Source: an optimization exercise on an open RTL-to-GDS flow (aim: small area). Production flows keep margins and buffers that such runs may drop.
At most, simulation tests tie the RTL to the original design; equivalence was not proved.
Some runs may be left out. An edit can pass the tests and still lose a function that they never use.
Function not checked in runs 4 to 7: the RTL went through the layout flow alone.
No driver is modelled on the clock port, so clocking that relies on it looks cheaper here than on a real chip.

`flow/config.mk`:
```
export PLATFORM = sky130hd
export DESIGN_NAME = fir
export DESIGN_NICKNAME = fir
export VERILOG_FILES = /design/flow/design.v
export SDC_FILE = /design/flow/constraint.sdc
export NUM_CORES = 4
export LEC_CHECK = 0
export CAP_MARGIN = 20
export CORE_MARGIN = 2
export CORE_UTILIZATION = 40
export SLEW_MARGIN = 20
export SYNTH_HIERARCHICAL = 1
```
`flow/constraint.sdc`:
```
create_clock -name core_clock -period 12.0 [get_ports {clk}]
set_input_delay 2.4000 -clock core_clock [delete_from_list [all_inputs] [get_ports {clk}]]
set_output_delay 2.4000 -clock core_clock [all_outputs]
set_load 0.01 [all_outputs]
```
`flow/design.v`:
```
`timescale 1ns/10ps
module fir(data_out, out_enable, data_in, sample_enable, coef_enable, error, clk, reset);
	output [15:0] data_out;
	output out_enable;
	output error;
	input [7:0] data_in;
	input sample_enable;
	input coef_enable;
	input clk;
	input reset;
	localparam S_RESET  = 3'd5;
	localparam S_FILTER = 3'd6;
	localparam S_ERROR  = 3'd7;
	reg [2:0] state;
	reg primed;
	reg [7:0] c0n, c1n, c2n, c3n, c4n;
	reg [7:0] x1n, x2n, x3n, x4n;
	wire [7:0] dn = ~data_in;
	wire ce = coef_enable;
	wire se = sample_enable;
	wire st_reset  = (state == S_RESET);
	wire st_filter = (state == S_FILTER);
	wire st_error  = (state == S_ERROR);
	wire st_coeff  = (state < 3'd5);
	wire st_c0     = (state == 3'd0);
	wire read_coef = ce & ~se & ~st_error;
	wire read_samp = se & ~ce & (st_filter | st_c0);
	assign out_enable = st_filter | (st_c0 & ~ce & se);
	assign error = st_error | (st_reset & se) | (st_coeff & ce & se) |
	               (st_coeff & ~st_c0 & ~ce) | (st_filter & ce & se);
	reg [2:0] nstate;
	always @(*) begin
		nstate = state;
		if (error) nstate = S_ERROR;
		else if (read_coef) nstate = (st_coeff && state != 3'd4) ? state + 3'd1 : (st_coeff ? 3'd0 : 3'd1);
		else if (st_c0) nstate = S_FILTER;
	end
	always @(posedge clk or negedge reset)
		if (~reset) begin
			state <= S_RESET;
			primed <= 1'b0;
		end else begin
			state <= nstate;
			if (st_c0 & ~ce) primed <= 1'b1;
		end
	always @(posedge clk)
		if (read_samp | ~primed) begin
			x1n <= read_samp ? dn : 8'hff;
			x2n <= x1n; x3n <= x2n; x4n <= x3n;
		end
	always @(posedge clk)
		if (read_coef) begin
			c0n <= dn; c1n <= c0n; c2n <= c1n; c3n <= c2n; c4n <= c3n;
		end
	wire p0;
	wire p1;
	wire p2;
	wire p3;
	wire p4;
	wire p5;
	wire p6;
	wire p7;
	wire p8;
	wire p9;
	wire p10;
	wire p11;
	wire p12;
	wire p13;
	wire p14;
	wire p15;
	wire p16;
	wire p17;
	wire p18;
	wire p19;
	wire p20;
	wire p21;
	wire p22;
	wire p23;
	wire p24;
	wire p25;
	wire p26;
	wire p27;
	wire p28;
	wire p29;
	wire p30;
	wire p31;
	wire p32;
	wire p33;
	wire p34;
	wire p35;
	wire p36;
	wire p37;
	wire p38;
	wire p39;
	wire p40;
	wire p41;
	wire p42;
	wire p43;
	wire p44;
	wire p45;
	wire p46;
	wire p47;
	wire p48;
	wire p49;
	wire p50;
	wire p51;
	wire p52;
	wire p53;
	wire p54;
	wire p55;
	wire p56;
	wire p57;
	wire p58;
	wire p59;
	wire p60;
	wire p61;
	wire p62;
	wire p63;
	wire p64;
	wire p65;
	wire p66;
	wire p67;
	wire p68;
	wire p69;
	wire p70;
	wire p71;
	wire p72;
	wire p73;
	wire p74;
	wire p75;
	wire p76;
	wire p77;
	wire p78;
	wire p79;
	wire p80;
	wire p81;
	wire p82;
	wire p83;
	wire p84;
	wire p85;
	wire p86;
	wire p87;
	wire p88;
	wire p89;
	wire p90;
	wire p91;
	wire p92;
	wire p93;
	wire p94;
	wire p95;
	wire p96;
	wire p97;
	wire p98;
	wire p99;
	wire p100;
	wire p101;
	wire p102;
	wire p103;
	wire p104;
	wire p105;
	wire p106;
	wire p107;
	wire p108;
	wire p109;
	wire p110;
	wire p111;
	wire p112;
	wire p113;
	wire p114;
	wire p115;
	wire p116;
	wire p117;
	wire p118;
	wire p119;
	wire p120;
	wire p121;
	wire p122;
	wire p123;
	wire p124;
	wire p125;
	wire p126;
	wire p127;
	wire p128;
	wire p129;
	wire p130;
	wire p131;
	wire p132;
	wire p133;
	wire p134;
	wire p135;
	wire p136;
	wire p137;
	wire p138;
	wire p139;
	wire p140;
	wire p141;
	wire p142;
	wire p143;
	wire p144;
	wire p145;
	wire p146;
	wire p147;
	wire p148;
	wire p149;
	wire p150;
	wire p151;
	wire p152;
	wire p153;
	wire p154;
	wire p155;
	wire p156;
	wire p157;
	wire p158;
	wire p159;
	wire p160;
	wire p161;
	wire p162;
	wire p163;
	wire p164;
	wire p165;
	wire p166;
	wire p167;
	wire p168;
	wire p169;
	wire p170;
	wire p171;
	wire p172;
	wire p173;
	wire p174;
	wire p175;
	wire p176;
	wire p177;
	wire p178;
	wire p179;
	wire p180;
	wire p181;
	wire p182;
	wire p183;
	wire p184;
	wire p185;
	wire p186;
	wire p187;
	wire p188;
	wire p189;
	wire p190;
	wire p191;
	wire p192;
	wire p193;
	wire p194;
	wire p195;
	wire p196;
	wire p197;
	wire p198;
	wire p199;
	wire p200;
	wire p201;
	wire p202;
	wire p203;
	wire p204;
	wire p205;
	wire p206;
	wire p207;
	wire p208;
	wire p209;
	wire p210;
	wire p211;
	wire p212;
	wire p213;
	wire p214;
	wire p215;
	wire p216;
	wire p217;
	wire p218;
	wire p219;
	wire p220;
	wire p221;
	wire p222;
	wire p223;
	wire p224;
	wire p225;
	wire p226;
	wire p227;
	wire p228;
	wire p229;
	wire p230;
	wire p231;
	wire p232;
	wire p233;
	wire p234;
	wire p235;
	wire p236;
	wire p237;
	wire p238;
	wire p239;
	wire p240;
	wire p241;
	wire p242;
	wire p243;
	wire p244;
	wire p245;
	wire p246;
	wire p247;
	wire p248;
	wire p249;
	wire p250;
	wire p251;
	wire p252;
	wire p253;
	wire p254;
	wire p255;
	wire p256;
	wire p257;
	wire p258;
	wire p259;
	wire p260;
	wire p261;
	wire p262;
	wire p263;
	wire p264;
	wire p265;
	wire p266;
	wire p267;
	wire p268;
	wire p269;
	wire p270;
	wire p271;
	wire p272;
	wire p273;
	wire p274;
	wire p275;
	wire p276;
	wire p277;
	wire p278;
	wire p279;
	wire p280;
	wire p281;
	wire p282;
	wire p283;
	wire p284;
	wire p285;
	wire p286;
	wire p287;
	wire p288;
	wire p289;
	wire p290;
	wire p291;
	wire p292;
	wire p293;
	wire p294;
	wire p295;
	wire p296;
	wire p297;
	wire p298;
	wire p299;
	wire p300;
	wire p301;
	wire p302;
	wire p303;
	wire p304;
	wire p305;
	wire p306;
	wire p307;
	wire p308;
	wire p309;
	wire p310;
	wire p311;
	wire p312;
	wire p313;
	wire p314;
	wire p315;
	wire p316;
	wire p317;
	wire p318;
	wire p319;
	wire s320;
	wire k320;
	wire s321;
	wire k321;
	wire s322;
	wire k322;
	wire s323;
	wire k323;
	wire s324;
	wire k324;
	wire s325;
	wire k325;
	wire s326;
	wire k326;
	wire s327;
	wire k327;
	wire s328;
	wire k328;
	wire s329;
	wire k329;
	wire s330;
	wire k330;
	wire s331;
	wire k331;
	wire s332;
	wire k332;
	wire s333;
	wire k333;
	wire s334;
	wire k334;
	wire s335;
	wire k335;
	wire s336;
	wire k336;
	wire s337;
	wire k337;
	wire s338;
	wire k338;
	wire s339;
	wire k339;
	wire s340;
	wire k340;
	wire s341;
	wire k341;
	wire s342;
	wire k342;
	wire s343;
	wire k343;
	wire s344;
	wire k344;
	wire s345;
	wire k345;
	wire s346;
	wire k346;
	wire s347;
	wire k347;
	wire s348;
	wire k348;
	wire s349;
	wire k349;
	wire s350;
	wire k350;
	wire s351;
	wire k351;
	wire s352;
	wire k352;
	wire s353;
	wire k353;
	wire s354;
	wire k354;
	wire s355;
	wire k355;
	wire s356;
	wire k356;
	wire s357;
	wire k357;
	wire s358;
	wire k358;
	wire s359;
	wire k359;
	wire s360;
	wire k360;
	wire s361;
	wire k361;
	wire s362;
	wire k362;
	wire s363;
	wire k363;
	wire s364;
	wire k364;
	wire s365;
	wire k365;
	wire s366;
	wire k366;
	wire s367;
	wire k367;
	wire s368;
	wire k368;
	wire s369;
	wire k369;
	wire s370;
	wire k370;
	wire s371;
	wire k371;
	wire s372;
	wire k372;
	wire s373;
	wire k373;
	wire s374;
	wire k374;
	wire s375;
	wire k375;
	wire s376;
	wire k376;
	wire s377;
	wire k377;
	wire s378;
	wire k378;
	wire s379;
	wire k379;
	wire s380;
	wire k380;
	wire s381;
	wire k381;
	wire s382;
	wire k382;
	wire s383;
	wire k383;
	wire s384;
	wire k384;
	wire s385;
	wire k385;
	wire s386;
	wire k386;
	wire s387;
	wire k387;
	wire s388;
	wire k388;
	wire s389;
	wire k389;
	wire s390;
	wire k390;
	wire s391;
	wire k391;
	wire s392;
	wire k392;
	wire s393;
	wire k393;
	wire s394;
	wire k394;
	wire s395;
	wire k395;
	wire s396;
	wire k396;
	wire s397;
	wire k397;
	wire s398;
	wire k398;
	wire s399;
	wire k399;
	wire s400;
	wire k400;
	wire s401;
	wire k401;
	wire s402;
	wire k402;
	wire s403;
	wire k403;
	wire s404;
	wire k404;
	wire s405;
	wire k405;
	wire s406;
	wire k406;
	wire s407;
	wire k407;
	wire s408;
	wire k408;
	wire s409;
	wire k409;
	wire s410;
	wire k410;
	wire s411;
	wire k411;
	wire s412;
	wire k412;
	wire s413;
	wire k413;
	wire s414;
	wire k414;
	wire s415;
	wire k415;
	wire s416;
	wire k416;
	wire s417;
	wire k417;
	wire s418;
	wire k418;
	wire s419;
	wire k419;
	wire s420;
	wire k420;
	wire s421;
	wire k421;
	wire s422;
	wire k422;
	wire s423;
	wire k423;
	wire s424;
	wire k424;
	wire s425;
	wire k425;
	wire s426;
	wire k426;
	wire s427;
	wire k427;
	wire s428;
	wire k428;
	wire s429;
	wire k429;
	wire s430;
	wire k430;
	wire s431;
	wire k431;
	wire s432;
	wire k432;
	wire s433;
	wire k433;
	wire s434;
	wire k434;
	wire s435;
	wire k435;
	wire s436;
	wire k436;
	wire s437;
	wire k437;
	wire s438;
	wire k438;
	wire s439;
	wire k439;
	wire s440;
	wire k440;
	wire s441;
	wire k441;
	wire s442;
	wire k442;
	wire s443;
	wire k443;
	wire s444;
	wire k444;
	wire s445;
	wire k445;
	wire s446;
	wire k446;
	wire s447;
	wire k447;
	wire s448;
	wire k448;
	wire s449;
	wire k449;
	wire s450;
	wire k450;
	wire s451;
	wire k451;
	wire s452;
	wire k452;
	wire s453;
	wire k453;
	wire s454;
	wire k454;
	wire s455;
	wire k455;
	wire s456;
	wire k456;
	wire s457;
	wire k457;
	wire s458;
	wire k458;
	wire s459;
	wire k459;
	wire s460;
	wire k460;
	wire s461;
	wire k461;
	wire s462;
	wire k462;
	wire s463;
	wire k463;
	wire s464;
	wire k464;
	wire s465;
	wire k465;
	wire s466;
	wire k466;
	wire s467;
	wire k467;
	wire s468;
	wire k468;
	wire s469;
	wire k469;
	wire s470;
	wire k470;
	wire s471;
	wire k471;
	wire s472;
	wire k472;
	wire s473;
	wire k473;
	wire s474;
	wire k474;
	wire s475;
	wire k475;
	wire s476;
	wire k476;
	wire s477;
	wire k477;
	wire s478;
	wire k478;
	wire s479;
	wire k479;
	wire s480;
	wire k480;
	wire s481;
	wire k481;
	wire s482;
	wire k482;
	wire s483;
	wire k483;
	wire s484;
	wire k484;
	wire s485;
	wire k485;
	wire s486;
	wire k486;
	wire s487;
	wire k487;
	wire s488;
	wire k488;
	wire s489;
	wire k489;
	wire s490;
	wire k490;
	wire s491;
	wire k491;
	wire s492;
	wire k492;
	wire s493;
	wire k493;
	wire s494;
	wire k494;
	wire s495;
	wire k495;
	wire s496;
	wire k496;
	wire s497;
	wire k497;
	wire s498;
	wire k498;
	wire s499;
	wire k499;
	wire s500;
	wire k500;
	wire s501;
	wire k501;
	wire s502;
	wire k502;
	wire s503;
	wire k503;
	wire s504;
	wire k504;
	wire s505;
	wire k505;
	wire s506;
	wire k506;
	wire s507;
	wire k507;
	wire s508;
	wire k508;
	wire s509;
	wire k509;
	wire s510;
	wire k510;
	wire s511;
	wire k511;
	wire s512;
	wire k512;
	wire s513;
	wire k513;
	wire s514;
	wire k514;
	wire s515;
	wire k515;
	wire s516;
	wire k516;
	wire s517;
	wire k517;
	wire s518;
	wire k518;
	wire s519;
	wire k519;
	wire s520;
	wire k520;
	wire s521;
	wire k521;
	wire s522;
	wire k522;
	wire s523;
	wire k523;
	wire s524;
	wire k524;
	wire s525;
	wire k525;
	wire s526;
	wire k526;
	wire s527;
	wire k527;
	wire s528;
	wire k528;
	wire s529;
	wire k529;
	wire s530;
	wire k530;
	wire s531;
	wire k531;
	wire s532;
	wire k532;
	wire s533;
	wire k533;
	wire s534;
	wire k534;
	wire s535;
	wire k535;
	wire s536;
	wire k536;
	wire s537;
	wire k537;
	wire s538;
	wire k538;
	wire s539;
	wire k539;
	wire s540;
	wire k540;
	wire s541;
	wire k541;
	wire s542;
	wire k542;
	wire s543;
	wire k543;
	wire s544;
	wire k544;
	wire s545;
	wire k545;
	wire s546;
	wire k546;
	wire s547;
	wire k547;
	wire s548;
	wire k548;
	wire s549;
	wire k549;
	wire s550;
	wire k550;
	wire s551;
	wire k551;
	wire s552;
	wire k552;
	wire s553;
	wire k553;
	wire s554;
	wire k554;
	wire s555;
	wire k555;
	wire s556;
	wire k556;
	wire s557;
	wire k557;
	wire s558;
	wire k558;
	wire s559;
	wire k559;
	wire s560;
	wire k560;
	wire s561;
	wire k561;
	wire s562;
	wire k562;
	wire s563;
	wire k563;
	wire s564;
	wire k564;
	wire s565;
	wire k565;
	wire s566;
	wire k566;
	wire s567;
	wire k567;
	wire s568;
	wire k568;
	wire s569;
	wire k569;
	wire s570;
	wire k570;
	wire s571;
	wire k571;
	wire s572;
	wire k572;
	wire s573;
	wire k573;
	wire s574;
	wire k574;
	wire s575;
	wire k575;
	wire s576;
	wire k576;
	wire s577;
	wire k577;
	wire s578;
	wire k578;
	wire s579;
	wire k579;
	wire s580;
	wire k580;
	wire s581;
	wire k581;
	wire s582;
	wire k582;
	wire s583;
	wire k583;
	wire s584;
	wire k584;
	wire s585;
	wire k585;
	wire s586;
	wire k586;
	wire s587;
	wire k587;
	wire s588;
	wire k588;
	wire s589;
	wire k589;
	wire s590;
	wire k590;
	wire s591;
	wire k591;
	wire s592;
	wire k592;
	wire s593;
	wire k593;
	wire s594;
	wire k594;
	wire s595;
	wire k595;
	wire s596;
	wire k596;
	wire s597;
	wire k597;
	wire s598;
	wire k598;
	wire s599;
	wire k599;
	wire s600;
	wire k600;
	wire s601;
	wire k601;
	wire s602;
	wire k602;
	wire s603;
	wire k603;
	wire s604;
	wire k604;
	wire s605;
	wire k605;
	wire s606;
	wire k606;
	wire s607;
	wire k607;
	wire s608;
	wire k608;
	wire s609;
	wire k609;
	wire s610;
	wire k610;
	wire s611;
	wire k611;
	wire s612;
	wire k612;
	wire s613;
	wire k613;
	wire s614;
	wire k614;
	wire s615;
	wire k615;
	wire s616;
	wire k616;
	wire s617;
	wire k617;
	wire s618;
	wire k618;
	wire s619;
	wire k619;
	wire s620;
	wire k620;
	wire s621;
	wire k621;
	wire s622;
	wire k622;
	wire s623;
	wire k623;
	wire s624;
	wire k624;
	wire s625;
	wire k625;
	wire s626;
	wire k626;
	wire o627;
	wire o628;
	wire r629;
	wire o630;
	wire r631;
	wire o632;
	wire r633;
	wire o634;
	assign p0 = ~(c4n[0] | dn[0]);
	assign p1 = ~(c4n[0] | dn[1]);
	assign p2 = ~(c4n[0] | dn[2]);
	assign p3 = ~(c4n[0] | dn[3]);
	assign p4 = ~(c4n[0] | dn[4]);
	assign p5 = ~(c4n[0] | dn[5]);
	assign p6 = ~(c4n[0] | dn[6]);
	assign p7 = ~(c4n[0] | dn[7]);
	assign p8 = ~(c4n[1] | dn[0]);
	assign p9 = ~(c4n[1] | dn[1]);
	assign p10 = ~(c4n[1] | dn[2]);
	assign p11 = ~(c4n[1] | dn[3]);
	assign p12 = ~(c4n[1] | dn[4]);
	assign p13 = ~(c4n[1] | dn[5]);
	assign p14 = ~(c4n[1] | dn[6]);
	assign p15 = ~(c4n[1] | dn[7]);
	assign p16 = ~(c4n[2] | dn[0]);
	assign p17 = ~(c4n[2] | dn[1]);
	assign p18 = ~(c4n[2] | dn[2]);
	assign p19 = ~(c4n[2] | dn[3]);
	assign p20 = ~(c4n[2] | dn[4]);
	assign p21 = ~(c4n[2] | dn[5]);
	assign p22 = ~(c4n[2] | dn[6]);
	assign p23 = ~(c4n[2] | dn[7]);
	assign p24 = ~(c4n[3] | dn[0]);
	assign p25 = ~(c4n[3] | dn[1]);
	assign p26 = ~(c4n[3] | dn[2]);
	assign p27 = ~(c4n[3] | dn[3]);
	assign p28 = ~(c4n[3] | dn[4]);
	assign p29 = ~(c4n[3] | dn[5]);
	assign p30 = ~(c4n[3] | dn[6]);
	assign p31 = ~(c4n[3] | dn[7]);
	assign p32 = ~(c4n[4] | dn[0]);
	assign p33 = ~(c4n[4] | dn[1]);
	assign p34 = ~(c4n[4] | dn[2]);
	assign p35 = ~(c4n[4] | dn[3]);
	assign p36 = ~(c4n[4] | dn[4]);
	assign p37 = ~(c4n[4] | dn[5]);
	assign p38 = ~(c4n[4] | dn[6]);
	assign p39 = ~(c4n[4] | dn[7]);
	assign p40 = ~(c4n[5] | dn[0]);
	assign p41 = ~(c4n[5] | dn[1]);
	assign p42 = ~(c4n[5] | dn[2]);
	assign p43 = ~(c4n[5] | dn[3]);
	assign p44 = ~(c4n[5] | dn[4]);
	assign p45 = ~(c4n[5] | dn[5]);
	assign p46 = ~(c4n[5] | dn[6]);
	assign p47 = ~(c4n[5] | dn[7]);
	assign p48 = ~(c4n[6] | dn[0]);
	assign p49 = ~(c4n[6] | dn[1]);
	assign p50 = ~(c4n[6] | dn[2]);
	assign p51 = ~(c4n[6] | dn[3]);
	assign p52 = ~(c4n[6] | dn[4]);
	assign p53 = ~(c4n[6] | dn[5]);
	assign p54 = ~(c4n[6] | dn[6]);
	assign p55 = ~(c4n[6] | dn[7]);
	assign p56 = ~(c4n[7] | dn[0]);
	assign p57 = ~(c4n[7] | dn[1]);
	assign p58 = ~(c4n[7] | dn[2]);
	assign p59 = ~(c4n[7] | dn[3]);
	assign p60 = ~(c4n[7] | dn[4]);
	assign p61 = ~(c4n[7] | dn[5]);
	assign p62 = ~(c4n[7] | dn[6]);
	assign p63 = ~(c4n[7] | dn[7]);
	assign p64 = ~(c3n[0] | x1n[0]);
	assign p65 = ~(c3n[0] | x1n[1]);
	assign p66 = ~(c3n[0] | x1n[2]);
	assign p67 = ~(c3n[0] | x1n[3]);
	assign p68 = ~(c3n[0] | x1n[4]);
	assign p69 = ~(c3n[0] | x1n[5]);
	assign p70 = ~(c3n[0] | x1n[6]);
	assign p71 = ~(c3n[0] | x1n[7]);
	assign p72 = ~(c3n[1] | x1n[0]);
	assign p73 = ~(c3n[1] | x1n[1]);
	assign p74 = ~(c3n[1] | x1n[2]);
	assign p75 = ~(c3n[1] | x1n[3]);
	assign p76 = ~(c3n[1] | x1n[4]);
	assign p77 = ~(c3n[1] | x1n[5]);
	assign p78 = ~(c3n[1] | x1n[6]);
	assign p79 = ~(c3n[1] | x1n[7]);
	assign p80 = ~(c3n[2] | x1n[0]);
	assign p81 = ~(c3n[2] | x1n[1]);
	assign p82 = ~(c3n[2] | x1n[2]);
	assign p83 = ~(c3n[2] | x1n[3]);
	assign p84 = ~(c3n[2] | x1n[4]);
	assign p85 = ~(c3n[2] | x1n[5]);
	assign p86 = ~(c3n[2] | x1n[6]);
	assign p87 = ~(c3n[2] | x1n[7]);
	assign p88 = ~(c3n[3] | x1n[0]);
	assign p89 = ~(c3n[3] | x1n[1]);
	assign p90 = ~(c3n[3] | x1n[2]);
	assign p91 = ~(c3n[3] | x1n[3]);
	assign p92 = ~(c3n[3] | x1n[4]);
	assign p93 = ~(c3n[3] | x1n[5]);
	assign p94 = ~(c3n[3] | x1n[6]);
	assign p95 = ~(c3n[3] | x1n[7]);
	assign p96 = ~(c3n[4] | x1n[0]);
	assign p97 = ~(c3n[4] | x1n[1]);
	assign p98 = ~(c3n[4] | x1n[2]);
	assign p99 = ~(c3n[4] | x1n[3]);
	assign p100 = ~(c3n[4] | x1n[4]);
	assign p101 = ~(c3n[4] | x1n[5]);
	assign p102 = ~(c3n[4] | x1n[6]);
	assign p103 = ~(c3n[4] | x1n[7]);
	assign p104 = ~(c3n[5] | x1n[0]);
	assign p105 = ~(c3n[5] | x1n[1]);
	assign p106 = ~(c3n[5] | x1n[2]);
	assign p107 = ~(c3n[5] | x1n[3]);
	assign p108 = ~(c3n[5] | x1n[4]);
	assign p109 = ~(c3n[5] | x1n[5]);
	assign p110 = ~(c3n[5] | x1n[6]);
	assign p111 = ~(c3n[5] | x1n[7]);
	assign p112 = ~(c3n[6] | x1n[0]);
	assign p113 = ~(c3n[6] | x1n[1]);
	assign p114 = ~(c3n[6] | x1n[2]);
	assign p115 = ~(c3n[6] | x1n[3]);
	assign p116 = ~(c3n[6] | x1n[4]);
	assign p117 = ~(c3n[6] | x1n[5]);
	assign p118 = ~(c3n[6] | x1n[6]);
	assign p119 = ~(c3n[6] | x1n[7]);
	assign p120 = ~(c3n[7] | x1n[0]);
	assign p121 = ~(c3n[7] | x1n[1]);
	assign p122 = ~(c3n[7] | x1n[2]);
	assign p123 = ~(c3n[7] | x1n[3]);
	assign p124 = ~(c3n[7] | x1n[4]);
	assign p125 = ~(c3n[7] | x1n[5]);
	assign p126 = ~(c3n[7] | x1n[6]);
	assign p127 = ~(c3n[7] | x1n[7]);
	assign p128 = ~(c2n[0] | x2n[0]);
	assign p129 = ~(c2n[0] | x2n[1]);
	assign p130 = ~(c2n[0] | x2n[2]);
	assign p131 = ~(c2n[0] | x2n[3]);
	assign p132 = ~(c2n[0] | x2n[4]);
	assign p133 = ~(c2n[0] | x2n[5]);
	assign p134 = ~(c2n[0] | x2n[6]);
	assign p135 = ~(c2n[0] | x2n[7]);
	assign p136 = ~(c2n[1] | x2n[0]);
	assign p137 = ~(c2n[1] | x2n[1]);
	assign p138 = ~(c2n[1] | x2n[2]);
	assign p139 = ~(c2n[1] | x2n[3]);
	assign p140 = ~(c2n[1] | x2n[4]);
	assign p141 = ~(c2n[1] | x2n[5]);
	assign p142 = ~(c2n[1] | x2n[6]);
	assign p143 = ~(c2n[1] | x2n[7]);
	assign p144 = ~(c2n[2] | x2n[0]);
	assign p145 = ~(c2n[2] | x2n[1]);
	assign p146 = ~(c2n[2] | x2n[2]);
	assign p147 = ~(c2n[2] | x2n[3]);
	assign p148 = ~(c2n[2] | x2n[4]);
	assign p149 = ~(c2n[2] | x2n[5]);
	assign p150 = ~(c2n[2] | x2n[6]);
	assign p151 = ~(c2n[2] | x2n[7]);
	assign p152 = ~(c2n[3] | x2n[0]);
	assign p153 = ~(c2n[3] | x2n[1]);
	assign p154 = ~(c2n[3] | x2n[2]);
	assign p155 = ~(c2n[3] | x2n[3]);
	assign p156 = ~(c2n[3] | x2n[4]);
	assign p157 = ~(c2n[3] | x2n[5]);
	assign p158 = ~(c2n[3] | x2n[6]);
	assign p159 = ~(c2n[3] | x2n[7]);
	assign p160 = ~(c2n[4] | x2n[0]);
	assign p161 = ~(c2n[4] | x2n[1]);
	assign p162 = ~(c2n[4] | x2n[2]);
	assign p163 = ~(c2n[4] | x2n[3]);
	assign p164 = ~(c2n[4] | x2n[4]);
	assign p165 = ~(c2n[4] | x2n[5]);
	assign p166 = ~(c2n[4] | x2n[6]);
	assign p167 = ~(c2n[4] | x2n[7]);
	assign p168 = ~(c2n[5] | x2n[0]);
	assign p169 = ~(c2n[5] | x2n[1]);
	assign p170 = ~(c2n[5] | x2n[2]);
	assign p171 = ~(c2n[5] | x2n[3]);
	assign p172 = ~(c2n[5] | x2n[4]);
	assign p173 = ~(c2n[5] | x2n[5]);
	assign p174 = ~(c2n[5] | x2n[6]);
	assign p175 = ~(c2n[5] | x2n[7]);
	assign p176 = ~(c2n[6] | x2n[0]);
	assign p177 = ~(c2n[6] | x2n[1]);
	assign p178 = ~(c2n[6] | x2n[2]);
	assign p179 = ~(c2n[6] | x2n[3]);
	assign p180 = ~(c2n[6] | x2n[4]);
	assign p181 = ~(c2n[6] | x2n[5]);
	assign p182 = ~(c2n[6] | x2n[6]);
	assign p183 = ~(c2n[6] | x2n[7]);
	assign p184 = ~(c2n[7] | x2n[0]);
	assign p185 = ~(c2n[7] | x2n[1]);
	assign p186 = ~(c2n[7] | x2n[2]);
	assign p187 = ~(c2n[7] | x2n[3]);
	assign p188 = ~(c2n[7] | x2n[4]);
	assign p189 = ~(c2n[7] | x2n[5]);
	assign p190 = ~(c2n[7] | x2n[6]);
	assign p191 = ~(c2n[7] | x2n[7]);
	assign p192 = ~(c1n[0] | x3n[0]);
	assign p193 = ~(c1n[0] | x3n[1]);
	assign p194 = ~(c1n[0] | x3n[2]);
	assign p195 = ~(c1n[0] | x3n[3]);
	assign p196 = ~(c1n[0] | x3n[4]);
	assign p197 = ~(c1n[0] | x3n[5]);
	assign p198 = ~(c1n[0] | x3n[6]);
	assign p199 = ~(c1n[0] | x3n[7]);
	assign p200 = ~(c1n[1] | x3n[0]);
	assign p201 = ~(c1n[1] | x3n[1]);
	assign p202 = ~(c1n[1] | x3n[2]);
	assign p203 = ~(c1n[1] | x3n[3]);
	assign p204 = ~(c1n[1] | x3n[4]);
	assign p205 = ~(c1n[1] | x3n[5]);
	assign p206 = ~(c1n[1] | x3n[6]);
	assign p207 = ~(c1n[1] | x3n[7]);
	assign p208 = ~(c1n[2] | x3n[0]);
	assign p209 = ~(c1n[2] | x3n[1]);
	assign p210 = ~(c1n[2] | x3n[2]);
	assign p211 = ~(c1n[2] | x3n[3]);
	assign p212 = ~(c1n[2] | x3n[4]);
	assign p213 = ~(c1n[2] | x3n[5]);
	assign p214 = ~(c1n[2] | x3n[6]);
	assign p215 = ~(c1n[2] | x3n[7]);
	assign p216 = ~(c1n[3] | x3n[0]);
	assign p217 = ~(c1n[3] | x3n[1]);
	assign p218 = ~(c1n[3] | x3n[2]);
	assign p219 = ~(c1n[3] | x3n[3]);
	assign p220 = ~(c1n[3] | x3n[4]);
	assign p221 = ~(c1n[3] | x3n[5]);
	assign p222 = ~(c1n[3] | x3n[6]);
	assign p223 = ~(c1n[3] | x3n[7]);
	assign p224 = ~(c1n[4] | x3n[0]);
	assign p225 = ~(c1n[4] | x3n[1]);
	assign p226 = ~(c1n[4] | x3n[2]);
	assign p227 = ~(c1n[4] | x3n[3]);
	assign p228 = ~(c1n[4] | x3n[4]);
	assign p229 = ~(c1n[4] | x3n[5]);
	assign p230 = ~(c1n[4] | x3n[6]);
	assign p231 = ~(c1n[4] | x3n[7]);
	assign p232 = ~(c1n[5] | x3n[0]);
	assign p233 = ~(c1n[5] | x3n[1]);
	assign p234 = ~(c1n[5] | x3n[2]);
	assign p235 = ~(c1n[5] | x3n[3]);
	assign p236 = ~(c1n[5] | x3n[4]);
	assign p237 = ~(c1n[5] | x3n[5]);
	assign p238 = ~(c1n[5] | x3n[6]);
	assign p239 = ~(c1n[5] | x3n[7]);
	assign p240 = ~(c1n[6] | x3n[0]);
	assign p241 = ~(c1n[6] | x3n[1]);
	assign p242 = ~(c1n[6] | x3n[2]);
	assign p243 = ~(c1n[6] | x3n[3]);
	assign p244 = ~(c1n[6] | x3n[4]);
	assign p245 = ~(c1n[6] | x3n[5]);
	assign p246 = ~(c1n[6] | x3n[6]);
	assign p247 = ~(c1n[6] | x3n[7]);
	assign p248 = ~(c1n[7] | x3n[0]);
	assign p249 = ~(c1n[7] | x3n[1]);
	assign p250 = ~(c1n[7] | x3n[2]);
	assign p251 = ~(c1n[7] | x3n[3]);
	assign p252 = ~(c1n[7] | x3n[4]);
	assign p253 = ~(c1n[7] | x3n[5]);
	assign p254 = ~(c1n[7] | x3n[6]);
	assign p255 = ~(c1n[7] | x3n[7]);
	assign p256 = ~(c0n[0] | x4n[0]);
	assign p257 = ~(c0n[0] | x4n[1]);
	assign p258 = ~(c0n[0] | x4n[2]);
	assign p259 = ~(c0n[0] | x4n[3]);
	assign p260 = ~(c0n[0] | x4n[4]);
	assign p261 = ~(c0n[0] | x4n[5]);
	assign p262 = ~(c0n[0] | x4n[6]);
	assign p263 = ~(c0n[0] | x4n[7]);
	assign p264 = ~(c0n[1] | x4n[0]);
	assign p265 = ~(c0n[1] | x4n[1]);
	assign p266 = ~(c0n[1] | x4n[2]);
	assign p267 = ~(c0n[1] | x4n[3]);
	assign p268 = ~(c0n[1] | x4n[4]);
	assign p269 = ~(c0n[1] | x4n[5]);
	assign p270 = ~(c0n[1] | x4n[6]);
	assign p271 = ~(c0n[1] | x4n[7]);
	assign p272 = ~(c0n[2] | x4n[0]);
	assign p273 = ~(c0n[2] | x4n[1]);
	assign p274 = ~(c0n[2] | x4n[2]);
	assign p275 = ~(c0n[2] | x4n[3]);
	assign p276 = ~(c0n[2] | x4n[4]);
	assign p277 = ~(c0n[2] | x4n[5]);
	assign p278 = ~(c0n[2] | x4n[6]);
	assign p279 = ~(c0n[2] | x4n[7]);
	assign p280 = ~(c0n[3] | x4n[0]);
	assign p281 = ~(c0n[3] | x4n[1]);
	assign p282 = ~(c0n[3] | x4n[2]);
	assign p283 = ~(c0n[3] | x4n[3]);
	assign p284 = ~(c0n[3] | x4n[4]);
	assign p285 = ~(c0n[3] | x4n[5]);
	assign p286 = ~(c0n[3] | x4n[6]);
	assign p287 = ~(c0n[3] | x4n[7]);
	assign p288 = ~(c0n[4] | x4n[0]);
	assign p289 = ~(c0n[4] | x4n[1]);
	assign p290 = ~(c0n[4] | x4n[2]);
	assign p291 = ~(c0n[4] | x4n[3]);
	assign p292 = ~(c0n[4] | x4n[4]);
	assign p293 = ~(c0n[4] | x4n[5]);
	assign p294 = ~(c0n[4] | x4n[6]);
	assign p295 = ~(c0n[4] | x4n[7]);
	assign p296 = ~(c0n[5] | x4n[0]);
	assign p297 = ~(c0n[5] | x4n[1]);
	assign p298 = ~(c0n[5] | x4n[2]);
	assign p299 = ~(c0n[5] | x4n[3]);
	assign p300 = ~(c0n[5] | x4n[4]);
	assign p301 = ~(c0n[5] | x4n[5]);
	assign p302 = ~(c0n[5] | x4n[6]);
	assign p303 = ~(c0n[5] | x4n[7]);
	assign p304 = ~(c0n[6] | x4n[0]);
	assign p305 = ~(c0n[6] | x4n[1]);
	assign p306 = ~(c0n[6] | x4n[2]);
	assign p307 = ~(c0n[6] | x4n[3]);
	assign p308 = ~(c0n[6] | x4n[4]);
	assign p309 = ~(c0n[6] | x4n[5]);
	assign p310 = ~(c0n[6] | x4n[6]);
	assign p311 = ~(c0n[6] | x4n[7]);
	assign p312 = ~(c0n[7] | x4n[0]);
	assign p313 = ~(c0n[7] | x4n[1]);
	assign p314 = ~(c0n[7] | x4n[2]);
	assign p315 = ~(c0n[7] | x4n[3]);
	assign p316 = ~(c0n[7] | x4n[4]);
	assign p317 = ~(c0n[7] | x4n[5]);
	assign p318 = ~(c0n[7] | x4n[6]);
	assign p319 = ~(c0n[7] | x4n[7]);
	fir_fa u320 (p128, p192, p256, s320, k320);
	fir_fa u321 (p64, s320, p0, s321, k321);
	fir_fa u322 (p129, p136, p193, s322, k322);
	fir_fa u323 (p200, p257, p264, s323, k323);
	fir_fa u324 (p65, p72, k320, s324, k324);
	fir_fa u325 (s322, s323, s324, s325, k325);
	fir_fa u326 (s325, p1, p8, s326, k326);
	fir_ha u327 (k321, s326, s327, k327);
	fir_fa u328 (p130, p137, p144, s328, k328);
	fir_fa u329 (p194, p201, p208, s329, k329);
	fir_fa u330 (p258, p265, p272, s330, k330);
	fir_fa u331 (p66, p73, p80, s331, k331);
	fir_fa u332 (k322, k323, s328, s332, k332);
	fir_fa u333 (s329, s330, s331, s333, k333);
	fir_fa u334 (k324, s332, s333, s334, k334);
	fir_fa u335 (k325, s334, p16, s335, k335);
	fir_fa u336 (p2, p9, k326, s336, k336);
	fir_fa u337 (s335, k327, s336, s337, k337);
	fir_fa u338 (p131, p138, p145, s338, k338);
	fir_fa u339 (p152, p195, p202, s339, k339);
	fir_fa u340 (p209, p216, p259, s340, k340);
	fir_fa u341 (p266, p273, p280, s341, k341);
	fir_fa u342 (p67, p74, p81, s342, k342);
	fir_fa u343 (p88, k328, k329, s343, k343);
	fir_fa u344 (k330, k331, s338, s344, k344);
	fir_fa u345 (s339, s340, s341, s345, k345);
	fir_fa u346 (s342, k332, k333, s346, k346);
	fir_fa u347 (s343, s344, s345, s347, k347);
	fir_fa u348 (k334, s346, s347, s348, k348);
	fir_fa u349 (s348, p10, p17, s349, k349);
	fir_fa u350 (p24, p3, k335, s350, k350);
	fir_fa u351 (s349, k336, s350, s351, k351);
	fir_ha u352 (k337, s351, s352, k352);
	fir_fa u353 (p132, p139, p146, s353, k353);
	fir_fa u354 (p153, p160, p196, s354, k354);
	fir_fa u355 (p203, p210, p217, s355, k355);
	fir_fa u356 (p224, p260, p267, s356, k356);
	fir_fa u357 (p274, p281, p288, s357, k357);
	fir_fa u358 (p68, p75, p82, s358, k358);
	fir_fa u359 (p89, p96, k338, s359, k359);
	fir_fa u360 (k339, k340, k341, s360, k360);
	fir_fa u361 (k342, s353, s354, s361, k361);
	fir_fa u362 (s355, s356, s357, s362, k362);
	fir_fa u363 (s358, k343, s359, s363, k363);
	fir_fa u364 (k344, k345, s360, s364, k364);
	fir_fa u365 (s361, s362, k346, s365, k365);
	fir_fa u366 (s363, k347, s364, s366, k366);
	fir_fa u367 (s365, k348, s366, s367, k367);
	fir_fa u368 (p11, p18, p25, s368, k368);
	fir_fa u369 (p32, p4, s367, s369, k369);
	fir_fa u370 (k349, s368, s369, s370, k370);
	fir_fa u371 (k350, s370, k351, s371, k371);
	fir_ha u372 (k352, s371, s372, k372);
	fir_fa u373 (p104, p133, p140, s373, k373);
	fir_fa u374 (p147, p154, p161, s374, k374);
	fir_fa u375 (p168, p197, p204, s375, k375);
	fir_fa u376 (p211, p218, p225, s376, k376);
	fir_fa u377 (p232, p261, p268, s377, k377);
	fir_fa u378 (p275, p282, p289, s378, k378);
	fir_fa u379 (p296, p69, p76, s379, k379);
	fir_fa u380 (p83, p90, p97, s380, k380);
	fir_fa u381 (k353, k354, k355, s381, k381);
	fir_fa u382 (k356, k357, k358, s382, k382);
	fir_fa u383 (s373, s374, s375, s383, k383);
	fir_fa u384 (s376, s377, s378, s384, k384);
	fir_fa u385 (s379, s380, k359, s385, k385);
	fir_fa u386 (k360, k361, k362, s386, k386);
	fir_fa u387 (s381, s382, s383, s387, k387);
	fir_fa u388 (s384, s385, k363, s388, k388);
	fir_fa u389 (k364, s386, s387, s389, k389);
	fir_fa u390 (k365, s388, k366, s390, k390);
	fir_fa u391 (s389, p12, p19, s391, k391);
	fir_fa u392 (p26, p33, p40, s392, k392);
	fir_fa u393 (p5, s390, k367, s393, k393);
	fir_fa u394 (k368, s391, s392, s394, k394);
	fir_fa u395 (k369, s393, k370, s395, k395);
	fir_fa u396 (s394, s395, k371, s396, k396);
	fir_ha u397 (k372, s396, s397, k397);
	fir_fa u398 (p105, p112, p134, s398, k398);
	fir_fa u399 (p141, p148, p155, s399, k399);
	fir_fa u400 (p162, p169, p176, s400, k400);
	fir_fa u401 (p198, p205, p212, s401, k401);
	fir_fa u402 (p219, p226, p233, s402, k402);
	fir_fa u403 (p240, p262, p269, s403, k403);
	fir_fa u404 (p276, p283, p290, s404, k404);
	fir_fa u405 (p297, p304, p70, s405, k405);
	fir_fa u406 (p77, p84, p91, s406, k406);
	fir_fa u407 (p98, k373, k374, s407, k407);
	fir_fa u408 (k375, k376, k377, s408, k408);
	fir_fa u409 (k378, k379, k380, s409, k409);
	fir_fa u410 (s398, s399, s400, s410, k410);
	fir_fa u411 (s401, s402, s403, s411, k411);
	fir_fa u412 (s404, s405, s406, s412, k412);
	fir_fa u413 (k381, k382, k383, s413, k413);
	fir_fa u414 (k384, s407, s408, s414, k414);
	fir_fa u415 (s409, s410, s411, s415, k415);
	fir_fa u416 (s412, k385, k386, s416, k416);
	fir_fa u417 (s413, k387, s414, s417, k417);
	fir_fa u418 (s415, k388, s416, s418, k418);
	fir_fa u419 (k389, s417, k390, s419, k419);
	fir_fa u420 (p13, p20, p27, s420, k420);
	fir_fa u421 (p34, p41, p48, s421, k421);
	fir_fa u422 (p6, s418, k391, s422, k422);
	fir_fa u423 (k392, s419, k393, s423, k423);
	fir_fa u424 (s420, s421, s422, s424, k424);
	fir_fa u425 (k394, s423, s424, s425, k425);
	fir_fa u426 (k395, s425, k396, s426, k426);
	fir_ha u427 (k397, s426, s427, k427);
	fir_fa u428 (p106, p113, p120, s428, k428);
	fir_fa u429 (p135, p142, p149, s429, k429);
	fir_fa u430 (p156, p163, p170, s430, k430);
	fir_fa u431 (p177, p184, p199, s431, k431);
	fir_fa u432 (p206, p213, p220, s432, k432);
	fir_fa u433 (p227, p234, p241, s433, k433);
	fir_fa u434 (p248, p263, p270, s434, k434);
	fir_fa u435 (p277, p284, p291, s435, k435);
	fir_fa u436 (p298, p305, p312, s436, k436);
	fir_fa u437 (p71, p78, p85, s437, k437);
	fir_fa u438 (p92, p99, k398, s438, k438);
	fir_fa u439 (k399, k400, k401, s439, k439);
	fir_fa u440 (k402, k403, k404, s440, k440);
	fir_fa u441 (k405, k406, s428, s441, k441);
	fir_fa u442 (s429, s430, s431, s442, k442);
	fir_fa u443 (s432, s433, s434, s443, k443);
	fir_fa u444 (s435, s436, s437, s444, k444);
	fir_fa u445 (k407, k408, k409, s445, k445);
	fir_fa u446 (s438, k410, k411, s446, k446);
	fir_fa u447 (k412, s439, s440, s447, k447);
	fir_fa u448 (s441, s442, s443, s448, k448);
	fir_fa u449 (s444, k413, k414, s449, k449);
	fir_fa u450 (s445, s446, s447, s450, k450);
	fir_fa u451 (k415, s448, k416, s451, k451);
	fir_fa u452 (s449, k417, s450, s452, k452);
	fir_fa u453 (k418, s451, p14, s453, k453);
	fir_fa u454 (p21, p28, p35, s454, k454);
	fir_fa u455 (p42, p49, p56, s455, k455);
	fir_fa u456 (p7, s452, k419, s456, k456);
	fir_fa u457 (k420, k421, s453, s457, k457);
	fir_fa u458 (s454, s455, k422, s458, k458);
	fir_fa u459 (s456, k423, s457, s459, k459);
	fir_fa u460 (k424, s458, s459, s460, k460);
	fir_fa u461 (k425, s460, k426, s461, k461);
	fir_ha u462 (k427, s461, s462, k462);
	fir_fa u463 (p100, p107, p114, s463, k463);
	fir_fa u464 (p121, p143, p150, s464, k464);
	fir_fa u465 (p157, p164, p171, s465, k465);
	fir_fa u466 (p178, p185, p207, s466, k466);
	fir_fa u467 (p214, p221, p228, s467, k467);
	fir_fa u468 (p235, p242, p249, s468, k468);
	fir_fa u469 (p271, p278, p285, s469, k469);
	fir_fa u470 (p292, p299, p306, s470, k470);
	fir_fa u471 (p313, p79, p86, s471, k471);
	fir_fa u472 (p93, k428, k429, s472, k472);
	fir_fa u473 (k430, k431, k432, s473, k473);
	fir_fa u474 (k433, k434, k435, s474, k474);
	fir_fa u475 (k436, k437, s463, s475, k475);
	fir_fa u476 (s464, s465, s466, s476, k476);
	fir_fa u477 (s467, s468, s469, s477, k477);
	fir_fa u478 (s470, s471, k438, s478, k478);
	fir_fa u479 (k439, k440, k441, s479, k479);
	fir_fa u480 (k442, k443, k444, s480, k480);
	fir_fa u481 (s472, s473, s474, s481, k481);
	fir_fa u482 (s475, s476, s477, s482, k482);
	fir_fa u483 (s478, k445, k446, s483, k483);
	fir_fa u484 (k447, s479, s480, s484, k484);
	fir_fa u485 (s481, k448, s482, s485, k485);
	fir_fa u486 (k449, s483, k450, s486, k486);
	fir_fa u487 (s484, s485, k451, s487, k487);
	fir_fa u488 (p15, p22, p29, s488, k488);
	fir_fa u489 (p36, p43, p50, s489, k489);
	fir_fa u490 (p57, s486, k452, s490, k490);
	fir_fa u491 (s487, k453, k454, s491, k491);
	fir_fa u492 (k455, s488, s489, s492, k492);
	fir_fa u493 (s490, k456, k457, s493, k493);
	fir_fa u494 (s491, s492, k458, s494, k494);
	fir_fa u495 (s493, k459, s494, s495, k495);
	fir_fa u496 (k460, s495, k461, s496, k496);
	fir_ha u497 (k462, s496, s497, k497);
	fir_fa u498 (p101, p108, p115, s498, k498);
	fir_fa u499 (p122, p151, p158, s499, k499);
	fir_fa u500 (p165, p172, p179, s500, k500);
	fir_fa u501 (p186, p215, p222, s501, k501);
	fir_fa u502 (p229, p236, p243, s502, k502);
	fir_fa u503 (p250, p279, p286, s503, k503);
	fir_fa u504 (p293, p300, p307, s504, k504);
	fir_fa u505 (p314, p87, p94, s505, k505);
	fir_fa u506 (k463, k464, k465, s506, k506);
	fir_fa u507 (k466, k467, k468, s507, k507);
	fir_fa u508 (k469, k470, k471, s508, k508);
	fir_fa u509 (s498, s499, s500, s509, k509);
	fir_fa u510 (s501, s502, s503, s510, k510);
	fir_fa u511 (s504, s505, k472, s511, k511);
	fir_fa u512 (k473, k474, k475, s512, k512);
	fir_fa u513 (k476, k477, s506, s513, k513);
	fir_fa u514 (s507, s508, s509, s514, k514);
	fir_fa u515 (s510, k478, k479, s515, k515);
	fir_fa u516 (s511, k480, k481, s516, k516);
	fir_fa u517 (s512, s513, k482, s517, k517);
	fir_fa u518 (s514, s515, k483, s518, k518);
	fir_fa u519 (k484, s516, k485, s519, k519);
	fir_fa u520 (s517, p23, p30, s520, k520);
	fir_fa u521 (p37, p44, p51, s521, k521);
	fir_fa u522 (p58, s518, k486, s522, k522);
	fir_fa u523 (s519, k487, k488, s523, k523);
	fir_fa u524 (k489, s520, s521, s524, k524);
	fir_fa u525 (k490, s522, k491, s525, k525);
	fir_fa u526 (s523, k492, s524, s526, k526);
	fir_fa u527 (k493, s525, s526, s527, k527);
	fir_fa u528 (k494, s527, k495, s528, k528);
	fir_fa u529 (s528, k496, k497, s529, k529);
	fir_fa u530 (p102, p109, p116, s530, k530);
	fir_fa u531 (p123, p159, p166, s531, k531);
	fir_fa u532 (p173, p180, p187, s532, k532);
	fir_fa u533 (p223, p230, p237, s533, k533);
	fir_fa u534 (p244, p251, p287, s534, k534);
	fir_fa u535 (p294, p301, p308, s535, k535);
	fir_fa u536 (p315, p95, k498, s536, k536);
	fir_fa u537 (k499, k500, k501, s537, k537);
	fir_fa u538 (k502, k503, k504, s538, k538);
	fir_fa u539 (k505, s530, s531, s539, k539);
	fir_fa u540 (s532, s533, s534, s540, k540);
	fir_fa u541 (s535, k506, k507, s541, k541);
	fir_fa u542 (k508, s536, k509, s542, k542);
	fir_fa u543 (k510, s537, s538, s543, k543);
	fir_fa u544 (s539, s540, k511, s544, k544);
	fir_fa u545 (k512, k513, s541, s545, k545);
	fir_fa u546 (s542, k514, s543, s546, k546);
	fir_fa u547 (k515, s544, k516, s547, k547);
	fir_fa u548 (k517, s545, s546, s548, k548);
	fir_fa u549 (k518, p31, p38, s549, k549);
	fir_fa u550 (p45, p52, p59, s550, k550);
	fir_fa u551 (s547, k519, s548, s551, k551);
	fir_fa u552 (k520, k521, k522, s552, k552);
	fir_fa u553 (s549, s550, s551, s553, k553);
	fir_fa u554 (k523, k524, s552, s554, k554);
	fir_fa u555 (s553, k525, k526, s555, k555);
	fir_fa u556 (s554, k527, s555, s556, k556);
	fir_fa u557 (s556, k528, k529, s557, k557);
	fir_fa u558 (p103, p110, p117, s558, k558);
	fir_fa u559 (p124, p167, p174, s559, k559);
	fir_fa u560 (p181, p188, p231, s560, k560);
	fir_fa u561 (p238, p245, p252, s561, k561);
	fir_fa u562 (p295, p302, p309, s562, k562);
	fir_fa u563 (p316, k530, k531, s563, k563);
	fir_fa u564 (k532, k533, k534, s564, k564);
	fir_fa u565 (k535, s558, s559, s565, k565);
	fir_fa u566 (s560, s561, s562, s566, k566);
	fir_fa u567 (k536, k537, k538, s567, k567);
	fir_fa u568 (k539, k540, s563, s568, k568);
	fir_fa u569 (s564, s565, s566, s569, k569);
	fir_fa u570 (k541, k542, k543, s570, k570);
	fir_fa u571 (s567, s568, s569, s571, k571);
	fir_fa u572 (k544, k545, s570, s572, k572);
	fir_fa u573 (k546, s571, k547, s573, k573);
	fir_fa u574 (p39, p46, p53, s574, k574);
	fir_fa u575 (p60, k548, s572, s575, k575);
	fir_fa u576 (s573, k549, k550, s576, k576);
	fir_fa u577 (s574, k551, s575, s577, k577);
	fir_fa u578 (k552, s576, k553, s578, k578);
	fir_fa u579 (s577, k554, s578, s579, k579);
	fir_fa u580 (k555, s579, k556, s580, k580);
	fir_fa u581 (p111, p118, p125, s581, k581);
	fir_fa u582 (p175, p182, p189, s582, k582);
	fir_fa u583 (p239, p246, p253, s583, k583);
	fir_fa u584 (p303, p310, p317, s584, k584);
	fir_fa u585 (k558, k559, k560, s585, k585);
	fir_fa u586 (k561, k562, s581, s586, k586);
	fir_fa u587 (s582, s583, s584, s587, k587);
	fir_fa u588 (k563, k564, k565, s588, k588);
	fir_fa u589 (k566, s585, s586, s589, k589);
	fir_fa u590 (s587, k567, k568, s590, k590);
	fir_fa u591 (s588, s589, k569, s591, k591);
	fir_fa u592 (k570, s590, k571, s592, k592);
	fir_fa u593 (s591, k572, p47, s593, k593);
	fir_fa u594 (p54, p61, s592, s594, k594);
	fir_fa u595 (k573, k574, k575, s595, k595);
	fir_fa u596 (s593, s594, k576, s596, k596);
	fir_fa u597 (s595, k577, s596, s597, k597);
	fir_fa u598 (k578, s597, k579, s598, k598);
	fir_ha u599 (s598, k580, s599, k599);
	fir_fa u600 (p119, p126, p183, s600, k600);
	fir_fa u601 (p190, p247, p254, s601, k601);
	fir_fa u602 (p311, p318, k581, s602, k602);
	fir_fa u603 (k582, k583, k584, s603, k603);
	fir_fa u604 (s600, s601, k585, s604, k604);
	fir_fa u605 (s602, k586, k587, s605, k605);
	fir_fa u606 (s603, s604, k588, s606, k606);
	fir_fa u607 (k589, s605, k590, s607, k607);
	fir_fa u608 (s606, k591, s607, s608, k608);
	fir_fa u609 (p55, p62, k592, s609, k609);
	fir_fa u610 (s608, k593, k594, s610, k610);
	fir_fa u611 (s609, k595, s610, s611, k611);
	fir_fa u612 (k596, s611, k597, s612, k612);
	fir_fa u613 (s612, k598, k599, s613, k613);
	fir_fa u614 (p127, p191, p255, s614, k614);
	fir_fa u615 (p319, k600, k601, s615, k615);
	fir_fa u616 (s614, k602, k603, s616, k616);
	fir_fa u617 (s615, k604, s616, s617, k617);
	fir_fa u618 (k605, k606, s617, s618, k618);
	fir_fa u619 (k607, p63, s618, s619, k619);
	fir_fa u620 (k608, k609, s619, s620, k620);
	fir_fa u621 (k610, s620, k611, s621, k621);
	fir_fa u622 (s621, k612, k613, s622, k622);
	fir_fa u623 (k614, k615, k616, s623, k623);
	fir_fa u624 (s623, k617, k618, s624, k624);
	fir_fa u625 (s624, k619, k620, s625, k625);
	fir_fa u626 (s625, k621, k622, s626, k626);
	assign o627 = s580 ^ k557;
	assign o628 = s599 ^ (k557 & s580);
	assign r629 = s580 & s599;
	assign o630 = s613 ^ (k557 & r629);
	assign r631 = r629 & s613;
	assign o632 = s622 ^ (k557 & r631);
	assign r633 = r631 & s622;
	assign o634 = s626 ^ (k557 & r633);
	assign data_out = {o634, o632, o630, o628, o627, s557, s529, s497, s462, s427, s397, s372, s352, s337, s327, s321};
endmodule
module fir_fa(input a, input b, input c, output s, output co);
	assign s = a ^ b ^ c;
	assign co = (a & b) | (c & (a ^ b));
endmodule
module fir_ha(input a, input b, output s, output co);
	assign s = a ^ b;
	assign co = a & b;
endmodule
```
`flow/run.sh`:
```
#!/bin/bash
# synth_recipe.tcl (not shown) runs the flow's synth.tcl, then flattens the netlist and writes it again
# the make line also repeats each setting of config.mk as NAME=value (left out here)
make -C /OpenROAD-flow-scripts/flow DESIGN_CONFIG=/design/flow/config.mk WORK_HOME=/design/flow/orfs CLKGATE_MAP_FILE= SYNTH_SCRIPT=/design/flow/synth_recipe.tcl finish
```
Figure 1. Routing congestion (run 1).
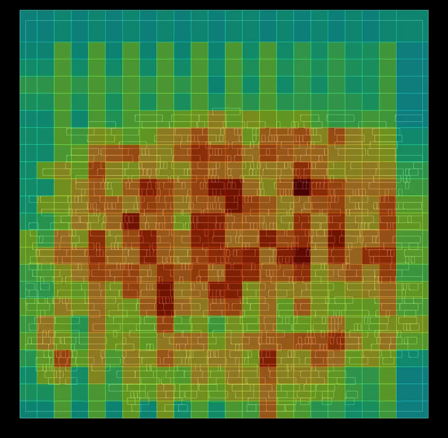
GR Util met2: 0.339
fin util: 0.433
Global Route Usage Sum: 0.209
GRT Max-Usage Layer: met2

Figure 2. Signal wires on met1 (run 1).
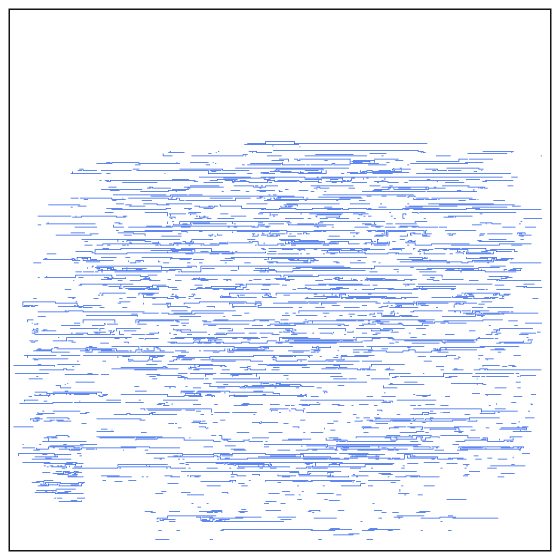
share of all routed wire = 39%
nets with wire on the layer = 925
DR vias: 6,258
met1 Use GR: 0.279
routed wire length: 25,800 µm

==> flow_summary.ini, run 1 <==
[sta]
slew_violations = 0
clock-skew-final_ns = 0.00898
post-route-min-period_ns = 10.95
finalHoldViolCount = 0
rsz0062_at_grt = false
fmax_ghz = 0.0913
finalSetupViolCount = 0
min_period_over_period = 0.913
tightest_slew_ns = 0.608
max_slew_margin = 0.595

[setup_path]
startpoint_type = flop
cp_cell_sequence = nor2_1 > fa_1 > fa_1 > fa_1 > fa_1 > fa_1 > fa_1 > fa_1 > fa_1 > fa_1 > fa_1 > fa_1 > fa_1 > ha_1 > fa_1 > fa_1 > ha_1 > xor2_1 > clkdlybuf4s50_1
reg2reg_to = x1n[3]
r2r_cells = 6
crit_type = flop to primary output
crit_fanout = 9
critical_path_required_ns = 9.60
rr_startpoint = state[1]
worst_ep_arrival_time_ns = 8.55
crit_top_cell = fa_1
rrSetupSlack_ns = 9.70
cp_slowest_stage_delay_ns = 0.71
crit_slowest_cell = edfxtp_1
endpoint_kind = primary output

[synth]
ys_seq_area_frac = 0.219
synthArstFlopShare = 0.0526
synth_cell_types = 28
ys_ff_latch = 76
synth_top_flop_cell = edfxtp_1
synth_area_um2 = 10300
synth_edf_count = 72
yosys_warnings = 7
synth_cells = 850
syn_area_per_cell_um2 = 12.1

[floorplan]
die_h_um = 165
die_w_um = 165
core_um2 = 25300
rows = 58
die-area_um2 = 27100
start_util = 0.409

[clock_tree]
ctsHoldBuffers = 0
clk_path_buf_depth = 2
cts_inserted_buffers = 9
clk_pin_slew_ns = 0.07
cts_resized = 0
cts_tree = yes
cts_sinks = 76
cts_setup_buffers = 0
clk-insertion-delay-late_ns = 0.34
root_buffer = clkbuf_16
h-tree-depth = 3

[layout]
fill_cells = 2327
nNetsFinal = 1129
drive_gt1_frac = 0.0309
regArea_um2 = 2260
diodes = 0
finalInstanceArea_um2 = 10900
syn2layout_area_growth_pct = 5.82
multiInputGateArea_um2 = 7610

[grt]
antenna_found_initial = 0
grt.overflow.total = 0
grt_first_pass_wirelength_um = 41400
grt_pass1_vias = 7234
grt_max_degree = 41

[placement]
gp_congestion = 0.930
placed_area_um2 = 10700
preCtsSetupSlack_ns = 1.18
dpl.hpwl_um = 20100

[worst_hold_path]
min_to = primed
min_from = primed
hp-class = flop to flop
hold_path_depth = 1

[run_status]
status = no timing/DRC/antenna violations

[detailed_routing]
dr.pass1.iters = 5
drtIter0Drc = 411
viasPerCell = 5.49
antenna_left = 0
post_drt_wl_per_cell_um = 22.7
drc = 0

[flow_run]
maxCapViolations = 0
Figure 3. Path with the least slack (run 1).
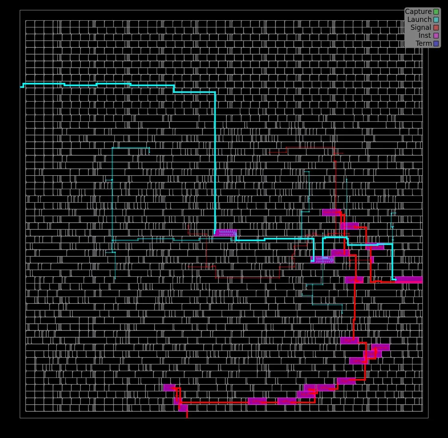
Non-Filler Instances: 1,139
setup TNS: 0 ns
Worst Slack Setup Final: 1.05 ns

Figure 4. Wires at chosen ports, followed through buffers (run 1).
Bar = 50 µm.
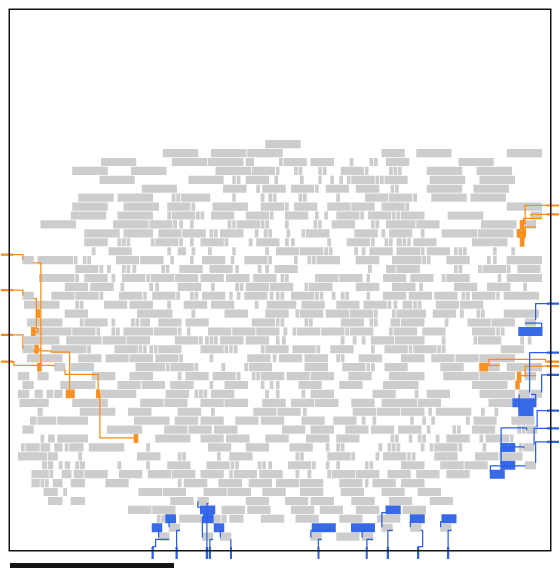
data_out -> blue  # direction output, end cells 16, buffers 16, wire 225 µm
data_in -> orange  # direction input, end cells 16, buffers 8, wire 231 µm
Top Ports: 30
PortBufs: 29

-- run 1: layout make-up --
type,count,area share
timing repair buffer,32,0.0286
clock buffer,9,0.0206
clock inverter,7,0.00469
inverter,13,0.00447
sequential,76,0.207
multi-input combinational,672,0.697
tap,330,0.0378
-- run 1: per-module statistics from Yosys, one instance, submodules excluded --
| module | times used | flops+latches |
|---|---|---|
| fir | 1 | 76 |
| fir_ha | 8 | 0 |
| fir_fa | 299 | 0 |
-- run 1: cells in the mapped netlist (all sizes together), types with 3 or more instances --
library cell | count | share of area
nor2 | 322 | 0.12
inv | 5 | 0.0018
ha | 14 | 0.017
clkinv | 8 | 0.0029
buf | 17 | 0.013
nand3 | 3 | 0.0015
clkbuf | 72 | 0.026
fa | 299 | 0.58
edfxtp | 72 | 0.21
nand2b | 3 | 0.0018
o21ai | 3 | 0.0015
nand2 | 13 | 0.0047
-- run 1: worst max-delay path, delay by kind of cell, from the launching register on --
| kind | cells | cell delay [ns] |
|---|---|---|
| buffers and inverters | 1 | 0.54 |
| adder cells (fa/ha/maj) | 16 | 6.67 |
| XOR/XNOR | 1 | 0.14 |
| AND/OR/NAND/NOR | 1 | 0.13 |
| flip-flops | 1 | 0.71 |
-- run 1: flip-flops by register name, indices dropped and copies added, names as in the netlist --
register  flops
x4n           8
primed        1
c4n           8
c3n           8
c0n           8
x2n           8
x3n           8
state         3
c2n           8
c1n           8
x1n           8
-- run 1: how the worst max path moves through the flow --
stage                    to  depth (start not counted)  slack (ns)        from
2_1_floorplan  data_out[12]                         20        2.23      x2n[0]
3_3_place_gp   data_out[12]                         16        1.22  data_in[4]
3_5_place_dp   data_out[12]                         16        1.18  data_in[4]
4_1_cts        data_out[12]                         19        0.99      x2n[0]
5_1_grt        data_out[15]                         20        0.73      x2n[0]
6_report       data_out[12]                         19        1.05      x1n[2]
-- run 1: metrics by stage --
step / cells / hold WS [ns]
final: 1139 / 0.478
after global routing: 1139 / 0.498
after CTS: 1139 / 0.482
after detailed placement: 1123 / 0.463
after global placement: 1123 / 0.462
after floorplan: 850 / 0.424
-- run 1: layer usage --
| metal | global-route usage | vias up | wire length (µm) |
|---|---|---|---|
| met2 | 0.339 | 305 | 12800 |
| met3 | 0.0394 | 69 | 1960 |
| met1 | 0.279 | 3415 | 10100 |
| met5 | 0 | - | 0 |
| met4 | 0.0858 | 0 | 1050 |
| li1 | - | 2469 | - |
-- run 1: cells by family after synthesis --
group | Yosys count | share of synthesized area
simple gates | 345 | 0.128
fa+ha+maj | 313 | 0.597
buf+inv | 102 | 0.0436
flops | 76 | 0.219
compound gates | 10 | 0.00897
xor+xnor | 4 | 0.00339
-- run 1: layout by cell type (no fill, tap or decap), types with 2 or more instances in the layout --
cell type        instances
xnor2_1                  2
edfxtp_1                72
dfrtp_1                  2
nand3_1                  3
clkbuf_16                9
ha_1                    14
nand2b_1                 3
fa_1                   299
nand2_1                 13
clkinv_4                 3
o21ai_0                  3
clkinv_1                10
xor2_1                   2
inv_1                    4
dfstp_2                  2
clkdlybuf4s50_1         29
nor2_1                 322
buf_4                    3
## Run 2: files that changed since run 1, shown whole
removed: flow/run.sh
==> flow/design.v <==
`timescale 1ns/10ps
module fir(data_out, out_enable, data_in, sample_enable, coef_enable, error, clk, reset);
	output [15:0] data_out;
	output out_enable;
	output error;
	input [7:0] data_in;
	input sample_enable;
	input coef_enable;
	input clk;
	input reset;
	localparam S_RESET  = 3'd0;
	localparam S_C0     = 3'd1;
	localparam S_C1     = 3'd2;
	localparam S_C4     = 3'd5;
	localparam S_FILTER = 3'd6;
	localparam S_ERROR  = 3'd7;
	reg [2:0] state;
	reg primed;
	reg [7:0] c0, c1, c2, c3, c4;
	reg [7:0] x1n, x2n, x3n, x4n;
	wire ce = coef_enable;
	wire se = sample_enable;
	wire st_reset  = (state == S_RESET);
	wire st_filter = (state == S_FILTER);
	wire st_error  = (state == S_ERROR);
	wire st_coeff  = (state != S_RESET) && (state <= S_C4);
	wire st_c0     = (state == S_C0);
	wire read_coef = ce & ~se & ~st_error;
	wire read_samp = se & ~ce & (st_filter | st_c0);
	assign out_enable = st_filter | (st_c0 & ~ce & se);
	assign error = st_error | (st_reset & se) | (st_coeff & ce & se) |
	               (st_coeff & ~st_c0 & ~ce) | (st_filter & ce & se);
	reg [2:0] nstate;
	always @(*) begin
		nstate = state;
		if (error) nstate = S_ERROR;
		else if (read_coef) nstate = !st_coeff ? S_C1 : (state == S_C4 ? S_C0 : state + 3'd1);
		else if (st_c0) nstate = S_FILTER;
	end
	always @(posedge clk or negedge reset)
		if (~reset) begin
			state <= S_RESET;
			primed <= 1'b0;
		end else begin
			state <= nstate;
			if (st_c0 & ~ce) primed <= 1'b1;
		end
	always @(posedge clk)
		if (read_samp | ~primed) begin
			x1n <= read_samp ? ~data_in : 8'hff;
			x2n <= x1n; x3n <= x2n; x4n <= x3n;
		end
	always @(posedge clk)
		if (read_coef) begin
			c0 <= data_in; c1 <= c0; c2 <= c1; c3 <= c2; c4 <= c3;
		end
	wire p0;
	wire p1;
	wire p2;
	wire p3;
	wire p4;
	wire p5;
	wire p6;
	wire p7;
	wire p8;
	wire p9;
	wire p10;
	wire p11;
	wire p12;
	wire p13;
	wire p14;
	wire p15;
	wire p16;
	wire p17;
	wire p18;
	wire p19;
	wire p20;
	wire p21;
	wire p22;
	wire p23;
	wire p24;
	wire p25;
	wire p26;
	wire p27;
	wire p28;
	wire p29;
	wire p30;
	wire p31;
	wire p32;
	wire p33;
	wire p34;
	wire p35;
	wire p36;
	wire p37;
	wire p38;
	wire p39;
	wire p40;
	wire p41;
	wire p42;
	wire p43;
	wire p44;
	wire p45;
	wire p46;
	wire p47;
	wire p48;
	wire p49;
	wire p50;
	wire p51;
	wire p52;
	wire p53;
	wire p54;
	wire p55;
	wire p56;
	wire p57;
	wire p58;
	wire p59;
	wire p60;
	wire p61;
	wire p62;
	wire p63;
	wire s64;
	wire k64;
	wire s65;
	wire k65;
	wire s66;
	wire k66;
	wire s67;
	wire k67;
	wire s68;
	wire k68;
	wire s69;
	wire k69;
	wire s70;
	wire k70;
	wire s71;
	wire k71;
	wire e72;
	wire e73;
	wire e74;
	wire p75;
	wire p76;
	wire p78;
	wire p80;
	wire p82;
	wire p84;
	wire p86;
	wire p88;
	wire p90;
	wire p91;
	wire e92;
	wire e93;
	wire e94;
	wire p95;
	wire p96;
	wire p98;
	wire p100;
	wire p102;
	wire p104;
	wire p106;
	wire p108;
	wire p110;
	wire p111;
	wire e112;
	wire e113;
	wire e114;
	wire p115;
	wire p116;
	wire p118;
	wire p120;
	wire p122;
	wire p124;
	wire p126;
	wire p128;
	wire p130;
	wire p131;
	wire e132;
	wire e133;
	wire e134;
	wire p135;
	wire p136;
	wire p138;
	wire p140;
	wire p142;
	wire p144;
	wire p146;
	wire p148;
	wire p150;
	wire p151;
	wire s152;
	wire k152;
	wire s153;
	wire k153;
	wire s154;
	wire k154;
	wire s155;
	wire k155;
	wire s156;
	wire k156;
	wire s157;
	wire k157;
	wire s158;
	wire k158;
	wire s159;
	wire k159;
	wire e160;
	wire e161;
	wire e162;
	wire p163;
	wire p164;
	wire p166;
	wire p168;
	wire p170;
	wire p172;
	wire p174;
	wire p176;
	wire p178;
	wire p179;
	wire e180;
	wire e181;
	wire e182;
	wire p183;
	wire p184;
	wire p186;
	wire p188;
	wire p190;
	wire p192;
	wire p194;
	wire p196;
	wire p198;
	wire p199;
	wire e200;
	wire e201;
	wire e202;
	wire p203;
	wire p204;
	wire p206;
	wire p208;
	wire p210;
	wire p212;
	wire p214;
	wire p216;
	wire p218;
	wire p219;
	wire e220;
	wire e221;
	wire e222;
	wire p223;
	wire p224;
	wire p226;
	wire p228;
	wire p230;
	wire p232;
	wire p234;
	wire p236;
	wire p238;
	wire p239;
	wire s240;
	wire k240;
	wire s241;
	wire k241;
	wire s242;
	wire k242;
	wire s243;
	wire k243;
	wire s244;
	wire k244;
	wire s245;
	wire k245;
	wire s246;
	wire k246;
	wire s247;
	wire k247;
	wire e248;
	wire e249;
	wire e250;
	wire p251;
	wire p252;
	wire p254;
	wire p256;
	wire p258;
	wire p260;
	wire p262;
	wire p264;
	wire p266;
	wire p267;
	wire e268;
	wire e269;
	wire e270;
	wire p271;
	wire p272;
	wire p274;
	wire p276;
	wire p278;
	wire p280;
	wire p282;
	wire p284;
	wire p286;
	wire p287;
	wire e288;
	wire e289;
	wire e290;
	wire p291;
	wire p292;
	wire p294;
	wire p296;
	wire p298;
	wire p300;
	wire p302;
	wire p304;
	wire p306;
	wire p307;
	wire e308;
	wire e309;
	wire e310;
	wire p311;
	wire p312;
	wire p314;
	wire p316;
	wire p318;
	wire p320;
	wire p322;
	wire p324;
	wire p326;
	wire p327;
	wire s328;
	wire k328;
	wire s329;
	wire k329;
	wire s330;
	wire k330;
	wire s331;
	wire k331;
	wire s332;
	wire k332;
	wire s333;
	wire k333;
	wire s334;
	wire k334;
	wire s335;
	wire k335;
	wire e336;
	wire e337;
	wire e338;
	wire p339;
	wire p340;
	wire p342;
	wire p344;
	wire p346;
	wire p348;
	wire p350;
	wire p352;
	wire p354;
	wire p355;
	wire e356;
	wire e357;
	wire e358;
	wire p359;
	wire p360;
	wire p362;
	wire p364;
	wire p366;
	wire p368;
	wire p370;
	wire p372;
	wire p374;
	wire p375;
	wire e376;
	wire e377;
	wire e378;
	wire p379;
	wire p380;
	wire p382;
	wire p384;
	wire p386;
	wire p388;
	wire p390;
	wire p392;
	wire p394;
	wire p395;
	wire e396;
	wire e397;
	wire e398;
	wire p399;
	wire p400;
	wire p402;
	wire p404;
	wire p406;
	wire p408;
	wire p410;
	wire p412;
	wire p414;
	wire p415;
	wire s416;
	wire k416;
	wire s417;
	wire k417;
	wire s418;
	wire k418;
	wire s419;
	wire k419;
	wire s420;
	wire k420;
	wire s421;
	wire k421;
	wire s422;
	wire k422;
	wire s423;
	wire k423;
	wire s424;
	wire k424;
	wire s425;
	wire k425;
	wire s426;
	wire k426;
	wire s427;
	wire k427;
	wire s428;
	wire k428;
	wire s429;
	wire k429;
	wire s430;
	wire k430;
	wire s431;
	wire k431;
	wire s432;
	wire k432;
	wire s433;
	wire k433;
	wire s434;
	wire k434;
	wire s435;
	wire k435;
	wire s436;
	wire k436;
	wire s437;
	wire k437;
	wire s438;
	wire k438;
	wire s439;
	wire k439;
	wire s440;
	wire k440;
	wire s441;
	wire k441;
	wire s442;
	wire k442;
	wire s443;
	wire k443;
	wire s444;
	wire k444;
	wire s445;
	wire k445;
	wire s446;
	wire k446;
	wire s447;
	wire k447;
	wire s448;
	wire k448;
	wire s449;
	wire k449;
	wire s450;
	wire k450;
	wire s451;
	wire k451;
	wire s452;
	wire k452;
	wire s453;
	wire k453;
	wire s454;
	wire k454;
	wire s455;
	wire k455;
	wire s456;
	wire k456;
	wire s457;
	wire k457;
	wire s458;
	wire k458;
	wire s459;
	wire k459;
	wire s460;
	wire k460;
	wire s461;
	wire k461;
	wire s462;
	wire k462;
	wire s463;
	wire k463;
	wire s464;
	wire k464;
	wire s465;
	wire k465;
	wire s466;
	wire k466;
	wire s467;
	wire k467;
	wire s468;
	wire k468;
	wire s469;
	wire k469;
	wire s470;
	wire k470;
	wire s471;
	wire k471;
	wire s472;
	wire k472;
	wire s473;
	wire k473;
	wire s474;
	wire k474;
	wire s475;
	wire k475;
	wire s476;
	wire k476;
	wire s477;
	wire k477;
	wire s478;
	wire k478;
	wire s479;
	wire k479;
	wire s480;
	wire k480;
	wire s481;
	wire k481;
	wire s482;
	wire k482;
	wire s483;
	wire k483;
	wire s484;
	wire k484;
	wire s485;
	wire k485;
	wire s486;
	wire k486;
	wire s487;
	wire k487;
	wire s488;
	wire k488;
	wire s489;
	wire k489;
	wire s490;
	wire k490;
	wire s491;
	wire k491;
	wire s492;
	wire k492;
	wire s493;
	wire k493;
	wire s494;
	wire k494;
	wire s495;
	wire k495;
	wire s496;
	wire k496;
	wire s497;
	wire k497;
	wire s498;
	wire k498;
	wire s499;
	wire k499;
	wire s500;
	wire k500;
	wire s501;
	wire k501;
	wire s502;
	wire k502;
	wire s503;
	wire k503;
	wire s504;
	wire k504;
	wire s505;
	wire k505;
	wire s506;
	wire k506;
	wire s507;
	wire k507;
	wire s508;
	wire k508;
	wire s509;
	wire k509;
	wire s510;
	wire k510;
	wire s511;
	wire k511;
	wire s512;
	wire k512;
	wire s513;
	wire k513;
	wire s514;
	wire k514;
	wire s515;
	wire k515;
	wire s516;
	wire k516;
	wire s517;
	wire k517;
	wire s518;
	wire k518;
	wire s519;
	wire k519;
	wire s520;
	wire k520;
	wire s521;
	wire k521;
	wire s522;
	wire k522;
	wire s523;
	wire k523;
	wire s524;
	wire k524;
	wire s525;
	wire k525;
	wire s526;
	wire k526;
	wire s527;
	wire k527;
	wire s528;
	wire k528;
	wire s529;
	wire k529;
	wire s530;
	wire k530;
	wire s531;
	wire k531;
	wire s532;
	wire k532;
	wire s533;
	wire k533;
	wire s534;
	wire k534;
	wire s535;
	wire k535;
	wire s536;
	wire k536;
	wire s537;
	wire k537;
	wire s538;
	wire k538;
	wire s539;
	wire k539;
	wire s540;
	wire k540;
	wire s541;
	wire k541;
	wire s542;
	wire k542;
	wire s543;
	wire k543;
	wire s544;
	wire k544;
	wire s545;
	wire k545;
	wire s546;
	wire k546;
	wire s547;
	wire k547;
	wire s548;
	wire k548;
	wire s549;
	wire k549;
	wire s550;
	wire k550;
	wire s551;
	wire k551;
	wire s552;
	wire k552;
	wire s553;
	wire k553;
	wire s554;
	wire k554;
	wire s555;
	wire k555;
	wire s556;
	wire k556;
	wire s557;
	wire k557;
	wire s558;
	wire k558;
	wire s559;
	wire k559;
	wire s560;
	wire k560;
	wire s561;
	wire k561;
	wire s562;
	wire k562;
	wire s563;
	wire k563;
	wire s564;
	wire k564;
	wire s565;
	wire k565;
	wire s566;
	wire k566;
	wire s567;
	wire k567;
	wire s568;
	wire k568;
	wire s569;
	wire k569;
	wire s570;
	wire k570;
	wire s571;
	wire k571;
	wire s572;
	wire k572;
	wire s573;
	wire k573;
	wire s574;
	wire k574;
	wire s575;
	wire k575;
	wire s576;
	wire k576;
	wire s577;
	wire k577;
	wire s578;
	wire k578;
	wire s579;
	wire k579;
	wire s580;
	wire k580;
	wire s581;
	wire k581;
	wire s582;
	wire k582;
	wire s583;
	wire k583;
	wire s584;
	wire k584;
	wire s585;
	wire k585;
	wire s586;
	wire k586;
	wire s587;
	wire k587;
	wire s588;
	wire k588;
	wire s589;
	wire k589;
	wire s590;
	wire k590;
	wire s591;
	wire k591;
	wire s592;
	wire k592;
	wire s593;
	wire k593;
	wire s594;
	wire k594;
	wire s595;
	wire k595;
	wire s596;
	wire k596;
	wire s597;
	wire k597;
	wire s598;
	wire k598;
	wire s599;
	wire k599;
	wire s600;
	wire k600;
	wire s601;
	wire k601;
	wire s602;
	wire k602;
	wire s603;
	wire k603;
	wire s604;
	wire k604;
	wire s605;
	wire k605;
	wire s606;
	wire k606;
	wire s607;
	wire k607;
	wire s608;
	wire k608;
	wire s609;
	wire k609;
	wire s610;
	wire k610;
	wire s611;
	wire k611;
	wire s612;
	wire k612;
	wire s613;
	wire k613;
	wire s614;
	wire k614;
	wire s615;
	wire k615;
	wire s616;
	wire k616;
	wire s617;
	wire k617;
	wire s618;
	wire k618;
	wire s619;
	wire k619;
	wire s620;
	wire k620;
	wire s621;
	wire k621;
	wire s622;
	wire k622;
	wire s623;
	wire k623;
	wire o624;
	wire o625;
	wire o626;
	wire o627;
	wire o628;
	wire o629;
	wire o630;
	wire o631;
	wire o632;
	wire o633;
	wire o634;
	wire o635;
	wire o636;
	wire o637;
	wire o638;
	wire o639;
	wire o640;
	wire o641;
	wire r642;
	wire o643;
	wire r644;
	wire o645;
	assign p0 = ~(c4[0] & data_in[0]);
	assign p1 = ~(c4[0] & data_in[1]);
	assign p2 = ~(c4[0] & data_in[2]);
	assign p3 = ~(c4[0] & data_in[3]);
	assign p4 = ~(c4[0] & data_in[4]);
	assign p5 = ~(c4[0] & data_in[5]);
	assign p6 = ~(c4[0] & data_in[6]);
	assign p7 = ~(c4[0] & data_in[7]);
	assign p8 = ~(c4[1] & data_in[0]);
	assign p9 = ~(c4[1] & data_in[1]);
	assign p10 = ~(c4[1] & data_in[2]);
	assign p11 = ~(c4[1] & data_in[3]);
	assign p12 = ~(c4[1] & data_in[4]);
	assign p13 = ~(c4[1] & data_in[5]);
	assign p14 = ~(c4[1] & data_in[6]);
	assign p15 = ~(c4[1] & data_in[7]);
	assign p16 = ~(c4[2] & data_in[0]);
	assign p17 = ~(c4[2] & data_in[1]);
	assign p18 = ~(c4[2] & data_in[2]);
	assign p19 = ~(c4[2] & data_in[3]);
	assign p20 = ~(c4[2] & data_in[4]);
	assign p21 = ~(c4[2] & data_in[5]);
	assign p22 = ~(c4[2] & data_in[6]);
	assign p23 = ~(c4[2] & data_in[7]);
	assign p24 = ~(c4[3] & data_in[0]);
	assign p25 = ~(c4[3] & data_in[1]);
	assign p26 = ~(c4[3] & data_in[2]);
	assign p27 = ~(c4[3] & data_in[3]);
	assign p28 = ~(c4[3] & data_in[4]);
	assign p29 = ~(c4[3] & data_in[5]);
	assign p30 = ~(c4[3] & data_in[6]);
	assign p31 = ~(c4[3] & data_in[7]);
	assign p32 = ~(c4[4] & data_in[0]);
	assign p33 = ~(c4[4] & data_in[1]);
	assign p34 = ~(c4[4] & data_in[2]);
	assign p35 = ~(c4[4] & data_in[3]);
	assign p36 = ~(c4[4] & data_in[4]);
	assign p37 = ~(c4[4] & data_in[5]);
	assign p38 = ~(c4[4] & data_in[6]);
	assign p39 = ~(c4[4] & data_in[7]);
	assign p40 = ~(c4[5] & data_in[0]);
	assign p41 = ~(c4[5] & data_in[1]);
	assign p42 = ~(c4[5] & data_in[2]);
	assign p43 = ~(c4[5] & data_in[3]);
	assign p44 = ~(c4[5] & data_in[4]);
	assign p45 = ~(c4[5] & data_in[5]);
	assign p46 = ~(c4[5] & data_in[6]);
	assign p47 = ~(c4[5] & data_in[7]);
	assign p48 = ~(c4[6] & data_in[0]);
	assign p49 = ~(c4[6] & data_in[1]);
	assign p50 = ~(c4[6] & data_in[2]);
	assign p51 = ~(c4[6] & data_in[3]);
	assign p52 = ~(c4[6] & data_in[4]);
	assign p53 = ~(c4[6] & data_in[5]);
	assign p54 = ~(c4[6] & data_in[6]);
	assign p55 = ~(c4[6] & data_in[7]);
	assign p56 = ~(c4[7] & data_in[0]);
	assign p57 = ~(c4[7] & data_in[1]);
	assign p58 = ~(c4[7] & data_in[2]);
	assign p59 = ~(c4[7] & data_in[3]);
	assign p60 = ~(c4[7] & data_in[4]);
	assign p61 = ~(c4[7] & data_in[5]);
	assign p62 = ~(c4[7] & data_in[6]);
	assign p63 = ~(c4[7] & data_in[7]);
	fir_ha u64 (c3[1], c3[0], s64, k64);
	fir_fa u65 (c3[2], c3[1], k64, s65, k65);
	fir_fa u66 (c3[3], c3[2], k65, s66, k66);
	fir_fa u67 (c3[4], c3[3], k66, s67, k67);
	fir_fa u68 (c3[5], c3[4], k67, s68, k68);
	fir_fa u69 (c3[6], c3[5], k68, s69, k69);
	fir_fa u70 (c3[7], c3[6], k69, s70, k70);
	fir_ha u71 (c3[7], k70, s71, k71);
	assign e72 = (~x1n[0]) & ~(~x1n[1]);
	assign e73 = ~(~x1n[0]) & (~x1n[1]);
	assign e74 = (~x1n[0]) & (~x1n[1]);
	assign p75 = ~(c3[0] & (~x1n[0]));
	fir_sel3 u77 (p76, e72, c3[1], e73, c3[0], e74, s64);
	fir_sel3 u79 (p78, e72, c3[2], e73, c3[1], e74, s65);
	fir_sel3 u81 (p80, e72, c3[3], e73, c3[2], e74, s66);
	fir_sel3 u83 (p82, e72, c3[4], e73, c3[3], e74, s67);
	fir_sel3 u85 (p84, e72, c3[5], e73, c3[4], e74, s68);
	fir_sel3 u87 (p86, e72, c3[6], e73, c3[5], e74, s69);
	fir_sel3 u89 (p88, e72, c3[7], e73, c3[6], e74, s70);
	assign p90 = ~((e73 & c3[7]) | (e74 & s71));
	assign p91 = ~((e74 & k71));
	assign e92 = (~x1n[2]) & ~(~x1n[3]);
	assign e93 = ~(~x1n[2]) & (~x1n[3]);
	assign e94 = (~x1n[2]) & (~x1n[3]);
	assign p95 = ~(c3[0] & (~x1n[2]));
	fir_sel3 u97 (p96, e92, c3[1], e93, c3[0], e94, s64);
	fir_sel3 u99 (p98, e92, c3[2], e93, c3[1], e94, s65);
	fir_sel3 u101 (p100, e92, c3[3], e93, c3[2], e94, s66);
	fir_sel3 u103 (p102, e92, c3[4], e93, c3[3], e94, s67);
	fir_sel3 u105 (p104, e92, c3[5], e93, c3[4], e94, s68);
	fir_sel3 u107 (p106, e92, c3[6], e93, c3[5], e94, s69);
	fir_sel3 u109 (p108, e92, c3[7], e93, c3[6], e94, s70);
	assign p110 = ~((e93 & c3[7]) | (e94 & s71));
	assign p111 = ~((e94 & k71));
	assign e112 = (~x1n[4]) & ~(~x1n[5]);
	assign e113 = ~(~x1n[4]) & (~x1n[5]);
	assign e114 = (~x1n[4]) & (~x1n[5]);
	assign p115 = ~(c3[0] & (~x1n[4]));
	fir_sel3 u117 (p116, e112, c3[1], e113, c3[0], e114, s64);
	fir_sel3 u119 (p118, e112, c3[2], e113, c3[1], e114, s65);
	fir_sel3 u121 (p120, e112, c3[3], e113, c3[2], e114, s66);
	fir_sel3 u123 (p122, e112, c3[4], e113, c3[3], e114, s67);
	fir_sel3 u125 (p124, e112, c3[5], e113, c3[4], e114, s68);
	fir_sel3 u127 (p126, e112, c3[6], e113, c3[5], e114, s69);
	fir_sel3 u129 (p128, e112, c3[7], e113, c3[6], e114, s70);
	assign p130 = ~((e113 & c3[7]) | (e114 & s71));
	assign p131 = ~((e114 & k71));
	assign e132 = (~x1n[6]) & ~(~x1n[7]);
	assign e133 = ~(~x1n[6]) & (~x1n[7]);
	assign e134 = (~x1n[6]) & (~x1n[7]);
	assign p135 = ~(c3[0] & (~x1n[6]));
	fir_sel3 u137 (p136, e132, c3[1], e133, c3[0], e134, s64);
	fir_sel3 u139 (p138, e132, c3[2], e133, c3[1], e134, s65);
	fir_sel3 u141 (p140, e132, c3[3], e133, c3[2], e134, s66);
	fir_sel3 u143 (p142, e132, c3[4], e133, c3[3], e134, s67);
	fir_sel3 u145 (p144, e132, c3[5], e133, c3[4], e134, s68);
	fir_sel3 u147 (p146, e132, c3[6], e133, c3[5], e134, s69);
	fir_sel3 u149 (p148, e132, c3[7], e133, c3[6], e134, s70);
	assign p150 = ~((e133 & c3[7]) | (e134 & s71));
	assign p151 = ~((e134 & k71));
	fir_ha u152 (c2[1], c2[0], s152, k152);
	fir_fa u153 (c2[2], c2[1], k152, s153, k153);
	fir_fa u154 (c2[3], c2[2], k153, s154, k154);
	fir_fa u155 (c2[4], c2[3], k154, s155, k155);
	fir_fa u156 (c2[5], c2[4], k155, s156, k156);
	fir_fa u157 (c2[6], c2[5], k156, s157, k157);
	fir_fa u158 (c2[7], c2[6], k157, s158, k158);
	fir_ha u159 (c2[7], k158, s159, k159);
	assign e160 = (~x2n[0]) & ~(~x2n[1]);
	assign e161 = ~(~x2n[0]) & (~x2n[1]);
	assign e162 = (~x2n[0]) & (~x2n[1]);
	assign p163 = ~(c2[0] & (~x2n[0]));
	fir_sel3 u165 (p164, e160, c2[1], e161, c2[0], e162, s152);
	fir_sel3 u167 (p166, e160, c2[2], e161, c2[1], e162, s153);
	fir_sel3 u169 (p168, e160, c2[3], e161, c2[2], e162, s154);
	fir_sel3 u171 (p170, e160, c2[4], e161, c2[3], e162, s155);
	fir_sel3 u173 (p172, e160, c2[5], e161, c2[4], e162, s156);
	fir_sel3 u175 (p174, e160, c2[6], e161, c2[5], e162, s157);
	fir_sel3 u177 (p176, e160, c2[7], e161, c2[6], e162, s158);
	assign p178 = ~((e161 & c2[7]) | (e162 & s159));
	assign p179 = ~((e162 & k159));
	assign e180 = (~x2n[2]) & ~(~x2n[3]);
	assign e181 = ~(~x2n[2]) & (~x2n[3]);
	assign e182 = (~x2n[2]) & (~x2n[3]);
	assign p183 = ~(c2[0] & (~x2n[2]));
	fir_sel3 u185 (p184, e180, c2[1], e181, c2[0], e182, s152);
	fir_sel3 u187 (p186, e180, c2[2], e181, c2[1], e182, s153);
	fir_sel3 u189 (p188, e180, c2[3], e181, c2[2], e182, s154);
	fir_sel3 u191 (p190, e180, c2[4], e181, c2[3], e182, s155);
	fir_sel3 u193 (p192, e180, c2[5], e181, c2[4], e182, s156);
	fir_sel3 u195 (p194, e180, c2[6], e181, c2[5], e182, s157);
	fir_sel3 u197 (p196, e180, c2[7], e181, c2[6], e182, s158);
	assign p198 = ~((e181 & c2[7]) | (e182 & s159));
	assign p199 = ~((e182 & k159));
	assign e200 = (~x2n[4]) & ~(~x2n[5]);
	assign e201 = ~(~x2n[4]) & (~x2n[5]);
	assign e202 = (~x2n[4]) & (~x2n[5]);
	assign p203 = ~(c2[0] & (~x2n[4]));
	fir_sel3 u205 (p204, e200, c2[1], e201, c2[0], e202, s152);
	fir_sel3 u207 (p206, e200, c2[2], e201, c2[1], e202, s153);
	fir_sel3 u209 (p208, e200, c2[3], e201, c2[2], e202, s154);
	fir_sel3 u211 (p210, e200, c2[4], e201, c2[3], e202, s155);
	fir_sel3 u213 (p212, e200, c2[5], e201, c2[4], e202, s156);
	fir_sel3 u215 (p214, e200, c2[6], e201, c2[5], e202, s157);
	fir_sel3 u217 (p216, e200, c2[7], e201, c2[6], e202, s158);
	assign p218 = ~((e201 & c2[7]) | (e202 & s159));
	assign p219 = ~((e202 & k159));
	assign e220 = (~x2n[6]) & ~(~x2n[7]);
	assign e221 = ~(~x2n[6]) & (~x2n[7]);
	assign e222 = (~x2n[6]) & (~x2n[7]);
	assign p223 = ~(c2[0] & (~x2n[6]));
	fir_sel3 u225 (p224, e220, c2[1], e221, c2[0], e222, s152);
	fir_sel3 u227 (p226, e220, c2[2], e221, c2[1], e222, s153);
	fir_sel3 u229 (p228, e220, c2[3], e221, c2[2], e222, s154);
	fir_sel3 u231 (p230, e220, c2[4], e221, c2[3], e222, s155);
	fir_sel3 u233 (p232, e220, c2[5], e221, c2[4], e222, s156);
	fir_sel3 u235 (p234, e220, c2[6], e221, c2[5], e222, s157);
	fir_sel3 u237 (p236, e220, c2[7], e221, c2[6], e222, s158);
	assign p238 = ~((e221 & c2[7]) | (e222 & s159));
	assign p239 = ~((e222 & k159));
	fir_ha u240 (c1[1], c1[0], s240, k240);
	fir_fa u241 (c1[2], c1[1], k240, s241, k241);
	fir_fa u242 (c1[3], c1[2], k241, s242, k242);
	fir_fa u243 (c1[4], c1[3], k242, s243, k243);
	fir_fa u244 (c1[5], c1[4], k243, s244, k244);
	fir_fa u245 (c1[6], c1[5], k244, s245, k245);
	fir_fa u246 (c1[7], c1[6], k245, s246, k246);
	fir_ha u247 (c1[7], k246, s247, k247);
	assign e248 = (~x3n[0]) & ~(~x3n[1]);
	assign e249 = ~(~x3n[0]) & (~x3n[1]);
	assign e250 = (~x3n[0]) & (~x3n[1]);
	assign p251 = ~(c1[0] & (~x3n[0]));
	fir_sel3 u253 (p252, e248, c1[1], e249, c1[0], e250, s240);
	fir_sel3 u255 (p254, e248, c1[2], e249, c1[1], e250, s241);
	fir_sel3 u257 (p256, e248, c1[3], e249, c1[2], e250, s242);
	fir_sel3 u259 (p258, e248, c1[4], e249, c1[3], e250, s243);
	fir_sel3 u261 (p260, e248, c1[5], e249, c1[4], e250, s244);
	fir_sel3 u263 (p262, e248, c1[6], e249, c1[5], e250, s245);
	fir_sel3 u265 (p264, e248, c1[7], e249, c1[6], e250, s246);
	assign p266 = ~((e249 & c1[7]) | (e250 & s247));
	assign p267 = ~((e250 & k247));
	assign e268 = (~x3n[2]) & ~(~x3n[3]);
	assign e269 = ~(~x3n[2]) & (~x3n[3]);
	assign e270 = (~x3n[2]) & (~x3n[3]);
	assign p271 = ~(c1[0] & (~x3n[2]));
	fir_sel3 u273 (p272, e268, c1[1], e269, c1[0], e270, s240);
	fir_sel3 u275 (p274, e268, c1[2], e269, c1[1], e270, s241);
	fir_sel3 u277 (p276, e268, c1[3], e269, c1[2], e270, s242);
	fir_sel3 u279 (p278, e268, c1[4], e269, c1[3], e270, s243);
	fir_sel3 u281 (p280, e268, c1[5], e269, c1[4], e270, s244);
	fir_sel3 u283 (p282, e268, c1[6], e269, c1[5], e270, s245);
	fir_sel3 u285 (p284, e268, c1[7], e269, c1[6], e270, s246);
	assign p286 = ~((e269 & c1[7]) | (e270 & s247));
	assign p287 = ~((e270 & k247));
	assign e288 = (~x3n[4]) & ~(~x3n[5]);
	assign e289 = ~(~x3n[4]) & (~x3n[5]);
	assign e290 = (~x3n[4]) & (~x3n[5]);
	assign p291 = ~(c1[0] & (~x3n[4]));
	fir_sel3 u293 (p292, e288, c1[1], e289, c1[0], e290, s240);
	fir_sel3 u295 (p294, e288, c1[2], e289, c1[1], e290, s241);
	fir_sel3 u297 (p296, e288, c1[3], e289, c1[2], e290, s242);
	fir_sel3 u299 (p298, e288, c1[4], e289, c1[3], e290, s243);
	fir_sel3 u301 (p300, e288, c1[5], e289, c1[4], e290, s244);
	fir_sel3 u303 (p302, e288, c1[6], e289, c1[5], e290, s245);
	fir_sel3 u305 (p304, e288, c1[7], e289, c1[6], e290, s246);
	assign p306 = ~((e289 & c1[7]) | (e290 & s247));
	assign p307 = ~((e290 & k247));
	assign e308 = (~x3n[6]) & ~(~x3n[7]);
	assign e309 = ~(~x3n[6]) & (~x3n[7]);
	assign e310 = (~x3n[6]) & (~x3n[7]);
	assign p311 = ~(c1[0] & (~x3n[6]));
	fir_sel3 u313 (p312, e308, c1[1], e309, c1[0], e310, s240);
	fir_sel3 u315 (p314, e308, c1[2], e309, c1[1], e310, s241);
	fir_sel3 u317 (p316, e308, c1[3], e309, c1[2], e310, s242);
	fir_sel3 u319 (p318, e308, c1[4], e309, c1[3], e310, s243);
	fir_sel3 u321 (p320, e308, c1[5], e309, c1[4], e310, s244);
	fir_sel3 u323 (p322, e308, c1[6], e309, c1[5], e310, s245);
	fir_sel3 u325 (p324, e308, c1[7], e309, c1[6], e310, s246);
	assign p326 = ~((e309 & c1[7]) | (e310 & s247));
	assign p327 = ~((e310 & k247));
	fir_ha u328 (c0[1], c0[0], s328, k328);
	fir_fa u329 (c0[2], c0[1], k328, s329, k329);
	fir_fa u330 (c0[3], c0[2], k329, s330, k330);
	fir_fa u331 (c0[4], c0[3], k330, s331, k331);
	fir_fa u332 (c0[5], c0[4], k331, s332, k332);
	fir_fa u333 (c0[6], c0[5], k332, s333, k333);
	fir_fa u334 (c0[7], c0[6], k333, s334, k334);
	fir_ha u335 (c0[7], k334, s335, k335);
	assign e336 = (~x4n[0]) & ~(~x4n[1]);
	assign e337 = ~(~x4n[0]) & (~x4n[1]);
	assign e338 = (~x4n[0]) & (~x4n[1]);
	assign p339 = ~(c0[0] & (~x4n[0]));
	fir_sel3 u341 (p340, e336, c0[1], e337, c0[0], e338, s328);
	fir_sel3 u343 (p342, e336, c0[2], e337, c0[1], e338, s329);
	fir_sel3 u345 (p344, e336, c0[3], e337, c0[2], e338, s330);
	fir_sel3 u347 (p346, e336, c0[4], e337, c0[3], e338, s331);
	fir_sel3 u349 (p348, e336, c0[5], e337, c0[4], e338, s332);
	fir_sel3 u351 (p350, e336, c0[6], e337, c0[5], e338, s333);
	fir_sel3 u353 (p352, e336, c0[7], e337, c0[6], e338, s334);
	assign p354 = ~((e337 & c0[7]) | (e338 & s335));
	assign p355 = ~((e338 & k335));
	assign e356 = (~x4n[2]) & ~(~x4n[3]);
	assign e357 = ~(~x4n[2]) & (~x4n[3]);
	assign e358 = (~x4n[2]) & (~x4n[3]);
	assign p359 = ~(c0[0] & (~x4n[2]));
	fir_sel3 u361 (p360, e356, c0[1], e357, c0[0], e358, s328);
	fir_sel3 u363 (p362, e356, c0[2], e357, c0[1], e358, s329);
	fir_sel3 u365 (p364, e356, c0[3], e357, c0[2], e358, s330);
	fir_sel3 u367 (p366, e356, c0[4], e357, c0[3], e358, s331);
	fir_sel3 u369 (p368, e356, c0[5], e357, c0[4], e358, s332);
	fir_sel3 u371 (p370, e356, c0[6], e357, c0[5], e358, s333);
	fir_sel3 u373 (p372, e356, c0[7], e357, c0[6], e358, s334);
	assign p374 = ~((e357 & c0[7]) | (e358 & s335));
	assign p375 = ~((e358 & k335));
	assign e376 = (~x4n[4]) & ~(~x4n[5]);
	assign e377 = ~(~x4n[4]) & (~x4n[5]);
	assign e378 = (~x4n[4]) & (~x4n[5]);
	assign p379 = ~(c0[0] & (~x4n[4]));
	fir_sel3 u381 (p380, e376, c0[1], e377, c0[0], e378, s328);
	fir_sel3 u383 (p382, e376, c0[2], e377, c0[1], e378, s329);
	fir_sel3 u385 (p384, e376, c0[3], e377, c0[2], e378, s330);
	fir_sel3 u387 (p386, e376, c0[4], e377, c0[3], e378, s331);
	fir_sel3 u389 (p388, e376, c0[5], e377, c0[4], e378, s332);
	fir_sel3 u391 (p390, e376, c0[6], e377, c0[5], e378, s333);
	fir_sel3 u393 (p392, e376, c0[7], e377, c0[6], e378, s334);
	assign p394 = ~((e377 & c0[7]) | (e378 & s335));
	assign p395 = ~((e378 & k335));
	assign e396 = (~x4n[6]) & ~(~x4n[7]);
	assign e397 = ~(~x4n[6]) & (~x4n[7]);
	assign e398 = (~x4n[6]) & (~x4n[7]);
	assign p399 = ~(c0[0] & (~x4n[6]));
	fir_sel3 u401 (p400, e396, c0[1], e397, c0[0], e398, s328);
	fir_sel3 u403 (p402, e396, c0[2], e397, c0[1], e398, s329);
	fir_sel3 u405 (p404, e396, c0[3], e397, c0[2], e398, s330);
	fir_sel3 u407 (p406, e396, c0[4], e397, c0[3], e398, s331);
	fir_sel3 u409 (p408, e396, c0[5], e397, c0[4], e398, s332);
	fir_sel3 u411 (p410, e396, c0[6], e397, c0[5], e398, s333);
	fir_sel3 u413 (p412, e396, c0[7], e397, c0[6], e398, s334);
	assign p414 = ~((e397 & c0[7]) | (e398 & s335));
	assign p415 = ~((e398 & k335));
	fir_fa u416 (p163, p251, p339, s416, k416);
	fir_fa u417 (p75, s416, p0, s417, k417);
	fir_fa u418 (p164, p252, p340, s418, k418);
	fir_fa u419 (p76, k416, s418, s419, k419);
	fir_fa u420 (s419, p1, p8, s420, k420);
	fir_fa u421 (k417, s420, 1'b1, s421, k421);
	fir_fa u422 (p183, p271, p359, s422, k422);
	fir_fa u423 (p95, p166, p254, s423, k423);
	fir_fa u424 (p342, p78, k418, s424, k424);
	fir_fa u425 (s422, s423, s424, s425, k425);
	fir_fa u426 (k419, p16, p2, s426, k426);
	fir_fa u427 (p9, s425, k420, s427, k427);
	fir_fa u428 (s426, s427, k421, s428, k428);
	fir_fa u429 (p184, p272, p360, s429, k429);
	fir_fa u430 (p96, k422, s429, s430, k430);
	fir_fa u431 (p168, p256, p344, s431, k431);
	fir_fa u432 (p80, k423, k424, s432, k432);
	fir_fa u433 (s430, s431, k425, s433, k433);
	fir_fa u434 (s432, p10, p17, s434, k434);
	fir_fa u435 (p24, p3, s433, s435, k435);
	fir_fa u436 (k426, s434, k427, s436, k436);
	fir_fa u437 (s435, s436, k428, s437, k437);
	fir_fa u438 (p115, p203, p291, s438, k438);
	fir_fa u439 (p379, p186, p274, s439, k439);
	fir_fa u440 (p362, p98, k429, s440, k440);
	fir_fa u441 (s438, s439, s440, s441, k441);
	fir_fa u442 (k430, p170, p258, s442, k442);
	fir_fa u443 (p346, p82, k431, s443, k443);
	fir_fa u444 (k432, p11, p18, s444, k444);
	fir_fa u445 (p25, p32, p4, s445, k445);
	fir_fa u446 (s441, s442, s443, s446, k446);
	fir_fa u447 (k433, k434, s444, s447, k447);
	fir_fa u448 (s445, k435, s446, s448, k448);
	fir_fa u449 (s447, k436, s448, s449, k449);
	fir_fa u450 (k437, s449, 1'b1, s450, k450);
	fir_fa u451 (p116, p204, p292, s451, k451);
	fir_fa u452 (p380, k438, s451, s452, k452);
	fir_fa u453 (p100, p188, p276, s453, k453);
	fir_fa u454 (p364, k439, k440, s454, k454);
	fir_fa u455 (s452, s453, k441, s455, k455);
	fir_fa u456 (s454, p12, p19, s456, k456);
	fir_fa u457 (p26, p33, p40, s457, k457);
	fir_fa u458 (p5, p172, p260, s458, k458);
	fir_fa u459 (p348, p84, k442, s459, k459);
	fir_fa u460 (k443, s455, k444, s460, k460);
	fir_fa u461 (k445, s456, s457, s461, k461);
	fir_fa u462 (s458, s459, k446, s462, k462);
	fir_fa u463 (k447, s460, s461, s463, k463);
	fir_fa u464 (s462, k448, s463, s464, k464);
	fir_fa u465 (k449, s464, k450, s465, k465);
	fir_fa u466 (p135, p223, p311, s466, k466);
	fir_fa u467 (p399, p118, p206, s467, k467);
	fir_fa u468 (p294, p382, k451, s468, k468);
	fir_fa u469 (s466, s467, s468, s469, k469);
	fir_fa u470 (k452, p102, p190, s470, k470);
	fir_fa u471 (p278, p366, k453, s471, k471);
	fir_fa u472 (k454, p13, p20, s472, k472);
	fir_fa u473 (p27, p34, p41, s473, k473);
	fir_fa u474 (p48, p6, s469, s474, k474);
	fir_fa u475 (s470, s471, k455, s475, k475);
	fir_fa u476 (k456, k457, p174, s476, k476);
	fir_fa u477 (p262, p350, p86, s477, k477);
	fir_fa u478 (s472, s473, s474, s478, k478);
	fir_fa u479 (k458, k459, s475, s479, k479);
	fir_fa u480 (k460, k461, s476, s480, k480);
	fir_fa u481 (s477, s478, k462, s481, k481);
	fir_fa u482 (s479, k463, s480, s482, k482);
	fir_fa u483 (s481, k464, s482, s483, k483);
	fir_fa u484 (s483, k465, 1'b1, s484, k484);
	fir_fa u485 (p136, p224, p312, s485, k485);
	fir_fa u486 (p400, k466, s485, s486, k486);
	fir_fa u487 (p120, p208, p296, s487, k487);
	fir_fa u488 (p384, k467, k468, s488, k488);
	fir_fa u489 (s486, s487, k469, s489, k489);
	fir_fa u490 (s488, p14, p21, s490, k490);
	fir_fa u491 (p28, p35, p42, s491, k491);
	fir_fa u492 (p49, p56, p7, s492, k492);
	fir_fa u493 (p104, p192, p280, s493, k493);
	fir_fa u494 (p368, k470, k471, s494, k494);
	fir_fa u495 (s489, k472, k473, s495, k495);
	fir_fa u496 (k474, s490, s491, s496, k496);
	fir_fa u497 (s492, s493, k475, s497, k497);
	fir_fa u498 (s494, k476, p176, s498, k498);
	fir_fa u499 (p264, p352, p88, s499, k499);
	fir_fa u500 (k477, k478, s495, s500, k500);
	fir_fa u501 (s496, k479, s497, s501, k501);
	fir_fa u502 (k480, s498, s499, s502, k502);
	fir_fa u503 (k481, s500, s501, s503, k503);
	fir_fa u504 (k482, s502, s503, s504, k504);
	fir_fa u505 (k483, s504, k484, s505, k505);
	fir_fa u506 (p138, p226, p314, s506, k506);
	fir_fa u507 (p402, k485, s506, s507, k507);
	fir_fa u508 (k486, p122, p210, s508, k508);
	fir_fa u509 (p298, p386, k487, s509, k509);
	fir_fa u510 (k488, s507, p15, s510, k510);
	fir_fa u511 (p22, p29, p36, s511, k511);
	fir_fa u512 (p43, p50, p57, s512, k512);
	fir_fa u513 (s508, s509, k489, s513, k513);
	fir_fa u514 (k490, k491, k492, s514, k514);
	fir_fa u515 (s510, p106, p194, s515, k515);
	fir_fa u516 (p282, p370, s511, s516, k516);
	fir_fa u517 (s512, k493, k494, s517, k517);
	fir_fa u518 (s513, k495, k496, s518, k518);
	fir_fa u519 (s514, s515, s516, s519, k519);
	fir_fa u520 (k497, s517, p178, s520, k520);
	fir_fa u521 (p266, p354, p90, s521, k521);
	fir_fa u522 (k498, k499, k500, s522, k522);
	fir_fa u523 (s518, s519, k501, s523, k523);
	fir_fa u524 (s520, s521, k502, s524, k524);
	fir_fa u525 (s522, s523, k503, s525, k525);
	fir_fa u526 (s524, k504, s525, s526, k526);
	fir_fa u527 (s526, k505, 1'b1, s527, k527);
	fir_fa u528 (p140, p228, p316, s528, k528);
	fir_fa u529 (p404, k506, k507, s529, k529);
	fir_fa u530 (s528, p23, p30, s530, k530);
	fir_fa u531 (p37, p44, p51, s531, k531);
	fir_fa u532 (p58, p124, p212, s532, k532);
	fir_fa u533 (p300, p388, k508, s533, k533);
	fir_fa u534 (k509, s529, k510, s534, k534);
	fir_fa u535 (k511, k512, s530, s535, k535);
	fir_fa u536 (s531, s532, s533, s536, k536);
	fir_fa u537 (k513, k514, s534, s537, k537);
	fir_fa u538 (p108, p196, p284, s538, k538);
	fir_fa u539 (p372, k515, k516, s539, k539);
	fir_fa u540 (s535, k517, p179, s540, k540);
	fir_fa u541 (p267, p355, p91, s541, k541);
	fir_fa u542 (s536, k518, s537, s542, k542);
	fir_fa u543 (s538, k519, s539, s543, k543);
	fir_fa u544 (k520, s540, k521, s544, k544);
	fir_fa u545 (s541, k522, s542, s545, k545);
	fir_fa u546 (k523, s543, s544, s546, k546);
	fir_fa u547 (k524, s545, k525, s547, k547);
	fir_fa u548 (s546, s547, k526, s548, k548);
	fir_fa u549 (s548, k527, 1'b1, s549, k549);
	fir_fa u550 (p142, p230, p318, s550, k550);
	fir_fa u551 (p406, k528, p31, s551, k551);
	fir_fa u552 (p38, p45, p52, s552, k552);
	fir_fa u553 (p59, k529, s550, s553, k553);
	fir_fa u554 (k530, k531, s551, s554, k554);
	fir_fa u555 (p126, p214, p302, s555, k555);
	fir_fa u556 (p390, s552, k532, s556, k556);
	fir_fa u557 (k533, k534, s553, s557, k557);
	fir_fa u558 (k535, s554, s555, s558, k558);
	fir_fa u559 (s556, k536, p110, s559, k559);
	fir_fa u560 (p198, p286, p374, s560, k560);
	fir_fa u561 (k537, s557, k538, s561, k561);
	fir_fa u562 (k539, k540, k541, s562, k562);
	fir_fa u563 (s558, s559, s560, s563, k563);
	fir_fa u564 (k542, s561, k543, s564, k564);
	fir_fa u565 (k544, s562, s563, s565, k565);
	fir_fa u566 (k545, s564, k546, s566, k566);
	fir_fa u567 (s565, s566, k547, s567, k567);
	fir_fa u568 (k548, s567, k549, s568, k568);
	fir_fa u569 (p39, p46, p53, s569, k569);
	fir_fa u570 (p60, p144, p232, s570, k570);
	fir_fa u571 (p320, p408, k550, s571, k571);
	fir_fa u572 (k551, k552, s569, s572, k572);
	fir_fa u573 (s570, s571, k553, s573, k573);
	fir_fa u574 (k554, p128, p216, s574, k574);
	fir_fa u575 (p304, p392, k555, s575, k575);
	fir_fa u576 (k556, s572, p111, s576, k576);
	fir_fa u577 (p199, p287, p375, s577, k577);
	fir_fa u578 (s573, k557, s574, s578, k578);
	fir_fa u579 (s575, k558, s576, s579, k579);
	fir_fa u580 (k559, k560, s577, s580, k580);
	fir_fa u581 (k561, k562, s578, s581, k581);
	fir_fa u582 (s579, k563, s580, s582, k582);
	fir_fa u583 (k564, s581, k565, s583, k583);
	fir_fa u584 (s582, k566, s583, s584, k584);
	fir_fa u585 (k567, s584, k568, s585, k585);
	fir_fa u586 (p47, p54, p61, s586, k586);
	fir_fa u587 (k569, p146, p234, s587, k587);
	fir_fa u588 (p322, p410, s586, s588, k588);
	fir_fa u589 (k570, k571, k572, s589, k589);
	fir_fa u590 (s587, s588, k573, s590, k590);
	fir_fa u591 (p130, p218, p306, s591, k591);
	fir_fa u592 (p394, k574, k575, s592, k592);
	fir_fa u593 (s589, k576, k577, s593, k593);
	fir_fa u594 (s590, s591, k578, s594, k594);
	fir_fa u595 (s592, k579, s593, s595, k595);
	fir_fa u596 (k580, s594, k581, s596, k596);
	fir_fa u597 (s595, k582, s596, s597, k597);
	fir_fa u598 (k583, s597, k584, s598, k598);
	fir_fa u599 (p55, p62, k586, s599, k599);
	fir_fa u600 (s599, p148, p236, s600, k600);
	fir_fa u601 (p324, p412, k587, s601, k601);
	fir_fa u602 (k588, p131, p219, s602, k602);
	fir_fa u603 (p307, p395, k589, s603, k603);
	fir_fa u604 (s600, s601, k590, s604, k604);
	fir_fa u605 (k591, s602, s603, s605, k605);
	fir_fa u606 (k592, k593, s604, s606, k606);
	fir_fa u607 (k594, s605, k595, s607, k607);
	fir_fa u608 (s606, k596, s607, s608, k608);
	fir_fa u609 (k597, s608, k598, s609, k609);
	fir_fa u610 (p63, k599, p150, s610, k610);
	fir_fa u611 (p238, p326, p414, s611, k611);
	fir_fa u612 (k600, k601, k602, s612, k612);
	fir_fa u613 (s610, s611, k603, s613, k613);
	fir_fa u614 (k604, s612, k605, s614, k614);
	fir_fa u615 (s613, k606, s614, s615, k615);
	fir_fa u616 (k607, s615, k608, s616, k616);
	fir_fa u617 (s616, k609, 1'b1, s617, k617);
	fir_fa u618 (p151, p239, p327, s618, k618);
	fir_fa u619 (p415, k610, k611, s619, k619);
	fir_fa u620 (s618, k612, s619, s620, k620);
	fir_fa u621 (k613, s620, k614, s621, k621);
	fir_fa u622 (k615, s621, k616, s622, k622);
	fir_fa u623 (s622, k617, 1'b1, s623, k623);
	assign o624 = ~s417;
	assign o625 = ~s421;
	assign o626 = ~s428;
	assign o627 = ~s437;
	assign o628 = ~s450;
	assign o629 = ~s465;
	assign o630 = ~s484;
	assign o631 = ~s505;
	assign o632 = ~s527;
	assign o633 = ~s549;
	assign o634 = ~s568;
	assign o635 = ~s585;
	assign o636 = ~s598;
	assign o637 = ~s609;
	assign o638 = ~s617;
	assign o639 = ~s623;
	assign o640 = o636 ^ ~k585;
	assign o641 = o637 ^ (~k585 & o636);
	assign r642 = o636 & o637;
	assign o643 = o638 ^ (~k585 & r642);
	assign r644 = r642 & o638;
	assign o645 = o639 ^ (~k585 & r644);
	assign data_out = {o645, o643, o641, o640, o635, o634, o633, o632, o631, o630, o629, o628, o627, o626, o625, o624};
endmodule
module fir_fa(input a, input b, input c, output s, output co);
	assign s = a ^ b ^ c;
	assign co = (a & b) | (c & (a ^ b));
endmodule
module fir_sel3(output y, input s1, input a1, input s2, input a2, input s3, input a3);
	assign y = ~((s1 & a1) | (s2 & a2) | (s3 & a3));
endmodule
module fir_ha(input a, input b, output s, output co);
	assign s = a ^ b;
	assign co = a & b;
endmodule
==> flow/flow/run.sh <==
#!/bin/bash
# The standard layout, with smaller port buffers and a clock tree built
# from small clock buffers without dummy balancing loads.
set -uo pipefail
bash standard.sh \
  "BUFFER_PORTS_ARGS=-buffer_cell sky130_fd_sc_hd__buf_1" \
  "CTS_ARGS=-sink_clustering_enable -repair_clock_nets -buf_list sky130_fd_sc_hd__clkbuf_4 -root_buf sky130_fd_sc_hd__clkbuf_8 -dont_use_dummy_load" \
  finish > standard_make.log 2>&1
==> flow/standard.sh <==
#!/bin/bash
# synth_recipe.tcl (not shown) runs the flow's synth.tcl, then flattens the netlist and writes it again
# the make line also repeats each setting of config.mk as NAME=value (left out here)
make -C /OpenROAD-flow-scripts/flow DESIGN_CONFIG=/design/flow/config.mk WORK_HOME=/design/flow/orfs CLKGATE_MAP_FILE= SYNTH_SCRIPT=/design/flow/synth_recipe.tcl "${@:-finish}"
==> run 2 against run 1 <==
Against the previous run:
- still clean on timing, DRC and antenna
- non-clock buffer count is 22 higher
- clock-buffer cell count is the same
- via count up 11%
- first-iteration DRC count grew to 4.7 times the previous value
- worst setup slack lost 0.63 ns
- register-to-register slack worse by 0.30 ns
- cell area shrank 6.5%
- sequential cell count is the same
- fmax down 5.4%
- critical path type unchanged
==> flow_summary.ini, run 2 <==
[layout]
nNetsFinal = 990
fin_util = 0.435
layout_common_cells = fa_1 (232), a222oi_1 (112), nand2_1 (93)
syn2layout_area_growth_pct = 6.90
final_common_cell = fa_1
drive_gt1_frac = 0.0722

[floorplan]
die_w_um = 159
die-area_um2 = 25200
core_um2 = 23500
rows = 56
ioPinCount = 30
start_util = 0.407
die_h_um = 159

[clock_tree]
cts_inserted_buffers = 9
cts_resized = 0
cts_setup_buffers = 0
clk_pin_slew_ns = 0.10
ctsHoldBuffers = 0
clk_path_buf_depth = 2
cts_sinks = 76
cts_tree = yes
h-tree-depth = 3
clk-insertion-delay-late_ns = 0.39
root_buffer = clkbuf_8

[synth]
synthTopCellsByCount = fa_1 (232), a222oi_1 (112), nand2_1 (93)
synth_area_um2 = 9560
synth-adder-area-share = 0.499
synth_top_area_frac = 0.486
synth_cell_types = 32
ys_top_cells_by_area = fa_1 (49%), edfxtp_1 (23%), a222oi_1 (12%)
synth_cells = 698
muxShareOfSynthArea = 0.0167
synth_area_leader_cell = fa_1
synth_top_flop_cell = edfxtp_1
synthXorXnorAreaFrac = 0.00275
ys_seq_area_frac = 0.237
synth_edf_count = 72
synth_compound_area_frac = 0.127
synth.most_common_cell = fa_1
synth_top_family_by_area = adder cells
yosys.area_share.simple = 0.0907
ys_ff_latch = 76
syn_area_per_cell_um2 = 13.7
yosys_warnings = 7
synthArstFlopShare = 0.0526

[sta]
max_slew_margin = 0.410
min_period_over_period = 0.965
timing.hold.ws_ns = 0.515
fmax_ghz = 0.0863
tightest_slew_ns = 0.886
finalSetupTns_ns = 0
post-route-min-period_ns = 11.58
finalSetupViolCount = 0
finalHoldViolCount = 0
clock-skew-final_ns = 0.0300
rsz0062_at_grt = false
slew_violations = 0

[setup_path]
crit_fanout = 11
rrSetupSlack_ns = 9.40
startpoint_type = flop
worst_ep_arrival_time_ns = 9.18
crit_type = flop to primary output
endpoint_kind = primary output
critical_path_required_ns = 9.60

[grt]
grt_max_degree = 43
grt.overflow.total = 0
grt_pass1_vias = 7177
grt_first_pass_wirelength_um = 47900
antenna_found_initial = 0

[run_status]
status = no timing/DRC/antenna violations

[detailed_routing]
drc = 0
dr.pass1.iters = 12
viasPerCell = 6.61
antenna_left = 0
drtIter0Drc = 1949

[flow_run]
maxCapViolations = 0

[placement]
gp_congestion = 1.04
dpl.hpwl_um = 27500
portBuffers = 29

[worst_hold_path]
hp-class = flop to flop
[run 2: changes by cell type after synthesis, moves of 4 or more]
cell	change
clkbuf_1	-56
clkinv_1	-8
nand2_1	+80
a222oi_1	+112
ha_1	-4
inv_1	+13
fa_1	-67
nor2_1	-304
mux2i_1	+16
or2_2	+16
nand2b_1	+15
nor2b_1	+32
[run 2: layer usage]
layer,share of wire,track usage
met3,0.096,0.0574
met4,0.052,0.131
met2,0.48,0.442
met1,0.38,0.365
met5,0,0
[run 2: path summary, 6_finish.rpt]
check,cells past startpoint,start,to
setup / recovery,20,c3[1],data_out[15]
hold / removal,1,primed,primed
setup reg to reg,5,state[2],x2n[3]
hold reg to reg,1,primed,primed
max in group asynchronous,1,reset,state[0]
min in group asynchronous,1,reset,state[1]
[run 2: cell type report]
type | count | area [µm²]
diodes | 1 | 2.50
clock buffers | 9 | 124
well taps | 319 | 399
multi-input cells | 576 | 7060
flip-flops and latches | 76 | 2260
inverters | 19 | 72.6
repair buffers | 54 | 297
fillers | 2159 | 13300
[run 2: worst max-delay path, stage by stage, from the launching register on]
cell      delay, ns
edfxtp_1       0.57
ha_1           0.30
fa_1           0.52
a222oi_1       0.51
fa_1           0.52
fa_1           0.39
fa_1           0.47
fa_1           0.40
fa_1           0.54
fa_1           0.44
fa_1           0.42
fa_1           0.40
fa_1           0.45
fa_1           0.40
fa_1           0.43
fa_1           0.42
fa_1           0.39
fa_1           0.46
nor4_1         0.43
xnor2_1        0.17
buf_1          0.17
[run 2: modules after synthesis (local to each module, per instance)]
module,area (µm²),flip-flops and latches
fir_fa,20.0,0
fir_sel3,10.0,0
fir_ha,12.5,0
fir,3700,76
[run 2: cell families (layout without fill, tap and decap cells)]
| logic type | after synthesis | in the layout |
|---|---|---|
| DFF | 76 | 76 |
| AOI/OAI and AO/OA | 126 | 126 |
| muxes | 16 | 16 |
| adders and majority gates | 242 | 242 |
| xor gates and xnor gates | 3 | 3 |
| and+or+nand+nor | 182 | 182 |
| other | 1 | 8 |
| buffers and inverters | 52 | 82 |
[run 2: metrics by stage]
step | worst slack [ns] | cells | cell area [µm²]
after floorplan | 1.28 | 704 | 9580
after detailed placement | 0.634 | 1044 | 10100
final | 0.419 | 1054 | 10200
after CTS | 0.396 | 1053 | 10200
after global placement | 0.685 | 1044 | 10100
after global routing | 0.0957 | 1053 | 10200
Figure 5. Met2 routing (run 2).
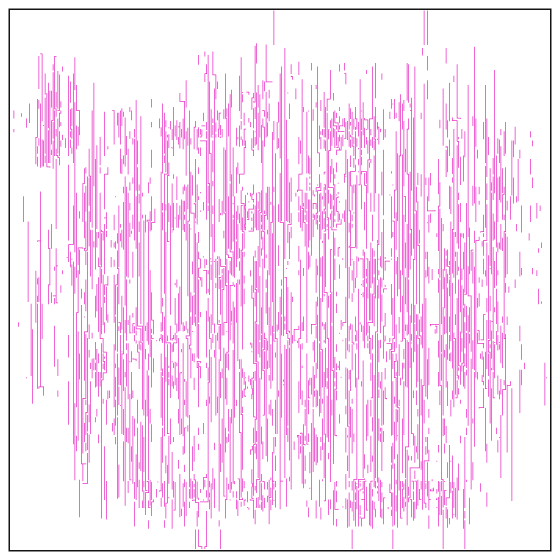
share of all routed wire = 48%
nets with wire on the layer = 903
longest straight run = 88.5 µm
wire length on this layer = 15,800 µm
main direction = vertical
GR Util met2: 0.442
DR vias: 6,962
routed wire length: 33,300 µm

Figure 6. Wiring by layer (run 2).
Bar = 50 µm. Only two layers are drawn.
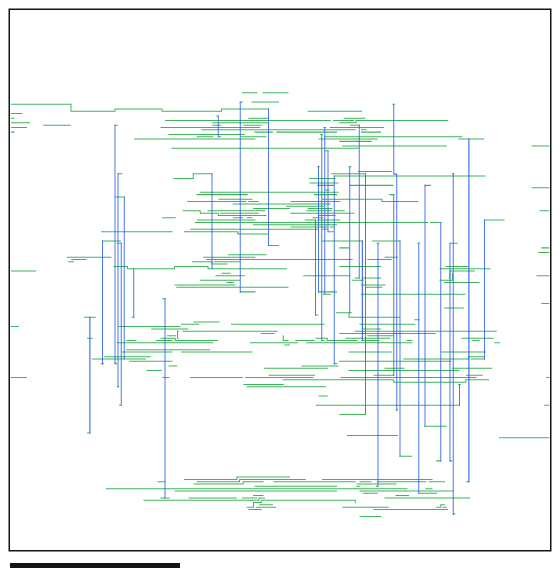
metal 3 -> green  # wire length 3,200 µm
metal 4 -> blue  # wire length 1,750 µm
Global Route Usage Sum: 0.277
Avg WL per Cell: 31.6 µm

==> run 3: changes to the inputs <==
==> flow/flow/run.sh (replaced) <==
#!/bin/bash
# The standard layout with three changes: port buffers chosen per
# direction (flow/pre_gpl.tcl), global placement that is not timing driven,
# and a clock tree of small clock buffers without dummy balancing loads.
set -uo pipefail
here=$(pwd)
bash standard.sh \
  "DONT_BUFFER_PORTS=1" \
  "PRE_GLOBAL_PLACE_TCL=$here/flow/pre_gpl.tcl" \
  "CTS_ARGS=-sink_clustering_enable -repair_clock_nets -buf_list sky130_fd_sc_hd__clkbuf_4 -root_buf sky130_fd_sc_hd__clkbuf_8 -dont_use_dummy_load" \
  finish > standard_make.log 2>&1
==> flow/flow/pre_gpl.tcl (new file) <==
# Runs before global placement: drop the buffers synthesis left in the
# netlist, then give each input port a buf_2 and each output port a buf_1.
remove_buffers
buffer_ports -inputs -buffer_cell sky130_fd_sc_hd__buf_2
buffer_ports -outputs -buffer_cell sky130_fd_sc_hd__buf_1
--- a/flow/config.mk
+++ b/flow/config.mk
@@ -8,5 +8,6 @@
 export CAP_MARGIN = 20
 export CORE_MARGIN = 2
 export CORE_UTILIZATION = 40
+export GPL_TIMING_DRIVEN = 0
 export SLEW_MARGIN = 20
 export SYNTH_HIERARCHICAL = 1
==> run 3 against run 2 <==
Against the previous run:
- sequential cell count unchanged
- first-iteration DRC count shrank 18%
- largest cell class unchanged
- via count is 2.5% lower
- worst hold slack gained 0.0080 ns
- synthesized cell count did not move
- fmax decreased by 1.5%
- clock skew increased by 0.0019 ns
- core utilization fell by 0.45 points
- global-route usage down 1.9 points
==> flow_summary.ini, run 3 <==
[run_status]
status = no timing/DRC/antenna violations

[setup_path]
startpoint_type = flop
worst_ep_arrival_time_ns = 9.36
critical_path_required_ns = 9.60
cp_slowest_stage_delay_ns = 0.72
crit_top_cell = fa_1
crit_fanout = 10
rrSetupSlack_ns = 9.53
crit_slowest_cell = a222oi_1
cp_cell_sequence = buf_12 > ha_1 > fa_1 > a222oi_1 > fa_1 > fa_1 > fa_1 > fa_1 > fa_1 > fa_1 > fa_1 > fa_1 > fa_1 > fa_1 > fa_1 > fa_1 > fa_1 > fa_1 > nor4_2 > xnor2_1 > buf_1
r2r_cells = 8
endpoint_kind = primary output
rr_startpoint = state[1]
worstSetupStartpoint = c0[0]
reg2reg_to = state[2]
crit_type = flop to primary output

[grt]
grt_pass1_vias = 7095
grt_max_degree = 43
grt_first_pass_wirelength_um = 45600
grt.overflow.total = 0
antenna_found_initial = 0

[layout]
nNetsFinal = 969
layout_common_cells = fa_1 (232), a222oi_1 (112), nand2_1 (93)
diodes = 0
fill_cells = 2163
drive_gt1_frac = 0.0631
syn2layout_area_growth_pct = 5.80
final_common_cell = fa_1

[synth]
syn_area_per_cell_um2 = 13.7
ys_top_cells_by_area = fa_1 (49%), edfxtp_1 (23%), a222oi_1 (12%)
synth_area_leader_cell = fa_1
synth_cells = 698
ys_seq_area_frac = 0.237
synth_edf_count = 72
synth.most_common_cell = fa_1
ys_ff_latch = 76
yosys_warnings = 7
synth_cell_types = 32
synthArstFlopShare = 0.0526
synth_top_area_frac = 0.486
synth_top_flop_cell = edfxtp_1
synthTopCellsByCount = fa_1 (232), a222oi_1 (112), nand2_1 (93)
synth_area_um2 = 9560

[sta]
tightest_slew_ns = 0.872
clock-skew-final_ns = 0.0320
slew_violations = 0
min_period_over_period = 0.980
rsz0062_at_grt = false
finalSetupTns_ns = 0
finalHoldViolCount = 0
finalSetupViolCount = 0
fmax_ghz = 0.0851
post-route-min-period_ns = 11.76
max_slew_margin = 0.418
timing.hold.ws_ns = 0.523

[worst_hold_path]
min_to = primed
min_from = primed
hold_path_depth = 1
hp-class = flop to flop

[flow_run]
maxCapViolations = 0

[floorplan]
ioPinCount = 30
core_um2 = 23500
die-area_um2 = 25200
rows = 56
die_h_um = 159
start_util = 0.407
die_w_um = 159

[placement]
gp_congestion = 0.980
portBuffers = 29
dpl.hpwl_um = 25000

[detailed_routing]
drtIter0Drc = 1600
drc = 0
dr.pass1.iters = 17
antenna_left = 0
viasPerCell = 6.58

[clock_tree]
clk_pin_slew_ns = 0.09
ctsHoldBuffers = 0
clk-insertion-delay-late_ns = 0.39
cts_inserted_buffers = 9
clk_path_buf_depth = 2
cts_tree = yes
root_buffer = clkbuf_8
cts_sinks = 76
h-tree-depth = 3
[run 3: changes by cell type in the layout (fill, tap and decap cells not counted), sizes merged]
| cell | delta |
|---|---|
| buf | -21 |
| diode | -1 |
[run 3: layout make-up]
cell class / count / area (µm²) / share of cell area
clock buffers: 9 / 124 / 0.0122
inverters: 19 / 72.6 / 0.00717
multi-input cells: 576 / 7070 / 0.699
flip-flops and latches: 76 / 2260 / 0.224
well taps: 319 / 399 / 0.0395
repair buffers: 33 / 185 / 0.0183
[run 3: worst max-delay path by stage]
stage | endpoint | slack [ns]
floorplan | data_out[15] | 1.28
global placement | data_out[15] | 0.44
detailed placement | data_out[15] | 0.43
CTS | data_out[15] | 0.02
global route | data_out[15] | 0.04
finish | data_out[15] | 0.24
[run 3: stage by stage]
| stage | instance area, µm² | util | setup WS [ns] | std cells |
|---|---|---|---|---|
| after global placement | 9920 | 0.423 | 0.440 | 1019 |
| after detailed placement | 9950 | 0.424 | 0.431 | 1020 |
| after CTS | 10100 | 0.429 | 0.0187 | 1029 |
| final | 10100 | 0.431 | 0.243 | 1032 |
| after global routing | 10100 | 0.431 | 0.0352 | 1032 |
| after floorplan | 9580 | - | 1.28 | 704 |
[run 3: metal layers]
metal  GRT usage  routed length, µm
met1       0.349              11500
met2       0.414              14600
met3      0.0408               3180
met4       0.117               1530
met5           0                  0
[run 3: worst max-delay path: cells and delay by family, from the launching register on]
kind                       cells  cell delay (ns)
xor gates and xnor gates       1             0.15
and+or+nand+nor                1             0.37
DFF                            1             0.42
buffers and inverters          2             0.33
AOI/OAI and AO/OA              1             0.72
adders and majority gates     16             6.97
[run 3: per-module statistics from Yosys, one instance, submodules excluded]
| module | cells | flip-flops and latches | cell area (µm²) | times used |
|---|---|---|---|---|
| fir | 346 | 76 | 3700 | 1 |
| fir_fa | 1 | 0 | 20.0 | 232 |
| fir_ha | 1 | 0 | 12.5 | 8 |
| fir_sel3 | 1 | 0 | 10.0 | 112 |
[run 3: cell families (layout without fill, tap and decap cells)]
family | Yosys count | in the layout | share of synthesized area
multiplexers | 16 | 16 | 0.0167
XOR/XNOR | 3 | 3 | 0.00275
AO/OA/AOI/OAI | 126 | 126 | 0.127
other | 1 | 7 | 0.000392
flip-flops | 76 | 76 | 0.237
buffers and inverters | 52 | 61 | 0.0270
adder cells (fa/ha/maj) | 242 | 242 | 0.499
AND/OR/NAND/NOR | 182 | 182 | 0.0907
[run 3: repair_timing]
| item | 4_1_cts | 5_1_grt |
|---|---|---|
| buffers inserted | 0 | 3 |
| setup endpoints to repair | 0 | 2 |
| gates resized for setup | 0 | 1 |
Figure 7. Routing congestion (run 3).
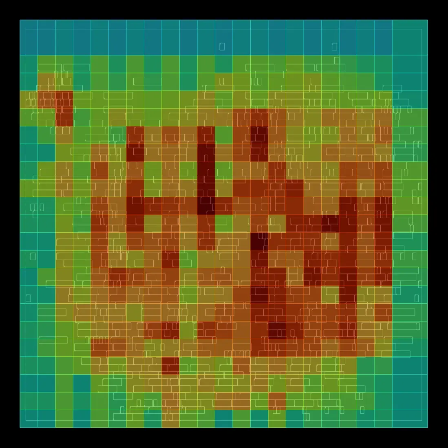
met1 Use GR: 0.349
M3 GR Usage: 0.0408
Avg WL per Cell: 29.9 µm
Global Route Usage Sum: 0.258

Figure 8. Signal wires on met1 (run 3).
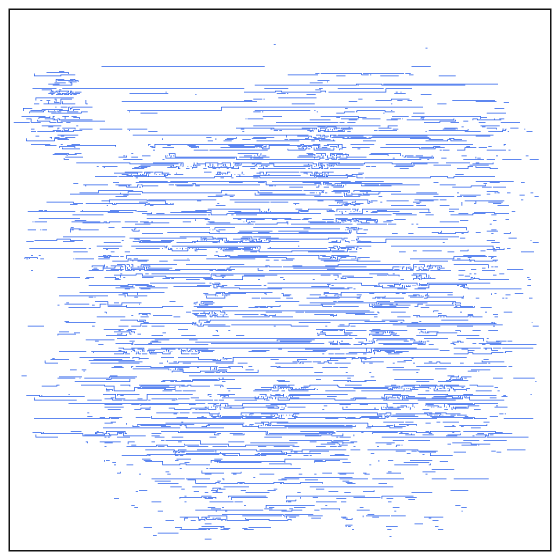
main direction = horizontal
share of all routed wire = 37%
nets with wire on the layer = 856
wire length on this layer = 11,500 µm
DR vias: 6,791
routed wire length: 30,800 µm

==> run 4: a larger rewrite; changed files in full <==
removed: flow/flow/pre_gpl.tcl
==> flow/design.v <==
`timescale 1ns/10ps
module fir(data_out, out_enable, data_in, sample_enable, coef_enable, error, clk, reset);
	output [15:0] data_out;
	output out_enable;
	output error;
	input [7:0] data_in;
	input sample_enable;
	input coef_enable;
	input clk;
	input reset;
	localparam S_RESET  = 3'd0;
	localparam S_C0     = 3'd1;
	localparam S_C1     = 3'd2;
	localparam S_C4     = 3'd5;
	localparam S_FILTER = 3'd6;
	localparam S_ERROR  = 3'd7;
	reg [2:0] state;
	reg primed;
	reg [7:0] c0, c1, c2, c3, c4;
	reg [7:0] x1n, x2n, x3n, x4n;
	wire ce = coef_enable;
	wire se = sample_enable;
	wire st_reset  = (state == S_RESET);
	wire st_filter = (state == S_FILTER);
	wire st_error  = (state == S_ERROR);
	wire st_coeff  = (state != S_RESET) && (state <= S_C4);
	wire st_c0     = (state == S_C0);
	wire read_coef = ce & ~se & ~st_error;
	wire read_samp = se & ~ce & (st_filter | st_c0);
	assign out_enable = st_filter | (st_c0 & ~ce & se);
	assign error = st_error | (st_reset & se) | (st_coeff & ce & se) |
	               (st_coeff & ~st_c0 & ~ce) | (st_filter & ce & se);
	reg [2:0] nstate;
	always @(*) begin
		nstate = state;
		if (error) nstate = S_ERROR;
		else if (read_coef) nstate = !st_coeff ? S_C1 : (state == S_C4 ? S_C0 : state + 3'd1);
		else if (st_c0) nstate = S_FILTER;
	end
	always @(posedge clk or negedge reset)
		if (~reset) begin
			state <= S_RESET;
			primed <= 1'b0;
		end else begin
			state <= nstate;
			if (st_c0 & ~ce) primed <= 1'b1;
		end
	always @(posedge clk)
		if (read_samp | ~primed) begin
			x1n <= read_samp ? ~data_in : 8'hff;
			x2n <= x1n; x3n <= x2n; x4n <= x3n;
		end
	always @(posedge clk)
		if (read_coef) begin
			c0 <= data_in; c1 <= c0; c2 <= c1; c3 <= c2; c4 <= c3;
		end
	wire s0;
	wire k0;
	wire s1;
	wire k1;
	wire s2;
	wire k2;
	wire s3;
	wire k3;
	wire s4;
	wire k4;
	wire s5;
	wire k5;
	wire s6;
	wire k6;
	wire s7;
	wire k7;
	wire e8;
	wire e9;
	wire e10;
	wire p11;
	wire p12;
	wire p14;
	wire p16;
	wire p18;
	wire p20;
	wire p22;
	wire p24;
	wire p26;
	wire p27;
	wire e28;
	wire e29;
	wire e30;
	wire p31;
	wire p32;
	wire p34;
	wire p36;
	wire p38;
	wire p40;
	wire p42;
	wire p44;
	wire p46;
	wire p47;
	wire e48;
	wire e49;
	wire e50;
	wire p51;
	wire p52;
	wire p54;
	wire p56;
	wire p58;
	wire p60;
	wire p62;
	wire p64;
	wire p66;
	wire p67;
	wire e68;
	wire e69;
	wire e70;
	wire p71;
	wire p72;
	wire p74;
	wire p76;
	wire p78;
	wire p80;
	wire p82;
	wire p84;
	wire p86;
	wire p87;
	wire s88;
	wire k88;
	wire s89;
	wire k89;
	wire s90;
	wire k90;
	wire s91;
	wire k91;
	wire s92;
	wire k92;
	wire s93;
	wire k93;
	wire s94;
	wire k94;
	wire s95;
	wire k95;
	wire e96;
	wire e97;
	wire e98;
	wire p99;
	wire p100;
	wire p102;
	wire p104;
	wire p106;
	wire p108;
	wire p110;
	wire p112;
	wire p114;
	wire p115;
	wire e116;
	wire e117;
	wire e118;
	wire p119;
	wire p120;
	wire p122;
	wire p124;
	wire p126;
	wire p128;
	wire p130;
	wire p132;
	wire p134;
	wire p135;
	wire e136;
	wire e137;
	wire e138;
	wire p139;
	wire p140;
	wire p142;
	wire p144;
	wire p146;
	wire p148;
	wire p150;
	wire p152;
	wire p154;
	wire p155;
	wire e156;
	wire e157;
	wire e158;
	wire p159;
	wire p160;
	wire p162;
	wire p164;
	wire p166;
	wire p168;
	wire p170;
	wire p172;
	wire p174;
	wire p175;
	wire s176;
	wire k176;
	wire s177;
	wire k177;
	wire s178;
	wire k178;
	wire s179;
	wire k179;
	wire s180;
	wire k180;
	wire s181;
	wire k181;
	wire s182;
	wire k182;
	wire s183;
	wire k183;
	wire e184;
	wire e185;
	wire e186;
	wire p187;
	wire p188;
	wire p190;
	wire p192;
	wire p194;
	wire p196;
	wire p198;
	wire p200;
	wire p202;
	wire p203;
	wire e204;
	wire e205;
	wire e206;
	wire p207;
	wire p208;
	wire p210;
	wire p212;
	wire p214;
	wire p216;
	wire p218;
	wire p220;
	wire p222;
	wire p223;
	wire e224;
	wire e225;
	wire e226;
	wire p227;
	wire p228;
	wire p230;
	wire p232;
	wire p234;
	wire p236;
	wire p238;
	wire p240;
	wire p242;
	wire p243;
	wire e244;
	wire e245;
	wire e246;
	wire p247;
	wire p248;
	wire p250;
	wire p252;
	wire p254;
	wire p256;
	wire p258;
	wire p260;
	wire p262;
	wire p263;
	wire s264;
	wire k264;
	wire s265;
	wire k265;
	wire s266;
	wire k266;
	wire s267;
	wire k267;
	wire s268;
	wire k268;
	wire s269;
	wire k269;
	wire s270;
	wire k270;
	wire s271;
	wire k271;
	wire e272;
	wire e273;
	wire e274;
	wire p275;
	wire p276;
	wire p278;
	wire p280;
	wire p282;
	wire p284;
	wire p286;
	wire p288;
	wire p290;
	wire p291;
	wire e292;
	wire e293;
	wire e294;
	wire p295;
	wire p296;
	wire p298;
	wire p300;
	wire p302;
	wire p304;
	wire p306;
	wire p308;
	wire p310;
	wire p311;
	wire e312;
	wire e313;
	wire e314;
	wire p315;
	wire p316;
	wire p318;
	wire p320;
	wire p322;
	wire p324;
	wire p326;
	wire p328;
	wire p330;
	wire p331;
	wire e332;
	wire e333;
	wire e334;
	wire p335;
	wire p336;
	wire p338;
	wire p340;
	wire p342;
	wire p344;
	wire p346;
	wire p348;
	wire p350;
	wire p351;
	wire s352;
	wire k352;
	wire s353;
	wire k353;
	wire s354;
	wire k354;
	wire s355;
	wire k355;
	wire s356;
	wire k356;
	wire s357;
	wire k357;
	wire s358;
	wire k358;
	wire s359;
	wire k359;
	wire e360;
	wire e361;
	wire e362;
	wire p363;
	wire p364;
	wire p366;
	wire p368;
	wire p370;
	wire p372;
	wire p374;
	wire p376;
	wire p378;
	wire p379;
	wire e380;
	wire e381;
	wire e382;
	wire p383;
	wire p384;
	wire p386;
	wire p388;
	wire p390;
	wire p392;
	wire p394;
	wire p396;
	wire p398;
	wire p399;
	wire e400;
	wire e401;
	wire e402;
	wire p403;
	wire p404;
	wire p406;
	wire p408;
	wire p410;
	wire p412;
	wire p414;
	wire p416;
	wire p418;
	wire p419;
	wire e420;
	wire e421;
	wire e422;
	wire p423;
	wire p424;
	wire p426;
	wire p428;
	wire p430;
	wire p432;
	wire p434;
	wire p436;
	wire p438;
	wire p439;
	wire s440;
	wire k440;
	wire s441;
	wire k441;
	wire s442;
	wire k442;
	wire s443;
	wire k443;
	wire s444;
	wire k444;
	wire s445;
	wire k445;
	wire s446;
	wire k446;
	wire s447;
	wire k447;
	wire s448;
	wire k448;
	wire s449;
	wire k449;
	wire s450;
	wire k450;
	wire s451;
	wire k451;
	wire s452;
	wire k452;
	wire s453;
	wire k453;
	wire s454;
	wire k454;
	wire s455;
	wire k455;
	wire s456;
	wire k456;
	wire s457;
	wire k457;
	wire s458;
	wire k458;
	wire s459;
	wire k459;
	wire s460;
	wire k460;
	wire s461;
	wire k461;
	wire s462;
	wire k462;
	wire s463;
	wire k463;
	wire s464;
	wire k464;
	wire s465;
	wire k465;
	wire s466;
	wire k466;
	wire s467;
	wire k467;
	wire s468;
	wire k468;
	wire s469;
	wire k469;
	wire s470;
	wire k470;
	wire s471;
	wire k471;
	wire s472;
	wire k472;
	wire s473;
	wire k473;
	wire s474;
	wire k474;
	wire s475;
	wire k475;
	wire s476;
	wire k476;
	wire s477;
	wire k477;
	wire s478;
	wire k478;
	wire s479;
	wire k479;
	wire s480;
	wire k480;
	wire s481;
	wire k481;
	wire s482;
	wire k482;
	wire s483;
	wire k483;
	wire s484;
	wire k484;
	wire s485;
	wire k485;
	wire s486;
	wire k486;
	wire s487;
	wire k487;
	wire s488;
	wire k488;
	wire s489;
	wire k489;
	wire s490;
	wire k490;
	wire s491;
	wire k491;
	wire s492;
	wire k492;
	wire s493;
	wire k493;
	wire s494;
	wire k494;
	wire s495;
	wire k495;
	wire s496;
	wire k496;
	wire s497;
	wire k497;
	wire s498;
	wire k498;
	wire s499;
	wire k499;
	wire s500;
	wire k500;
	wire s501;
	wire k501;
	wire s502;
	wire k502;
	wire s503;
	wire k503;
	wire s504;
	wire k504;
	wire s505;
	wire k505;
	wire s506;
	wire k506;
	wire s507;
	wire k507;
	wire s508;
	wire k508;
	wire s509;
	wire k509;
	wire s510;
	wire k510;
	wire s511;
	wire k511;
	wire s512;
	wire k512;
	wire s513;
	wire k513;
	wire s514;
	wire k514;
	wire s515;
	wire k515;
	wire s516;
	wire k516;
	wire s517;
	wire k517;
	wire s518;
	wire k518;
	wire s519;
	wire k519;
	wire s520;
	wire k520;
	wire s521;
	wire k521;
	wire s522;
	wire k522;
	wire s523;
	wire k523;
	wire s524;
	wire k524;
	wire s525;
	wire k525;
	wire s526;
	wire k526;
	wire s527;
	wire k527;
	wire s528;
	wire k528;
	wire s529;
	wire k529;
	wire s530;
	wire k530;
	wire s531;
	wire k531;
	wire s532;
	wire k532;
	wire s533;
	wire k533;
	wire s534;
	wire k534;
	wire s535;
	wire k535;
	wire s536;
	wire k536;
	wire s537;
	wire k537;
	wire s538;
	wire k538;
	wire s539;
	wire k539;
	wire s540;
	wire k540;
	wire s541;
	wire k541;
	wire s542;
	wire k542;
	wire s543;
	wire k543;
	wire s544;
	wire k544;
	wire s545;
	wire k545;
	wire s546;
	wire k546;
	wire s547;
	wire k547;
	wire s548;
	wire k548;
	wire s549;
	wire k549;
	wire s550;
	wire k550;
	wire s551;
	wire k551;
	wire s552;
	wire k552;
	wire s553;
	wire k553;
	wire s554;
	wire k554;
	wire s555;
	wire k555;
	wire s556;
	wire k556;
	wire s557;
	wire k557;
	wire s558;
	wire k558;
	wire s559;
	wire k559;
	wire s560;
	wire k560;
	wire s561;
	wire k561;
	wire s562;
	wire k562;
	wire s563;
	wire k563;
	wire s564;
	wire k564;
	wire s565;
	wire k565;
	wire s566;
	wire k566;
	wire s567;
	wire k567;
	wire s568;
	wire k568;
	wire s569;
	wire k569;
	wire s570;
	wire k570;
	wire s571;
	wire k571;
	wire s572;
	wire k572;
	wire s573;
	wire k573;
	wire s574;
	wire k574;
	wire s575;
	wire k575;
	wire s576;
	wire k576;
	wire s577;
	wire k577;
	wire s578;
	wire k578;
	wire s579;
	wire k579;
	wire s580;
	wire k580;
	wire s581;
	wire k581;
	wire s582;
	wire k582;
	wire s583;
	wire k583;
	wire s584;
	wire k584;
	wire s585;
	wire k585;
	wire s586;
	wire k586;
	wire s587;
	wire k587;
	wire s588;
	wire k588;
	wire s589;
	wire k589;
	wire s590;
	wire k590;
	wire s591;
	wire k591;
	wire s592;
	wire k592;
	wire s593;
	wire k593;
	wire s594;
	wire k594;
	wire s595;
	wire k595;
	wire s596;
	wire k596;
	wire s597;
	wire k597;
	wire s598;
	wire k598;
	wire s599;
	wire k599;
	wire s600;
	wire k600;
	wire s601;
	wire k601;
	wire s602;
	wire k602;
	wire s603;
	wire k603;
	wire s604;
	wire k604;
	wire s605;
	wire k605;
	wire s606;
	wire k606;
	wire s607;
	wire k607;
	wire s608;
	wire k608;
	wire s609;
	wire k609;
	wire s610;
	wire k610;
	wire s611;
	wire k611;
	wire s612;
	wire k612;
	wire s613;
	wire k613;
	wire s614;
	wire k614;
	wire s615;
	wire k615;
	wire s616;
	wire k616;
	wire s617;
	wire k617;
	wire s618;
	wire k618;
	wire s619;
	wire k619;
	wire s620;
	wire k620;
	wire s621;
	wire k621;
	wire s622;
	wire k622;
	wire s623;
	wire k623;
	wire s624;
	wire k624;
	wire o625;
	wire o626;
	wire o627;
	wire o628;
	wire o629;
	wire o630;
	wire o631;
	wire o632;
	wire o633;
	wire o634;
	wire o635;
	wire o636;
	wire o637;
	wire o638;
	wire o639;
	wire o640;
	wire o641;
	wire o642;
	wire r643;
	wire o644;
	wire r645;
	wire o646;
	fir_ha u0 (c4[1], c4[0], s0, k0);
	fir_fa u1 (c4[2], c4[1], k0, s1, k1);
	fir_fa u2 (c4[3], c4[2], k1, s2, k2);
	fir_fa u3 (c4[4], c4[3], k2, s3, k3);
	fir_fa u4 (c4[5], c4[4], k3, s4, k4);
	fir_fa u5 (c4[6], c4[5], k4, s5, k5);
	fir_fa u6 (c4[7], c4[6], k5, s6, k6);
	fir_ha u7 (c4[7], k6, s7, k7);
	assign e8 = (data_in[0]) & ~(data_in[1]);
	assign e9 = ~(data_in[0]) & (data_in[1]);
	assign e10 = (data_in[0]) & (data_in[1]);
	assign p11 = ~(c4[0] & (data_in[0]));
	fir_sel3 u13 (p12, e8, c4[1], e9, c4[0], e10, s0);
	fir_sel3 u15 (p14, e8, c4[2], e9, c4[1], e10, s1);
	fir_sel3 u17 (p16, e8, c4[3], e9, c4[2], e10, s2);
	fir_sel3 u19 (p18, e8, c4[4], e9, c4[3], e10, s3);
	fir_sel3 u21 (p20, e8, c4[5], e9, c4[4], e10, s4);
	fir_sel3 u23 (p22, e8, c4[6], e9, c4[5], e10, s5);
	fir_sel3 u25 (p24, e8, c4[7], e9, c4[6], e10, s6);
	assign p26 = ~((e9 & c4[7]) | (e10 & s7));
	assign p27 = ~((e10 & k7));
	assign e28 = (data_in[2]) & ~(data_in[3]);
	assign e29 = ~(data_in[2]) & (data_in[3]);
	assign e30 = (data_in[2]) & (data_in[3]);
	assign p31 = ~(c4[0] & (data_in[2]));
	fir_sel3 u33 (p32, e28, c4[1], e29, c4[0], e30, s0);
	fir_sel3 u35 (p34, e28, c4[2], e29, c4[1], e30, s1);
	fir_sel3 u37 (p36, e28, c4[3], e29, c4[2], e30, s2);
	fir_sel3 u39 (p38, e28, c4[4], e29, c4[3], e30, s3);
	fir_sel3 u41 (p40, e28, c4[5], e29, c4[4], e30, s4);
	fir_sel3 u43 (p42, e28, c4[6], e29, c4[5], e30, s5);
	fir_sel3 u45 (p44, e28, c4[7], e29, c4[6], e30, s6);
	assign p46 = ~((e29 & c4[7]) | (e30 & s7));
	assign p47 = ~((e30 & k7));
	assign e48 = (data_in[4]) & ~(data_in[5]);
	assign e49 = ~(data_in[4]) & (data_in[5]);
	assign e50 = (data_in[4]) & (data_in[5]);
	assign p51 = ~(c4[0] & (data_in[4]));
	fir_sel3 u53 (p52, e48, c4[1], e49, c4[0], e50, s0);
	fir_sel3 u55 (p54, e48, c4[2], e49, c4[1], e50, s1);
	fir_sel3 u57 (p56, e48, c4[3], e49, c4[2], e50, s2);
	fir_sel3 u59 (p58, e48, c4[4], e49, c4[3], e50, s3);
	fir_sel3 u61 (p60, e48, c4[5], e49, c4[4], e50, s4);
	fir_sel3 u63 (p62, e48, c4[6], e49, c4[5], e50, s5);
	fir_sel3 u65 (p64, e48, c4[7], e49, c4[6], e50, s6);
	assign p66 = ~((e49 & c4[7]) | (e50 & s7));
	assign p67 = ~((e50 & k7));
	assign e68 = (data_in[6]) & ~(data_in[7]);
	assign e69 = ~(data_in[6]) & (data_in[7]);
	assign e70 = (data_in[6]) & (data_in[7]);
	assign p71 = ~(c4[0] & (data_in[6]));
	fir_sel3 u73 (p72, e68, c4[1], e69, c4[0], e70, s0);
	fir_sel3 u75 (p74, e68, c4[2], e69, c4[1], e70, s1);
	fir_sel3 u77 (p76, e68, c4[3], e69, c4[2], e70, s2);
	fir_sel3 u79 (p78, e68, c4[4], e69, c4[3], e70, s3);
	fir_sel3 u81 (p80, e68, c4[5], e69, c4[4], e70, s4);
	fir_sel3 u83 (p82, e68, c4[6], e69, c4[5], e70, s5);
	fir_sel3 u85 (p84, e68, c4[7], e69, c4[6], e70, s6);
	assign p86 = ~((e69 & c4[7]) | (e70 & s7));
	assign p87 = ~((e70 & k7));
	fir_ha u88 (c3[1], c3[0], s88, k88);
	fir_fa u89 (c3[2], c3[1], k88, s89, k89);
	fir_fa u90 (c3[3], c3[2], k89, s90, k90);
	fir_fa u91 (c3[4], c3[3], k90, s91, k91);
	fir_fa u92 (c3[5], c3[4], k91, s92, k92);
	fir_fa u93 (c3[6], c3[5], k92, s93, k93);
	fir_fa u94 (c3[7], c3[6], k93, s94, k94);
	fir_ha u95 (c3[7], k94, s95, k95);
	assign e96 = (~x1n[0]) & ~(~x1n[1]);
	assign e97 = ~(~x1n[0]) & (~x1n[1]);
	assign e98 = (~x1n[0]) & (~x1n[1]);
	assign p99 = ~(c3[0] & (~x1n[0]));
	fir_sel3 u101 (p100, e96, c3[1], e97, c3[0], e98, s88);
	fir_sel3 u103 (p102, e96, c3[2], e97, c3[1], e98, s89);
	fir_sel3 u105 (p104, e96, c3[3], e97, c3[2], e98, s90);
	fir_sel3 u107 (p106, e96, c3[4], e97, c3[3], e98, s91);
	fir_sel3 u109 (p108, e96, c3[5], e97, c3[4], e98, s92);
	fir_sel3 u111 (p110, e96, c3[6], e97, c3[5], e98, s93);
	fir_sel3 u113 (p112, e96, c3[7], e97, c3[6], e98, s94);
	assign p114 = ~((e97 & c3[7]) | (e98 & s95));
	assign p115 = ~((e98 & k95));
	assign e116 = (~x1n[2]) & ~(~x1n[3]);
	assign e117 = ~(~x1n[2]) & (~x1n[3]);
	assign e118 = (~x1n[2]) & (~x1n[3]);
	assign p119 = ~(c3[0] & (~x1n[2]));
	fir_sel3 u121 (p120, e116, c3[1], e117, c3[0], e118, s88);
	fir_sel3 u123 (p122, e116, c3[2], e117, c3[1], e118, s89);
	fir_sel3 u125 (p124, e116, c3[3], e117, c3[2], e118, s90);
	fir_sel3 u127 (p126, e116, c3[4], e117, c3[3], e118, s91);
	fir_sel3 u129 (p128, e116, c3[5], e117, c3[4], e118, s92);
	fir_sel3 u131 (p130, e116, c3[6], e117, c3[5], e118, s93);
	fir_sel3 u133 (p132, e116, c3[7], e117, c3[6], e118, s94);
	assign p134 = ~((e117 & c3[7]) | (e118 & s95));
	assign p135 = ~((e118 & k95));
	assign e136 = (~x1n[4]) & ~(~x1n[5]);
	assign e137 = ~(~x1n[4]) & (~x1n[5]);
	assign e138 = (~x1n[4]) & (~x1n[5]);
	assign p139 = ~(c3[0] & (~x1n[4]));
	fir_sel3 u141 (p140, e136, c3[1], e137, c3[0], e138, s88);
	fir_sel3 u143 (p142, e136, c3[2], e137, c3[1], e138, s89);
	fir_sel3 u145 (p144, e136, c3[3], e137, c3[2], e138, s90);
	fir_sel3 u147 (p146, e136, c3[4], e137, c3[3], e138, s91);
	fir_sel3 u149 (p148, e136, c3[5], e137, c3[4], e138, s92);
	fir_sel3 u151 (p150, e136, c3[6], e137, c3[5], e138, s93);
	fir_sel3 u153 (p152, e136, c3[7], e137, c3[6], e138, s94);
	assign p154 = ~((e137 & c3[7]) | (e138 & s95));
	assign p155 = ~((e138 & k95));
	assign e156 = (~x1n[6]) & ~(~x1n[7]);
	assign e157 = ~(~x1n[6]) & (~x1n[7]);
	assign e158 = (~x1n[6]) & (~x1n[7]);
	assign p159 = ~(c3[0] & (~x1n[6]));
	fir_sel3 u161 (p160, e156, c3[1], e157, c3[0], e158, s88);
	fir_sel3 u163 (p162, e156, c3[2], e157, c3[1], e158, s89);
	fir_sel3 u165 (p164, e156, c3[3], e157, c3[2], e158, s90);
	fir_sel3 u167 (p166, e156, c3[4], e157, c3[3], e158, s91);
	fir_sel3 u169 (p168, e156, c3[5], e157, c3[4], e158, s92);
	fir_sel3 u171 (p170, e156, c3[6], e157, c3[5], e158, s93);
	fir_sel3 u173 (p172, e156, c3[7], e157, c3[6], e158, s94);
	assign p174 = ~((e157 & c3[7]) | (e158 & s95));
	assign p175 = ~((e158 & k95));
	fir_ha u176 (c2[1], c2[0], s176, k176);
	fir_fa u177 (c2[2], c2[1], k176, s177, k177);
	fir_fa u178 (c2[3], c2[2], k177, s178, k178);
	fir_fa u179 (c2[4], c2[3], k178, s179, k179);
	fir_fa u180 (c2[5], c2[4], k179, s180, k180);
	fir_fa u181 (c2[6], c2[5], k180, s181, k181);
	fir_fa u182 (c2[7], c2[6], k181, s182, k182);
	fir_ha u183 (c2[7], k182, s183, k183);
	assign e184 = (~x2n[0]) & ~(~x2n[1]);
	assign e185 = ~(~x2n[0]) & (~x2n[1]);
	assign e186 = (~x2n[0]) & (~x2n[1]);
	assign p187 = ~(c2[0] & (~x2n[0]));
	fir_sel3 u189 (p188, e184, c2[1], e185, c2[0], e186, s176);
	fir_sel3 u191 (p190, e184, c2[2], e185, c2[1], e186, s177);
	fir_sel3 u193 (p192, e184, c2[3], e185, c2[2], e186, s178);
	fir_sel3 u195 (p194, e184, c2[4], e185, c2[3], e186, s179);
	fir_sel3 u197 (p196, e184, c2[5], e185, c2[4], e186, s180);
	fir_sel3 u199 (p198, e184, c2[6], e185, c2[5], e186, s181);
	fir_sel3 u201 (p200, e184, c2[7], e185, c2[6], e186, s182);
	assign p202 = ~((e185 & c2[7]) | (e186 & s183));
	assign p203 = ~((e186 & k183));
	assign e204 = (~x2n[2]) & ~(~x2n[3]);
	assign e205 = ~(~x2n[2]) & (~x2n[3]);
	assign e206 = (~x2n[2]) & (~x2n[3]);
	assign p207 = ~(c2[0] & (~x2n[2]));
	fir_sel3 u209 (p208, e204, c2[1], e205, c2[0], e206, s176);
	fir_sel3 u211 (p210, e204, c2[2], e205, c2[1], e206, s177);
	fir_sel3 u213 (p212, e204, c2[3], e205, c2[2], e206, s178);
	fir_sel3 u215 (p214, e204, c2[4], e205, c2[3], e206, s179);
	fir_sel3 u217 (p216, e204, c2[5], e205, c2[4], e206, s180);
	fir_sel3 u219 (p218, e204, c2[6], e205, c2[5], e206, s181);
	fir_sel3 u221 (p220, e204, c2[7], e205, c2[6], e206, s182);
	assign p222 = ~((e205 & c2[7]) | (e206 & s183));
	assign p223 = ~((e206 & k183));
	assign e224 = (~x2n[4]) & ~(~x2n[5]);
	assign e225 = ~(~x2n[4]) & (~x2n[5]);
	assign e226 = (~x2n[4]) & (~x2n[5]);
	assign p227 = ~(c2[0] & (~x2n[4]));
	fir_sel3 u229 (p228, e224, c2[1], e225, c2[0], e226, s176);
	fir_sel3 u231 (p230, e224, c2[2], e225, c2[1], e226, s177);
	fir_sel3 u233 (p232, e224, c2[3], e225, c2[2], e226, s178);
	fir_sel3 u235 (p234, e224, c2[4], e225, c2[3], e226, s179);
	fir_sel3 u237 (p236, e224, c2[5], e225, c2[4], e226, s180);
	fir_sel3 u239 (p238, e224, c2[6], e225, c2[5], e226, s181);
	fir_sel3 u241 (p240, e224, c2[7], e225, c2[6], e226, s182);
	assign p242 = ~((e225 & c2[7]) | (e226 & s183));
	assign p243 = ~((e226 & k183));
	assign e244 = (~x2n[6]) & ~(~x2n[7]);
	assign e245 = ~(~x2n[6]) & (~x2n[7]);
	assign e246 = (~x2n[6]) & (~x2n[7]);
	assign p247 = ~(c2[0] & (~x2n[6]));
	fir_sel3 u249 (p248, e244, c2[1], e245, c2[0], e246, s176);
	fir_sel3 u251 (p250, e244, c2[2], e245, c2[1], e246, s177);
	fir_sel3 u253 (p252, e244, c2[3], e245, c2[2], e246, s178);
	fir_sel3 u255 (p254, e244, c2[4], e245, c2[3], e246, s179);
	fir_sel3 u257 (p256, e244, c2[5], e245, c2[4], e246, s180);
	fir_sel3 u259 (p258, e244, c2[6], e245, c2[5], e246, s181);
	fir_sel3 u261 (p260, e244, c2[7], e245, c2[6], e246, s182);
	assign p262 = ~((e245 & c2[7]) | (e246 & s183));
	assign p263 = ~((e246 & k183));
	fir_ha u264 (c1[1], c1[0], s264, k264);
	fir_fa u265 (c1[2], c1[1], k264, s265, k265);
	fir_fa u266 (c1[3], c1[2], k265, s266, k266);
	fir_fa u267 (c1[4], c1[3], k266, s267, k267);
	fir_fa u268 (c1[5], c1[4], k267, s268, k268);
	fir_fa u269 (c1[6], c1[5], k268, s269, k269);
	fir_fa u270 (c1[7], c1[6], k269, s270, k270);
	fir_ha u271 (c1[7], k270, s271, k271);
	assign e272 = (~x3n[0]) & ~(~x3n[1]);
	assign e273 = ~(~x3n[0]) & (~x3n[1]);
	assign e274 = (~x3n[0]) & (~x3n[1]);
	assign p275 = ~(c1[0] & (~x3n[0]));
	fir_sel3 u277 (p276, e272, c1[1], e273, c1[0], e274, s264);
	fir_sel3 u279 (p278, e272, c1[2], e273, c1[1], e274, s265);
	fir_sel3 u281 (p280, e272, c1[3], e273, c1[2], e274, s266);
	fir_sel3 u283 (p282, e272, c1[4], e273, c1[3], e274, s267);
	fir_sel3 u285 (p284, e272, c1[5], e273, c1[4], e274, s268);
	fir_sel3 u287 (p286, e272, c1[6], e273, c1[5], e274, s269);
	fir_sel3 u289 (p288, e272, c1[7], e273, c1[6], e274, s270);
	assign p290 = ~((e273 & c1[7]) | (e274 & s271));
	assign p291 = ~((e274 & k271));
	assign e292 = (~x3n[2]) & ~(~x3n[3]);
	assign e293 = ~(~x3n[2]) & (~x3n[3]);
	assign e294 = (~x3n[2]) & (~x3n[3]);
	assign p295 = ~(c1[0] & (~x3n[2]));
	fir_sel3 u297 (p296, e292, c1[1], e293, c1[0], e294, s264);
	fir_sel3 u299 (p298, e292, c1[2], e293, c1[1], e294, s265);
	fir_sel3 u301 (p300, e292, c1[3], e293, c1[2], e294, s266);
	fir_sel3 u303 (p302, e292, c1[4], e293, c1[3], e294, s267);
	fir_sel3 u305 (p304, e292, c1[5], e293, c1[4], e294, s268);
	fir_sel3 u307 (p306, e292, c1[6], e293, c1[5], e294, s269);
	fir_sel3 u309 (p308, e292, c1[7], e293, c1[6], e294, s270);
	assign p310 = ~((e293 & c1[7]) | (e294 & s271));
	assign p311 = ~((e294 & k271));
	assign e312 = (~x3n[4]) & ~(~x3n[5]);
	assign e313 = ~(~x3n[4]) & (~x3n[5]);
	assign e314 = (~x3n[4]) & (~x3n[5]);
	assign p315 = ~(c1[0] & (~x3n[4]));
	fir_sel3 u317 (p316, e312, c1[1], e313, c1[0], e314, s264);
	fir_sel3 u319 (p318, e312, c1[2], e313, c1[1], e314, s265);
	fir_sel3 u321 (p320, e312, c1[3], e313, c1[2], e314, s266);
	fir_sel3 u323 (p322, e312, c1[4], e313, c1[3], e314, s267);
	fir_sel3 u325 (p324, e312, c1[5], e313, c1[4], e314, s268);
	fir_sel3 u327 (p326, e312, c1[6], e313, c1[5], e314, s269);
	fir_sel3 u329 (p328, e312, c1[7], e313, c1[6], e314, s270);
	assign p330 = ~((e313 & c1[7]) | (e314 & s271));
	assign p331 = ~((e314 & k271));
	assign e332 = (~x3n[6]) & ~(~x3n[7]);
	assign e333 = ~(~x3n[6]) & (~x3n[7]);
	assign e334 = (~x3n[6]) & (~x3n[7]);
	assign p335 = ~(c1[0] & (~x3n[6]));
	fir_sel3 u337 (p336, e332, c1[1], e333, c1[0], e334, s264);
	fir_sel3 u339 (p338, e332, c1[2], e333, c1[1], e334, s265);
	fir_sel3 u341 (p340, e332, c1[3], e333, c1[2], e334, s266);
	fir_sel3 u343 (p342, e332, c1[4], e333, c1[3], e334, s267);
	fir_sel3 u345 (p344, e332, c1[5], e333, c1[4], e334, s268);
	fir_sel3 u347 (p346, e332, c1[6], e333, c1[5], e334, s269);
	fir_sel3 u349 (p348, e332, c1[7], e333, c1[6], e334, s270);
	assign p350 = ~((e333 & c1[7]) | (e334 & s271));
	assign p351 = ~((e334 & k271));
	fir_ha u352 (c0[1], c0[0], s352, k352);
	fir_fa u353 (c0[2], c0[1], k352, s353, k353);
	fir_fa u354 (c0[3], c0[2], k353, s354, k354);
	fir_fa u355 (c0[4], c0[3], k354, s355, k355);
	fir_fa u356 (c0[5], c0[4], k355, s356, k356);
	fir_fa u357 (c0[6], c0[5], k356, s357, k357);
	fir_fa u358 (c0[7], c0[6], k357, s358, k358);
	fir_ha u359 (c0[7], k358, s359, k359);
	assign e360 = (~x4n[0]) & ~(~x4n[1]);
	assign e361 = ~(~x4n[0]) & (~x4n[1]);
	assign e362 = (~x4n[0]) & (~x4n[1]);
	assign p363 = ~(c0[0] & (~x4n[0]));
	fir_sel3 u365 (p364, e360, c0[1], e361, c0[0], e362, s352);
	fir_sel3 u367 (p366, e360, c0[2], e361, c0[1], e362, s353);
	fir_sel3 u369 (p368, e360, c0[3], e361, c0[2], e362, s354);
	fir_sel3 u371 (p370, e360, c0[4], e361, c0[3], e362, s355);
	fir_sel3 u373 (p372, e360, c0[5], e361, c0[4], e362, s356);
	fir_sel3 u375 (p374, e360, c0[6], e361, c0[5], e362, s357);
	fir_sel3 u377 (p376, e360, c0[7], e361, c0[6], e362, s358);
	assign p378 = ~((e361 & c0[7]) | (e362 & s359));
	assign p379 = ~((e362 & k359));
	assign e380 = (~x4n[2]) & ~(~x4n[3]);
	assign e381 = ~(~x4n[2]) & (~x4n[3]);
	assign e382 = (~x4n[2]) & (~x4n[3]);
	assign p383 = ~(c0[0] & (~x4n[2]));
	fir_sel3 u385 (p384, e380, c0[1], e381, c0[0], e382, s352);
	fir_sel3 u387 (p386, e380, c0[2], e381, c0[1], e382, s353);
	fir_sel3 u389 (p388, e380, c0[3], e381, c0[2], e382, s354);
	fir_sel3 u391 (p390, e380, c0[4], e381, c0[3], e382, s355);
	fir_sel3 u393 (p392, e380, c0[5], e381, c0[4], e382, s356);
	fir_sel3 u395 (p394, e380, c0[6], e381, c0[5], e382, s357);
	fir_sel3 u397 (p396, e380, c0[7], e381, c0[6], e382, s358);
	assign p398 = ~((e381 & c0[7]) | (e382 & s359));
	assign p399 = ~((e382 & k359));
	assign e400 = (~x4n[4]) & ~(~x4n[5]);
	assign e401 = ~(~x4n[4]) & (~x4n[5]);
	assign e402 = (~x4n[4]) & (~x4n[5]);
	assign p403 = ~(c0[0] & (~x4n[4]));
	fir_sel3 u405 (p404, e400, c0[1], e401, c0[0], e402, s352);
	fir_sel3 u407 (p406, e400, c0[2], e401, c0[1], e402, s353);
	fir_sel3 u409 (p408, e400, c0[3], e401, c0[2], e402, s354);
	fir_sel3 u411 (p410, e400, c0[4], e401, c0[3], e402, s355);
	fir_sel3 u413 (p412, e400, c0[5], e401, c0[4], e402, s356);
	fir_sel3 u415 (p414, e400, c0[6], e401, c0[5], e402, s357);
	fir_sel3 u417 (p416, e400, c0[7], e401, c0[6], e402, s358);
	assign p418 = ~((e401 & c0[7]) | (e402 & s359));
	assign p419 = ~((e402 & k359));
	assign e420 = (~x4n[6]) & ~(~x4n[7]);
	assign e421 = ~(~x4n[6]) & (~x4n[7]);
	assign e422 = (~x4n[6]) & (~x4n[7]);
	assign p423 = ~(c0[0] & (~x4n[6]));
	fir_sel3 u425 (p424, e420, c0[1], e421, c0[0], e422, s352);
	fir_sel3 u427 (p426, e420, c0[2], e421, c0[1], e422, s353);
	fir_sel3 u429 (p428, e420, c0[3], e421, c0[2], e422, s354);
	fir_sel3 u431 (p430, e420, c0[4], e421, c0[3], e422, s355);
	fir_sel3 u433 (p432, e420, c0[5], e421, c0[4], e422, s356);
	fir_sel3 u435 (p434, e420, c0[6], e421, c0[5], e422, s357);
	fir_sel3 u437 (p436, e420, c0[7], e421, c0[6], e422, s358);
	assign p438 = ~((e421 & c0[7]) | (e422 & s359));
	assign p439 = ~((e422 & k359));
	fir_fa u440 (p187, p275, p363, s440, k440);
	fir_fa u441 (p99, s440, p11, s441, k441);
	fir_fa u442 (p100, p188, p276, s442, k442);
	fir_fa u443 (p364, k440, s442, s443, k443);
	fir_fa u444 (s443, p12, k441, s444, k444);
	fir_fa u445 (p119, p207, p295, s445, k445);
	fir_fa u446 (p383, p102, p190, s446, k446);
	fir_fa u447 (p278, p366, k442, s447, k447);
	fir_fa u448 (s445, s446, s447, s448, k448);
	fir_fa u449 (k443, s448, p14, s449, k449);
	fir_fa u450 (p31, s449, k444, s450, k450);
	fir_fa u451 (p120, p208, p296, s451, k451);
	fir_fa u452 (p384, k445, s451, s452, k452);
	fir_fa u453 (p104, p192, p280, s453, k453);
	fir_fa u454 (p368, k446, k447, s454, k454);
	fir_fa u455 (s452, s453, k448, s455, k455);
	fir_fa u456 (s454, s455, p16, s456, k456);
	fir_fa u457 (p32, k449, s456, s457, k457);
	fir_fa u458 (s457, k450, 1'b1, s458, k458);
	fir_fa u459 (p139, p227, p315, s459, k459);
	fir_fa u460 (p403, p122, p210, s460, k460);
	fir_fa u461 (p298, p386, k451, s461, k461);
	fir_fa u462 (s459, s460, s461, s462, k462);
	fir_fa u463 (k452, p106, p194, s463, k463);
	fir_fa u464 (p282, p370, k453, s464, k464);
	fir_fa u465 (k454, s462, s463, s465, k465);
	fir_fa u466 (s464, k455, p18, s466, k466);
	fir_fa u467 (p34, p51, s465, s467, k467);
	fir_fa u468 (k456, s466, s467, s468, k468);
	fir_fa u469 (k457, s468, k458, s469, k469);
	fir_fa u470 (p140, p228, p316, s470, k470);
	fir_fa u471 (p404, k459, s470, s471, k471);
	fir_fa u472 (p124, p212, p300, s472, k472);
	fir_fa u473 (p388, k460, k461, s473, k473);
	fir_fa u474 (s471, s472, k462, s474, k474);
	fir_fa u475 (s473, p108, p196, s475, k475);
	fir_fa u476 (p284, p372, k463, s476, k476);
	fir_fa u477 (k464, s474, p20, s477, k477);
	fir_fa u478 (p36, p52, k465, s478, k478);
	fir_fa u479 (s475, s476, k466, s479, k479);
	fir_fa u480 (s477, s478, k467, s480, k480);
	fir_fa u481 (s479, k468, s480, s481, k481);
	fir_fa u482 (s481, k469, 1'b1, s482, k482);
	fir_fa u483 (p159, p247, p335, s483, k483);
	fir_fa u484 (p423, p142, p230, s484, k484);
	fir_fa u485 (p318, p406, k470, s485, k485);
	fir_fa u486 (s483, s484, s485, s486, k486);
	fir_fa u487 (k471, p126, p214, s487, k487);
	fir_fa u488 (p302, p390, k472, s488, k488);
	fir_fa u489 (k473, s486, s487, s489, k489);
	fir_fa u490 (s488, k474, p38, s490, k490);
	fir_fa u491 (p54, p71, p110, s491, k491);
	fir_fa u492 (p198, p22, p286, s492, k492);
	fir_fa u493 (p374, k475, k476, s493, k493);
	fir_fa u494 (s489, k477, s490, s494, k494);
	fir_fa u495 (s491, k478, s492, s495, k495);
	fir_fa u496 (s493, k479, s494, s496, k496);
	fir_fa u497 (k480, s495, s496, s497, k497);
	fir_fa u498 (k481, s497, k482, s498, k498);
	fir_fa u499 (p160, p248, p336, s499, k499);
	fir_fa u500 (p424, k483, s499, s500, k500);
	fir_fa u501 (p144, p232, p320, s501, k501);
	fir_fa u502 (p408, k484, k485, s502, k502);
	fir_fa u503 (s500, s501, k486, s503, k503);
	fir_fa u504 (s502, p128, p216, s504, k504);
	fir_fa u505 (p304, p392, k487, s505, k505);
	fir_fa u506 (k488, s503, p40, s506, k506);
	fir_fa u507 (p56, p72, k489, s507, k507);
	fir_fa u508 (s504, s505, k490, s508, k508);
	fir_fa u509 (p112, p200, p24, s509, k509);
	fir_fa u510 (p288, p376, k491, s510, k510);
	fir_fa u511 (s506, k492, k493, s511, k511);
	fir_fa u512 (s507, k494, s508, s512, k512);
	fir_fa u513 (s509, s510, k495, s513, k513);
	fir_fa u514 (s511, k496, s512, s514, k514);
	fir_fa u515 (s513, k497, s514, s515, k515);
	fir_fa u516 (s515, k498, 1'b1, s516, k516);
	fir_fa u517 (p162, p250, p338, s517, k517);
	fir_fa u518 (p426, k499, s517, s518, k518);
	fir_fa u519 (k500, p146, p234, s519, k519);
	fir_fa u520 (p322, p410, k501, s520, k520);
	fir_fa u521 (k502, s518, s519, s521, k521);
	fir_fa u522 (s520, k503, p58, s522, k522);
	fir_fa u523 (p74, p130, p218, s523, k523);
	fir_fa u524 (p306, p394, p42, s524, k524);
	fir_fa u525 (k504, k505, s521, s525, k525);
	fir_fa u526 (k506, s522, k507, s526, k526);
	fir_fa u527 (s523, s524, p114, s527, k527);
	fir_fa u528 (p202, p26, p290, s528, k528);
	fir_fa u529 (p378, s525, k508, s529, k529);
	fir_fa u530 (k509, k510, k511, s530, k530);
	fir_fa u531 (s526, s527, s528, s531, k531);
	fir_fa u532 (s529, k512, s530, s532, k532);
	fir_fa u533 (k513, s531, k514, s533, k533);
	fir_fa u534 (s532, s533, k515, s534, k534);
	fir_fa u535 (s534, k516, 1'b1, s535, k535);
	fir_fa u536 (p164, p252, p340, s536, k536);
	fir_fa u537 (p428, k517, k518, s537, k537);
	fir_fa u538 (s536, p148, p236, s538, k538);
	fir_fa u539 (p324, p412, k519, s539, k539);
	fir_fa u540 (k520, s537, p60, s540, k540);
	fir_fa u541 (p76, k521, s538, s541, k541);
	fir_fa u542 (s539, k522, p132, s542, k542);
	fir_fa u543 (p220, p308, p396, s543, k543);
	fir_fa u544 (p44, s540, k523, s544, k544);
	fir_fa u545 (k524, p115, p203, s545, k545);
	fir_fa u546 (p27, p291, p379, s546, k546);
	fir_fa u547 (k525, s541, s542, s547, k547);
	fir_fa u548 (s543, k526, s544, s548, k548);
	fir_fa u549 (k527, k528, s545, s549, k549);
	fir_fa u550 (s546, k529, k530, s550, k550);
	fir_fa u551 (s547, s548, k531, s551, k551);
	fir_fa u552 (s549, s550, k532, s552, k552);
	fir_fa u553 (s551, k533, s552, s553, k553);
	fir_fa u554 (k534, s553, k535, s554, k554);
	fir_fa u555 (p166, p254, p342, s555, k555);
	fir_fa u556 (p430, k536, k537, s556, k556);
	fir_fa u557 (s555, p78, p150, s557, k557);
	fir_fa u558 (p238, p326, p414, s558, k558);
	fir_fa u559 (p62, k538, k539, s559, k559);
	fir_fa u560 (s556, k540, s557, s560, k560);
	fir_fa u561 (s558, k541, s559, s561, k561);
	fir_fa u562 (p134, p222, p310, s562, k562);
	fir_fa u563 (p398, p46, k542, s563, k563);
	fir_fa u564 (k543, k544, s560, s564, k564);
	fir_fa u565 (k545, k546, s561, s565, k565);
	fir_fa u566 (s562, s563, k547, s566, k566);
	fir_fa u567 (k548, s564, k549, s567, k567);
	fir_fa u568 (s565, k550, s566, s568, k568);
	fir_fa u569 (k551, s567, k552, s569, k569);
	fir_fa u570 (s568, s569, k553, s570, k570);
	fir_fa u571 (s570, k554, 1'b1, s571, k571);
	fir_fa u572 (p168, p256, p344, s572, k572);
	fir_fa u573 (p432, k555, p80, s573, k573);
	fir_fa u574 (k556, s572, p152, s574, k574);
	fir_fa u575 (p240, p328, p416, s575, k575);
	fir_fa u576 (p64, k557, s573, s576, k576);
	fir_fa u577 (k558, k559, p135, s577, k577);
	fir_fa u578 (p223, p311, p399, s578, k578);
	fir_fa u579 (p47, s574, k560, s579, k579);
	fir_fa u580 (s575, s576, k561, s580, k580);
	fir_fa u581 (s577, k562, s578, s581, k581);
	fir_fa u582 (k563, k564, s579, s582, k582);
	fir_fa u583 (s580, k565, s581, s583, k583);
	fir_fa u584 (k566, s582, k567, s584, k584);
	fir_fa u585 (s583, k568, s584, s585, k585);
	fir_fa u586 (k569, s585, k570, s586, k586);
	fir_fa u587 (s586, k571, 1'b1, s587, k587);
	fir_fa u588 (p170, p258, p346, s588, k588);
	fir_fa u589 (p434, p82, k572, s589, k589);
	fir_fa u590 (k573, s588, s589, s590, k590);
	fir_fa u591 (p154, p242, p330, s591, k591);
	fir_fa u592 (p418, p66, k574, s592, k592);
	fir_fa u593 (k575, k576, k577, s593, k593);
	fir_fa u594 (k578, s590, s591, s594, k594);
	fir_fa u595 (s592, k579, s593, s595, k595);
	fir_fa u596 (k580, k581, s594, s596, k596);
	fir_fa u597 (k582, s595, k583, s597, k597);
	fir_fa u598 (s596, k584, s597, s598, k598);
	fir_fa u599 (k585, s598, k586, s599, k599);
	fir_fa u600 (p172, p260, p348, s600, k600);
	fir_fa u601 (p436, p84, k588, s601, k601);
	fir_fa u602 (k589, p155, p243, s602, k602);
	fir_fa u603 (p331, p419, p67, s603, k603);
	fir_fa u604 (s600, s601, k590, s604, k604);
	fir_fa u605 (k591, s602, s603, s605, k605);
	fir_fa u606 (k592, k593, s604, s606, k606);
	fir_fa u607 (k594, s605, k595, s607, k607);
	fir_fa u608 (s606, k596, s607, s608, k608);
	fir_fa u609 (k597, s608, k598, s609, k609);
	fir_fa u610 (s609, k599, 1'b1, s610, k610);
	fir_fa u611 (p174, p262, p350, s611, k611);
	fir_fa u612 (p438, p86, k600, s612, k612);
	fir_fa u613 (k601, k602, k603, s613, k613);
	fir_fa u614 (s611, s612, k604, s614, k614);
	fir_fa u615 (k605, s613, s614, s615, k615);
	fir_fa u616 (k606, k607, s615, s616, k616);
	fir_fa u617 (k608, s616, k609, s617, k617);
	fir_fa u618 (s617, k610, 1'b1, s618, k618);
	fir_fa u619 (p175, p263, p351, s619, k619);
	fir_fa u620 (p439, p87, k611, s620, k620);
	fir_fa u621 (s619, k612, k613, s621, k621);
	fir_fa u622 (s620, k614, s621, s622, k622);
	fir_fa u623 (k615, s622, k616, s623, k623);
	fir_fa u624 (s623, k617, k618, s624, k624);
	assign o625 = ~s441;
	assign o626 = ~s444;
	assign o627 = ~s450;
	assign o628 = ~s458;
	assign o629 = ~s469;
	assign o630 = ~s482;
	assign o631 = ~s498;
	assign o632 = ~s516;
	assign o633 = ~s535;
	assign o634 = ~s554;
	assign o635 = ~s571;
	assign o636 = ~s587;
	assign o637 = ~s599;
	assign o638 = ~s610;
	assign o639 = ~s618;
	assign o640 = ~s624;
	assign o641 = o637 ^ ~k587;
	assign o642 = o638 ^ (~k587 & o637);
	assign r643 = o637 & o638;
	assign o644 = o639 ^ (~k587 & r643);
	assign r645 = r643 & o639;
	assign o646 = o640 ^ (~k587 & r645);
	assign data_out = {o646, o644, o642, o641, o636, o635, o634, o633, o632, o631, o630, o629, o628, o627, o626, o625};
endmodule
module fir_fa(input a, input b, input c, output s, output co);
	assign s = a ^ b ^ c;
	assign co = (a & b) | (c & (a ^ b));
endmodule
module fir_sel3(output y, input s1, input a1, input s2, input a2, input s3, input a3);
	assign y = ~((s1 & a1) | (s2 & a2) | (s3 & a3));
endmodule
module fir_ha(input a, input b, output s, output co);
	assign s = a ^ b;
	assign co = a & b;
endmodule
==> flow/flow/run.sh <==
#!/bin/bash
# The standard layout, with smaller port buffers and a clock tree built
# from small clock buffers without dummy balancing loads.
set -uo pipefail
bash standard.sh \
  "BUFFER_PORTS_ARGS=-buffer_cell sky130_fd_sc_hd__buf_1" \
  "CTS_ARGS=-sink_clustering_enable -repair_clock_nets -buf_list sky130_fd_sc_hd__clkbuf_4 -root_buf sky130_fd_sc_hd__clkbuf_8 -dont_use_dummy_load" \
  finish > standard_make.log 2>&1
==> flow/config.mk <==
export PLATFORM = sky130hd
export DESIGN_NAME = fir
export DESIGN_NICKNAME = fir
export VERILOG_FILES = /design/flow/design.v
export SDC_FILE = /design/flow/constraint.sdc
export NUM_CORES = 4
export LEC_CHECK = 0
export CAP_MARGIN = 20
export CORE_MARGIN = 2
export CORE_UTILIZATION = 40
export SLEW_MARGIN = 20
export SYNTH_HIERARCHICAL = 1
==> run 4 against run 3 <==
Against the previous run:
- clock skew is 0.0042 ns lower
- synthesized area is 1.7% lower
- still clean
- critical path type unchanged
- core utilization is 0.97 points higher
==> flow_summary.ini, run 4 <==
[detailed_routing]
viasPerCell = 6.95
dr.pass1.iters = 17
drc = 0
drtIter0Drc = 2038
antenna_left = 0

[setup_path]
endpoint_kind = primary output
crit_slowest_cell = fa_1
crit_fanout = 10
cp_slowest_stage_delay_ns = 0.59
critical_path_required_ns = 9.60
rr_startpoint = state[2]
crit_top_cell = fa_1
cp_cell_sequence = buf_4 > fa_1 > a222oi_1 > fa_1 > fa_1 > fa_1 > fa_1 > fa_1 > fa_1 > fa_1 > fa_1 > fa_1 > fa_1 > fa_1 > fa_1 > fa_1 > fa_1 > nor4_1 > xnor2_1 > buf_1
rrSetupSlack_ns = 9.51
worstSetupStartpoint = c3[1]
crit_type = flop to primary output
r2r_cells = 5
startpoint_type = flop
worst_ep_arrival_time_ns = 9.26
reg2reg_to = x4n[2]

[synth]
synth_area_leader_cell = fa_1
ys_top_cells_by_area = fa_1 (46%), edfxtp_1 (23%), a222oi_1 (15%)
synth.most_common_cell = fa_1
ys_ff_latch = 76
synth_top_area_frac = 0.458
synth_top_flop_cell = edfxtp_1
synth_area_um2 = 9400
syn_area_per_cell_um2 = 14.3
yosys_warnings = 7
synth_edf_count = 72
synthArstFlopShare = 0.0526
synth_cells = 659
synth_cell_types = 34
ys_seq_area_frac = 0.241
synthTopCellsByCount = fa_1 (215), a222oi_1 (140), edfxtp_1 (72)

[clock_tree]
cts_inserted_buffers = 9
h-tree-depth = 3
cts_tree = yes
cts_setup_buffers = 0
clk-insertion-delay-late_ns = 0.37
cts_sinks = 76
clk_path_buf_depth = 2
cts_resized = 0
clk_pin_slew_ns = 0.08
ctsHoldBuffers = 0
root_buffer = clkbuf_8

[sta]
post-route-min-period_ns = 11.66
finalHoldViolCount = 0
slew_violations = 0
max_slew_margin = 0.514
clock-skew-final_ns = 0.0277
finalSetupViolCount = 0
min_period_over_period = 0.971
rsz0062_at_grt = false
tightest_slew_ns = 0.729
finalSetupTns_ns = 0
fmax_ghz = 0.0858

[worst_hold_path]
min_from = primed
hp-class = flop to flop
hold_path_depth = 1
min_to = primed

[layout]
fill_cells = 2147
nNetsFinal = 971
layout_common_cells = fa_1 (215), a222oi_1 (140), edfxtp_1 (72)
final_common_cell = fa_1
drive_gt1_frac = 0.105
diodes = 0
syn2layout_area_growth_pct = 9.11

[floorplan]
die-area_um2 = 24700
core_um2 = 23300
die_h_um = 157
start_util = 0.404
rows = 56
die_w_um = 157
ioPinCount = 30

[run_status]
status = no timing/DRC/antenna violations

[grt]
grt_max_degree = 41
grt_first_pass_wirelength_um = 48000
antenna_found_initial = 0
grt.overflow.total = 0
grt_pass1_vias = 7397

[placement]
dpl.hpwl_um = 27000
portBuffers = 29
gp_congestion = 1.05

[flow_run]
maxCapViolations = 0
==> run 4: cell types whose count changed in the layout (fill, tap and decap cells not counted), moves of 4 or more <==
cell      change
and2_1        +4
buf_2        -11
mux2_2        +4
fa_1         -17
buf_4        +41
nand2_1      -53
nor2b_1       +8
buf_1        +11
a222oi_1     +28
==> run 4: layout make-up <==
class | instances | area, µm² | area share
Multi-Input combinational cell | 556 | 6970 | 0.680
Sequential cell | 76 | 2260 | 0.221
Timing Repair Buffer | 72 | 432 | 0.0421
Tap cell | 319 | 399 | 0.0389
Clock buffer | 9 | 124 | 0.0121
Inverter | 17 | 63.8 | 0.00622
==> run 4: modules after synthesis, one instance, submodules excluded <==
module    times used  cell area, µm²
fir                1            3560
fir_fa           215            20.0
fir_sel3         140            10.0
fir_ha            10            12.5
==> run 4: per-stage QoR <==
step                      utilization  area, µm²  worst slack, ns  std cells  hold slack (ns)
final                           0.441      10300            0.342       1049            0.487
after global routing            0.441      10300           0.0337       1049            0.538
after CTS                       0.441      10300            0.276       1049            0.491
after detailed placement        0.435      10100            0.514       1040            0.471
after global placement          0.435      10100            0.595       1040            0.467
after floorplan                     -       9420             1.26        666            0.444
==> run 4: worst max path at each step <==
stage	end	slack [ns]	cells past startpoint
after floorplan	data_out[15]	1.26	20
after global placement	data_out[15]	0.60	17
after detailed placement	data_out[15]	0.51	17
after CTS	data_out[15]	0.28	20
after global routing	data_out[15]	0.03	20
final	data_out[15]	0.34	20
==> run 4: layer usage <==
metal | track usage | up-vias | share of wire
li1 | - | 2769 | -
met1 | 0.377 | 3795 | 0.37
met2 | 0.419 | 630 | 0.45
met3 | 0.0688 | 93 | 0.13
met4 | 0.105 | 0 | 0.046
met5 | 0 | - | 0
==> run 4: logic make-up (layout without fill, tap and decap cells) <==
kind of cell | Yosys count | after routing | share of synthesized area
multiplexers | 20 | 20 | 0.0218
other | 1 | 8 | 0.000399
flip-flops | 76 | 76 | 0.241
AO/OA/AOI/OAI | 154 | 154 | 0.160
XOR/XNOR | 2 | 2 | 0.00186
AND/OR/NAND/NOR | 145 | 145 | 0.0810
adder cells (fa/ha/maj) | 227 | 227 | 0.474
buffers and inverters | 34 | 98 | 0.0201
==> run 4: critical path, delay by kind of cell (launching register included) <==
kind	cells	cell delay, ns
fa+ha+maj	15	6.90
compound gates	1	0.58
simple gates	1	0.48
flops	1	0.40
buf+inv	2	0.38
xor+xnor	1	0.17
Figure 9. Wiring by layer (run 4).
Bar = 50 µm. Only two layers are drawn.
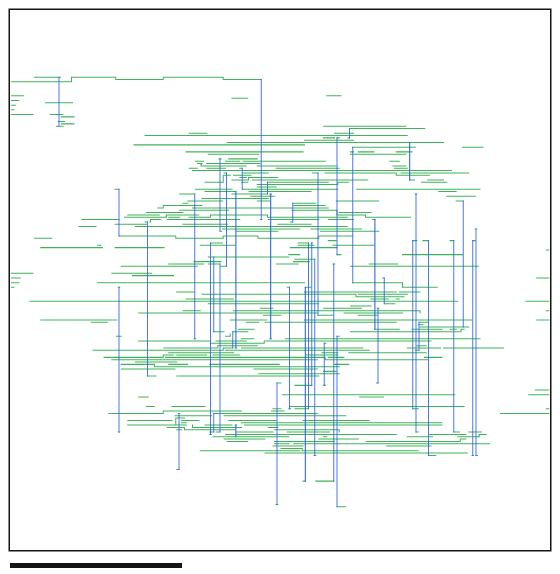
metal 3 -> green  # wire length 4,400 µm
metal 4 -> blue  # wire length 1,500 µm
Global Route Usage Sum: 0.274
DR vias: 7,287
routed wire length: 32,800 µm
Avg WL per Cell: 31.3 µm

Figure 10. Wires at chosen ports, followed through buffers (run 4).
Bar = 50 µm.
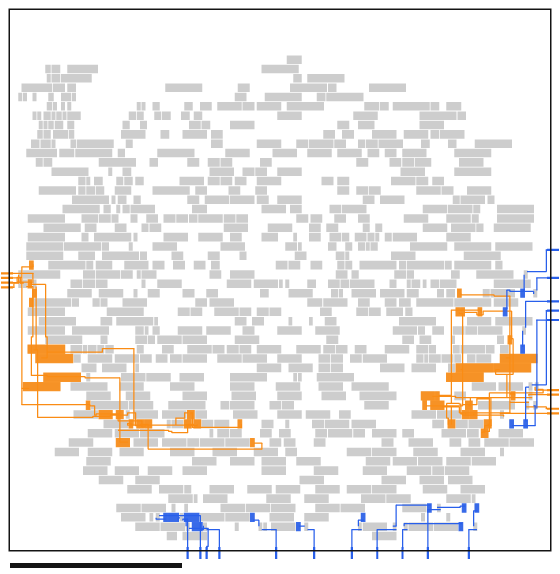
data_out -> blue  # direction output, end cells 16, buffers 16, wire 322 µm
data_in -> orange  # direction input, end cells 40, buffers 8, wire 827 µm

==> run 5: changes to the inputs <==
--- a/flow/config.mk
+++ b/flow/config.mk
@@ -6,6 +6,8 @@
 export NUM_CORES = 4
 export LEC_CHECK = 0
 export CAP_MARGIN = 20
+export CELL_PAD_IN_SITES_DETAIL_PLACEMENT = 1
+export CELL_PAD_IN_SITES_GLOBAL_PLACEMENT = 1
 export CORE_MARGIN = 2
 export CORE_UTILIZATION = 40
 export SLEW_MARGIN = 20
==> run 5 against run 4 <==
Against the previous run:
- global-route usage rose by 1.9 points
- non-clock buffer count fell by 5
- sequential share of layout area rose by 0.068 points
- fmax fell by 0.60%
- die area did not move
- worst hold slack improved by 0.0022 ns
==> flow_summary.ini, run 5 <==
[detailed_routing]
routed.top_layer = met4
drc = 0
dr.pass1.iters = 11
viasPerCell = 6.77
antenna_left = 0
met3RoutedLength_um = 3070
wl_met2_um = 15800
wl_met1_um = 13600
drtIter0Drc = 1504

[synth]
ys_ff_latch = 76
yosys_warnings = 7
synth_cell_types = 34
synth_edf_count = 72
synth_cells = 659
syn_area_per_cell_um2 = 14.3
synth_top_area_frac = 0.458
ys_top_cells_by_area = fa_1 (46%), edfxtp_1 (23%), a222oi_1 (15%)
synth_area_um2 = 9400
synth_area_leader_cell = fa_1
synth.most_common_cell = fa_1
synthTopCellsByCount = fa_1 (215), a222oi_1 (140), edfxtp_1 (72)
synthArstFlopShare = 0.0526
synth_top_flop_cell = edfxtp_1
ys_seq_area_frac = 0.241

[sta]
post-route-min-period_ns = 11.73
fmax_ghz = 0.0853
finalSetupTns_ns = 0
max_slew_margin = 0.466
tightest_slew_ns = 0.801
min_period_over_period = 0.977
slew_violations = 0
clock-skew-final_ns = 0.0156
rsz0062_at_grt = false
finalSetupViolCount = 0
finalHoldViolCount = 0

[floorplan]
die-area_um2 = 24700
rows = 56
start_util = 0.404
die_w_um = 157
ioPinCount = 30
die_h_um = 157
core_um2 = 23300

[layout]
fill_cells = 2404
nNetsFinal = 966
fin_util = 0.439
drive_gt1_frac = 0.101
layout_common_cells = fa_1 (215), a222oi_1 (140), edfxtp_1 (72)
final_common_cell = fa_1
diodes = 0
syn2layout_area_growth_pct = 8.78

[flow_run]
maxCapViolations = 0

[setup_path]
crit_type = flop to primary output
r2r_cells = 5
crit_fanout = 10
startpoint_type = flop
worst_ep_arrival_time_ns = 9.33
cp_cell_sequence = buf_4 > fa_1 > fa_1 > fa_1 > fa_1 > fa_1 > a222oi_1 > fa_1 > fa_1 > fa_1 > fa_1 > fa_1 > fa_1 > fa_1 > fa_1 > fa_1 > fa_1 > fa_1 > xnor2_1 > buf_1
crit_slowest_cell = a222oi_1
endpoint_kind = primary output
critical_path_required_ns = 9.60
crit_top_cell = fa_1
cp_slowest_stage_delay_ns = 0.71

[grt]
grt_pass1_vias = 7528
grt_first_pass_wirelength_um = 50700
antenna_found_initial = 0
grt.overflow.total = 0
grt_max_degree = 43

[clock_tree]
cts_sinks = 76
root_buffer = clkbuf_8
clk_pin_slew_ns = 0.08
cts_inserted_buffers = 9
h-tree-depth = 3
ctsHoldBuffers = 0
cts_tree = yes
clk-insertion-delay-late_ns = 0.38
clk_path_buf_depth = 2

[placement]
portBuffers = 29
gp_congestion = 1.04
dpl.hpwl_um = 28700

[worst_hold_path]
hp-class = flop to flop
hold_path_depth = 1

[run_status]
status = no timing/DRC/antenna violations
## run 5: cells by family after synthesis
kind of cell,Yosys count,share of synthesized area
AND/OR/NAND/NOR,145,0.0810
multiplexers,20,0.0218
adder cells (fa/ha/maj),227,0.474
XOR/XNOR,2,0.00186
other,1,0.000399
AO/OA/AOI/OAI,154,0.160
buffers and inverters,34,0.0201
flip-flops,76,0.241
## run 5: stage by stage
step	worst slack, ns	cells	hold WS, ns	cell area, µm²
2_1_floorplan	1.26	666	0.444	9420
3_3_place_gp	0.481	1032	0.466	10100
3_5_place_dp	0.367	1032	0.470	10100
4_1_cts	0.180	1041	0.490	10200
5_1_grt	0.00804	1044	0.508	10200
6_report	0.271	1044	0.489	10200
## run 5: what timing repair did
item	4_1_cts	5_1_grt
resized for setup	0	1
endpoints found under the setup margin	0	1
buffers inserted	0	3
## run 5: worst paths after layout
path / slack [ns] / to / from
setup reg to reg: 9.39 / x3n[3] / state[2]
max in group asynchronous: 9.95 / state[1] / reset
hold / removal: 0.49 / primed / primed
min in group asynchronous: 1.84 / state[2] / reset
hold reg to reg: 0.49 / primed / primed
setup / recovery: 0.27 / data_out[15] / c3[1]
## run 5: final cells by class
class	instances	area, µm²	share of cell area
tap	319	399	0.0391
clock buffer	9	124	0.0121
timing repair buffer	67	394	0.0386
sequential	76	2260	0.221
multi-input combinational	556	6980	0.683
inverter	17	63.8	0.00624
## run 5: worst max-delay path: cells and delay by family (launching register included)
family	cells	cell delay, ns
xor+xnor	1	0.12
buf+inv	2	0.38
fa+ha+maj	16	7.34
flops	1	0.40
compound gates	1	0.71
## run 5: Yosys stat by module (local to each module, per instance)
module    flip-flops and latches  times used  cells
fir                           76           1    294
fir_fa                         0         215      1
fir_ha                         0          10      1
fir_sel3                       0         140      1
## run 5: per-layer routing
layer	vias up	global-route usage
li1	2762	-
met2	460	0.448
met4	0	0.138
met5	-	0
met1	3767	0.404
met3	80	0.0578
Figure 11. Met2 routing (run 5).
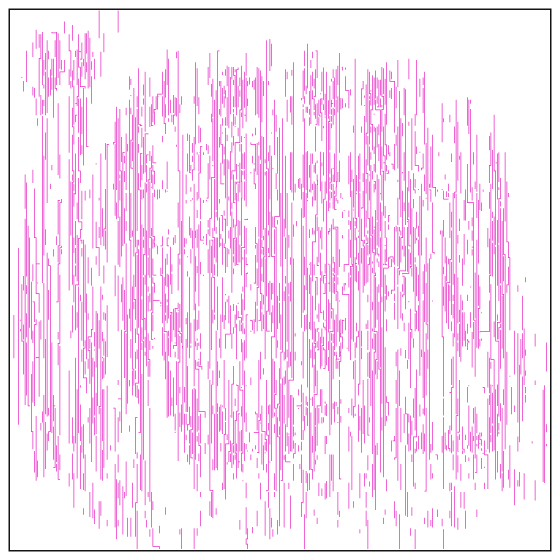
share of all routed wire = 46%
main direction = vertical
longest straight run = 70.7 µm
routed wire length: 34,300 µm
GR Util met2: 0.448

Figure 12. Wiring by layer (run 5).
Bar = 50 µm. Only two layers are drawn.
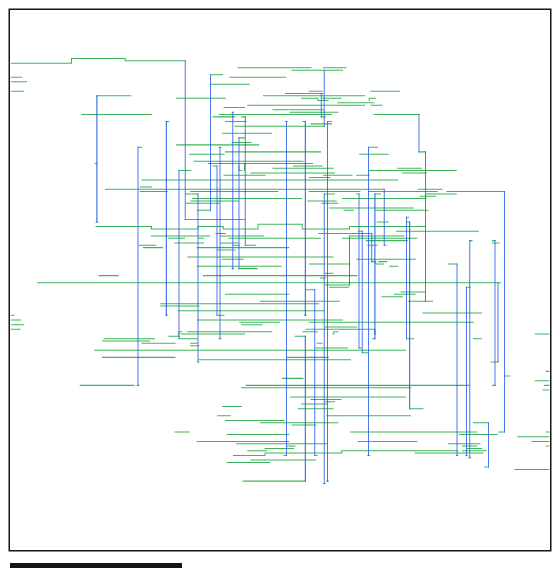
metal 3 -> green  # wire length 3,070 µm
metal 4 -> blue  # wire length 1,730 µm
DR vias: 7,069
Global Route Usage Sum: 0.293
Avg WL per Cell: 32.8 µm

==> run 6: changes to the inputs <==
--- a/flow/design.v
+++ b/flow/design.v
@@ -782,10 +782,6 @@
 	wire o640;
 	wire o641;
 	wire o642;
-	wire r643;
-	wire o644;
-	wire r645;
-	wire o646;
 	fir_ha u0 (c4[1], c4[0], s0, k0);
 	fir_fa u1 (c4[2], c4[1], k0, s1, k1);
 	fir_fa u2 (c4[3], c4[2], k1, s2, k2);
@@ -1104,7 +1100,8 @@
 	fir_fa u455 (s452, s453, k448, s455, k455);
 	fir_fa u456 (s454, s455, p16, s456, k456);
 	fir_fa u457 (p32, k449, s456, s457, k457);
-	fir_fa u458 (s457, k450, 1'b1, s458, k458);
+	fir_xnor u458 (s457, k450, s458);
+	fir_or v458 (s457, k450, k458);
 	fir_fa u459 (p139, p227, p315, s459, k459);
 	fir_fa u460 (p403, p122, p210, s460, k460);
 	fir_fa u461 (p298, p386, k451, s461, k461);
@@ -1128,7 +1125,8 @@
 	fir_fa u479 (s475, s476, k466, s479, k479);
 	fir_fa u480 (s477, s478, k467, s480, k480);
 	fir_fa u481 (s479, k468, s480, s481, k481);
-	fir_fa u482 (s481, k469, 1'b1, s482, k482);
+	fir_xnor u482 (s481, k469, s482);
+	fir_or v482 (s481, k469, k482);
 	fir_fa u483 (p159, p247, p335, s483, k483);
 	fir_fa u484 (p423, p142, p230, s484, k484);
 	fir_fa u485 (p318, p406, k470, s485, k485);
@@ -1162,7 +1160,8 @@
 	fir_fa u513 (s509, s510, k495, s513, k513);
 	fir_fa u514 (s511, k496, s512, s514, k514);
 	fir_fa u515 (s513, k497, s514, s515, k515);
-	fir_fa u516 (s515, k498, 1'b1, s516, k516);
+	fir_xnor u516 (s515, k498, s516);
+	fir_or v516 (s515, k498, k516);
 	fir_fa u517 (p162, p250, p338, s517, k517);
 	fir_fa u518 (p426, k499, s517, s518, k518);
 	fir_fa u519 (k500, p146, p234, s519, k519);
@@ -1181,7 +1180,8 @@
 	fir_fa u532 (s529, k512, s530, s532, k532);
 	fir_fa u533 (k513, s531, k514, s533, k533);
 	fir_fa u534 (s532, s533, k515, s534, k534);
-	fir_fa u535 (s534, k516, 1'b1, s535, k535);
+	fir_xnor u535 (s534, k516, s535);
+	fir_or v535 (s534, k516, k535);
 	fir_fa u536 (p164, p252, p340, s536, k536);
 	fir_fa u537 (p428, k517, k518, s537, k537);
 	fir_fa u538 (s536, p148, p236, s538, k538);
@@ -1217,7 +1217,8 @@
 	fir_fa u568 (s565, k550, s566, s568, k568);
 	fir_fa u569 (k551, s567, k552, s569, k569);
 	fir_fa u570 (s568, s569, k553, s570, k570);
-	fir_fa u571 (s570, k554, 1'b1, s571, k571);
+	fir_xnor u571 (s570, k554, s571);
+	fir_or v571 (s570, k554, k571);
 	fir_fa u572 (p168, p256, p344, s572, k572);
 	fir_fa u573 (p432, k555, p80, s573, k573);
 	fir_fa u574 (k556, s572, p152, s574, k574);
@@ -1233,7 +1234,8 @@
 	fir_fa u584 (k566, s582, k567, s584, k584);
 	fir_fa u585 (s583, k568, s584, s585, k585);
 	fir_fa u586 (k569, s585, k570, s586, k586);
-	fir_fa u587 (s586, k571, 1'b1, s587, k587);
+	fir_xnor u587 (s586, k571, s587);
+	fir_or v587 (s586, k571, k587);
 	fir_fa u588 (p170, p258, p346, s588, k588);
 	fir_fa u589 (p434, p82, k572, s589, k589);
 	fir_fa u590 (k573, s588, s589, s590, k590);
@@ -1246,31 +1248,33 @@
 	fir_fa u597 (k582, s595, k583, s597, k597);
 	fir_fa u598 (s596, k584, s597, s598, k598);
 	fir_fa u599 (k585, s598, k586, s599, k599);
-	fir_fa u600 (p172, p260, p348, s600, k600);
-	fir_fa u601 (p436, p84, k588, s601, k601);
-	fir_fa u602 (k589, p155, p243, s602, k602);
-	fir_fa u603 (p331, p419, p67, s603, k603);
-	fir_fa u604 (s600, s601, k590, s604, k604);
-	fir_fa u605 (k591, s602, s603, s605, k605);
-	fir_fa u606 (k592, k593, s604, s606, k606);
-	fir_fa u607 (k594, s605, k595, s607, k607);
-	fir_fa u608 (s606, k596, s607, s608, k608);
-	fir_fa u609 (k597, s608, k598, s609, k609);
-	fir_fa u610 (s609, k599, 1'b1, s610, k610);
-	fir_fa u611 (p174, p262, p350, s611, k611);
-	fir_fa u612 (p438, p86, k600, s612, k612);
-	fir_fa u613 (k601, k602, k603, s613, k613);
-	fir_fa u614 (s611, s612, k604, s614, k614);
-	fir_fa u615 (k605, s613, s614, s615, k615);
-	fir_fa u616 (k606, k607, s615, s616, k616);
-	fir_fa u617 (k608, s616, k609, s617, k617);
-	fir_fa u618 (s617, k610, 1'b1, s618, k618);
+	fir_xnor u600 (s599, k587, s600);
+	fir_or v600 (s599, k587, k600);
+	fir_fa u601 (p172, p260, p348, s601, k601);
+	fir_fa u602 (p436, p84, k588, s602, k602);
+	fir_fa u603 (k589, p155, p243, s603, k603);
+	fir_fa u604 (p331, p419, p67, s604, k604);
+	fir_fa u605 (s601, s602, k590, s605, k605);
+	fir_fa u606 (k591, s603, s604, s606, k606);
+	fir_fa u607 (k592, k593, s605, s607, k607);
+	fir_fa u608 (k594, s606, k595, s608, k608);
+	fir_fa u609 (s607, k596, s608, s609, k609);
+	fir_fa u610 (k597, s609, k598, s610, k610);
+	fir_fa u611 (s610, k599, k600, s611, k611);
+	fir_fa u612 (p174, p262, p350, s612, k612);
+	fir_fa u613 (p438, p86, k601, s613, k613);
+	fir_fa u614 (k602, k603, k604, s614, k614);
+	fir_fa u615 (s612, s613, k605, s615, k615);
+	fir_fa u616 (k606, s614, s615, s616, k616);
+	fir_fa u617 (k607, k608, s616, s617, k617);
+	fir_fa u618 (k609, s617, k610, s618, k618);
 	fir_fa u619 (p175, p263, p351, s619, k619);
-	fir_fa u620 (p439, p87, k611, s620, k620);
-	fir_fa u621 (s619, k612, k613, s621, k621);
-	fir_fa u622 (s620, k614, s621, s622, k622);
-	fir_fa u623 (k615, s622, k616, s623, k623);
-	fir_fa u624 (s623, k617, k618, s624, k624);
+	fir_fa u620 (p439, p87, k612, s620, k620);
+	fir_fa u621 (s619, k613, k614, s621, k621);
+	fir_fa u622 (s620, k615, s621, s622, k622);
+	fir_fa u623 (k616, s622, k617, s623, k623);
+	fir_xnor u624 (s623, k618, s624);
+	fir_or v624 (s623, k618, k624);
 	assign o625 = ~s441;
 	assign o626 = ~s444;
 	assign o627 = ~s450;
@@ -1283,17 +1287,13 @@
 	assign o634 = ~s554;
 	assign o635 = ~s571;
 	assign o636 = ~s587;
-	assign o637 = ~s599;
-	assign o638 = ~s610;
+	assign o637 = ~s600;
+	assign o638 = ~s611;
 	assign o639 = ~s618;
 	assign o640 = ~s624;
-	assign o641 = o637 ^ ~k587;
-	assign o642 = o638 ^ (~k587 & o637);
-	assign r643 = o637 & o638;
-	assign o644 = o639 ^ (~k587 & r643);
-	assign r645 = r643 & o639;
-	assign o646 = o640 ^ (~k587 & r645);
-	assign data_out = {o646, o644, o642, o641, o636, o635, o634, o633, o632, o631, o630, o629, o628, o627, o626, o625};
+	assign o641 = o639 ^ ~k611;
+	assign o642 = o640 ^ (~k611 & o639);
+	assign data_out = {o642, o641, o638, o637, o636, o635, o634, o633, o632, o631, o630, o629, o628, o627, o626, o625};
 endmodule
 module fir_fa(input a, input b, input c, output s, output co);
 	assign s = a ^ b ^ c;
@@ -1302,6 +1302,12 @@
 module fir_sel3(output y, input s1, input a1, input s2, input a2, input s3, input a3);
 	assign y = ~((s1 & a1) | (s2 & a2) | (s3 & a3));
 endmodule
+module fir_xnor(input a, input b, output y);
+	assign y = ~(a ^ b);
+endmodule
+module fir_or(input a, input b, output y);
+	assign y = a | b;
+endmodule
 module fir_ha(input a, input b, output s, output co);
 	assign s = a ^ b;
 	assign co = a & b;
==> flow/flow/run.sh (replaced) <==
#!/bin/bash
# The standard layout with three changes: port buffers chosen per
# direction (flow/pre_gpl.tcl), global placement that is not timing driven,
# and a clock tree of small clock buffers without dummy balancing loads.
set -uo pipefail
here=$(pwd)
bash standard.sh \
  "DONT_BUFFER_PORTS=1" \
  "PRE_GLOBAL_PLACE_TCL=$here/flow/pre_gpl.tcl" \
  "CTS_ARGS=-sink_clustering_enable -repair_clock_nets -buf_list sky130_fd_sc_hd__clkbuf_4 -root_buf sky130_fd_sc_hd__clkbuf_8 -dont_use_dummy_load" \
  finish > standard_make.log 2>&1
==> flow/flow/pre_gpl.tcl (new file) <==
# Runs before global placement: drop the buffers synthesis left in the
# netlist, then give each input port a buf_2 and each output port a buf_1.
remove_buffers
buffer_ports -inputs -buffer_cell sky130_fd_sc_hd__buf_2
buffer_ports -outputs -buffer_cell sky130_fd_sc_hd__buf_1
--- a/flow/config.mk
+++ b/flow/config.mk
@@ -10,5 +10,6 @@
 export CELL_PAD_IN_SITES_GLOBAL_PLACEMENT = 1
 export CORE_MARGIN = 2
 export CORE_UTILIZATION = 40
+export GPL_TIMING_DRIVEN = 0
 export SLEW_MARGIN = 20
 export SYNTH_HIERARCHICAL = 1
==> run 6 against run 5 <==
Against the previous run:
- core utilization decreased by 0.48 points
- synthesized cell count rose by 0.61%
- worst hold slack improved by 0.026 ns
- worst setup slack better by 0.16 ns
- register-to-register slack got worse by 0.03 ns
- non-clock buffer count shrank 36
- via count fell by 1.2%
- highest routed layer unchanged
==> flow_summary.ini, run 6 <==
[run_status]
status = no timing/DRC/antenna violations

[sta]
finalSetupViolCount = 0
max_slew_margin = 0.320
min_period_over_period = 0.964
fmax_ghz = 0.0864
clock-skew-final_ns = 0.0194
finalHoldViolCount = 0
timing.final.ws_setup_ns = 0.432
slew_violations = 0

[grt]
grt_pass1_vias = 7358
antenna_found_initial = 0
grt_first_pass_wirelength_um = 48800

[placement]
dpl.hpwl_um = 27600
preCtsSetupSlack_ns = 0.857
gp_congestion = 1.02

[synth]
synth_area_leader_cell = fa_1
synth_cell_types = 32
synth_compound_area_frac = 0.160
muxShareOfSynthArea = 0.0220
synth-adder-area-share = 0.460
synth_top_flop_cell = edfxtp_1
yosys.area_share.simple = 0.0852
synthArstFlopShare = 0.0526
ys_top_cells_by_area = fa_1 (44%), edfxtp_1 (23%), a222oi_1 (15%)
synth_top_family_by_area = adder cells
yosys_warnings = 7
synthTopCellsByCount = fa_1 (207), a222oi_1 (140), edfxtp_1 (72)
synth_area_um2 = 9330
synthXorXnorAreaFrac = 0.00845
syn_area_per_cell_um2 = 14.1

[detailed_routing]
viasPerCell = 6.99
drc = 0
antenna_left = 0
drtIter0Drc = 1760

[floorplan]
die-area_um2 = 24600
core_um2 = 22800
die_w_um = 157
ioPinCount = 30
rows = 55
start_util = 0.409

[setup_path]
r2r_cells = 5
worst_ep_arrival_time_ns = 9.17
endpoint_kind = primary output
crit_fanout = 11
crit_type = flop to primary output

[clock_tree]
root_buffer = clkbuf_8
cts_tree = yes
cts_sinks = 76
cts_inserted_buffers = 9
cts_setup_buffers = 0
clk_pin_slew_ns = 0.09
clk_path_buf_depth = 2
cts_resized = 0
h-tree-depth = 3
ctsHoldBuffers = 0

[layout]
final_common_cell = fa_1
fill_cells = 2302
drive_gt1_frac = 0.0714
layout_common_cells = fa_1 (207), a222oi_1 (140), edfxtp_1 (72)
nNetsFinal = 919

[flow_run]
maxCapViolations = 0
-- run 6: layer usage --
metal,share of wire,vias up,GRT usage,wire (µm)
li1,-,2703,-,-
met1,0.38,3711,0.387,12500
met2,0.49,508,0.462,16100
met3,0.10,63,0.0438,3440
met4,0.034,0,0.0913,1130
met5,0,-,0,0
-- run 6: layout make-up --
type | instances | area, µm² | area share
repair buffers | 31 | 178 | 0.0179
flip-flops and latches | 76 | 2260 | 0.229
diodes | 1 | 2.50 | 0.000253
well taps | 313 | 392 | 0.0396
inverters | 19 | 71.3 | 0.00721
multi-input cells | 551 | 6870 | 0.694
clock buffers | 9 | 124 | 0.0125
-- run 6: worst max-delay path, stage by stage, from the launching register on --
cell and delay [ns]:
edfxtp_1 0.62, ha_1 0.32, fa_1 0.38, fa_1 0.40, fa_1 0.39, fa_1 0.39, fa_1 0.39, fa_1 0.57
a222oi_1 0.87, fa_1 0.35, fa_1 0.44, fa_1 0.40, fa_1 0.41, fa_1 0.48, fa_1 0.42, fa_1 0.39
fa_1 0.47, or2_1 0.24, fa_1 0.36, inv_1 0.06, ha_1 0.15, xnor2_1 0.11, buf_1 0.16
-- run 6: worst paths after layout --
path / start / end / slack [ns]
max: c1[1] / data_out[15] / 0.43
min: primed / primed / 0.52
max reg2reg: state[2] / x4n[1] / 9.36
min reg2reg: primed / primed / 0.52
max in group asynchronous: reset / state[0] / 10.04
min in group asynchronous: reset / state[1] / 1.83
-- run 6: logic make-up after synthesis --
| kind of cell | Yosys count |
|---|---|
| adders and majority gates | 219 |
| AOI/OAI and AO/OA | 153 |
| and+or+nand+nor | 150 |
| DFF | 76 |
| buffers and inverters | 36 |
| muxes | 20 |
| xor gates and xnor gates | 9 |
-- run 6: through the flow --
step	utilization	cells	hold slack, ns	cell area [µm²]
finish	0.435	1000	0.515	9900
detailed placement	0.429	990	0.506	9770
CTS	0.434	999	0.528	9900
global route	0.434	999	0.547	9900
global placement	0.426	988	0.468	9710
floorplan	-	663	0.444	9330
-- run 6: modules after synthesis (local to each module, per instance) --
module	flops+latches	copies in the design	cells inside
fir_or	0	7	1
fir_ha	0	10	1
fir_sel3	0	140	1
fir_fa	0	207	1
fir_xnor	0	8	1
fir	76	1	291
Figure 13. Wiring by layer (run 6).
Bar = 50 µm. Only two layers are drawn.
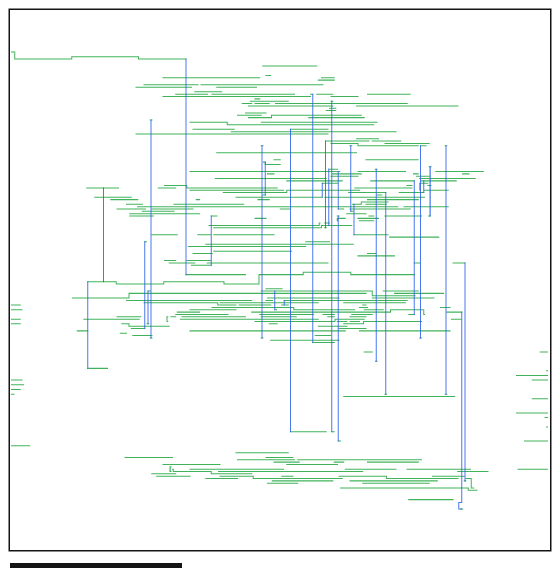
metal 4 -> blue  # wire length 1,130 µm
metal 3 -> green  # wire length 3,440 µm
DR vias: 6,985
Global Route Usage Sum: 0.282

Figure 14. Routing congestion (run 6).
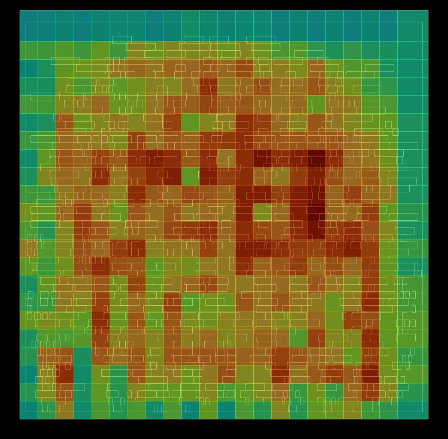
GR Util met2: 0.462
met1 Use GR: 0.387
Avg WL per Cell: 33.2 µm
M3 GR Usage: 0.0438

==> run 7: changes to the inputs <==
==> flow/flow/run.sh (replaced) <==
#!/bin/bash
# The standard layout with these changes: port buffers chosen per direction
# (flow/pre_gpl.tcl), global placement that is not timing driven, only
# small buffers for the resizer (flow/small_bufs.tcl), and a clock tree of
# clock buffers without dummy balancing loads.
set -uo pipefail
here=$(pwd)
bash standard.sh synth > standard_synth.log 2>&1 || exit 1
bash standard.sh \
  "DONT_BUFFER_PORTS=1" \
  "PRE_GLOBAL_PLACE_TCL=$here/flow/pre_gpl.tcl" \
  "PRE_RESIZE_TCL=$here/flow/small_bufs.tcl" \
  "PRE_CTS_TCL=$here/flow/small_bufs.tcl" \
  "PRE_GLOBAL_ROUTE_TCL=$here/flow/small_bufs.tcl" \
  "CTS_ARGS=-sink_clustering_enable -repair_clock_nets -buf_list sky130_fd_sc_hd__clkbuf_4 -root_buf sky130_fd_sc_hd__clkbuf_8 -dont_use_dummy_load" \
  finish > standard_make.log 2>&1
==> flow/flow/small_bufs.tcl (new file) <==
set_dont_use {sky130_fd_sc_hd__buf_6 sky130_fd_sc_hd__buf_8 sky130_fd_sc_hd__buf_12 sky130_fd_sc_hd__buf_16 sky130_fd_sc_hd__bufbuf_8 sky130_fd_sc_hd__bufbuf_16}
==> run 7 against run 6 <==
Against the previous run:
- worst hold slack better by 0.015 ns
- still clean
- critical path type unchanged
- global-route usage about the same
- clock skew up 0.0051 ns
- final cell count down 0.10%
- non-clock buffer count unchanged
- clock-buffer cell count unchanged
- routed wire length up 0.36%
- register-to-register slack worse by 0.12 ns
==> flow_summary.ini, run 7 <==
[placement]
placed_area_um2 = 9730
dpl.hpwl_um = 27500
portBuffers = 29
gp_congestion = 1.02
preCtsSetupSlack_ns = 0.851
dp_cells = 990

[sta]
finalSetupViolCount = 0
finalHoldViolCount = 0
max_slew_margin = 0.264
tightest_slew_ns = 1.10
finalSetupTns_ns = 0
rsz0062_at_grt = false
clock-skew-final_ns = 0.0245
fmax_ghz = 0.0861
min_period_over_period = 0.968
slew_violations = 0

[setup_path]
crit_fanout = 10
crit_type = flop to primary output
r2r_cells = 5
crit_slowest_cell = a222oi_1
cp_slowest_stage_delay_ns = 0.95
rrSetupSlack_ns = 9.24
reg2reg_to = x4n[5]
endpoint_kind = primary output
rr_startpoint = state[2]
cp_top_family = adder cells
cp_cell_sequence = ha_1 > fa_1 > fa_1 > fa_1 > fa_1 > fa_1 > fa_1 > a222oi_1 > fa_1 > fa_1 > fa_1 > fa_1 > fa_1 > fa_1 > fa_1 > fa_1 > or2_1 > fa_1 > inv_1 > ha_1 > xnor2_1 > buf_1
path_buf_inv = 2
worst_ep_arrival_time_ns = 9.21
crit_top_cell = fa_1
critical_path_required_ns = 9.60
startpoint_type = flop

[flow_run]
maxCapViolations = 0

[worst_hold_path]
hold_path_depth = 1
hp-class = flop to flop
min_from = primed
min_to = primed

[layout]
fill_cells = 2329
final_common_cell = fa_1
layout_common_cells = fa_1 (207), a222oi_1 (140), edfxtp_1 (72)
nNetsFinal = 919
syn2layout_area_growth_pct = 5.69
finalInstanceArea_um2 = 9860
regArea_um2 = 2260
drive_gt1_frac = 0.0714
diodes = 0
multiInputGateArea_um2 = 6870

[synth]
synth_area_um2 = 9330
synth.most_common_cell = fa_1
synth_top_area_frac = 0.444
synth_area_leader_cell = fa_1
ys_top_cells_by_area = fa_1 (44%), edfxtp_1 (23%), a222oi_1 (15%)
synth_cells = 663
synth_top_flop_cell = edfxtp_1
synth_cell_types = 32
synthArstFlopShare = 0.0526
synth_edf_count = 72
ys_seq_area_frac = 0.243
yosys_warnings = 7
ys_ff_latch = 76
synthTopCellsByCount = fa_1 (207), a222oi_1 (140), edfxtp_1 (72)
syn_area_per_cell_um2 = 14.1

[detailed_routing]
vias = 6953
drtIter0Drc = 1703
viasPerCell = 6.96
antenna_left = 0
post_drt_wl_per_cell_um = 33.3
drc = 0
routed_wl_um = 33300
dr.pass1.iters = 12

[clock_tree]
cts_resized = 0
cts_inserted_buffers = 9
cts_tree = yes
clk-insertion-delay-late_ns = 0.38
clk_pin_slew_ns = 0.08
ctsHoldBuffers = 0
cts_setup_buffers = 0
cts_sinks = 76

[grt]
grt_first_pass_wirelength_um = 48700
grt_max_degree = 24
grt_pass1_vias = 7275
grt.overflow.total = 0
grtUsageTotal = 0.282
antenna_found_initial = 0

[floorplan]
die_w_um = 157
core_um2 = 22800
start_util = 0.409
die_h_um = 157
die-area_um2 = 24600
rows = 55
ioPinCount = 30

[run_status]
status = no timing/DRC/antenna violations
run 7: through the flow:
step | util | hold WS [ns]
after detailed placement | 0.427 | 0.515
after global placement | 0.426 | 0.468
after global routing | 0.433 | 0.572
after CTS | 0.433 | 0.540
final | 0.433 | 0.530
after floorplan | - | 0.444
run 7: cells by family after synthesis:
logic type / after synthesis / synth area share
compound gates: 153 / 0.160
xor+xnor: 9 / 0.00845
fa+ha+maj: 219 / 0.460
buf+inv: 36 / 0.0211
flops: 76 / 0.243
mux: 20 / 0.0220
simple gates: 150 / 0.0852
run 7: cell type report:
cell class / instances / area share
well taps: 313 / 0.0397
repair buffers: 31 / 0.0140
multi-input cells: 551 / 0.697
inverters: 19 / 0.00724
clock buffers: 9 / 0.0126
flip-flops and latches: 76 / 0.230
run 7: per-module statistics from Yosys, one instance, submodules excluded:
module,area (µm²),cells inside,copies in the design,flip-flops and latches
fir_xnor,8.76,1,8,0
fir_sel3,10.0,1,140,0
fir,3540,291,1,76
fir_fa,20.0,1,207,0
fir_or,6.26,1,7,0
fir_ha,12.5,1,10,0
run 7: how the worst max path moves through the flow:
stage | depth (start not counted) | from | endpoint | slack [ns]
global placement | 21 | c3[1] | data_out[15] | 0.93
finish | 22 | c2[0] | data_out[15] | 0.39
CTS | 21 | c3[1] | data_out[15] | 0.42
global route | 22 | c2[0] | data_out[15] | 0.19
floorplan | 21 | c3[1] | data_out[15] | 1.73
detailed placement | 21 | c3[1] | data_out[15] | 0.85
run 7: layer usage:
metal / GRT usage / share of wire / vias to the layer above
met3: 0.0457 / 0.11 / 68
met4: 0.0900 / 0.038 / 0
met5: 0 / 0 / -
met2: 0.464 / 0.48 / 525
met1: 0.384 / 0.37 / 3662
li1: - / - / 2698
Figure 15. Routing congestion (run 7).
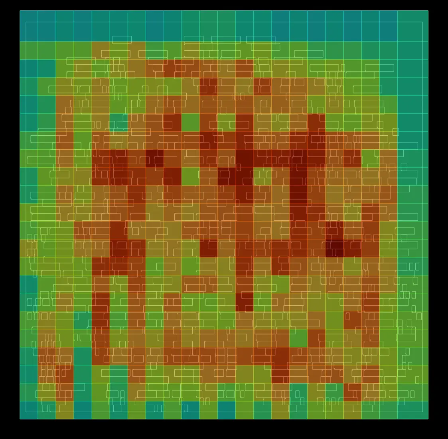
GR Util met2: 0.464
met1 Use GR: 0.384

Figure 16. Path with the least slack (run 7).
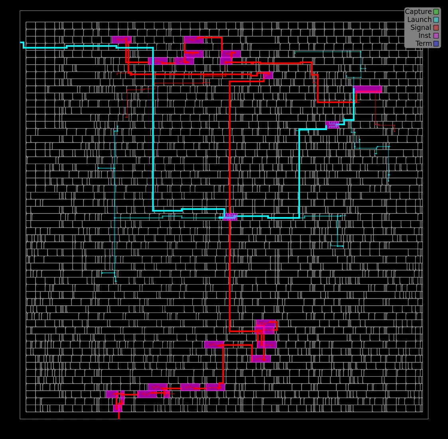
Non-Filler Instances: 999
Final min period: 11.61 ns
Worst Slack Setup Final: 0.388 ns
fin util: 0.433

==> run 8: changes to the inputs <==
--- a/flow/design.v
+++ b/flow/design.v
@@ -774,14 +774,6 @@
 	wire o632;
 	wire o633;
 	wire o634;
-	wire o635;
-	wire o636;
-	wire o637;
-	wire o638;
-	wire o639;
-	wire o640;
-	wire o641;
-	wire o642;
 	fir_ha u0 (c4[1], c4[0], s0, k0);
 	fir_fa u1 (c4[2], c4[1], k0, s1, k1);
 	fir_fa u2 (c4[3], c4[2], k1, s2, k2);
@@ -1100,7 +1092,7 @@
 	fir_fa u455 (s452, s453, k448, s455, k455);
 	fir_fa u456 (s454, s455, p16, s456, k456);
 	fir_fa u457 (p32, k449, s456, s457, k457);
-	fir_xnor u458 (s457, k450, s458);
+	fir_xor u458 (s457, k450, s458);
 	fir_or v458 (s457, k450, k458);
 	fir_fa u459 (p139, p227, p315, s459, k459);
 	fir_fa u460 (p403, p122, p210, s460, k460);
@@ -1125,7 +1117,7 @@
 	fir_fa u479 (s475, s476, k466, s479, k479);
 	fir_fa u480 (s477, s478, k467, s480, k480);
 	fir_fa u481 (s479, k468, s480, s481, k481);
-	fir_xnor u482 (s481, k469, s482);
+	fir_xor u482 (s481, k469, s482);
 	fir_or v482 (s481, k469, k482);
 	fir_fa u483 (p159, p247, p335, s483, k483);
 	fir_fa u484 (p423, p142, p230, s484, k484);
@@ -1160,7 +1152,7 @@
 	fir_fa u513 (s509, s510, k495, s513, k513);
 	fir_fa u514 (s511, k496, s512, s514, k514);
 	fir_fa u515 (s513, k497, s514, s515, k515);
-	fir_xnor u516 (s515, k498, s516);
+	fir_xor u516 (s515, k498, s516);
 	fir_or v516 (s515, k498, k516);
 	fir_fa u517 (p162, p250, p338, s517, k517);
 	fir_fa u518 (p426, k499, s517, s518, k518);
@@ -1180,7 +1172,7 @@
 	fir_fa u532 (s529, k512, s530, s532, k532);
 	fir_fa u533 (k513, s531, k514, s533, k533);
 	fir_fa u534 (s532, s533, k515, s534, k534);
-	fir_xnor u535 (s534, k516, s535);
+	fir_xor u535 (s534, k516, s535);
 	fir_or v535 (s534, k516, k535);
 	fir_fa u536 (p164, p252, p340, s536, k536);
 	fir_fa u537 (p428, k517, k518, s537, k537);
@@ -1217,7 +1209,7 @@
 	fir_fa u568 (s565, k550, s566, s568, k568);
 	fir_fa u569 (k551, s567, k552, s569, k569);
 	fir_fa u570 (s568, s569, k553, s570, k570);
-	fir_xnor u571 (s570, k554, s571);
+	fir_xor u571 (s570, k554, s571);
 	fir_or v571 (s570, k554, k571);
 	fir_fa u572 (p168, p256, p344, s572, k572);
 	fir_fa u573 (p432, k555, p80, s573, k573);
@@ -1234,7 +1226,7 @@
 	fir_fa u584 (k566, s582, k567, s584, k584);
 	fir_fa u585 (s583, k568, s584, s585, k585);
 	fir_fa u586 (k569, s585, k570, s586, k586);
-	fir_xnor u587 (s586, k571, s587);
+	fir_xor u587 (s586, k571, s587);
 	fir_or v587 (s586, k571, k587);
 	fir_fa u588 (p170, p258, p346, s588, k588);
 	fir_fa u589 (p434, p82, k572, s589, k589);
@@ -1248,7 +1240,7 @@
 	fir_fa u597 (k582, s595, k583, s597, k597);
 	fir_fa u598 (s596, k584, s597, s598, k598);
 	fir_fa u599 (k585, s598, k586, s599, k599);
-	fir_xnor u600 (s599, k587, s600);
+	fir_xor u600 (s599, k587, s600);
 	fir_or v600 (s599, k587, k600);
 	fir_fa u601 (p172, p260, p348, s601, k601);
 	fir_fa u602 (p436, p84, k588, s602, k602);
@@ -1273,27 +1265,19 @@
 	fir_fa u621 (s619, k613, k614, s621, k621);
 	fir_fa u622 (s620, k615, s621, s622, k622);
 	fir_fa u623 (k616, s622, k617, s623, k623);
-	fir_xnor u624 (s623, k618, s624);
+	fir_xor u624 (s623, k618, s624);
 	fir_or v624 (s623, k618, k624);
 	assign o625 = ~s441;
 	assign o626 = ~s444;
 	assign o627 = ~s450;
-	assign o628 = ~s458;
-	assign o629 = ~s469;
-	assign o630 = ~s482;
-	assign o631 = ~s498;
-	assign o632 = ~s516;
-	assign o633 = ~s535;
-	assign o634 = ~s554;
-	assign o635 = ~s571;
-	assign o636 = ~s587;
-	assign o637 = ~s600;
-	assign o638 = ~s611;
-	assign o639 = ~s618;
-	assign o640 = ~s624;
-	assign o641 = o639 ^ ~k611;
-	assign o642 = o640 ^ (~k611 & o639);
-	assign data_out = {o642, o641, o638, o637, o636, o635, o634, o633, o632, o631, o630, o629, o628, o627, o626, o625};
+	assign o628 = ~s469;
+	assign o629 = ~s498;
+	assign o630 = ~s554;
+	assign o631 = ~s611;
+	assign o632 = ~s618;
+	assign o633 = o632 ^ ~k611;
+	assign o634 = s624 ^ (~k611 & o632);
+	assign data_out = {o634, o633, o631, s600, s587, s571, o630, s535, s516, o629, s482, o628, s458, o627, o626, o625};
 endmodule
 module fir_fa(input a, input b, input c, output s, output co);
 	assign s = a ^ b ^ c;
@@ -1305,6 +1289,9 @@
 module fir_xnor(input a, input b, output y);
 	assign y = ~(a ^ b);
 endmodule
+module fir_xor(input a, input b, output y);
+	assign y = a ^ b;
+endmodule
 module fir_or(input a, input b, output y);
 	assign y = a | b;
 endmodule
==> run 8 against run 7 <==
Against the previous run:
- highest routed layer unchanged
- clock-buffer cell count unchanged
- critical endpoint unchanged
- non-clock buffer count unchanged
- fmax up 0.17%
- via count down 0.40%
- sequential share of layout area grew 0.14 points
- critical path type unchanged
- die area is 0.27% lower
- sequential cell count is the same
==> flow_summary.ini, run 8 <==
[sta]
timing.final.ws_setup_ns = 0.408
finalHoldViolCount = 0
max_slew_margin = 0.299
post-route-min-period_ns = 11.59
finalSetupTns_ns = 0
finalSetupViolCount = 0
min_period_over_period = 0.966
slew_violations = 0
fmax_ghz = 0.0863
tightest_slew_ns = 1.05
rsz0062_at_grt = false
clock-skew-final_ns = 0.0277

[floorplan]
core_um2 = 22700
start_util = 0.409
die_w_um = 156
rows = 55
die-area_um2 = 24500
die_h_um = 156
ioPinCount = 30

[detailed_routing]
antenna_left = 0
dr.pass1.iters = 11
viasPerCell = 7.18
drc = 0
drtIter0Drc = 1645
post_drt_wl_per_cell_um = 34.5

[synth]
synth_edf_count = 72
synthTopCellsByCount = fa_1 (207), a222oi_1 (140), edfxtp_1 (72)
synth_cell_types = 32
ys_ff_latch = 76
ys_seq_area_frac = 0.243
synth_top_flop_cell = edfxtp_1
synthArstFlopShare = 0.0526
synth_top_area_frac = 0.446
synth_area_um2 = 9300
syn_area_per_cell_um2 = 14.2
ys_top_cells_by_area = fa_1 (45%), edfxtp_1 (23%), a222oi_1 (15%)
synth.most_common_cell = fa_1
yosys_warnings = 7
synth_area_leader_cell = fa_1
synth_cells = 656

[layout]
layout_common_cells = fa_1 (207), a222oi_1 (140), edfxtp_1 (72)
final_common_cell = fa_1
fill_cells = 2314
nNetsFinal = 912
diodes = 0
drive_gt1_frac = 0.0722
syn2layout_area_growth_pct = 5.33

[grt]
grt_pass1_vias = 7422
grtUsageTotal = 0.288
grt_first_pass_wirelength_um = 49700
antenna_found_initial = 0
grt.overflow.total = 0
grt_max_degree = 29

[setup_path]
cp_cell_sequence = ha_1 > fa_1 > fa_1 > fa_1 > fa_1 > fa_1 > a222oi_1 > fa_1 > fa_1 > fa_1 > fa_1 > fa_1 > or2_1 > fa_1 > or2_1 > or2_1 > or2_1 > fa_1 > inv_1 > ha_1 > xor2_1 > buf_1
crit_top_cell = fa_1
crit_type = flop to primary output
worst_ep_arrival_time_ns = 9.19
startpoint_type = flop
critical_path_required_ns = 9.60
crit_fanout = 10
crit_slowest_cell = a222oi_1
endpoint_kind = primary output
cp_slowest_stage_delay_ns = 0.83

[placement]
portBuffers = 29
preCtsSetupSlack_ns = 0.880
dpl.hpwl_um = 27700
gp_congestion = 1.04

[clock_tree]
clk-insertion-delay-late_ns = 0.38
cts_sinks = 76
cts_setup_buffers = 0
cts_tree = yes
clk_pin_slew_ns = 0.09
cts_resized = 0
cts_inserted_buffers = 9
ctsHoldBuffers = 0

[worst_hold_path]
hp-class = flop to flop

[flow_run]
maxCapViolations = 0

[run_status]
status = no timing/DRC/antenna violations
==> run 8: changes by cell type after synthesis <==
cell | before | now
inv_1 | 19 | 12
xnor2_1 | 9 | 0
xor2_1 | 0 | 9
==> run 8: cells by family after synthesis <==
kind of cell	share of synthesized area
AOI/OAI and AO/OA	0.161
xor gates and xnor gates	0.00848
adders and majority gates	0.462
buffers and inverters	0.0183
DFF	0.243
muxes	0.0221
and+or+nand+nor	0.0854
==> run 8: worst max-delay path: cells and delay by family, from the launching register on <==
kind | cells | cell delay [ns]
compound gates | 1 | 0.83
xor+xnor | 1 | 0.13
simple gates | 4 | 1.02
buf+inv | 2 | 0.23
fa+ha+maj | 14 | 5.98
flops | 1 | 0.61
==> run 8: modules after synthesis, one instance, submodules excluded <==
module	cells	flops+latches
fir	284	76
fir_fa	1	0
fir_ha	1	0
fir_sel3	1	0
fir_xor	1	0
fir_or	1	0
==> run 8: per-layer routing <==
layer	global-route usage	wire, µm	up-vias
met5	0	0	-
met4	0.148	2010	0
met3	0.0454	3240	96
met2	0.458	15700	483
met1	0.383	12300	3663
li1	-	-	2683
==> run 8: cell type report <==
type / count / area (µm²) / area share
clock buffers: 9 / 124 / 0.0126
repair buffers: 31 / 138 / 0.0141
well taps: 285 / 357 / 0.0364
flip-flops and latches: 76 / 2260 / 0.231
multi-input cells: 551 / 6870 / 0.701
inverters: 12 / 45.0 / 0.00460
==> run 8: final timing paths <==
check	start	endpoint	slack, ns	cells past startpoint
max	c2[0]	data_out[15]	0.41	22
min	primed	primed	0.53	1
max reg2reg	state[2]	x3n[3]	9.30	5
min reg2reg	primed	primed	0.53	1
max in group asynchronous	reset	state[1]	10.07	1
min in group asynchronous	reset	primed	1.81	1
==> run 8: through the flow <==
stage	area (µm²)	hold WS, ns	std cells	utilization
finish	9790	0.525	964	0.431
detailed placement	9670	0.510	955	0.426
floorplan	9300	0.444	656	-
CTS	9790	0.517	964	0.431
global route	9790	0.540	964	0.431
global placement	9650	0.469	953	0.425
Figure 17. Wires at chosen ports, followed through buffers (run 8).
Bar = 50 µm.
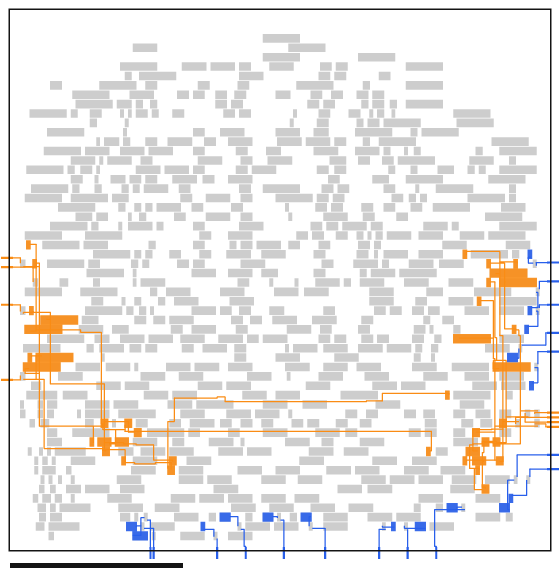
data_in -> orange  # direction input, end cells 40, buffers 8, wire 985 µm
data_out -> blue  # direction output, end cells 16, buffers 16, wire 219 µm

Figure 18. Signal wires on met1 (run 8).
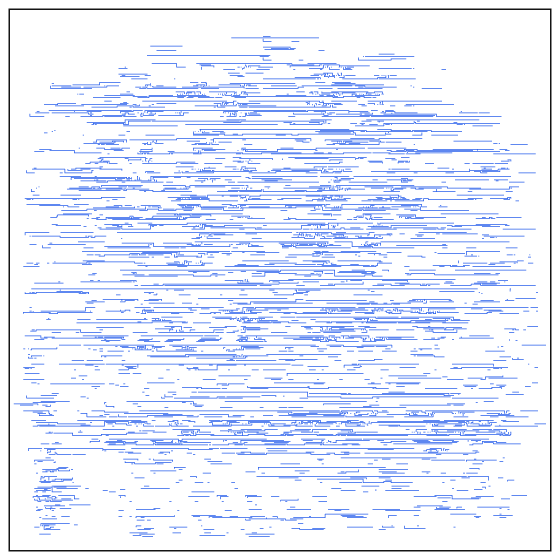
nets with wire on the layer = 827
main direction = horizontal
share of all routed wire = 37%
wire length on this layer = 12,300 µm
longest straight run = 129 µm
DR vias: 6,925
met1 Use GR: 0.383
routed wire length: 33,200 µm

--- run 9: outline of the changes from run 8 ---
flow/design.v: 1301 -> 1304 lines; modules unchanged: 6
  fir: edited, 1280 -> 1280 lines
  fir_sel2: new, 3 lines
==> module fir_sel2 as of run 9 <==
module fir_sel2(output y, input s1, input a1, input s2, input a2);
	assign y = ~((s1 & a1) | (s2 & a2));
endmodule
==> flow/flow/pre_gpl.tcl (replaced) <==
# Runs before global placement: drop the buffers synthesis left in the
# netlist, then give each port a buf_1.
remove_buffers
buffer_ports -inputs -buffer_cell sky130_fd_sc_hd__buf_1
buffer_ports -outputs -buffer_cell sky130_fd_sc_hd__buf_1
--- a/flow/config.mk
+++ b/flow/config.mk
@@ -10,5 +10,5 @@
 export CELL_PAD_IN_SITES_GLOBAL_PLACEMENT = 1
 export CORE_MARGIN = 2
-export CORE_UTILIZATION = 40
+export CORE_UTILIZATION = 55
 export GPL_TIMING_DRIVEN = 0
 export SLEW_MARGIN = 20
==> run 9 against run 8 <==
Against the previous run:
- first-iteration DRC count fell by 5.4%
- routed wire length down 11%
- final cell count shrank 9.0%
- global-route usage is 6.5 points higher
- die area fell by 27%
- synthesized cell count down 2.9%
- via count is 1.9% lower
- critical endpoint unchanged
- largest cell class unchanged
==> flow_summary.ini, run 9 <==
[synth]
synth_cells = 637
synthArstFlopShare = 0.0526
synth_cell_types = 31
synth_top_flop_cell = edfxtp_1
synth_top_area_frac = 0.449
synthTopCellsByCount = fa_1 (207), a222oi_1 (140), edfxtp_1 (72)
synth_edf_count = 72
synth_area_um2 = 9230
syn_area_per_cell_um2 = 14.5
ys_seq_area_frac = 0.245
synth_area_leader_cell = fa_1
ys_ff_latch = 76
synth.most_common_cell = fa_1
yosys_warnings = 7
ys_top_cells_by_area = fa_1 (45%), edfxtp_1 (23%), a222oi_1 (15%)

[sta]
finalSetupViolCount = 0
max_slew_margin = 0.294
clock-skew-final_ns = 0.0279
post-route-min-period_ns = 11.47
tightest_slew_ns = 1.06
fmax_ghz = 0.0872
timing.final.ws_setup_ns = 0.528
finalSetupTns_ns = 0
slew_violations = 0
finalHoldViolCount = 0
rsz0062_at_grt = false
min_period_over_period = 0.956

[setup_path]
crit_type = flop to primary output
rr_startpoint = state[2]
worstSetupStartpoint = c0[1]
startpoint_type = flop
crit_top_cell = fa_1
cp_top_family = adder cells
cp_cell_sequence = ha_1 > fa_1 > a222oi_1 > fa_1 > fa_1 > fa_1 > fa_1 > fa_1 > fa_1 > fa_1 > fa_1 > fa_1 > fa_1 > fa_1 > fa_1 > or2_1 > fa_1 > inv_1 > ha_1 > xor2_1 > buf_1
critical_path_required_ns = 9.60
crit_slowest_cell = edfxtp_1
endpoint_kind = primary output
cp_slowest_stage_delay_ns = 0.63
crit_fanout = 11
worst_ep_arrival_time_ns = 9.07

[floorplan]
core_um2 = 16500
ioPinCount = 30
start_util = 0.561
die_h_um = 134
die_w_um = 134
die-area_um2 = 17800
rows = 47

[worst_hold_path]
hp-class = flop to flop
min_from = x3m[7]

[placement]
dp_cells = 868
preCtsSetupSlack_ns = 0.881
placed_area_um2 = 9480
dpl.hpwl_um = 24100
portBuffers = 29
gp_congestion = 0.948

[clock_tree]
clk_pin_slew_ns = 0.10
ctsHoldBuffers = 0
cts_inserted_buffers = 9
cts_resized = 0
cts_tree = yes
cts_sinks = 76
cts_setup_buffers = 0
clk-insertion-delay-late_ns = 0.38

[detailed_routing]
antenna_left = 0
drtIter0Drc = 1556
viasPerCell = 7.75
drc = 0

[layout]
diodes = 0
syn2layout_area_growth_pct = 4.03
layout.cells.non_filler = 877
nNetsFinal = 890
drive_gt1_frac = 0.0563
layout_common_cells = fa_1 (207), a222oi_1 (140), edfxtp_1 (72)
final_common_cell = fa_1
finalInstanceArea_um2 = 9600
fill_cells = 1595

[grt]
grt.overflow.total = 0
grt_max_degree = 44
grt_first_pass_wirelength_um = 45500
grt_pass1_vias = 7372
antenna_found_initial = 0

[run_status]
status = no timing/DRC/antenna violations

[flow_run]
maxCapViolations = 0
[run 9: cell types whose count changed after synthesis, sizes merged, moves of 2 or more]
cell / change
nand2b: -16
or2: -16
a22oi: +20
and2: +21
o31ai: -2
nor2b: -16
nand2: +9
mux2i: -16
mux2: -4
[run 9: worst paths after layout]
kind / end / slack (ns) / cells after the start
min reg2reg: x4m[7] / 0.50 / 0
max in group asynchronous: primed / 9.93 / 1
min: x4m[7] / 0.50 / 0
min in group asynchronous: state[2] / 1.87 / 1
max reg2reg: x1m[4] / 9.32 / 4
max: data_out[15] / 0.53 / 21
[run 9: cell type report]
cell class / count / area [µm²] / share of cell area
Inverter: 12 / 50.0 / 0.00521
Clock buffer: 9 / 124 / 0.0129
Tap cell: 220 / 275 / 0.0287
Timing Repair Buffer: 29 / 109 / 0.0113
Multi-Input combinational cell: 531 / 6780 / 0.706
Sequential cell: 76 / 2260 / 0.236
[run 9: logic make-up (layout without fill, tap and decap cells)]
| kind of cell | Yosys count | after routing | share of synthesized area |
|---|---|---|---|
| AO/OA/AOI/OAI | 172 | 172 | 0.189 |
| XOR/XNOR | 10 | 10 | 0.00949 |
| adder cells (fa/ha/maj) | 219 | 219 | 0.465 |
| buffers and inverters | 30 | 50 | 0.0205 |
| flip-flops | 76 | 76 | 0.245 |
| AND/OR/NAND/NOR | 130 | 130 | 0.0710 |
[run 9: per-stage QoR]
step                 util  hold WS (ns)
finish              0.583         0.502
global route        0.583         0.500
CTS                 0.583         0.494
detailed placement  0.576         0.484
global placement    0.575         0.453
floorplan               -         0.441
[run 9: modules after synthesis, one instance, submodules excluded]
module	cells	flip-flops and latches
fir_ha	1	0
fir_xor	1	0
fir_fa	1	0
fir	245	76
fir_sel3	1	0
fir_sel2	1	0
fir_or	1	0
[run 9: per-layer routing]
layer,up-vias,global-route usage,share of wire
met1,3599,0.483,0.37
met2,499,0.581,0.49
met5,-,0,0
met3,64,0.0677,0.11
met4,0,0.103,0.027
li1,2632,-,-
Figure 19. Signal wires on met1 (run 9).
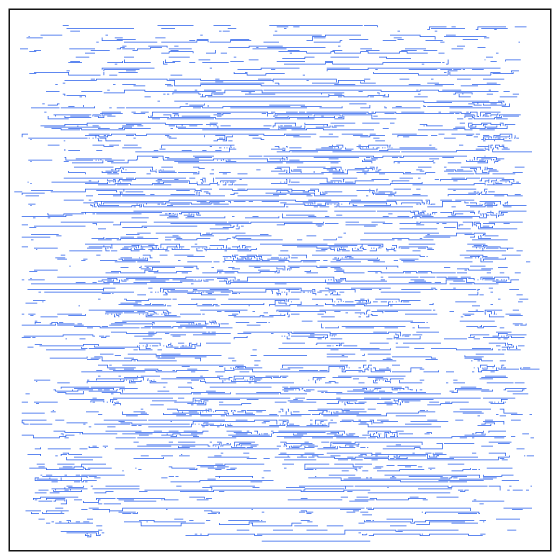
share of all routed wire = 37%
nets with wire on the layer = 821
longest straight run = 61.6 µm
met1 Use GR: 0.483
DR vias: 6,794
routed wire length: 29,600 µm

Figure 20. Wiring by layer (run 9).
Bar = 50 µm. Only two layers are drawn.
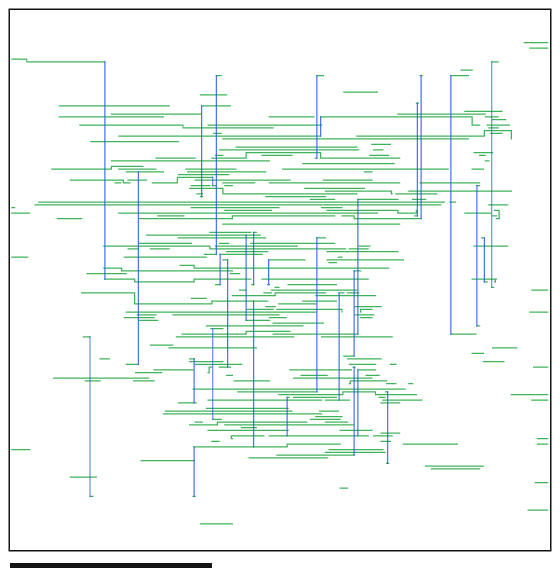
metal 3 -> green  # wire length 3,360 µm
metal 4 -> blue  # wire length 803 µm
Global Route Usage Sum: 0.352
Avg WL per Cell: 33.7 µm

==> run 10: changes to the inputs <==
--- a/flow/config.mk
+++ b/flow/config.mk
@@ -9,7 +9,7 @@
 export CELL_PAD_IN_SITES_DETAIL_PLACEMENT = 1
 export CELL_PAD_IN_SITES_GLOBAL_PLACEMENT = 1
 export CORE_MARGIN = 2
-export CORE_UTILIZATION = 55
+export CORE_UTILIZATION = 40
 export GPL_TIMING_DRIVEN = 0
 export SLEW_MARGIN = 20
 export SYNTH_HIERARCHICAL = 1
==> run 10 against run 9 <==
Against the previous run:
- sequential cell count stayed put
- core utilization down 16 points
- clock skew is 0.016 ns lower
- non-clock buffer count up 1
- final cell count up 7.5%
- worst setup slack better by 0.026 ns
- global-route usage shrank 9.0 points
- synthesized cell count is the same
- largest cell class unchanged
==> flow_summary.ini, run 10 <==
[synth]
ys_ff_latch = 76
synth.most_common_cell = fa_1
synth_edf_count = 72
synth_area_um2 = 9230
synthTopCellsByCount = fa_1 (207), a222oi_1 (140), edfxtp_1 (72)
synthArstFlopShare = 0.0526
synth_top_area_frac = 0.449
ys_seq_area_frac = 0.245
ys_top_cells_by_area = fa_1 (45%), edfxtp_1 (23%), a222oi_1 (15%)
syn_area_per_cell_um2 = 14.5
synth_area_leader_cell = fa_1
synth_top_flop_cell = edfxtp_1
yosys_warnings = 7
synth_cell_types = 31
synth_cells = 637

[worst_hold_path]
hp-class = flop to flop

[detailed_routing]
post_drt_wl_per_cell_um = 32.1
vias = 6573
drtIter0Drc = 1268
routed_wl_um = 30200
antenna_left = 0
dr.pass1.iters = 9
drc = 0
viasPerCell = 6.97

[clock_tree]
clk-insertion-delay-late_ns = 0.36
cts_tree = yes
cts_setup_buffers = 0
cts_resized = 0
cts_inserted_buffers = 9
cts_sinks = 76
ctsHoldBuffers = 0
clk_pin_slew_ns = 0.08

[grt]
antenna_found_initial = 0
grt.overflow.total = 0
grt_max_degree = 44
grtUsageTotal = 0.262
grt_first_pass_wirelength_um = 46500
grt_pass1_vias = 7258

[sta]
timing.hold.ws_ns = 0.497
slew_violations = 0
min_period_over_period = 0.954
clock-skew-final_ns = 0.0115
fmax_ghz = 0.0874
finalSetupViolCount = 0
tightest_slew_ns = 0.938
rsz0062_at_grt = false
max_slew_margin = 0.374
finalHoldViolCount = 0
finalSetupTns_ns = 0

[placement]
gp_congestion = 0.983
dp_cells = 934
dpl.hpwl_um = 25000
portBuffers = 29

[floorplan]
core_um2 = 22600
die-area_um2 = 24300
ioPinCount = 30
die_h_um = 156
rows = 55
die_w_um = 156
start_util = 0.408

[setup_path]
critical_path_required_ns = 9.60
endpoint_kind = primary output
worst_ep_arrival_time_ns = 9.05
crit_type = flop to primary output
startpoint_type = flop
crit_fanout = 11

[run_status]
status = no timing/DRC/antenna violations

[layout]
nNetsFinal = 891
multiInputGateArea_um2 = 6780
diodes = 0
drive_gt1_frac = 0.0578
fill_cells = 2300
syn2layout_area_growth_pct = 4.99
final_common_cell = fa_1
layout_common_cells = fa_1 (207), a222oi_1 (140), edfxtp_1 (72)
regArea_um2 = 2260

[flow_run]
maxCapViolations = 0
[run 10: cell counts after synthesis]
Identical to the previous run, type by type.
[run 10: kinds of logic after synthesis]
kind of cell    Yosys count  share of synthesized area
compound gates          172                      0.189
xor+xnor                 10                    0.00949
fa+ha+maj               219                      0.465
buf+inv                  30                     0.0205
flops                    76                      0.245
simple gates            130                     0.0710
[run 10: path summary, 6_finish.rpt]
path                          start  depth (start not counted)  slack (ns)      endpoint
setup / recovery              c3[1]                         21        0.55  data_out[15]
max in group asynchronous     reset                          1        9.98      state[1]
hold / removal               primed                          1        0.50        primed
hold reg to reg              primed                          1        0.50        primed
min in group asynchronous     reset                          1        1.85        primed
setup reg to reg           state[2]                          5        9.51        x2m[1]
[run 10: worst max-delay path, cell delays in order (launching register included)]
cell      delay, ns
edfxtp_1       0.63
ha_1           0.32
fa_1           0.41
fa_1           0.57
a222oi_1       0.47
fa_1           0.50
fa_1           0.62
fa_1           0.48
fa_1           0.46
fa_1           0.42
fa_1           0.49
fa_1           0.42
fa_1           0.47
fa_1           0.42
fa_1           0.39
fa_1           0.47
or2_1          0.24
fa_1           0.37
inv_1          0.07
ha_1           0.16
xor2_1         0.14
buf_1          0.17
[run 10: Yosys stat by module (local to each module, per instance)]
| module | flops+latches | copies in the design | area (µm²) | cells inside |
|---|---|---|---|---|
| fir_xor | 0 | 8 | 8.76 | 1 |
| fir_ha | 0 | 10 | 12.5 | 1 |
| fir | 76 | 1 | 3200 | 245 |
| fir_or | 0 | 7 | 6.26 | 1 |
| fir_sel3 | 0 | 140 | 10.0 | 1 |
| fir_fa | 0 | 207 | 20.0 | 1 |
| fir_sel2 | 0 | 20 | 12.5 | 1 |
[run 10: through the flow]
| stage | util | worst slack (ns) | instance area, µm² |
|---|---|---|---|
| final | 0.428 | 0.554 | 9690 |
| after global placement | 0.422 | 0.899 | 9560 |
| after detailed placement | 0.423 | 0.836 | 9570 |
| after floorplan | - | 1.71 | 9230 |
| after CTS | 0.428 | 0.554 | 9690 |
| after global routing | 0.428 | 0.187 | 9690 |
[run 10: layer usage]
layer	track usage	wire, µm	vias up
li1	-	-	2632
met5	0	0	-
met2	0.435	14700	352
met4	0.0795	825	0
met3	0.0536	2650	50
met1	0.349	12100	3539
[run 10: area by class of cell]
class / count / area share
Timing Repair Buffer: 30 / 0.0120
Inverter: 12 / 0.00516
Clock buffer: 9 / 0.0128
Sequential cell: 76 / 0.233
Tap cell: 285 / 0.0368
Multi-Input combinational cell: 531 / 0.700
Figure 21. Wires at chosen ports, followed through buffers (run 10).
Bar = 50 µm.
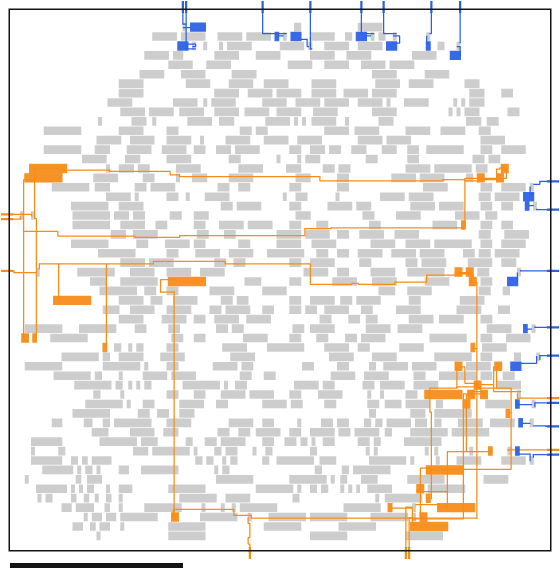
data_out -> blue  # direction output, end cells 16, buffers 16, wire 173 µm
data_in -> orange  # direction input, end cells 32, buffers 8, wire 1,200 µm

Figure 22. Path with the least slack (run 10).
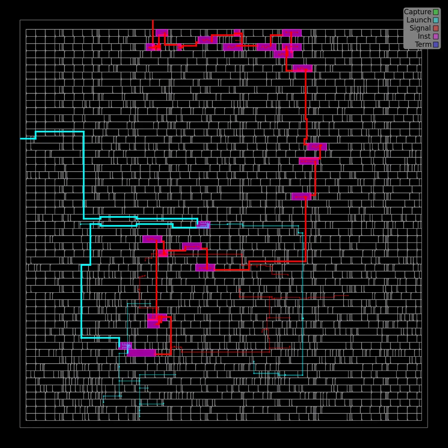
Final min period: 11.45 ns
Worst Slack Setup Final: 0.554 ns
Non-Filler Instances: 943
fin util: 0.428

==> run 11: changes to the inputs <==
==> flow/flow/run.sh (replaced) <==
#!/bin/bash
# The standard layout with these changes: port buffers chosen per direction
# (flow/pre_gpl.tcl), global placement that is not timing driven, only
# small buffers for the resizer (flow/small_bufs.tcl), a clock tree of
# clock buffers without dummy balancing loads, and cells downsized where
# timing allows after clock tree synthesis (flow/post_cts.tcl).
set -uo pipefail
here=$(pwd)
bash standard.sh synth > standard_synth.log 2>&1 || exit 1
bash standard.sh \
  "DONT_BUFFER_PORTS=1" \
  "PRE_GLOBAL_PLACE_TCL=$here/flow/pre_gpl.tcl" \
  "PRE_RESIZE_TCL=$here/flow/small_bufs.tcl" \
  "PRE_CTS_TCL=$here/flow/small_bufs.tcl" \
  "POST_CTS_TCL=$here/flow/post_cts.tcl" \
  "PRE_GLOBAL_ROUTE_TCL=$here/flow/small_bufs.tcl" \
  "CTS_ARGS=-sink_clustering_enable -repair_clock_nets -buf_list sky130_fd_sc_hd__clkbuf_4 -root_buf sky130_fd_sc_hd__clkbuf_8 -dont_use_dummy_load" \
  finish > standard_make.log 2>&1
==> flow/flow/post_cts.tcl (new file) <==
# Runs after clock tree synthesis: move each combinational cell to the
# smallest drive strength of its function that keeps setup slack above a
# margin, with no slew or capacitance violation. Flip-flops and clock
# buffers are left alone.
proc my_downsize { margin } {
  set dont_use {}
  if {[info exists ::env(DONT_USE_CELLS)]} { set dont_use $::env(DONT_USE_CELLS) }
  set changed 0
  foreach inst [get_cells *] {
    set ref [get_property $inst ref_name]
    if {![regexp {^(sky130_fd_sc_hd__[a-z0-9]+)_([0-9]+)$} $ref -> base drive]} continue
    if {[string match "*clkbuf*" $base] || [string match "*clkinv*" $base]} continue
    if {[string match "*df*" $base]} continue
    foreach d {0 1 2} {
      if {$d >= $drive} break
      set cand ${base}_$d
      if {[get_lib_cells -quiet */$cand] == ""} continue
      if {[lsearch $dont_use $cand] >= 0} continue
      replace_cell $inst $cand
      estimate_parasitics -placement
      if {[sta::worst_slack -max] >= $margin
          && [sta::max_slew_violation_count] == 0
          && [sta::max_capacitance_violation_count] == 0} {
        incr changed
        break
      }
      replace_cell $inst $ref
      estimate_parasitics -placement
    }
  }
  return $changed
}
estimate_parasitics -placement
puts "my_downsize: resized [my_downsize 0.3] instances"
==> run 11 against run 10 <==
Against the previous run:
- via count increased by 0.50%
- synthesized area unchanged
- critical endpoint unchanged
- synthesized cell count stayed put
- final cell count did not move
- fmax about the same
- clock skew is 0.00058 ns lower
- first-iteration DRC count grew 9.7%
- clock-buffer cell count unchanged
- global-route usage about the same
- highest routed layer unchanged
- register-to-register slack got worse by 0.37 ns
- worst hold slack worse by 0.0051 ns
==> flow_summary.ini, run 11 <==
[sta]
tightest_slew_ns = 0.970
finalSetupViolCount = 0
rsz0062_at_grt = false
timing.hold.ws_ns = 0.492
min_period_over_period = 0.954
timing.final.ws_setup_ns = 0.549
fmax_ghz = 0.0873
clock-skew-final_ns = 0.0109
slew_violations = 0
finalSetupTns_ns = 0
post-route-min-period_ns = 11.45
max_slew_margin = 0.352
finalHoldViolCount = 0

[setup_path]
crit_slowest_cell = edfxtp_1
rr_startpoint = state[2]
cp_cell_sequence = ha_1 > fa_1 > fa_1 > a222oi_1 > fa_1 > fa_1 > fa_1 > fa_1 > fa_1 > fa_1 > fa_1 > fa_1 > fa_1 > fa_1 > fa_1 > or2_0 > fa_1 > inv_1 > ha_1 > xor2_1 > buf_1
crit_top_cell = fa_1
reg2reg_to = x2m[1]
cp-endpoint = data_out[15]
critical_path_required_ns = 9.60
r2r_cells = 5
cp_slowest_stage_delay_ns = 0.63
rrSetupSlack_ns = 9.14
crit_fanout = 11
worst_ep_arrival_time_ns = 9.05
crit_type = flop to primary output
startpoint_type = flop
endpoint_kind = primary output
worstSetupStartpoint = c3[1]

[detailed_routing]
dr.pass1.iters = 15
drc = 0
antenna_left = 0
viasPerCell = 7.01
post_drt_wl_per_cell_um = 32.1
drtIter0Drc = 1391

[synth]
yosys_warnings = 7
synthTopCellsByCount = fa_1 (207), a222oi_1 (140), edfxtp_1 (72)
synth_top_area_frac = 0.449
synth_cells = 637
synthArstFlopShare = 0.0526
syn_area_per_cell_um2 = 14.5
synth_area_leader_cell = fa_1
synth.most_common_cell = fa_1
ys_top_cells_by_area = fa_1 (45%), edfxtp_1 (23%), a222oi_1 (15%)
synth_cell_types = 31
ys_ff_latch = 76
synth_top_flop_cell = edfxtp_1
synth_area_um2 = 9230
ys_seq_area_frac = 0.245
synth_edf_count = 72

[floorplan]
core_um2 = 22600
die-area_um2 = 24300
die_h_um = 156
die_w_um = 156
start_util = 0.408
ioPinCount = 30
rows = 55

[layout]
final_common_cell = fa_1
fill_cells = 2313
finalInstanceArea_um2 = 9570
multiInputGateArea_um2 = 6660
drive_gt1_frac = 0.0167
layout.cells.non_filler = 943
fin_util = 0.422
nNetsFinal = 891
layout_common_cells = fa_1 (207), a222oi_1 (140), edfxtp_1 (72)
diodes = 0
syn2layout_area_growth_pct = 3.63
regArea_um2 = 2260

[clock_tree]
cts_sinks = 76
cts_tree = yes
clk-insertion-delay-late_ns = 0.36
clk_pin_slew_ns = 0.08

[run_status]
status = no timing/DRC/antenna violations

[worst_hold_path]
hp-class = flop to flop

[grt]
antenna_found_initial = 0
grt.overflow.total = 0
grt_first_pass_wirelength_um = 46500
grt_max_degree = 44
grt_pass1_vias = 7276

[placement]
placed_area_um2 = 9570
gp_congestion = 0.983
dp_cells = 934
portBuffers = 29
preCtsSetupSlack_ns = 0.836
dpl.hpwl_um = 25000

[flow_run]
maxCapViolations = 0
run 11: cell types whose count changed in the layout (fill, tap and decap cells not counted), moves of 7 or more:
cell and delta:
and2_0 +25, and2_1 -25, a22oi_1 +20, a22oi_2 -20, or2_0 +8, or2_1 -7
run 11: worst min path at each step:
stage	slack, ns	to	cells past startpoint	startpoint
final	0.49	primed	1	primed
after global routing	0.54	x3m[3]	0	x2m[3]
after detailed placement	0.49	primed	1	primed
after global placement	0.45	primed	1	primed
after floorplan	0.44	primed	1	primed
run 11: modules after synthesis (local to each module, per instance):
module	area, µm²	flip-flops and latches	cells
fir	3200	76	245
fir_fa	20.0	0	1
fir_ha	12.5	0	1
fir_sel2	12.5	0	1
fir_sel3	10.0	0	1
fir_xor	8.76	0	1
fir_or	6.26	0	1
run 11: worst max-delay path: cells and delay by family, from the launching register on:
kind / cells / cell delay [ns]
fa+ha+maj: 16 / 6.97
flops: 1 / 0.63
compound gates: 1 / 0.47
buf+inv: 2 / 0.24
simple gates: 1 / 0.24
xor+xnor: 1 / 0.14
run 11: logic make-up (layout without fill, tap and decap cells):
kind of cell | after synthesis | after routing | synth area share
AO/OA/AOI/OAI | 172 | 172 | 0.189
flip-flops | 76 | 76 | 0.245
AND/OR/NAND/NOR | 130 | 130 | 0.0710
buffers and inverters | 30 | 51 | 0.0205
adder cells (fa/ha/maj) | 219 | 219 | 0.465
XOR/XNOR | 10 | 10 | 0.00949
run 11: layout make-up:
| type | instances | share of cell area |
|---|---|---|
| Multi-Input combinational cell | 531 | 0.696 |
| Sequential cell | 76 | 0.236 |
| Tap cell | 285 | 0.0373 |
| Clock buffer | 9 | 0.0129 |
| Timing Repair Buffer | 30 | 0.0119 |
| Inverter | 12 | 0.00523 |
run 11: layer usage:
layer / vias up / wire (µm) / global-route usage
li1: 2637 / - / -
met1: 3555 / 11900 / 0.347
met2: 356 / 14700 / 0.435
met3: 58 / 2740 / 0.0572
met4: 0 / 869 / 0.0808
met5: - / 0 / 0
Figure 23. Met2 routing (run 11).
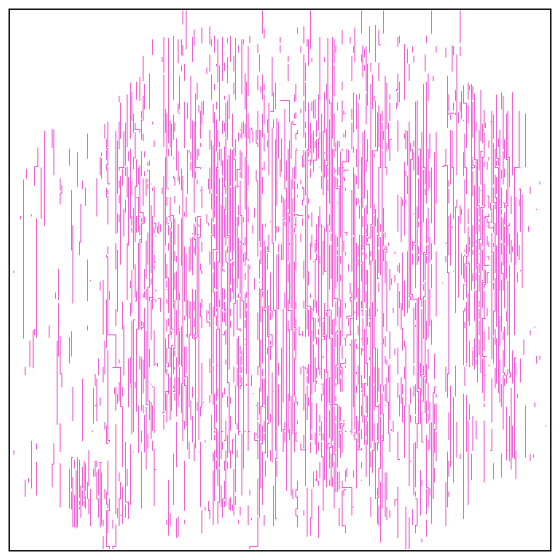
main direction = vertical
wire length on this layer = 14,700 µm
share of all routed wire = 49%
DR vias: 6,606
GR Util met2: 0.435
routed wire length: 30,300 µm

Figure 24. Routing congestion (run 11).
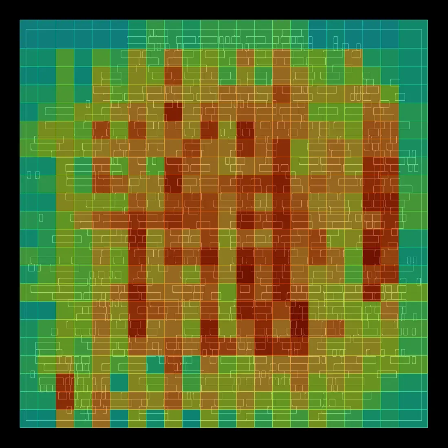
met1 Use GR: 0.347
Global Route Usage Sum: 0.262
M3 GR Usage: 0.0572

==> run 12: changes to the inputs <==
--- a/flow/design.v
+++ b/flow/design.v
@@ -9,11 +9,13 @@
 	input clk;
 	input reset;
 	localparam S_RESET  = 3'd0;
-	localparam S_C0     = 3'd1;
-	localparam S_C1     = 3'd2;
-	localparam S_C4     = 3'd5;
+	localparam S_C0     = 3'd2;
+	localparam S_C1     = 3'd1;
+	localparam S_C2     = 3'd3;
+	localparam S_C3     = 3'd5;
+	localparam S_C4     = 3'd7;
 	localparam S_FILTER = 3'd6;
-	localparam S_ERROR  = 3'd7;
+	localparam S_ERROR  = 3'd4;
 	reg [2:0] state;
 	reg primed;
 	reg [7:0] c0, c1, c2, c3, c4;
@@ -23,18 +25,29 @@
 	wire st_reset  = (state == S_RESET);
 	wire st_filter = (state == S_FILTER);
 	wire st_error  = (state == S_ERROR);
-	wire st_coeff  = (state != S_RESET) && (state <= S_C4);
+	wire st_coeff  = (state == S_C0) || (state == S_C1) || (state == S_C2) ||
+	                 (state == S_C3) || (state == S_C4);
 	wire st_c0     = (state == S_C0);
 	wire read_coef = ce & ~se & ~st_error;
 	wire read_samp = se & ~ce & (st_filter | st_c0);
 	assign out_enable = st_filter | (st_c0 & ~ce & se);
 	assign error = st_error | (st_reset & se) | (st_coeff & ce & se) |
 	               (st_coeff & ~st_c0 & ~ce) | (st_filter & ce & se);
+	reg [2:0] after_coef;
+	always @(*)
+		case (state)
+			S_C0: after_coef = S_C1;
+			S_C1: after_coef = S_C2;
+			S_C2: after_coef = S_C3;
+			S_C3: after_coef = S_C4;
+			S_C4: after_coef = S_C0;
+			default: after_coef = S_C1;
+		endcase
 	reg [2:0] nstate;
 	always @(*) begin
 		nstate = state;
 		if (error) nstate = S_ERROR;
-		else if (read_coef) nstate = !st_coeff ? S_C1 : (state == S_C4 ? S_C0 : state + 3'd1);
+		else if (read_coef) nstate = after_coef;
 		else if (st_c0) nstate = S_FILTER;
 	end
 	always @(posedge clk or negedge reset)
@@ -753,27 +766,26 @@
 	wire s638;
 	wire k638;
 	wire s639;
-	wire k639;
 	wire s640;
-	wire k640;
 	wire s641;
-	wire k641;
 	wire s642;
-	wire k642;
 	wire s643;
-	wire k643;
 	wire s644;
-	wire k644;
-	wire o645;
-	wire o646;
-	wire o647;
-	wire o648;
-	wire o649;
+	wire s645;
+	wire s646;
+	wire s647;
+	wire s648;
+	wire s649;
 	wire o650;
 	wire o651;
 	wire o652;
 	wire o653;
 	wire o654;
+	wire o655;
+	wire o656;
+	wire o657;
+	wire o658;
+	wire o659;
 	fir_ha u0 (c4[1], c4[0], s0, k0);
 	fir_fa u1 (c4[2], c4[1], k0, s1, k1);
 	fir_fa u2 (c4[3], c4[2], k1, s2, k2);
@@ -1260,24 +1272,28 @@
 	fir_fa u636 (k626, s634, s635, s636, k636);
 	fir_fa u637 (k627, k628, s636, s637, k637);
 	fir_fa u638 (k629, s637, k630, s638, k638);
-	fir_fa u639 (p183, p275, p367, s639, k639);
-	fir_fa u640 (p459, p91, k632, s640, k640);
-	fir_fa u641 (s639, k633, k634, s641, k641);
-	fir_fa u642 (s640, k635, s641, s642, k642);
-	fir_fa u643 (k636, s642, k637, s643, k643);
-	fir_xor u644 (s643, k638, s644);
-	fir_or v644 (s643, k638, k644);
-	assign o645 = ~s461;
-	assign o646 = ~s464;
-	assign o647 = ~s470;
-	assign o648 = ~s489;
-	assign o649 = ~s518;
-	assign o650 = ~s574;
-	assign o651 = ~s631;
-	assign o652 = ~s638;
-	assign o653 = o652 ^ ~k631;
-	assign o654 = s644 ^ (~k631 & o652);
-	assign data_out = {o654, o653, o651, s620, s607, s591, o650, s555, s536, o649, s502, o648, s478, o647, o646, o645};
+	fir_xor u639 (p183, p275, s639);
+	fir_xor u640 (p367, p459, s640);
+	fir_xor u641 (p91, s639, s641);
+	fir_xor u642 (s640, k632, s642);
+	fir_xor u643 (s641, k633, s643);
+	fir_xor u644 (s642, k634, s644);
+	fir_xor u645 (s643, s644, s645);
+	fir_xor u646 (k635, s645, s646);
+	fir_xor u647 (k636, s646, s647);
+	fir_xor u648 (s647, k637, s648);
+	fir_xor u649 (s648, k638, s649);
+	assign o650 = ~s461;
+	assign o651 = ~s464;
+	assign o652 = ~s470;
+	assign o653 = ~s489;
+	assign o654 = ~s518;
+	assign o655 = ~s574;
+	assign o656 = ~s631;
+	assign o657 = ~s638;
+	assign o658 = o657 ^ ~k631;
+	assign o659 = s649 ^ (~k631 & o657);
+	assign data_out = {o659, o658, o656, s620, s607, s591, o655, s555, s536, o654, s502, o653, s478, o652, o651, o650};
 endmodule
 module fir_fa(input a, input b, input c, output s, output co);
 	assign s = a ^ b ^ c;
==> run 12 against run 11 <==
Against the previous run:
- still clean on timing, DRC and antenna
- worst setup slack improved by 0.085 ns
- critical path depth unchanged
- non-clock buffer count grew 1
- cell area fell by 0.58%
- final cell count is 0.42% lower
- synthesized area decreased by 1.1%
- worst hold slack lost 0.00058 ns
- critical path type unchanged
- highest routed layer unchanged
==> flow_summary.ini, run 12 <==
[run_status]
status = no timing/DRC/antenna violations

[detailed_routing]
routed.top_layer = met4
wl_met2_um = 14700
drc = 0
dr.pass1.iters = 12
viasPerCell = 6.98
met3RoutedLength_um = 3080
wl_met1_um = 11600
post_drt_wl_per_cell_um = 32.2
antenna_left = 0
drtIter0Drc = 1565

[grt]
grtUsageTotal = 0.262
grt_pass1_vias = 7373
antenna_found_initial = 0
grt.overflow.total = 0
grt_max_degree = 24
grt_first_pass_wirelength_um = 46400

[clock_tree]
clk-insertion-delay-late_ns = 0.37
clk_pin_slew_ns = 0.08
cts_sinks = 76
cts_tree = yes

[floorplan]
die_h_um = 155
die_w_um = 155
ioPinCount = 30
die-area_um2 = 24000
rows = 55
core_um2 = 22500
start_util = 0.406

[layout]
nNetsFinal = 881
regArea_um2 = 2260
syn2layout_area_growth_pct = 4.19
multiInputGateArea_um2 = 6600
drive_gt1_frac = 0.0199
final_common_cell = fa_1
fill_cells = 2309
layout_common_cells = fa_1 (202), a222oi_1 (140), edfxtp_1 (72)
diodes = 0

[synth]
synthArstFlopShare = 0.0526
synth_cells = 630
synth_top_area_frac = 0.443
synth_area_um2 = 9130
ys_seq_area_frac = 0.248
synth_area_leader_cell = fa_1
yosys_warnings = 7
synth_cell_types = 25
syn_area_per_cell_um2 = 14.5
synth_top_flop_cell = edfxtp_1
synth_edf_count = 72
ys_top_cells_by_area = fa_1 (44%), edfxtp_1 (24%), a222oi_1 (15%)
synth.most_common_cell = fa_1
synthTopCellsByCount = fa_1 (202), a222oi_1 (140), edfxtp_1 (72)
ys_ff_latch = 76

[setup_path]
crit_fanout = 11
crit_top_cell = fa_1
critical_path_required_ns = 9.60
cp_top_family = adder cells
cp_cell_sequence = ha_1 > fa_1 > fa_1 > a222oi_1 > fa_1 > fa_1 > fa_1 > fa_1 > fa_1 > fa_1 > fa_1 > fa_1 > fa_1 > fa_1 > fa_1 > or2_0 > fa_1 > inv_1 > ha_1 > xor2_1 > buf_1
crit_type = flop to primary output
crit_slowest_cell = fa_1
path_buf_inv = 2
cp_slowest_stage_delay_ns = 0.64
endpoint_kind = primary output
startpoint_type = flop
worst_ep_arrival_time_ns = 8.97

[sta]
timing.hold.ws_ns = 0.492
fmax_ghz = 0.0880
min_period_over_period = 0.947
tightest_slew_ns = 0.947
slew_violations = 0
clock-skew-final_ns = 0.0206
finalSetupViolCount = 0
finalSetupTns_ns = 0
rsz0062_at_grt = false
max_slew_margin = 0.367
finalHoldViolCount = 0

[flow_run]
maxCapViolations = 0

[placement]
dpl.hpwl_um = 24900
gp_congestion = 0.950
dp_cells = 930
portBuffers = 29

[worst_hold_path]
hp-class = flop to flop
run 12: cells by family (layout without fill, tap and decap cells):
| logic type | after synthesis | in the layout | synth area share |
|---|---|---|---|
| flip-flops | 76 | 76 | 0.248 |
| AND/OR/NAND/NOR | 123 | 123 | 0.0684 |
| AO/OA/AOI/OAI | 170 | 170 | 0.189 |
| buffers and inverters | 29 | 53 | 0.0185 |
| adder cells (fa/ha/maj) | 213 | 213 | 0.458 |
| XOR/XNOR | 19 | 19 | 0.0182 |
run 12: final timing paths:
path	startpoint	endpoint	slack, ns	cells after the start
min in group asynchronous	reset	state[0]	1.85	1
hold reg to reg	primed	primed	0.49	1
hold / removal	primed	primed	0.49	1
setup / recovery	c3[1]	data_out[15]	0.63	21
setup reg to reg	state[0]	x4m[3]	9.25	4
max in group asynchronous	reset	state[1]	9.94	1
run 12: final cells by class:
type | count | area share
Multi-Input combinational cell | 525 | 0.694
Sequential cell | 76 | 0.238
Tap cell | 285 | 0.0375
Clock buffer | 9 | 0.0130
Timing Repair Buffer | 31 | 0.0125
Inverter | 13 | 0.00513
run 12: metal layers:
layer / track usage / up-vias
met2: 0.436 / 395
met4: 0.0829 / 0
met1: 0.338 / 3475
met3: 0.0680 / 58
li1: - / 2624
met5: 0 / -
run 12: per-stage QoR:
stage / cell area [µm²] / worst slack (ns)
after floorplan: 9130 / 1.71
after global placement: 9470 / 0.903
after detailed placement: 9510 / 0.822
after global routing: 9510 / 0.288
final: 9510 / 0.634
run 12: per-module statistics from Yosys (local to each module, per instance):
module    cells  cell area (µm²)  flops+latches
fir_fa        1             20.0              0
fir_sel2      1             12.5              0
fir_xor       1             8.76              0
fir_ha        1             12.5              0
fir_sel3      1             10.0              0
fir         233             3110             76
fir_or        1             6.26              0
Figure 25. Path with the least slack (run 12).
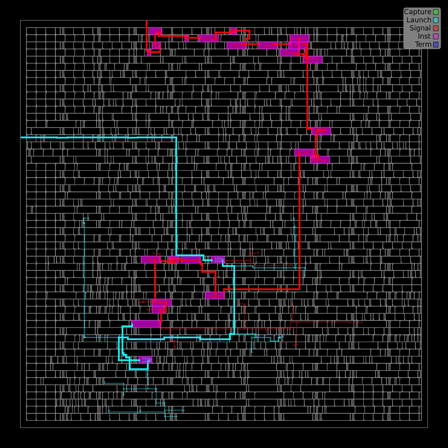
fin util: 0.423
Final min period: 11.37 ns
Non-Filler Instances: 939
Worst Slack Setup Final: 0.634 ns

Figure 26. Met2 routing (run 12).
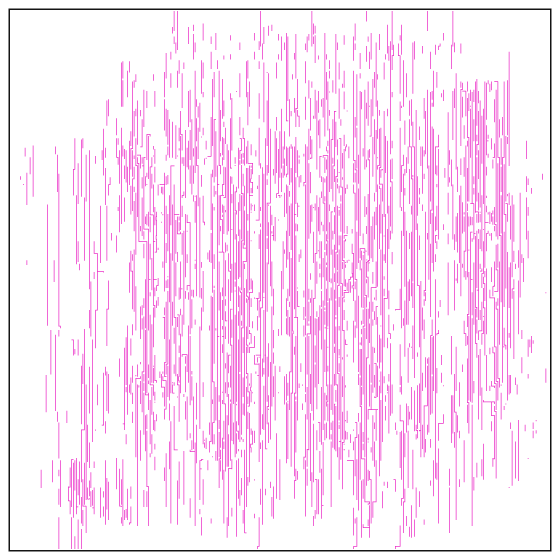
main direction = vertical
share of all routed wire = 49%
wire length on this layer = 14,700 µm
routed wire length: 30,200 µm
DR vias: 6,552
GR Util met2: 0.436


==> layout pictures side by side <==
Wires at chosen ports, followed through buffers.
Bar = 50 µm.
image #1
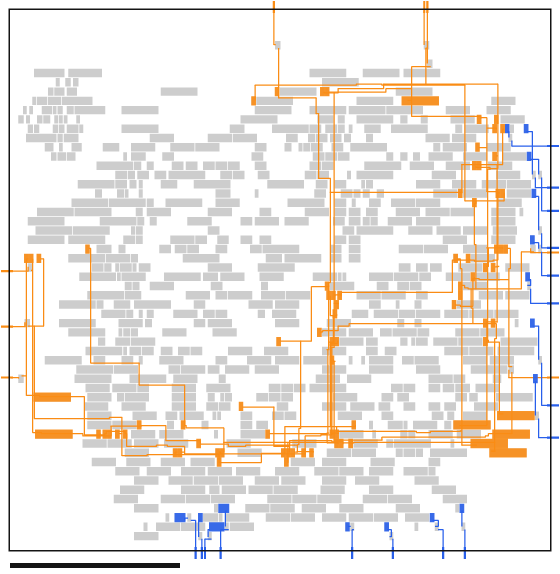
image #2
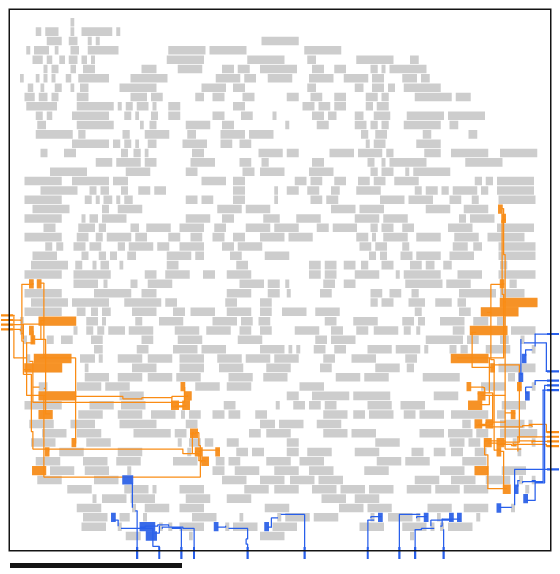
image #3
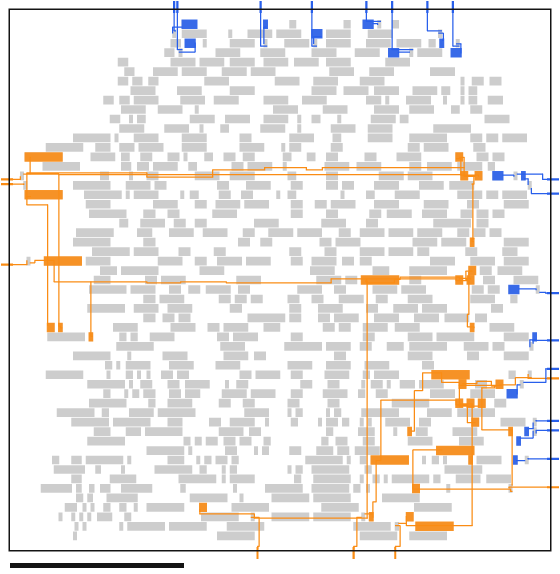
image #4
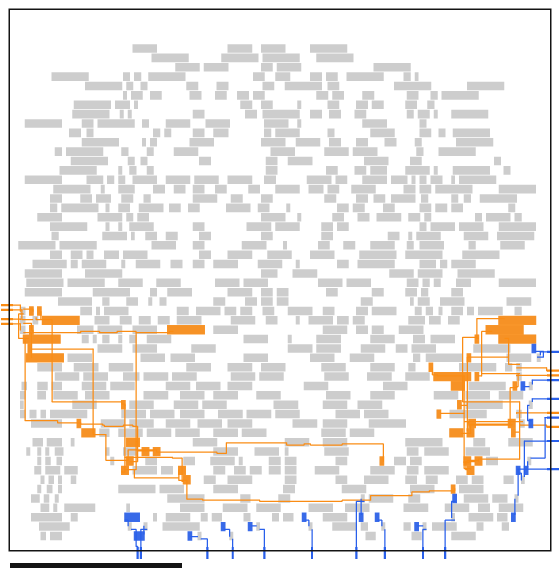
image #5
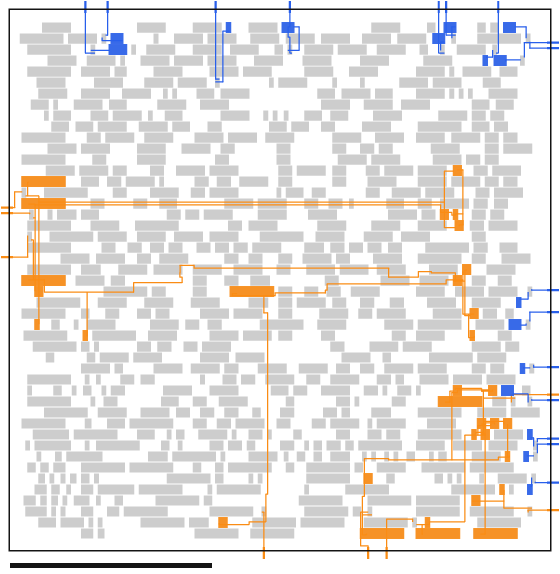
Of these, smallest die: image #5
For run 5, see image #2.
For run 12, see image #3.
For run 9, see image #5.
For run 3, see image #1.
For run 6, see image #4.

Key to image #2:
data_out -> blue  # direction output, end cells 16, buffers 16, wire 328 µm
data_in -> orange  # direction input, end cells 40, buffers 9, wire 879 µm


## Gallery

Wires at chosen ports, followed through buffers.
Bar = 50 µm.
(a)
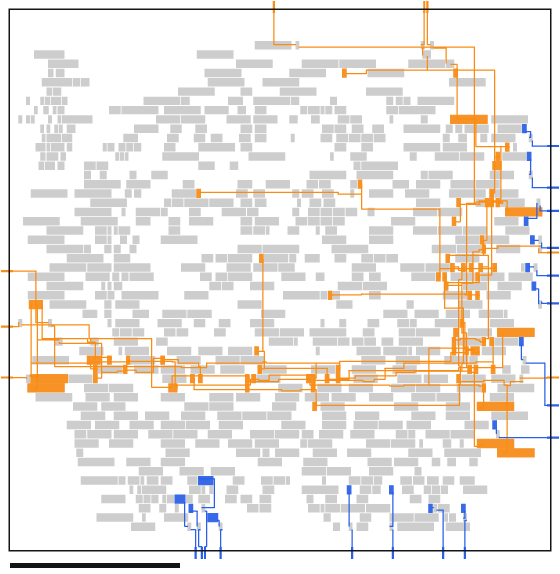
(b)
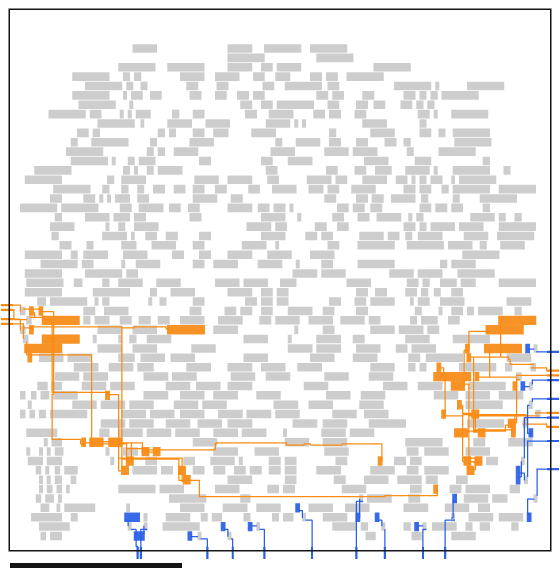
(c)
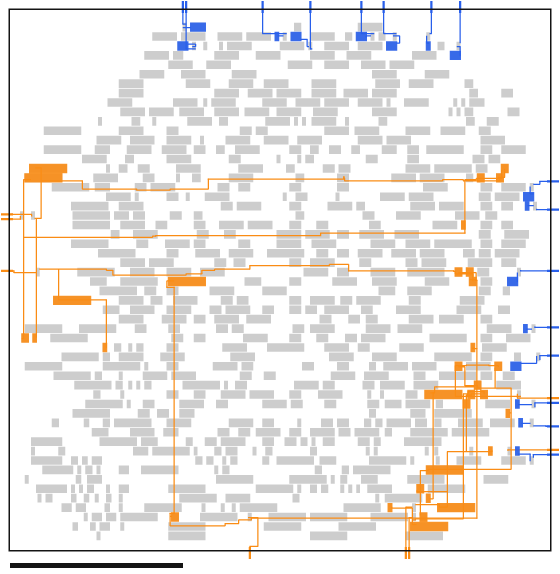
| from | picture |
|---|---|
| run 7 | (b) |
| run 2 | (a) |
| run 11 | (c) |

Key to (c):
data_out -> blue  # direction output, end cells 16, buffers 16, wire 173 µm
data_in -> orange  # direction input, end cells 32, buffers 8, wire 1,220 µm

[static timing again, ports no longer ideal]
The results above use ideal ports. As a check the final layouts listed here were re-extracted and re-timed, cells and wires unchanged. Step 1 assumes that a clkbuf_16 drives the clock port and a buf_2 every other input. Step 2 times the ports against the registers' clock, not the clock port: input delays grow and output delays shrink by t, the midpoint of the rising clock arrivals with the driver on. Slacks: ideal / step 1 / step 2; pairs: ideal / step 1.
run | t, ns | slack for setup (ns) | latest minus earliest clock arrival (ns) | worst register clock-pin slew, ns | worst slew at a driven data input, ns
run 1 | 0.383 | 1.048 / 1.006 / 1.212 | 0.009 / 0.010 | 0.07 / 0.07 | 0.04
run 2 | 0.413 | 0.419 / 0.376 / 0.608 | 0.031 / 0.030 | 0.10 / 0.10 | 0.04
run 3 | 0.412 | 0.243 / 0.202 / 0.614 | 0.033 / 0.032 | 0.10 / 0.10 | 0.03
run 4 | 0.398 | 0.342 / 0.304 / 0.447 | 0.029 / 0.029 | 0.09 / 0.09 | 0.03
run 5 | 0.410 | 0.271 / 0.232 / 0.341 | 0.015 / 0.015 | 0.08 / 0.08 | 0.03
run 6 | 0.407 | 0.432 / 0.391 / 0.798 | 0.020 / 0.020 | 0.09 / 0.09 | 0.03
run 7 | 0.409 | 0.388 / 0.346 / 0.756 | 0.025 / 0.025 | 0.09 / 0.09 | 0.03
run 8 | 0.409 | 0.408 / 0.366 / 0.775 | 0.027 / 0.028 | 0.09 / 0.09 | 0.03
run 9 | 0.408 | 0.528 / 0.487 / 0.804 | 0.028 / 0.028 | 0.10 / 0.10 | 0.04
run 10 | 0.390 | 0.554 / 0.519 / 0.692 | 0.011 / 0.011 | 0.08 / 0.08 | 0.03
run 11 | 0.390 | 0.549 / 0.515 / 0.728 | 0.011 / 0.011 | 0.08 / 0.08 | 0.03
run 12 | 0.401 | 0.634 / 0.593 / 0.682 | 0.020 / 0.021 | 0.08 / 0.08 | 0.03
After both steps setup and hold are still met in every run listed.
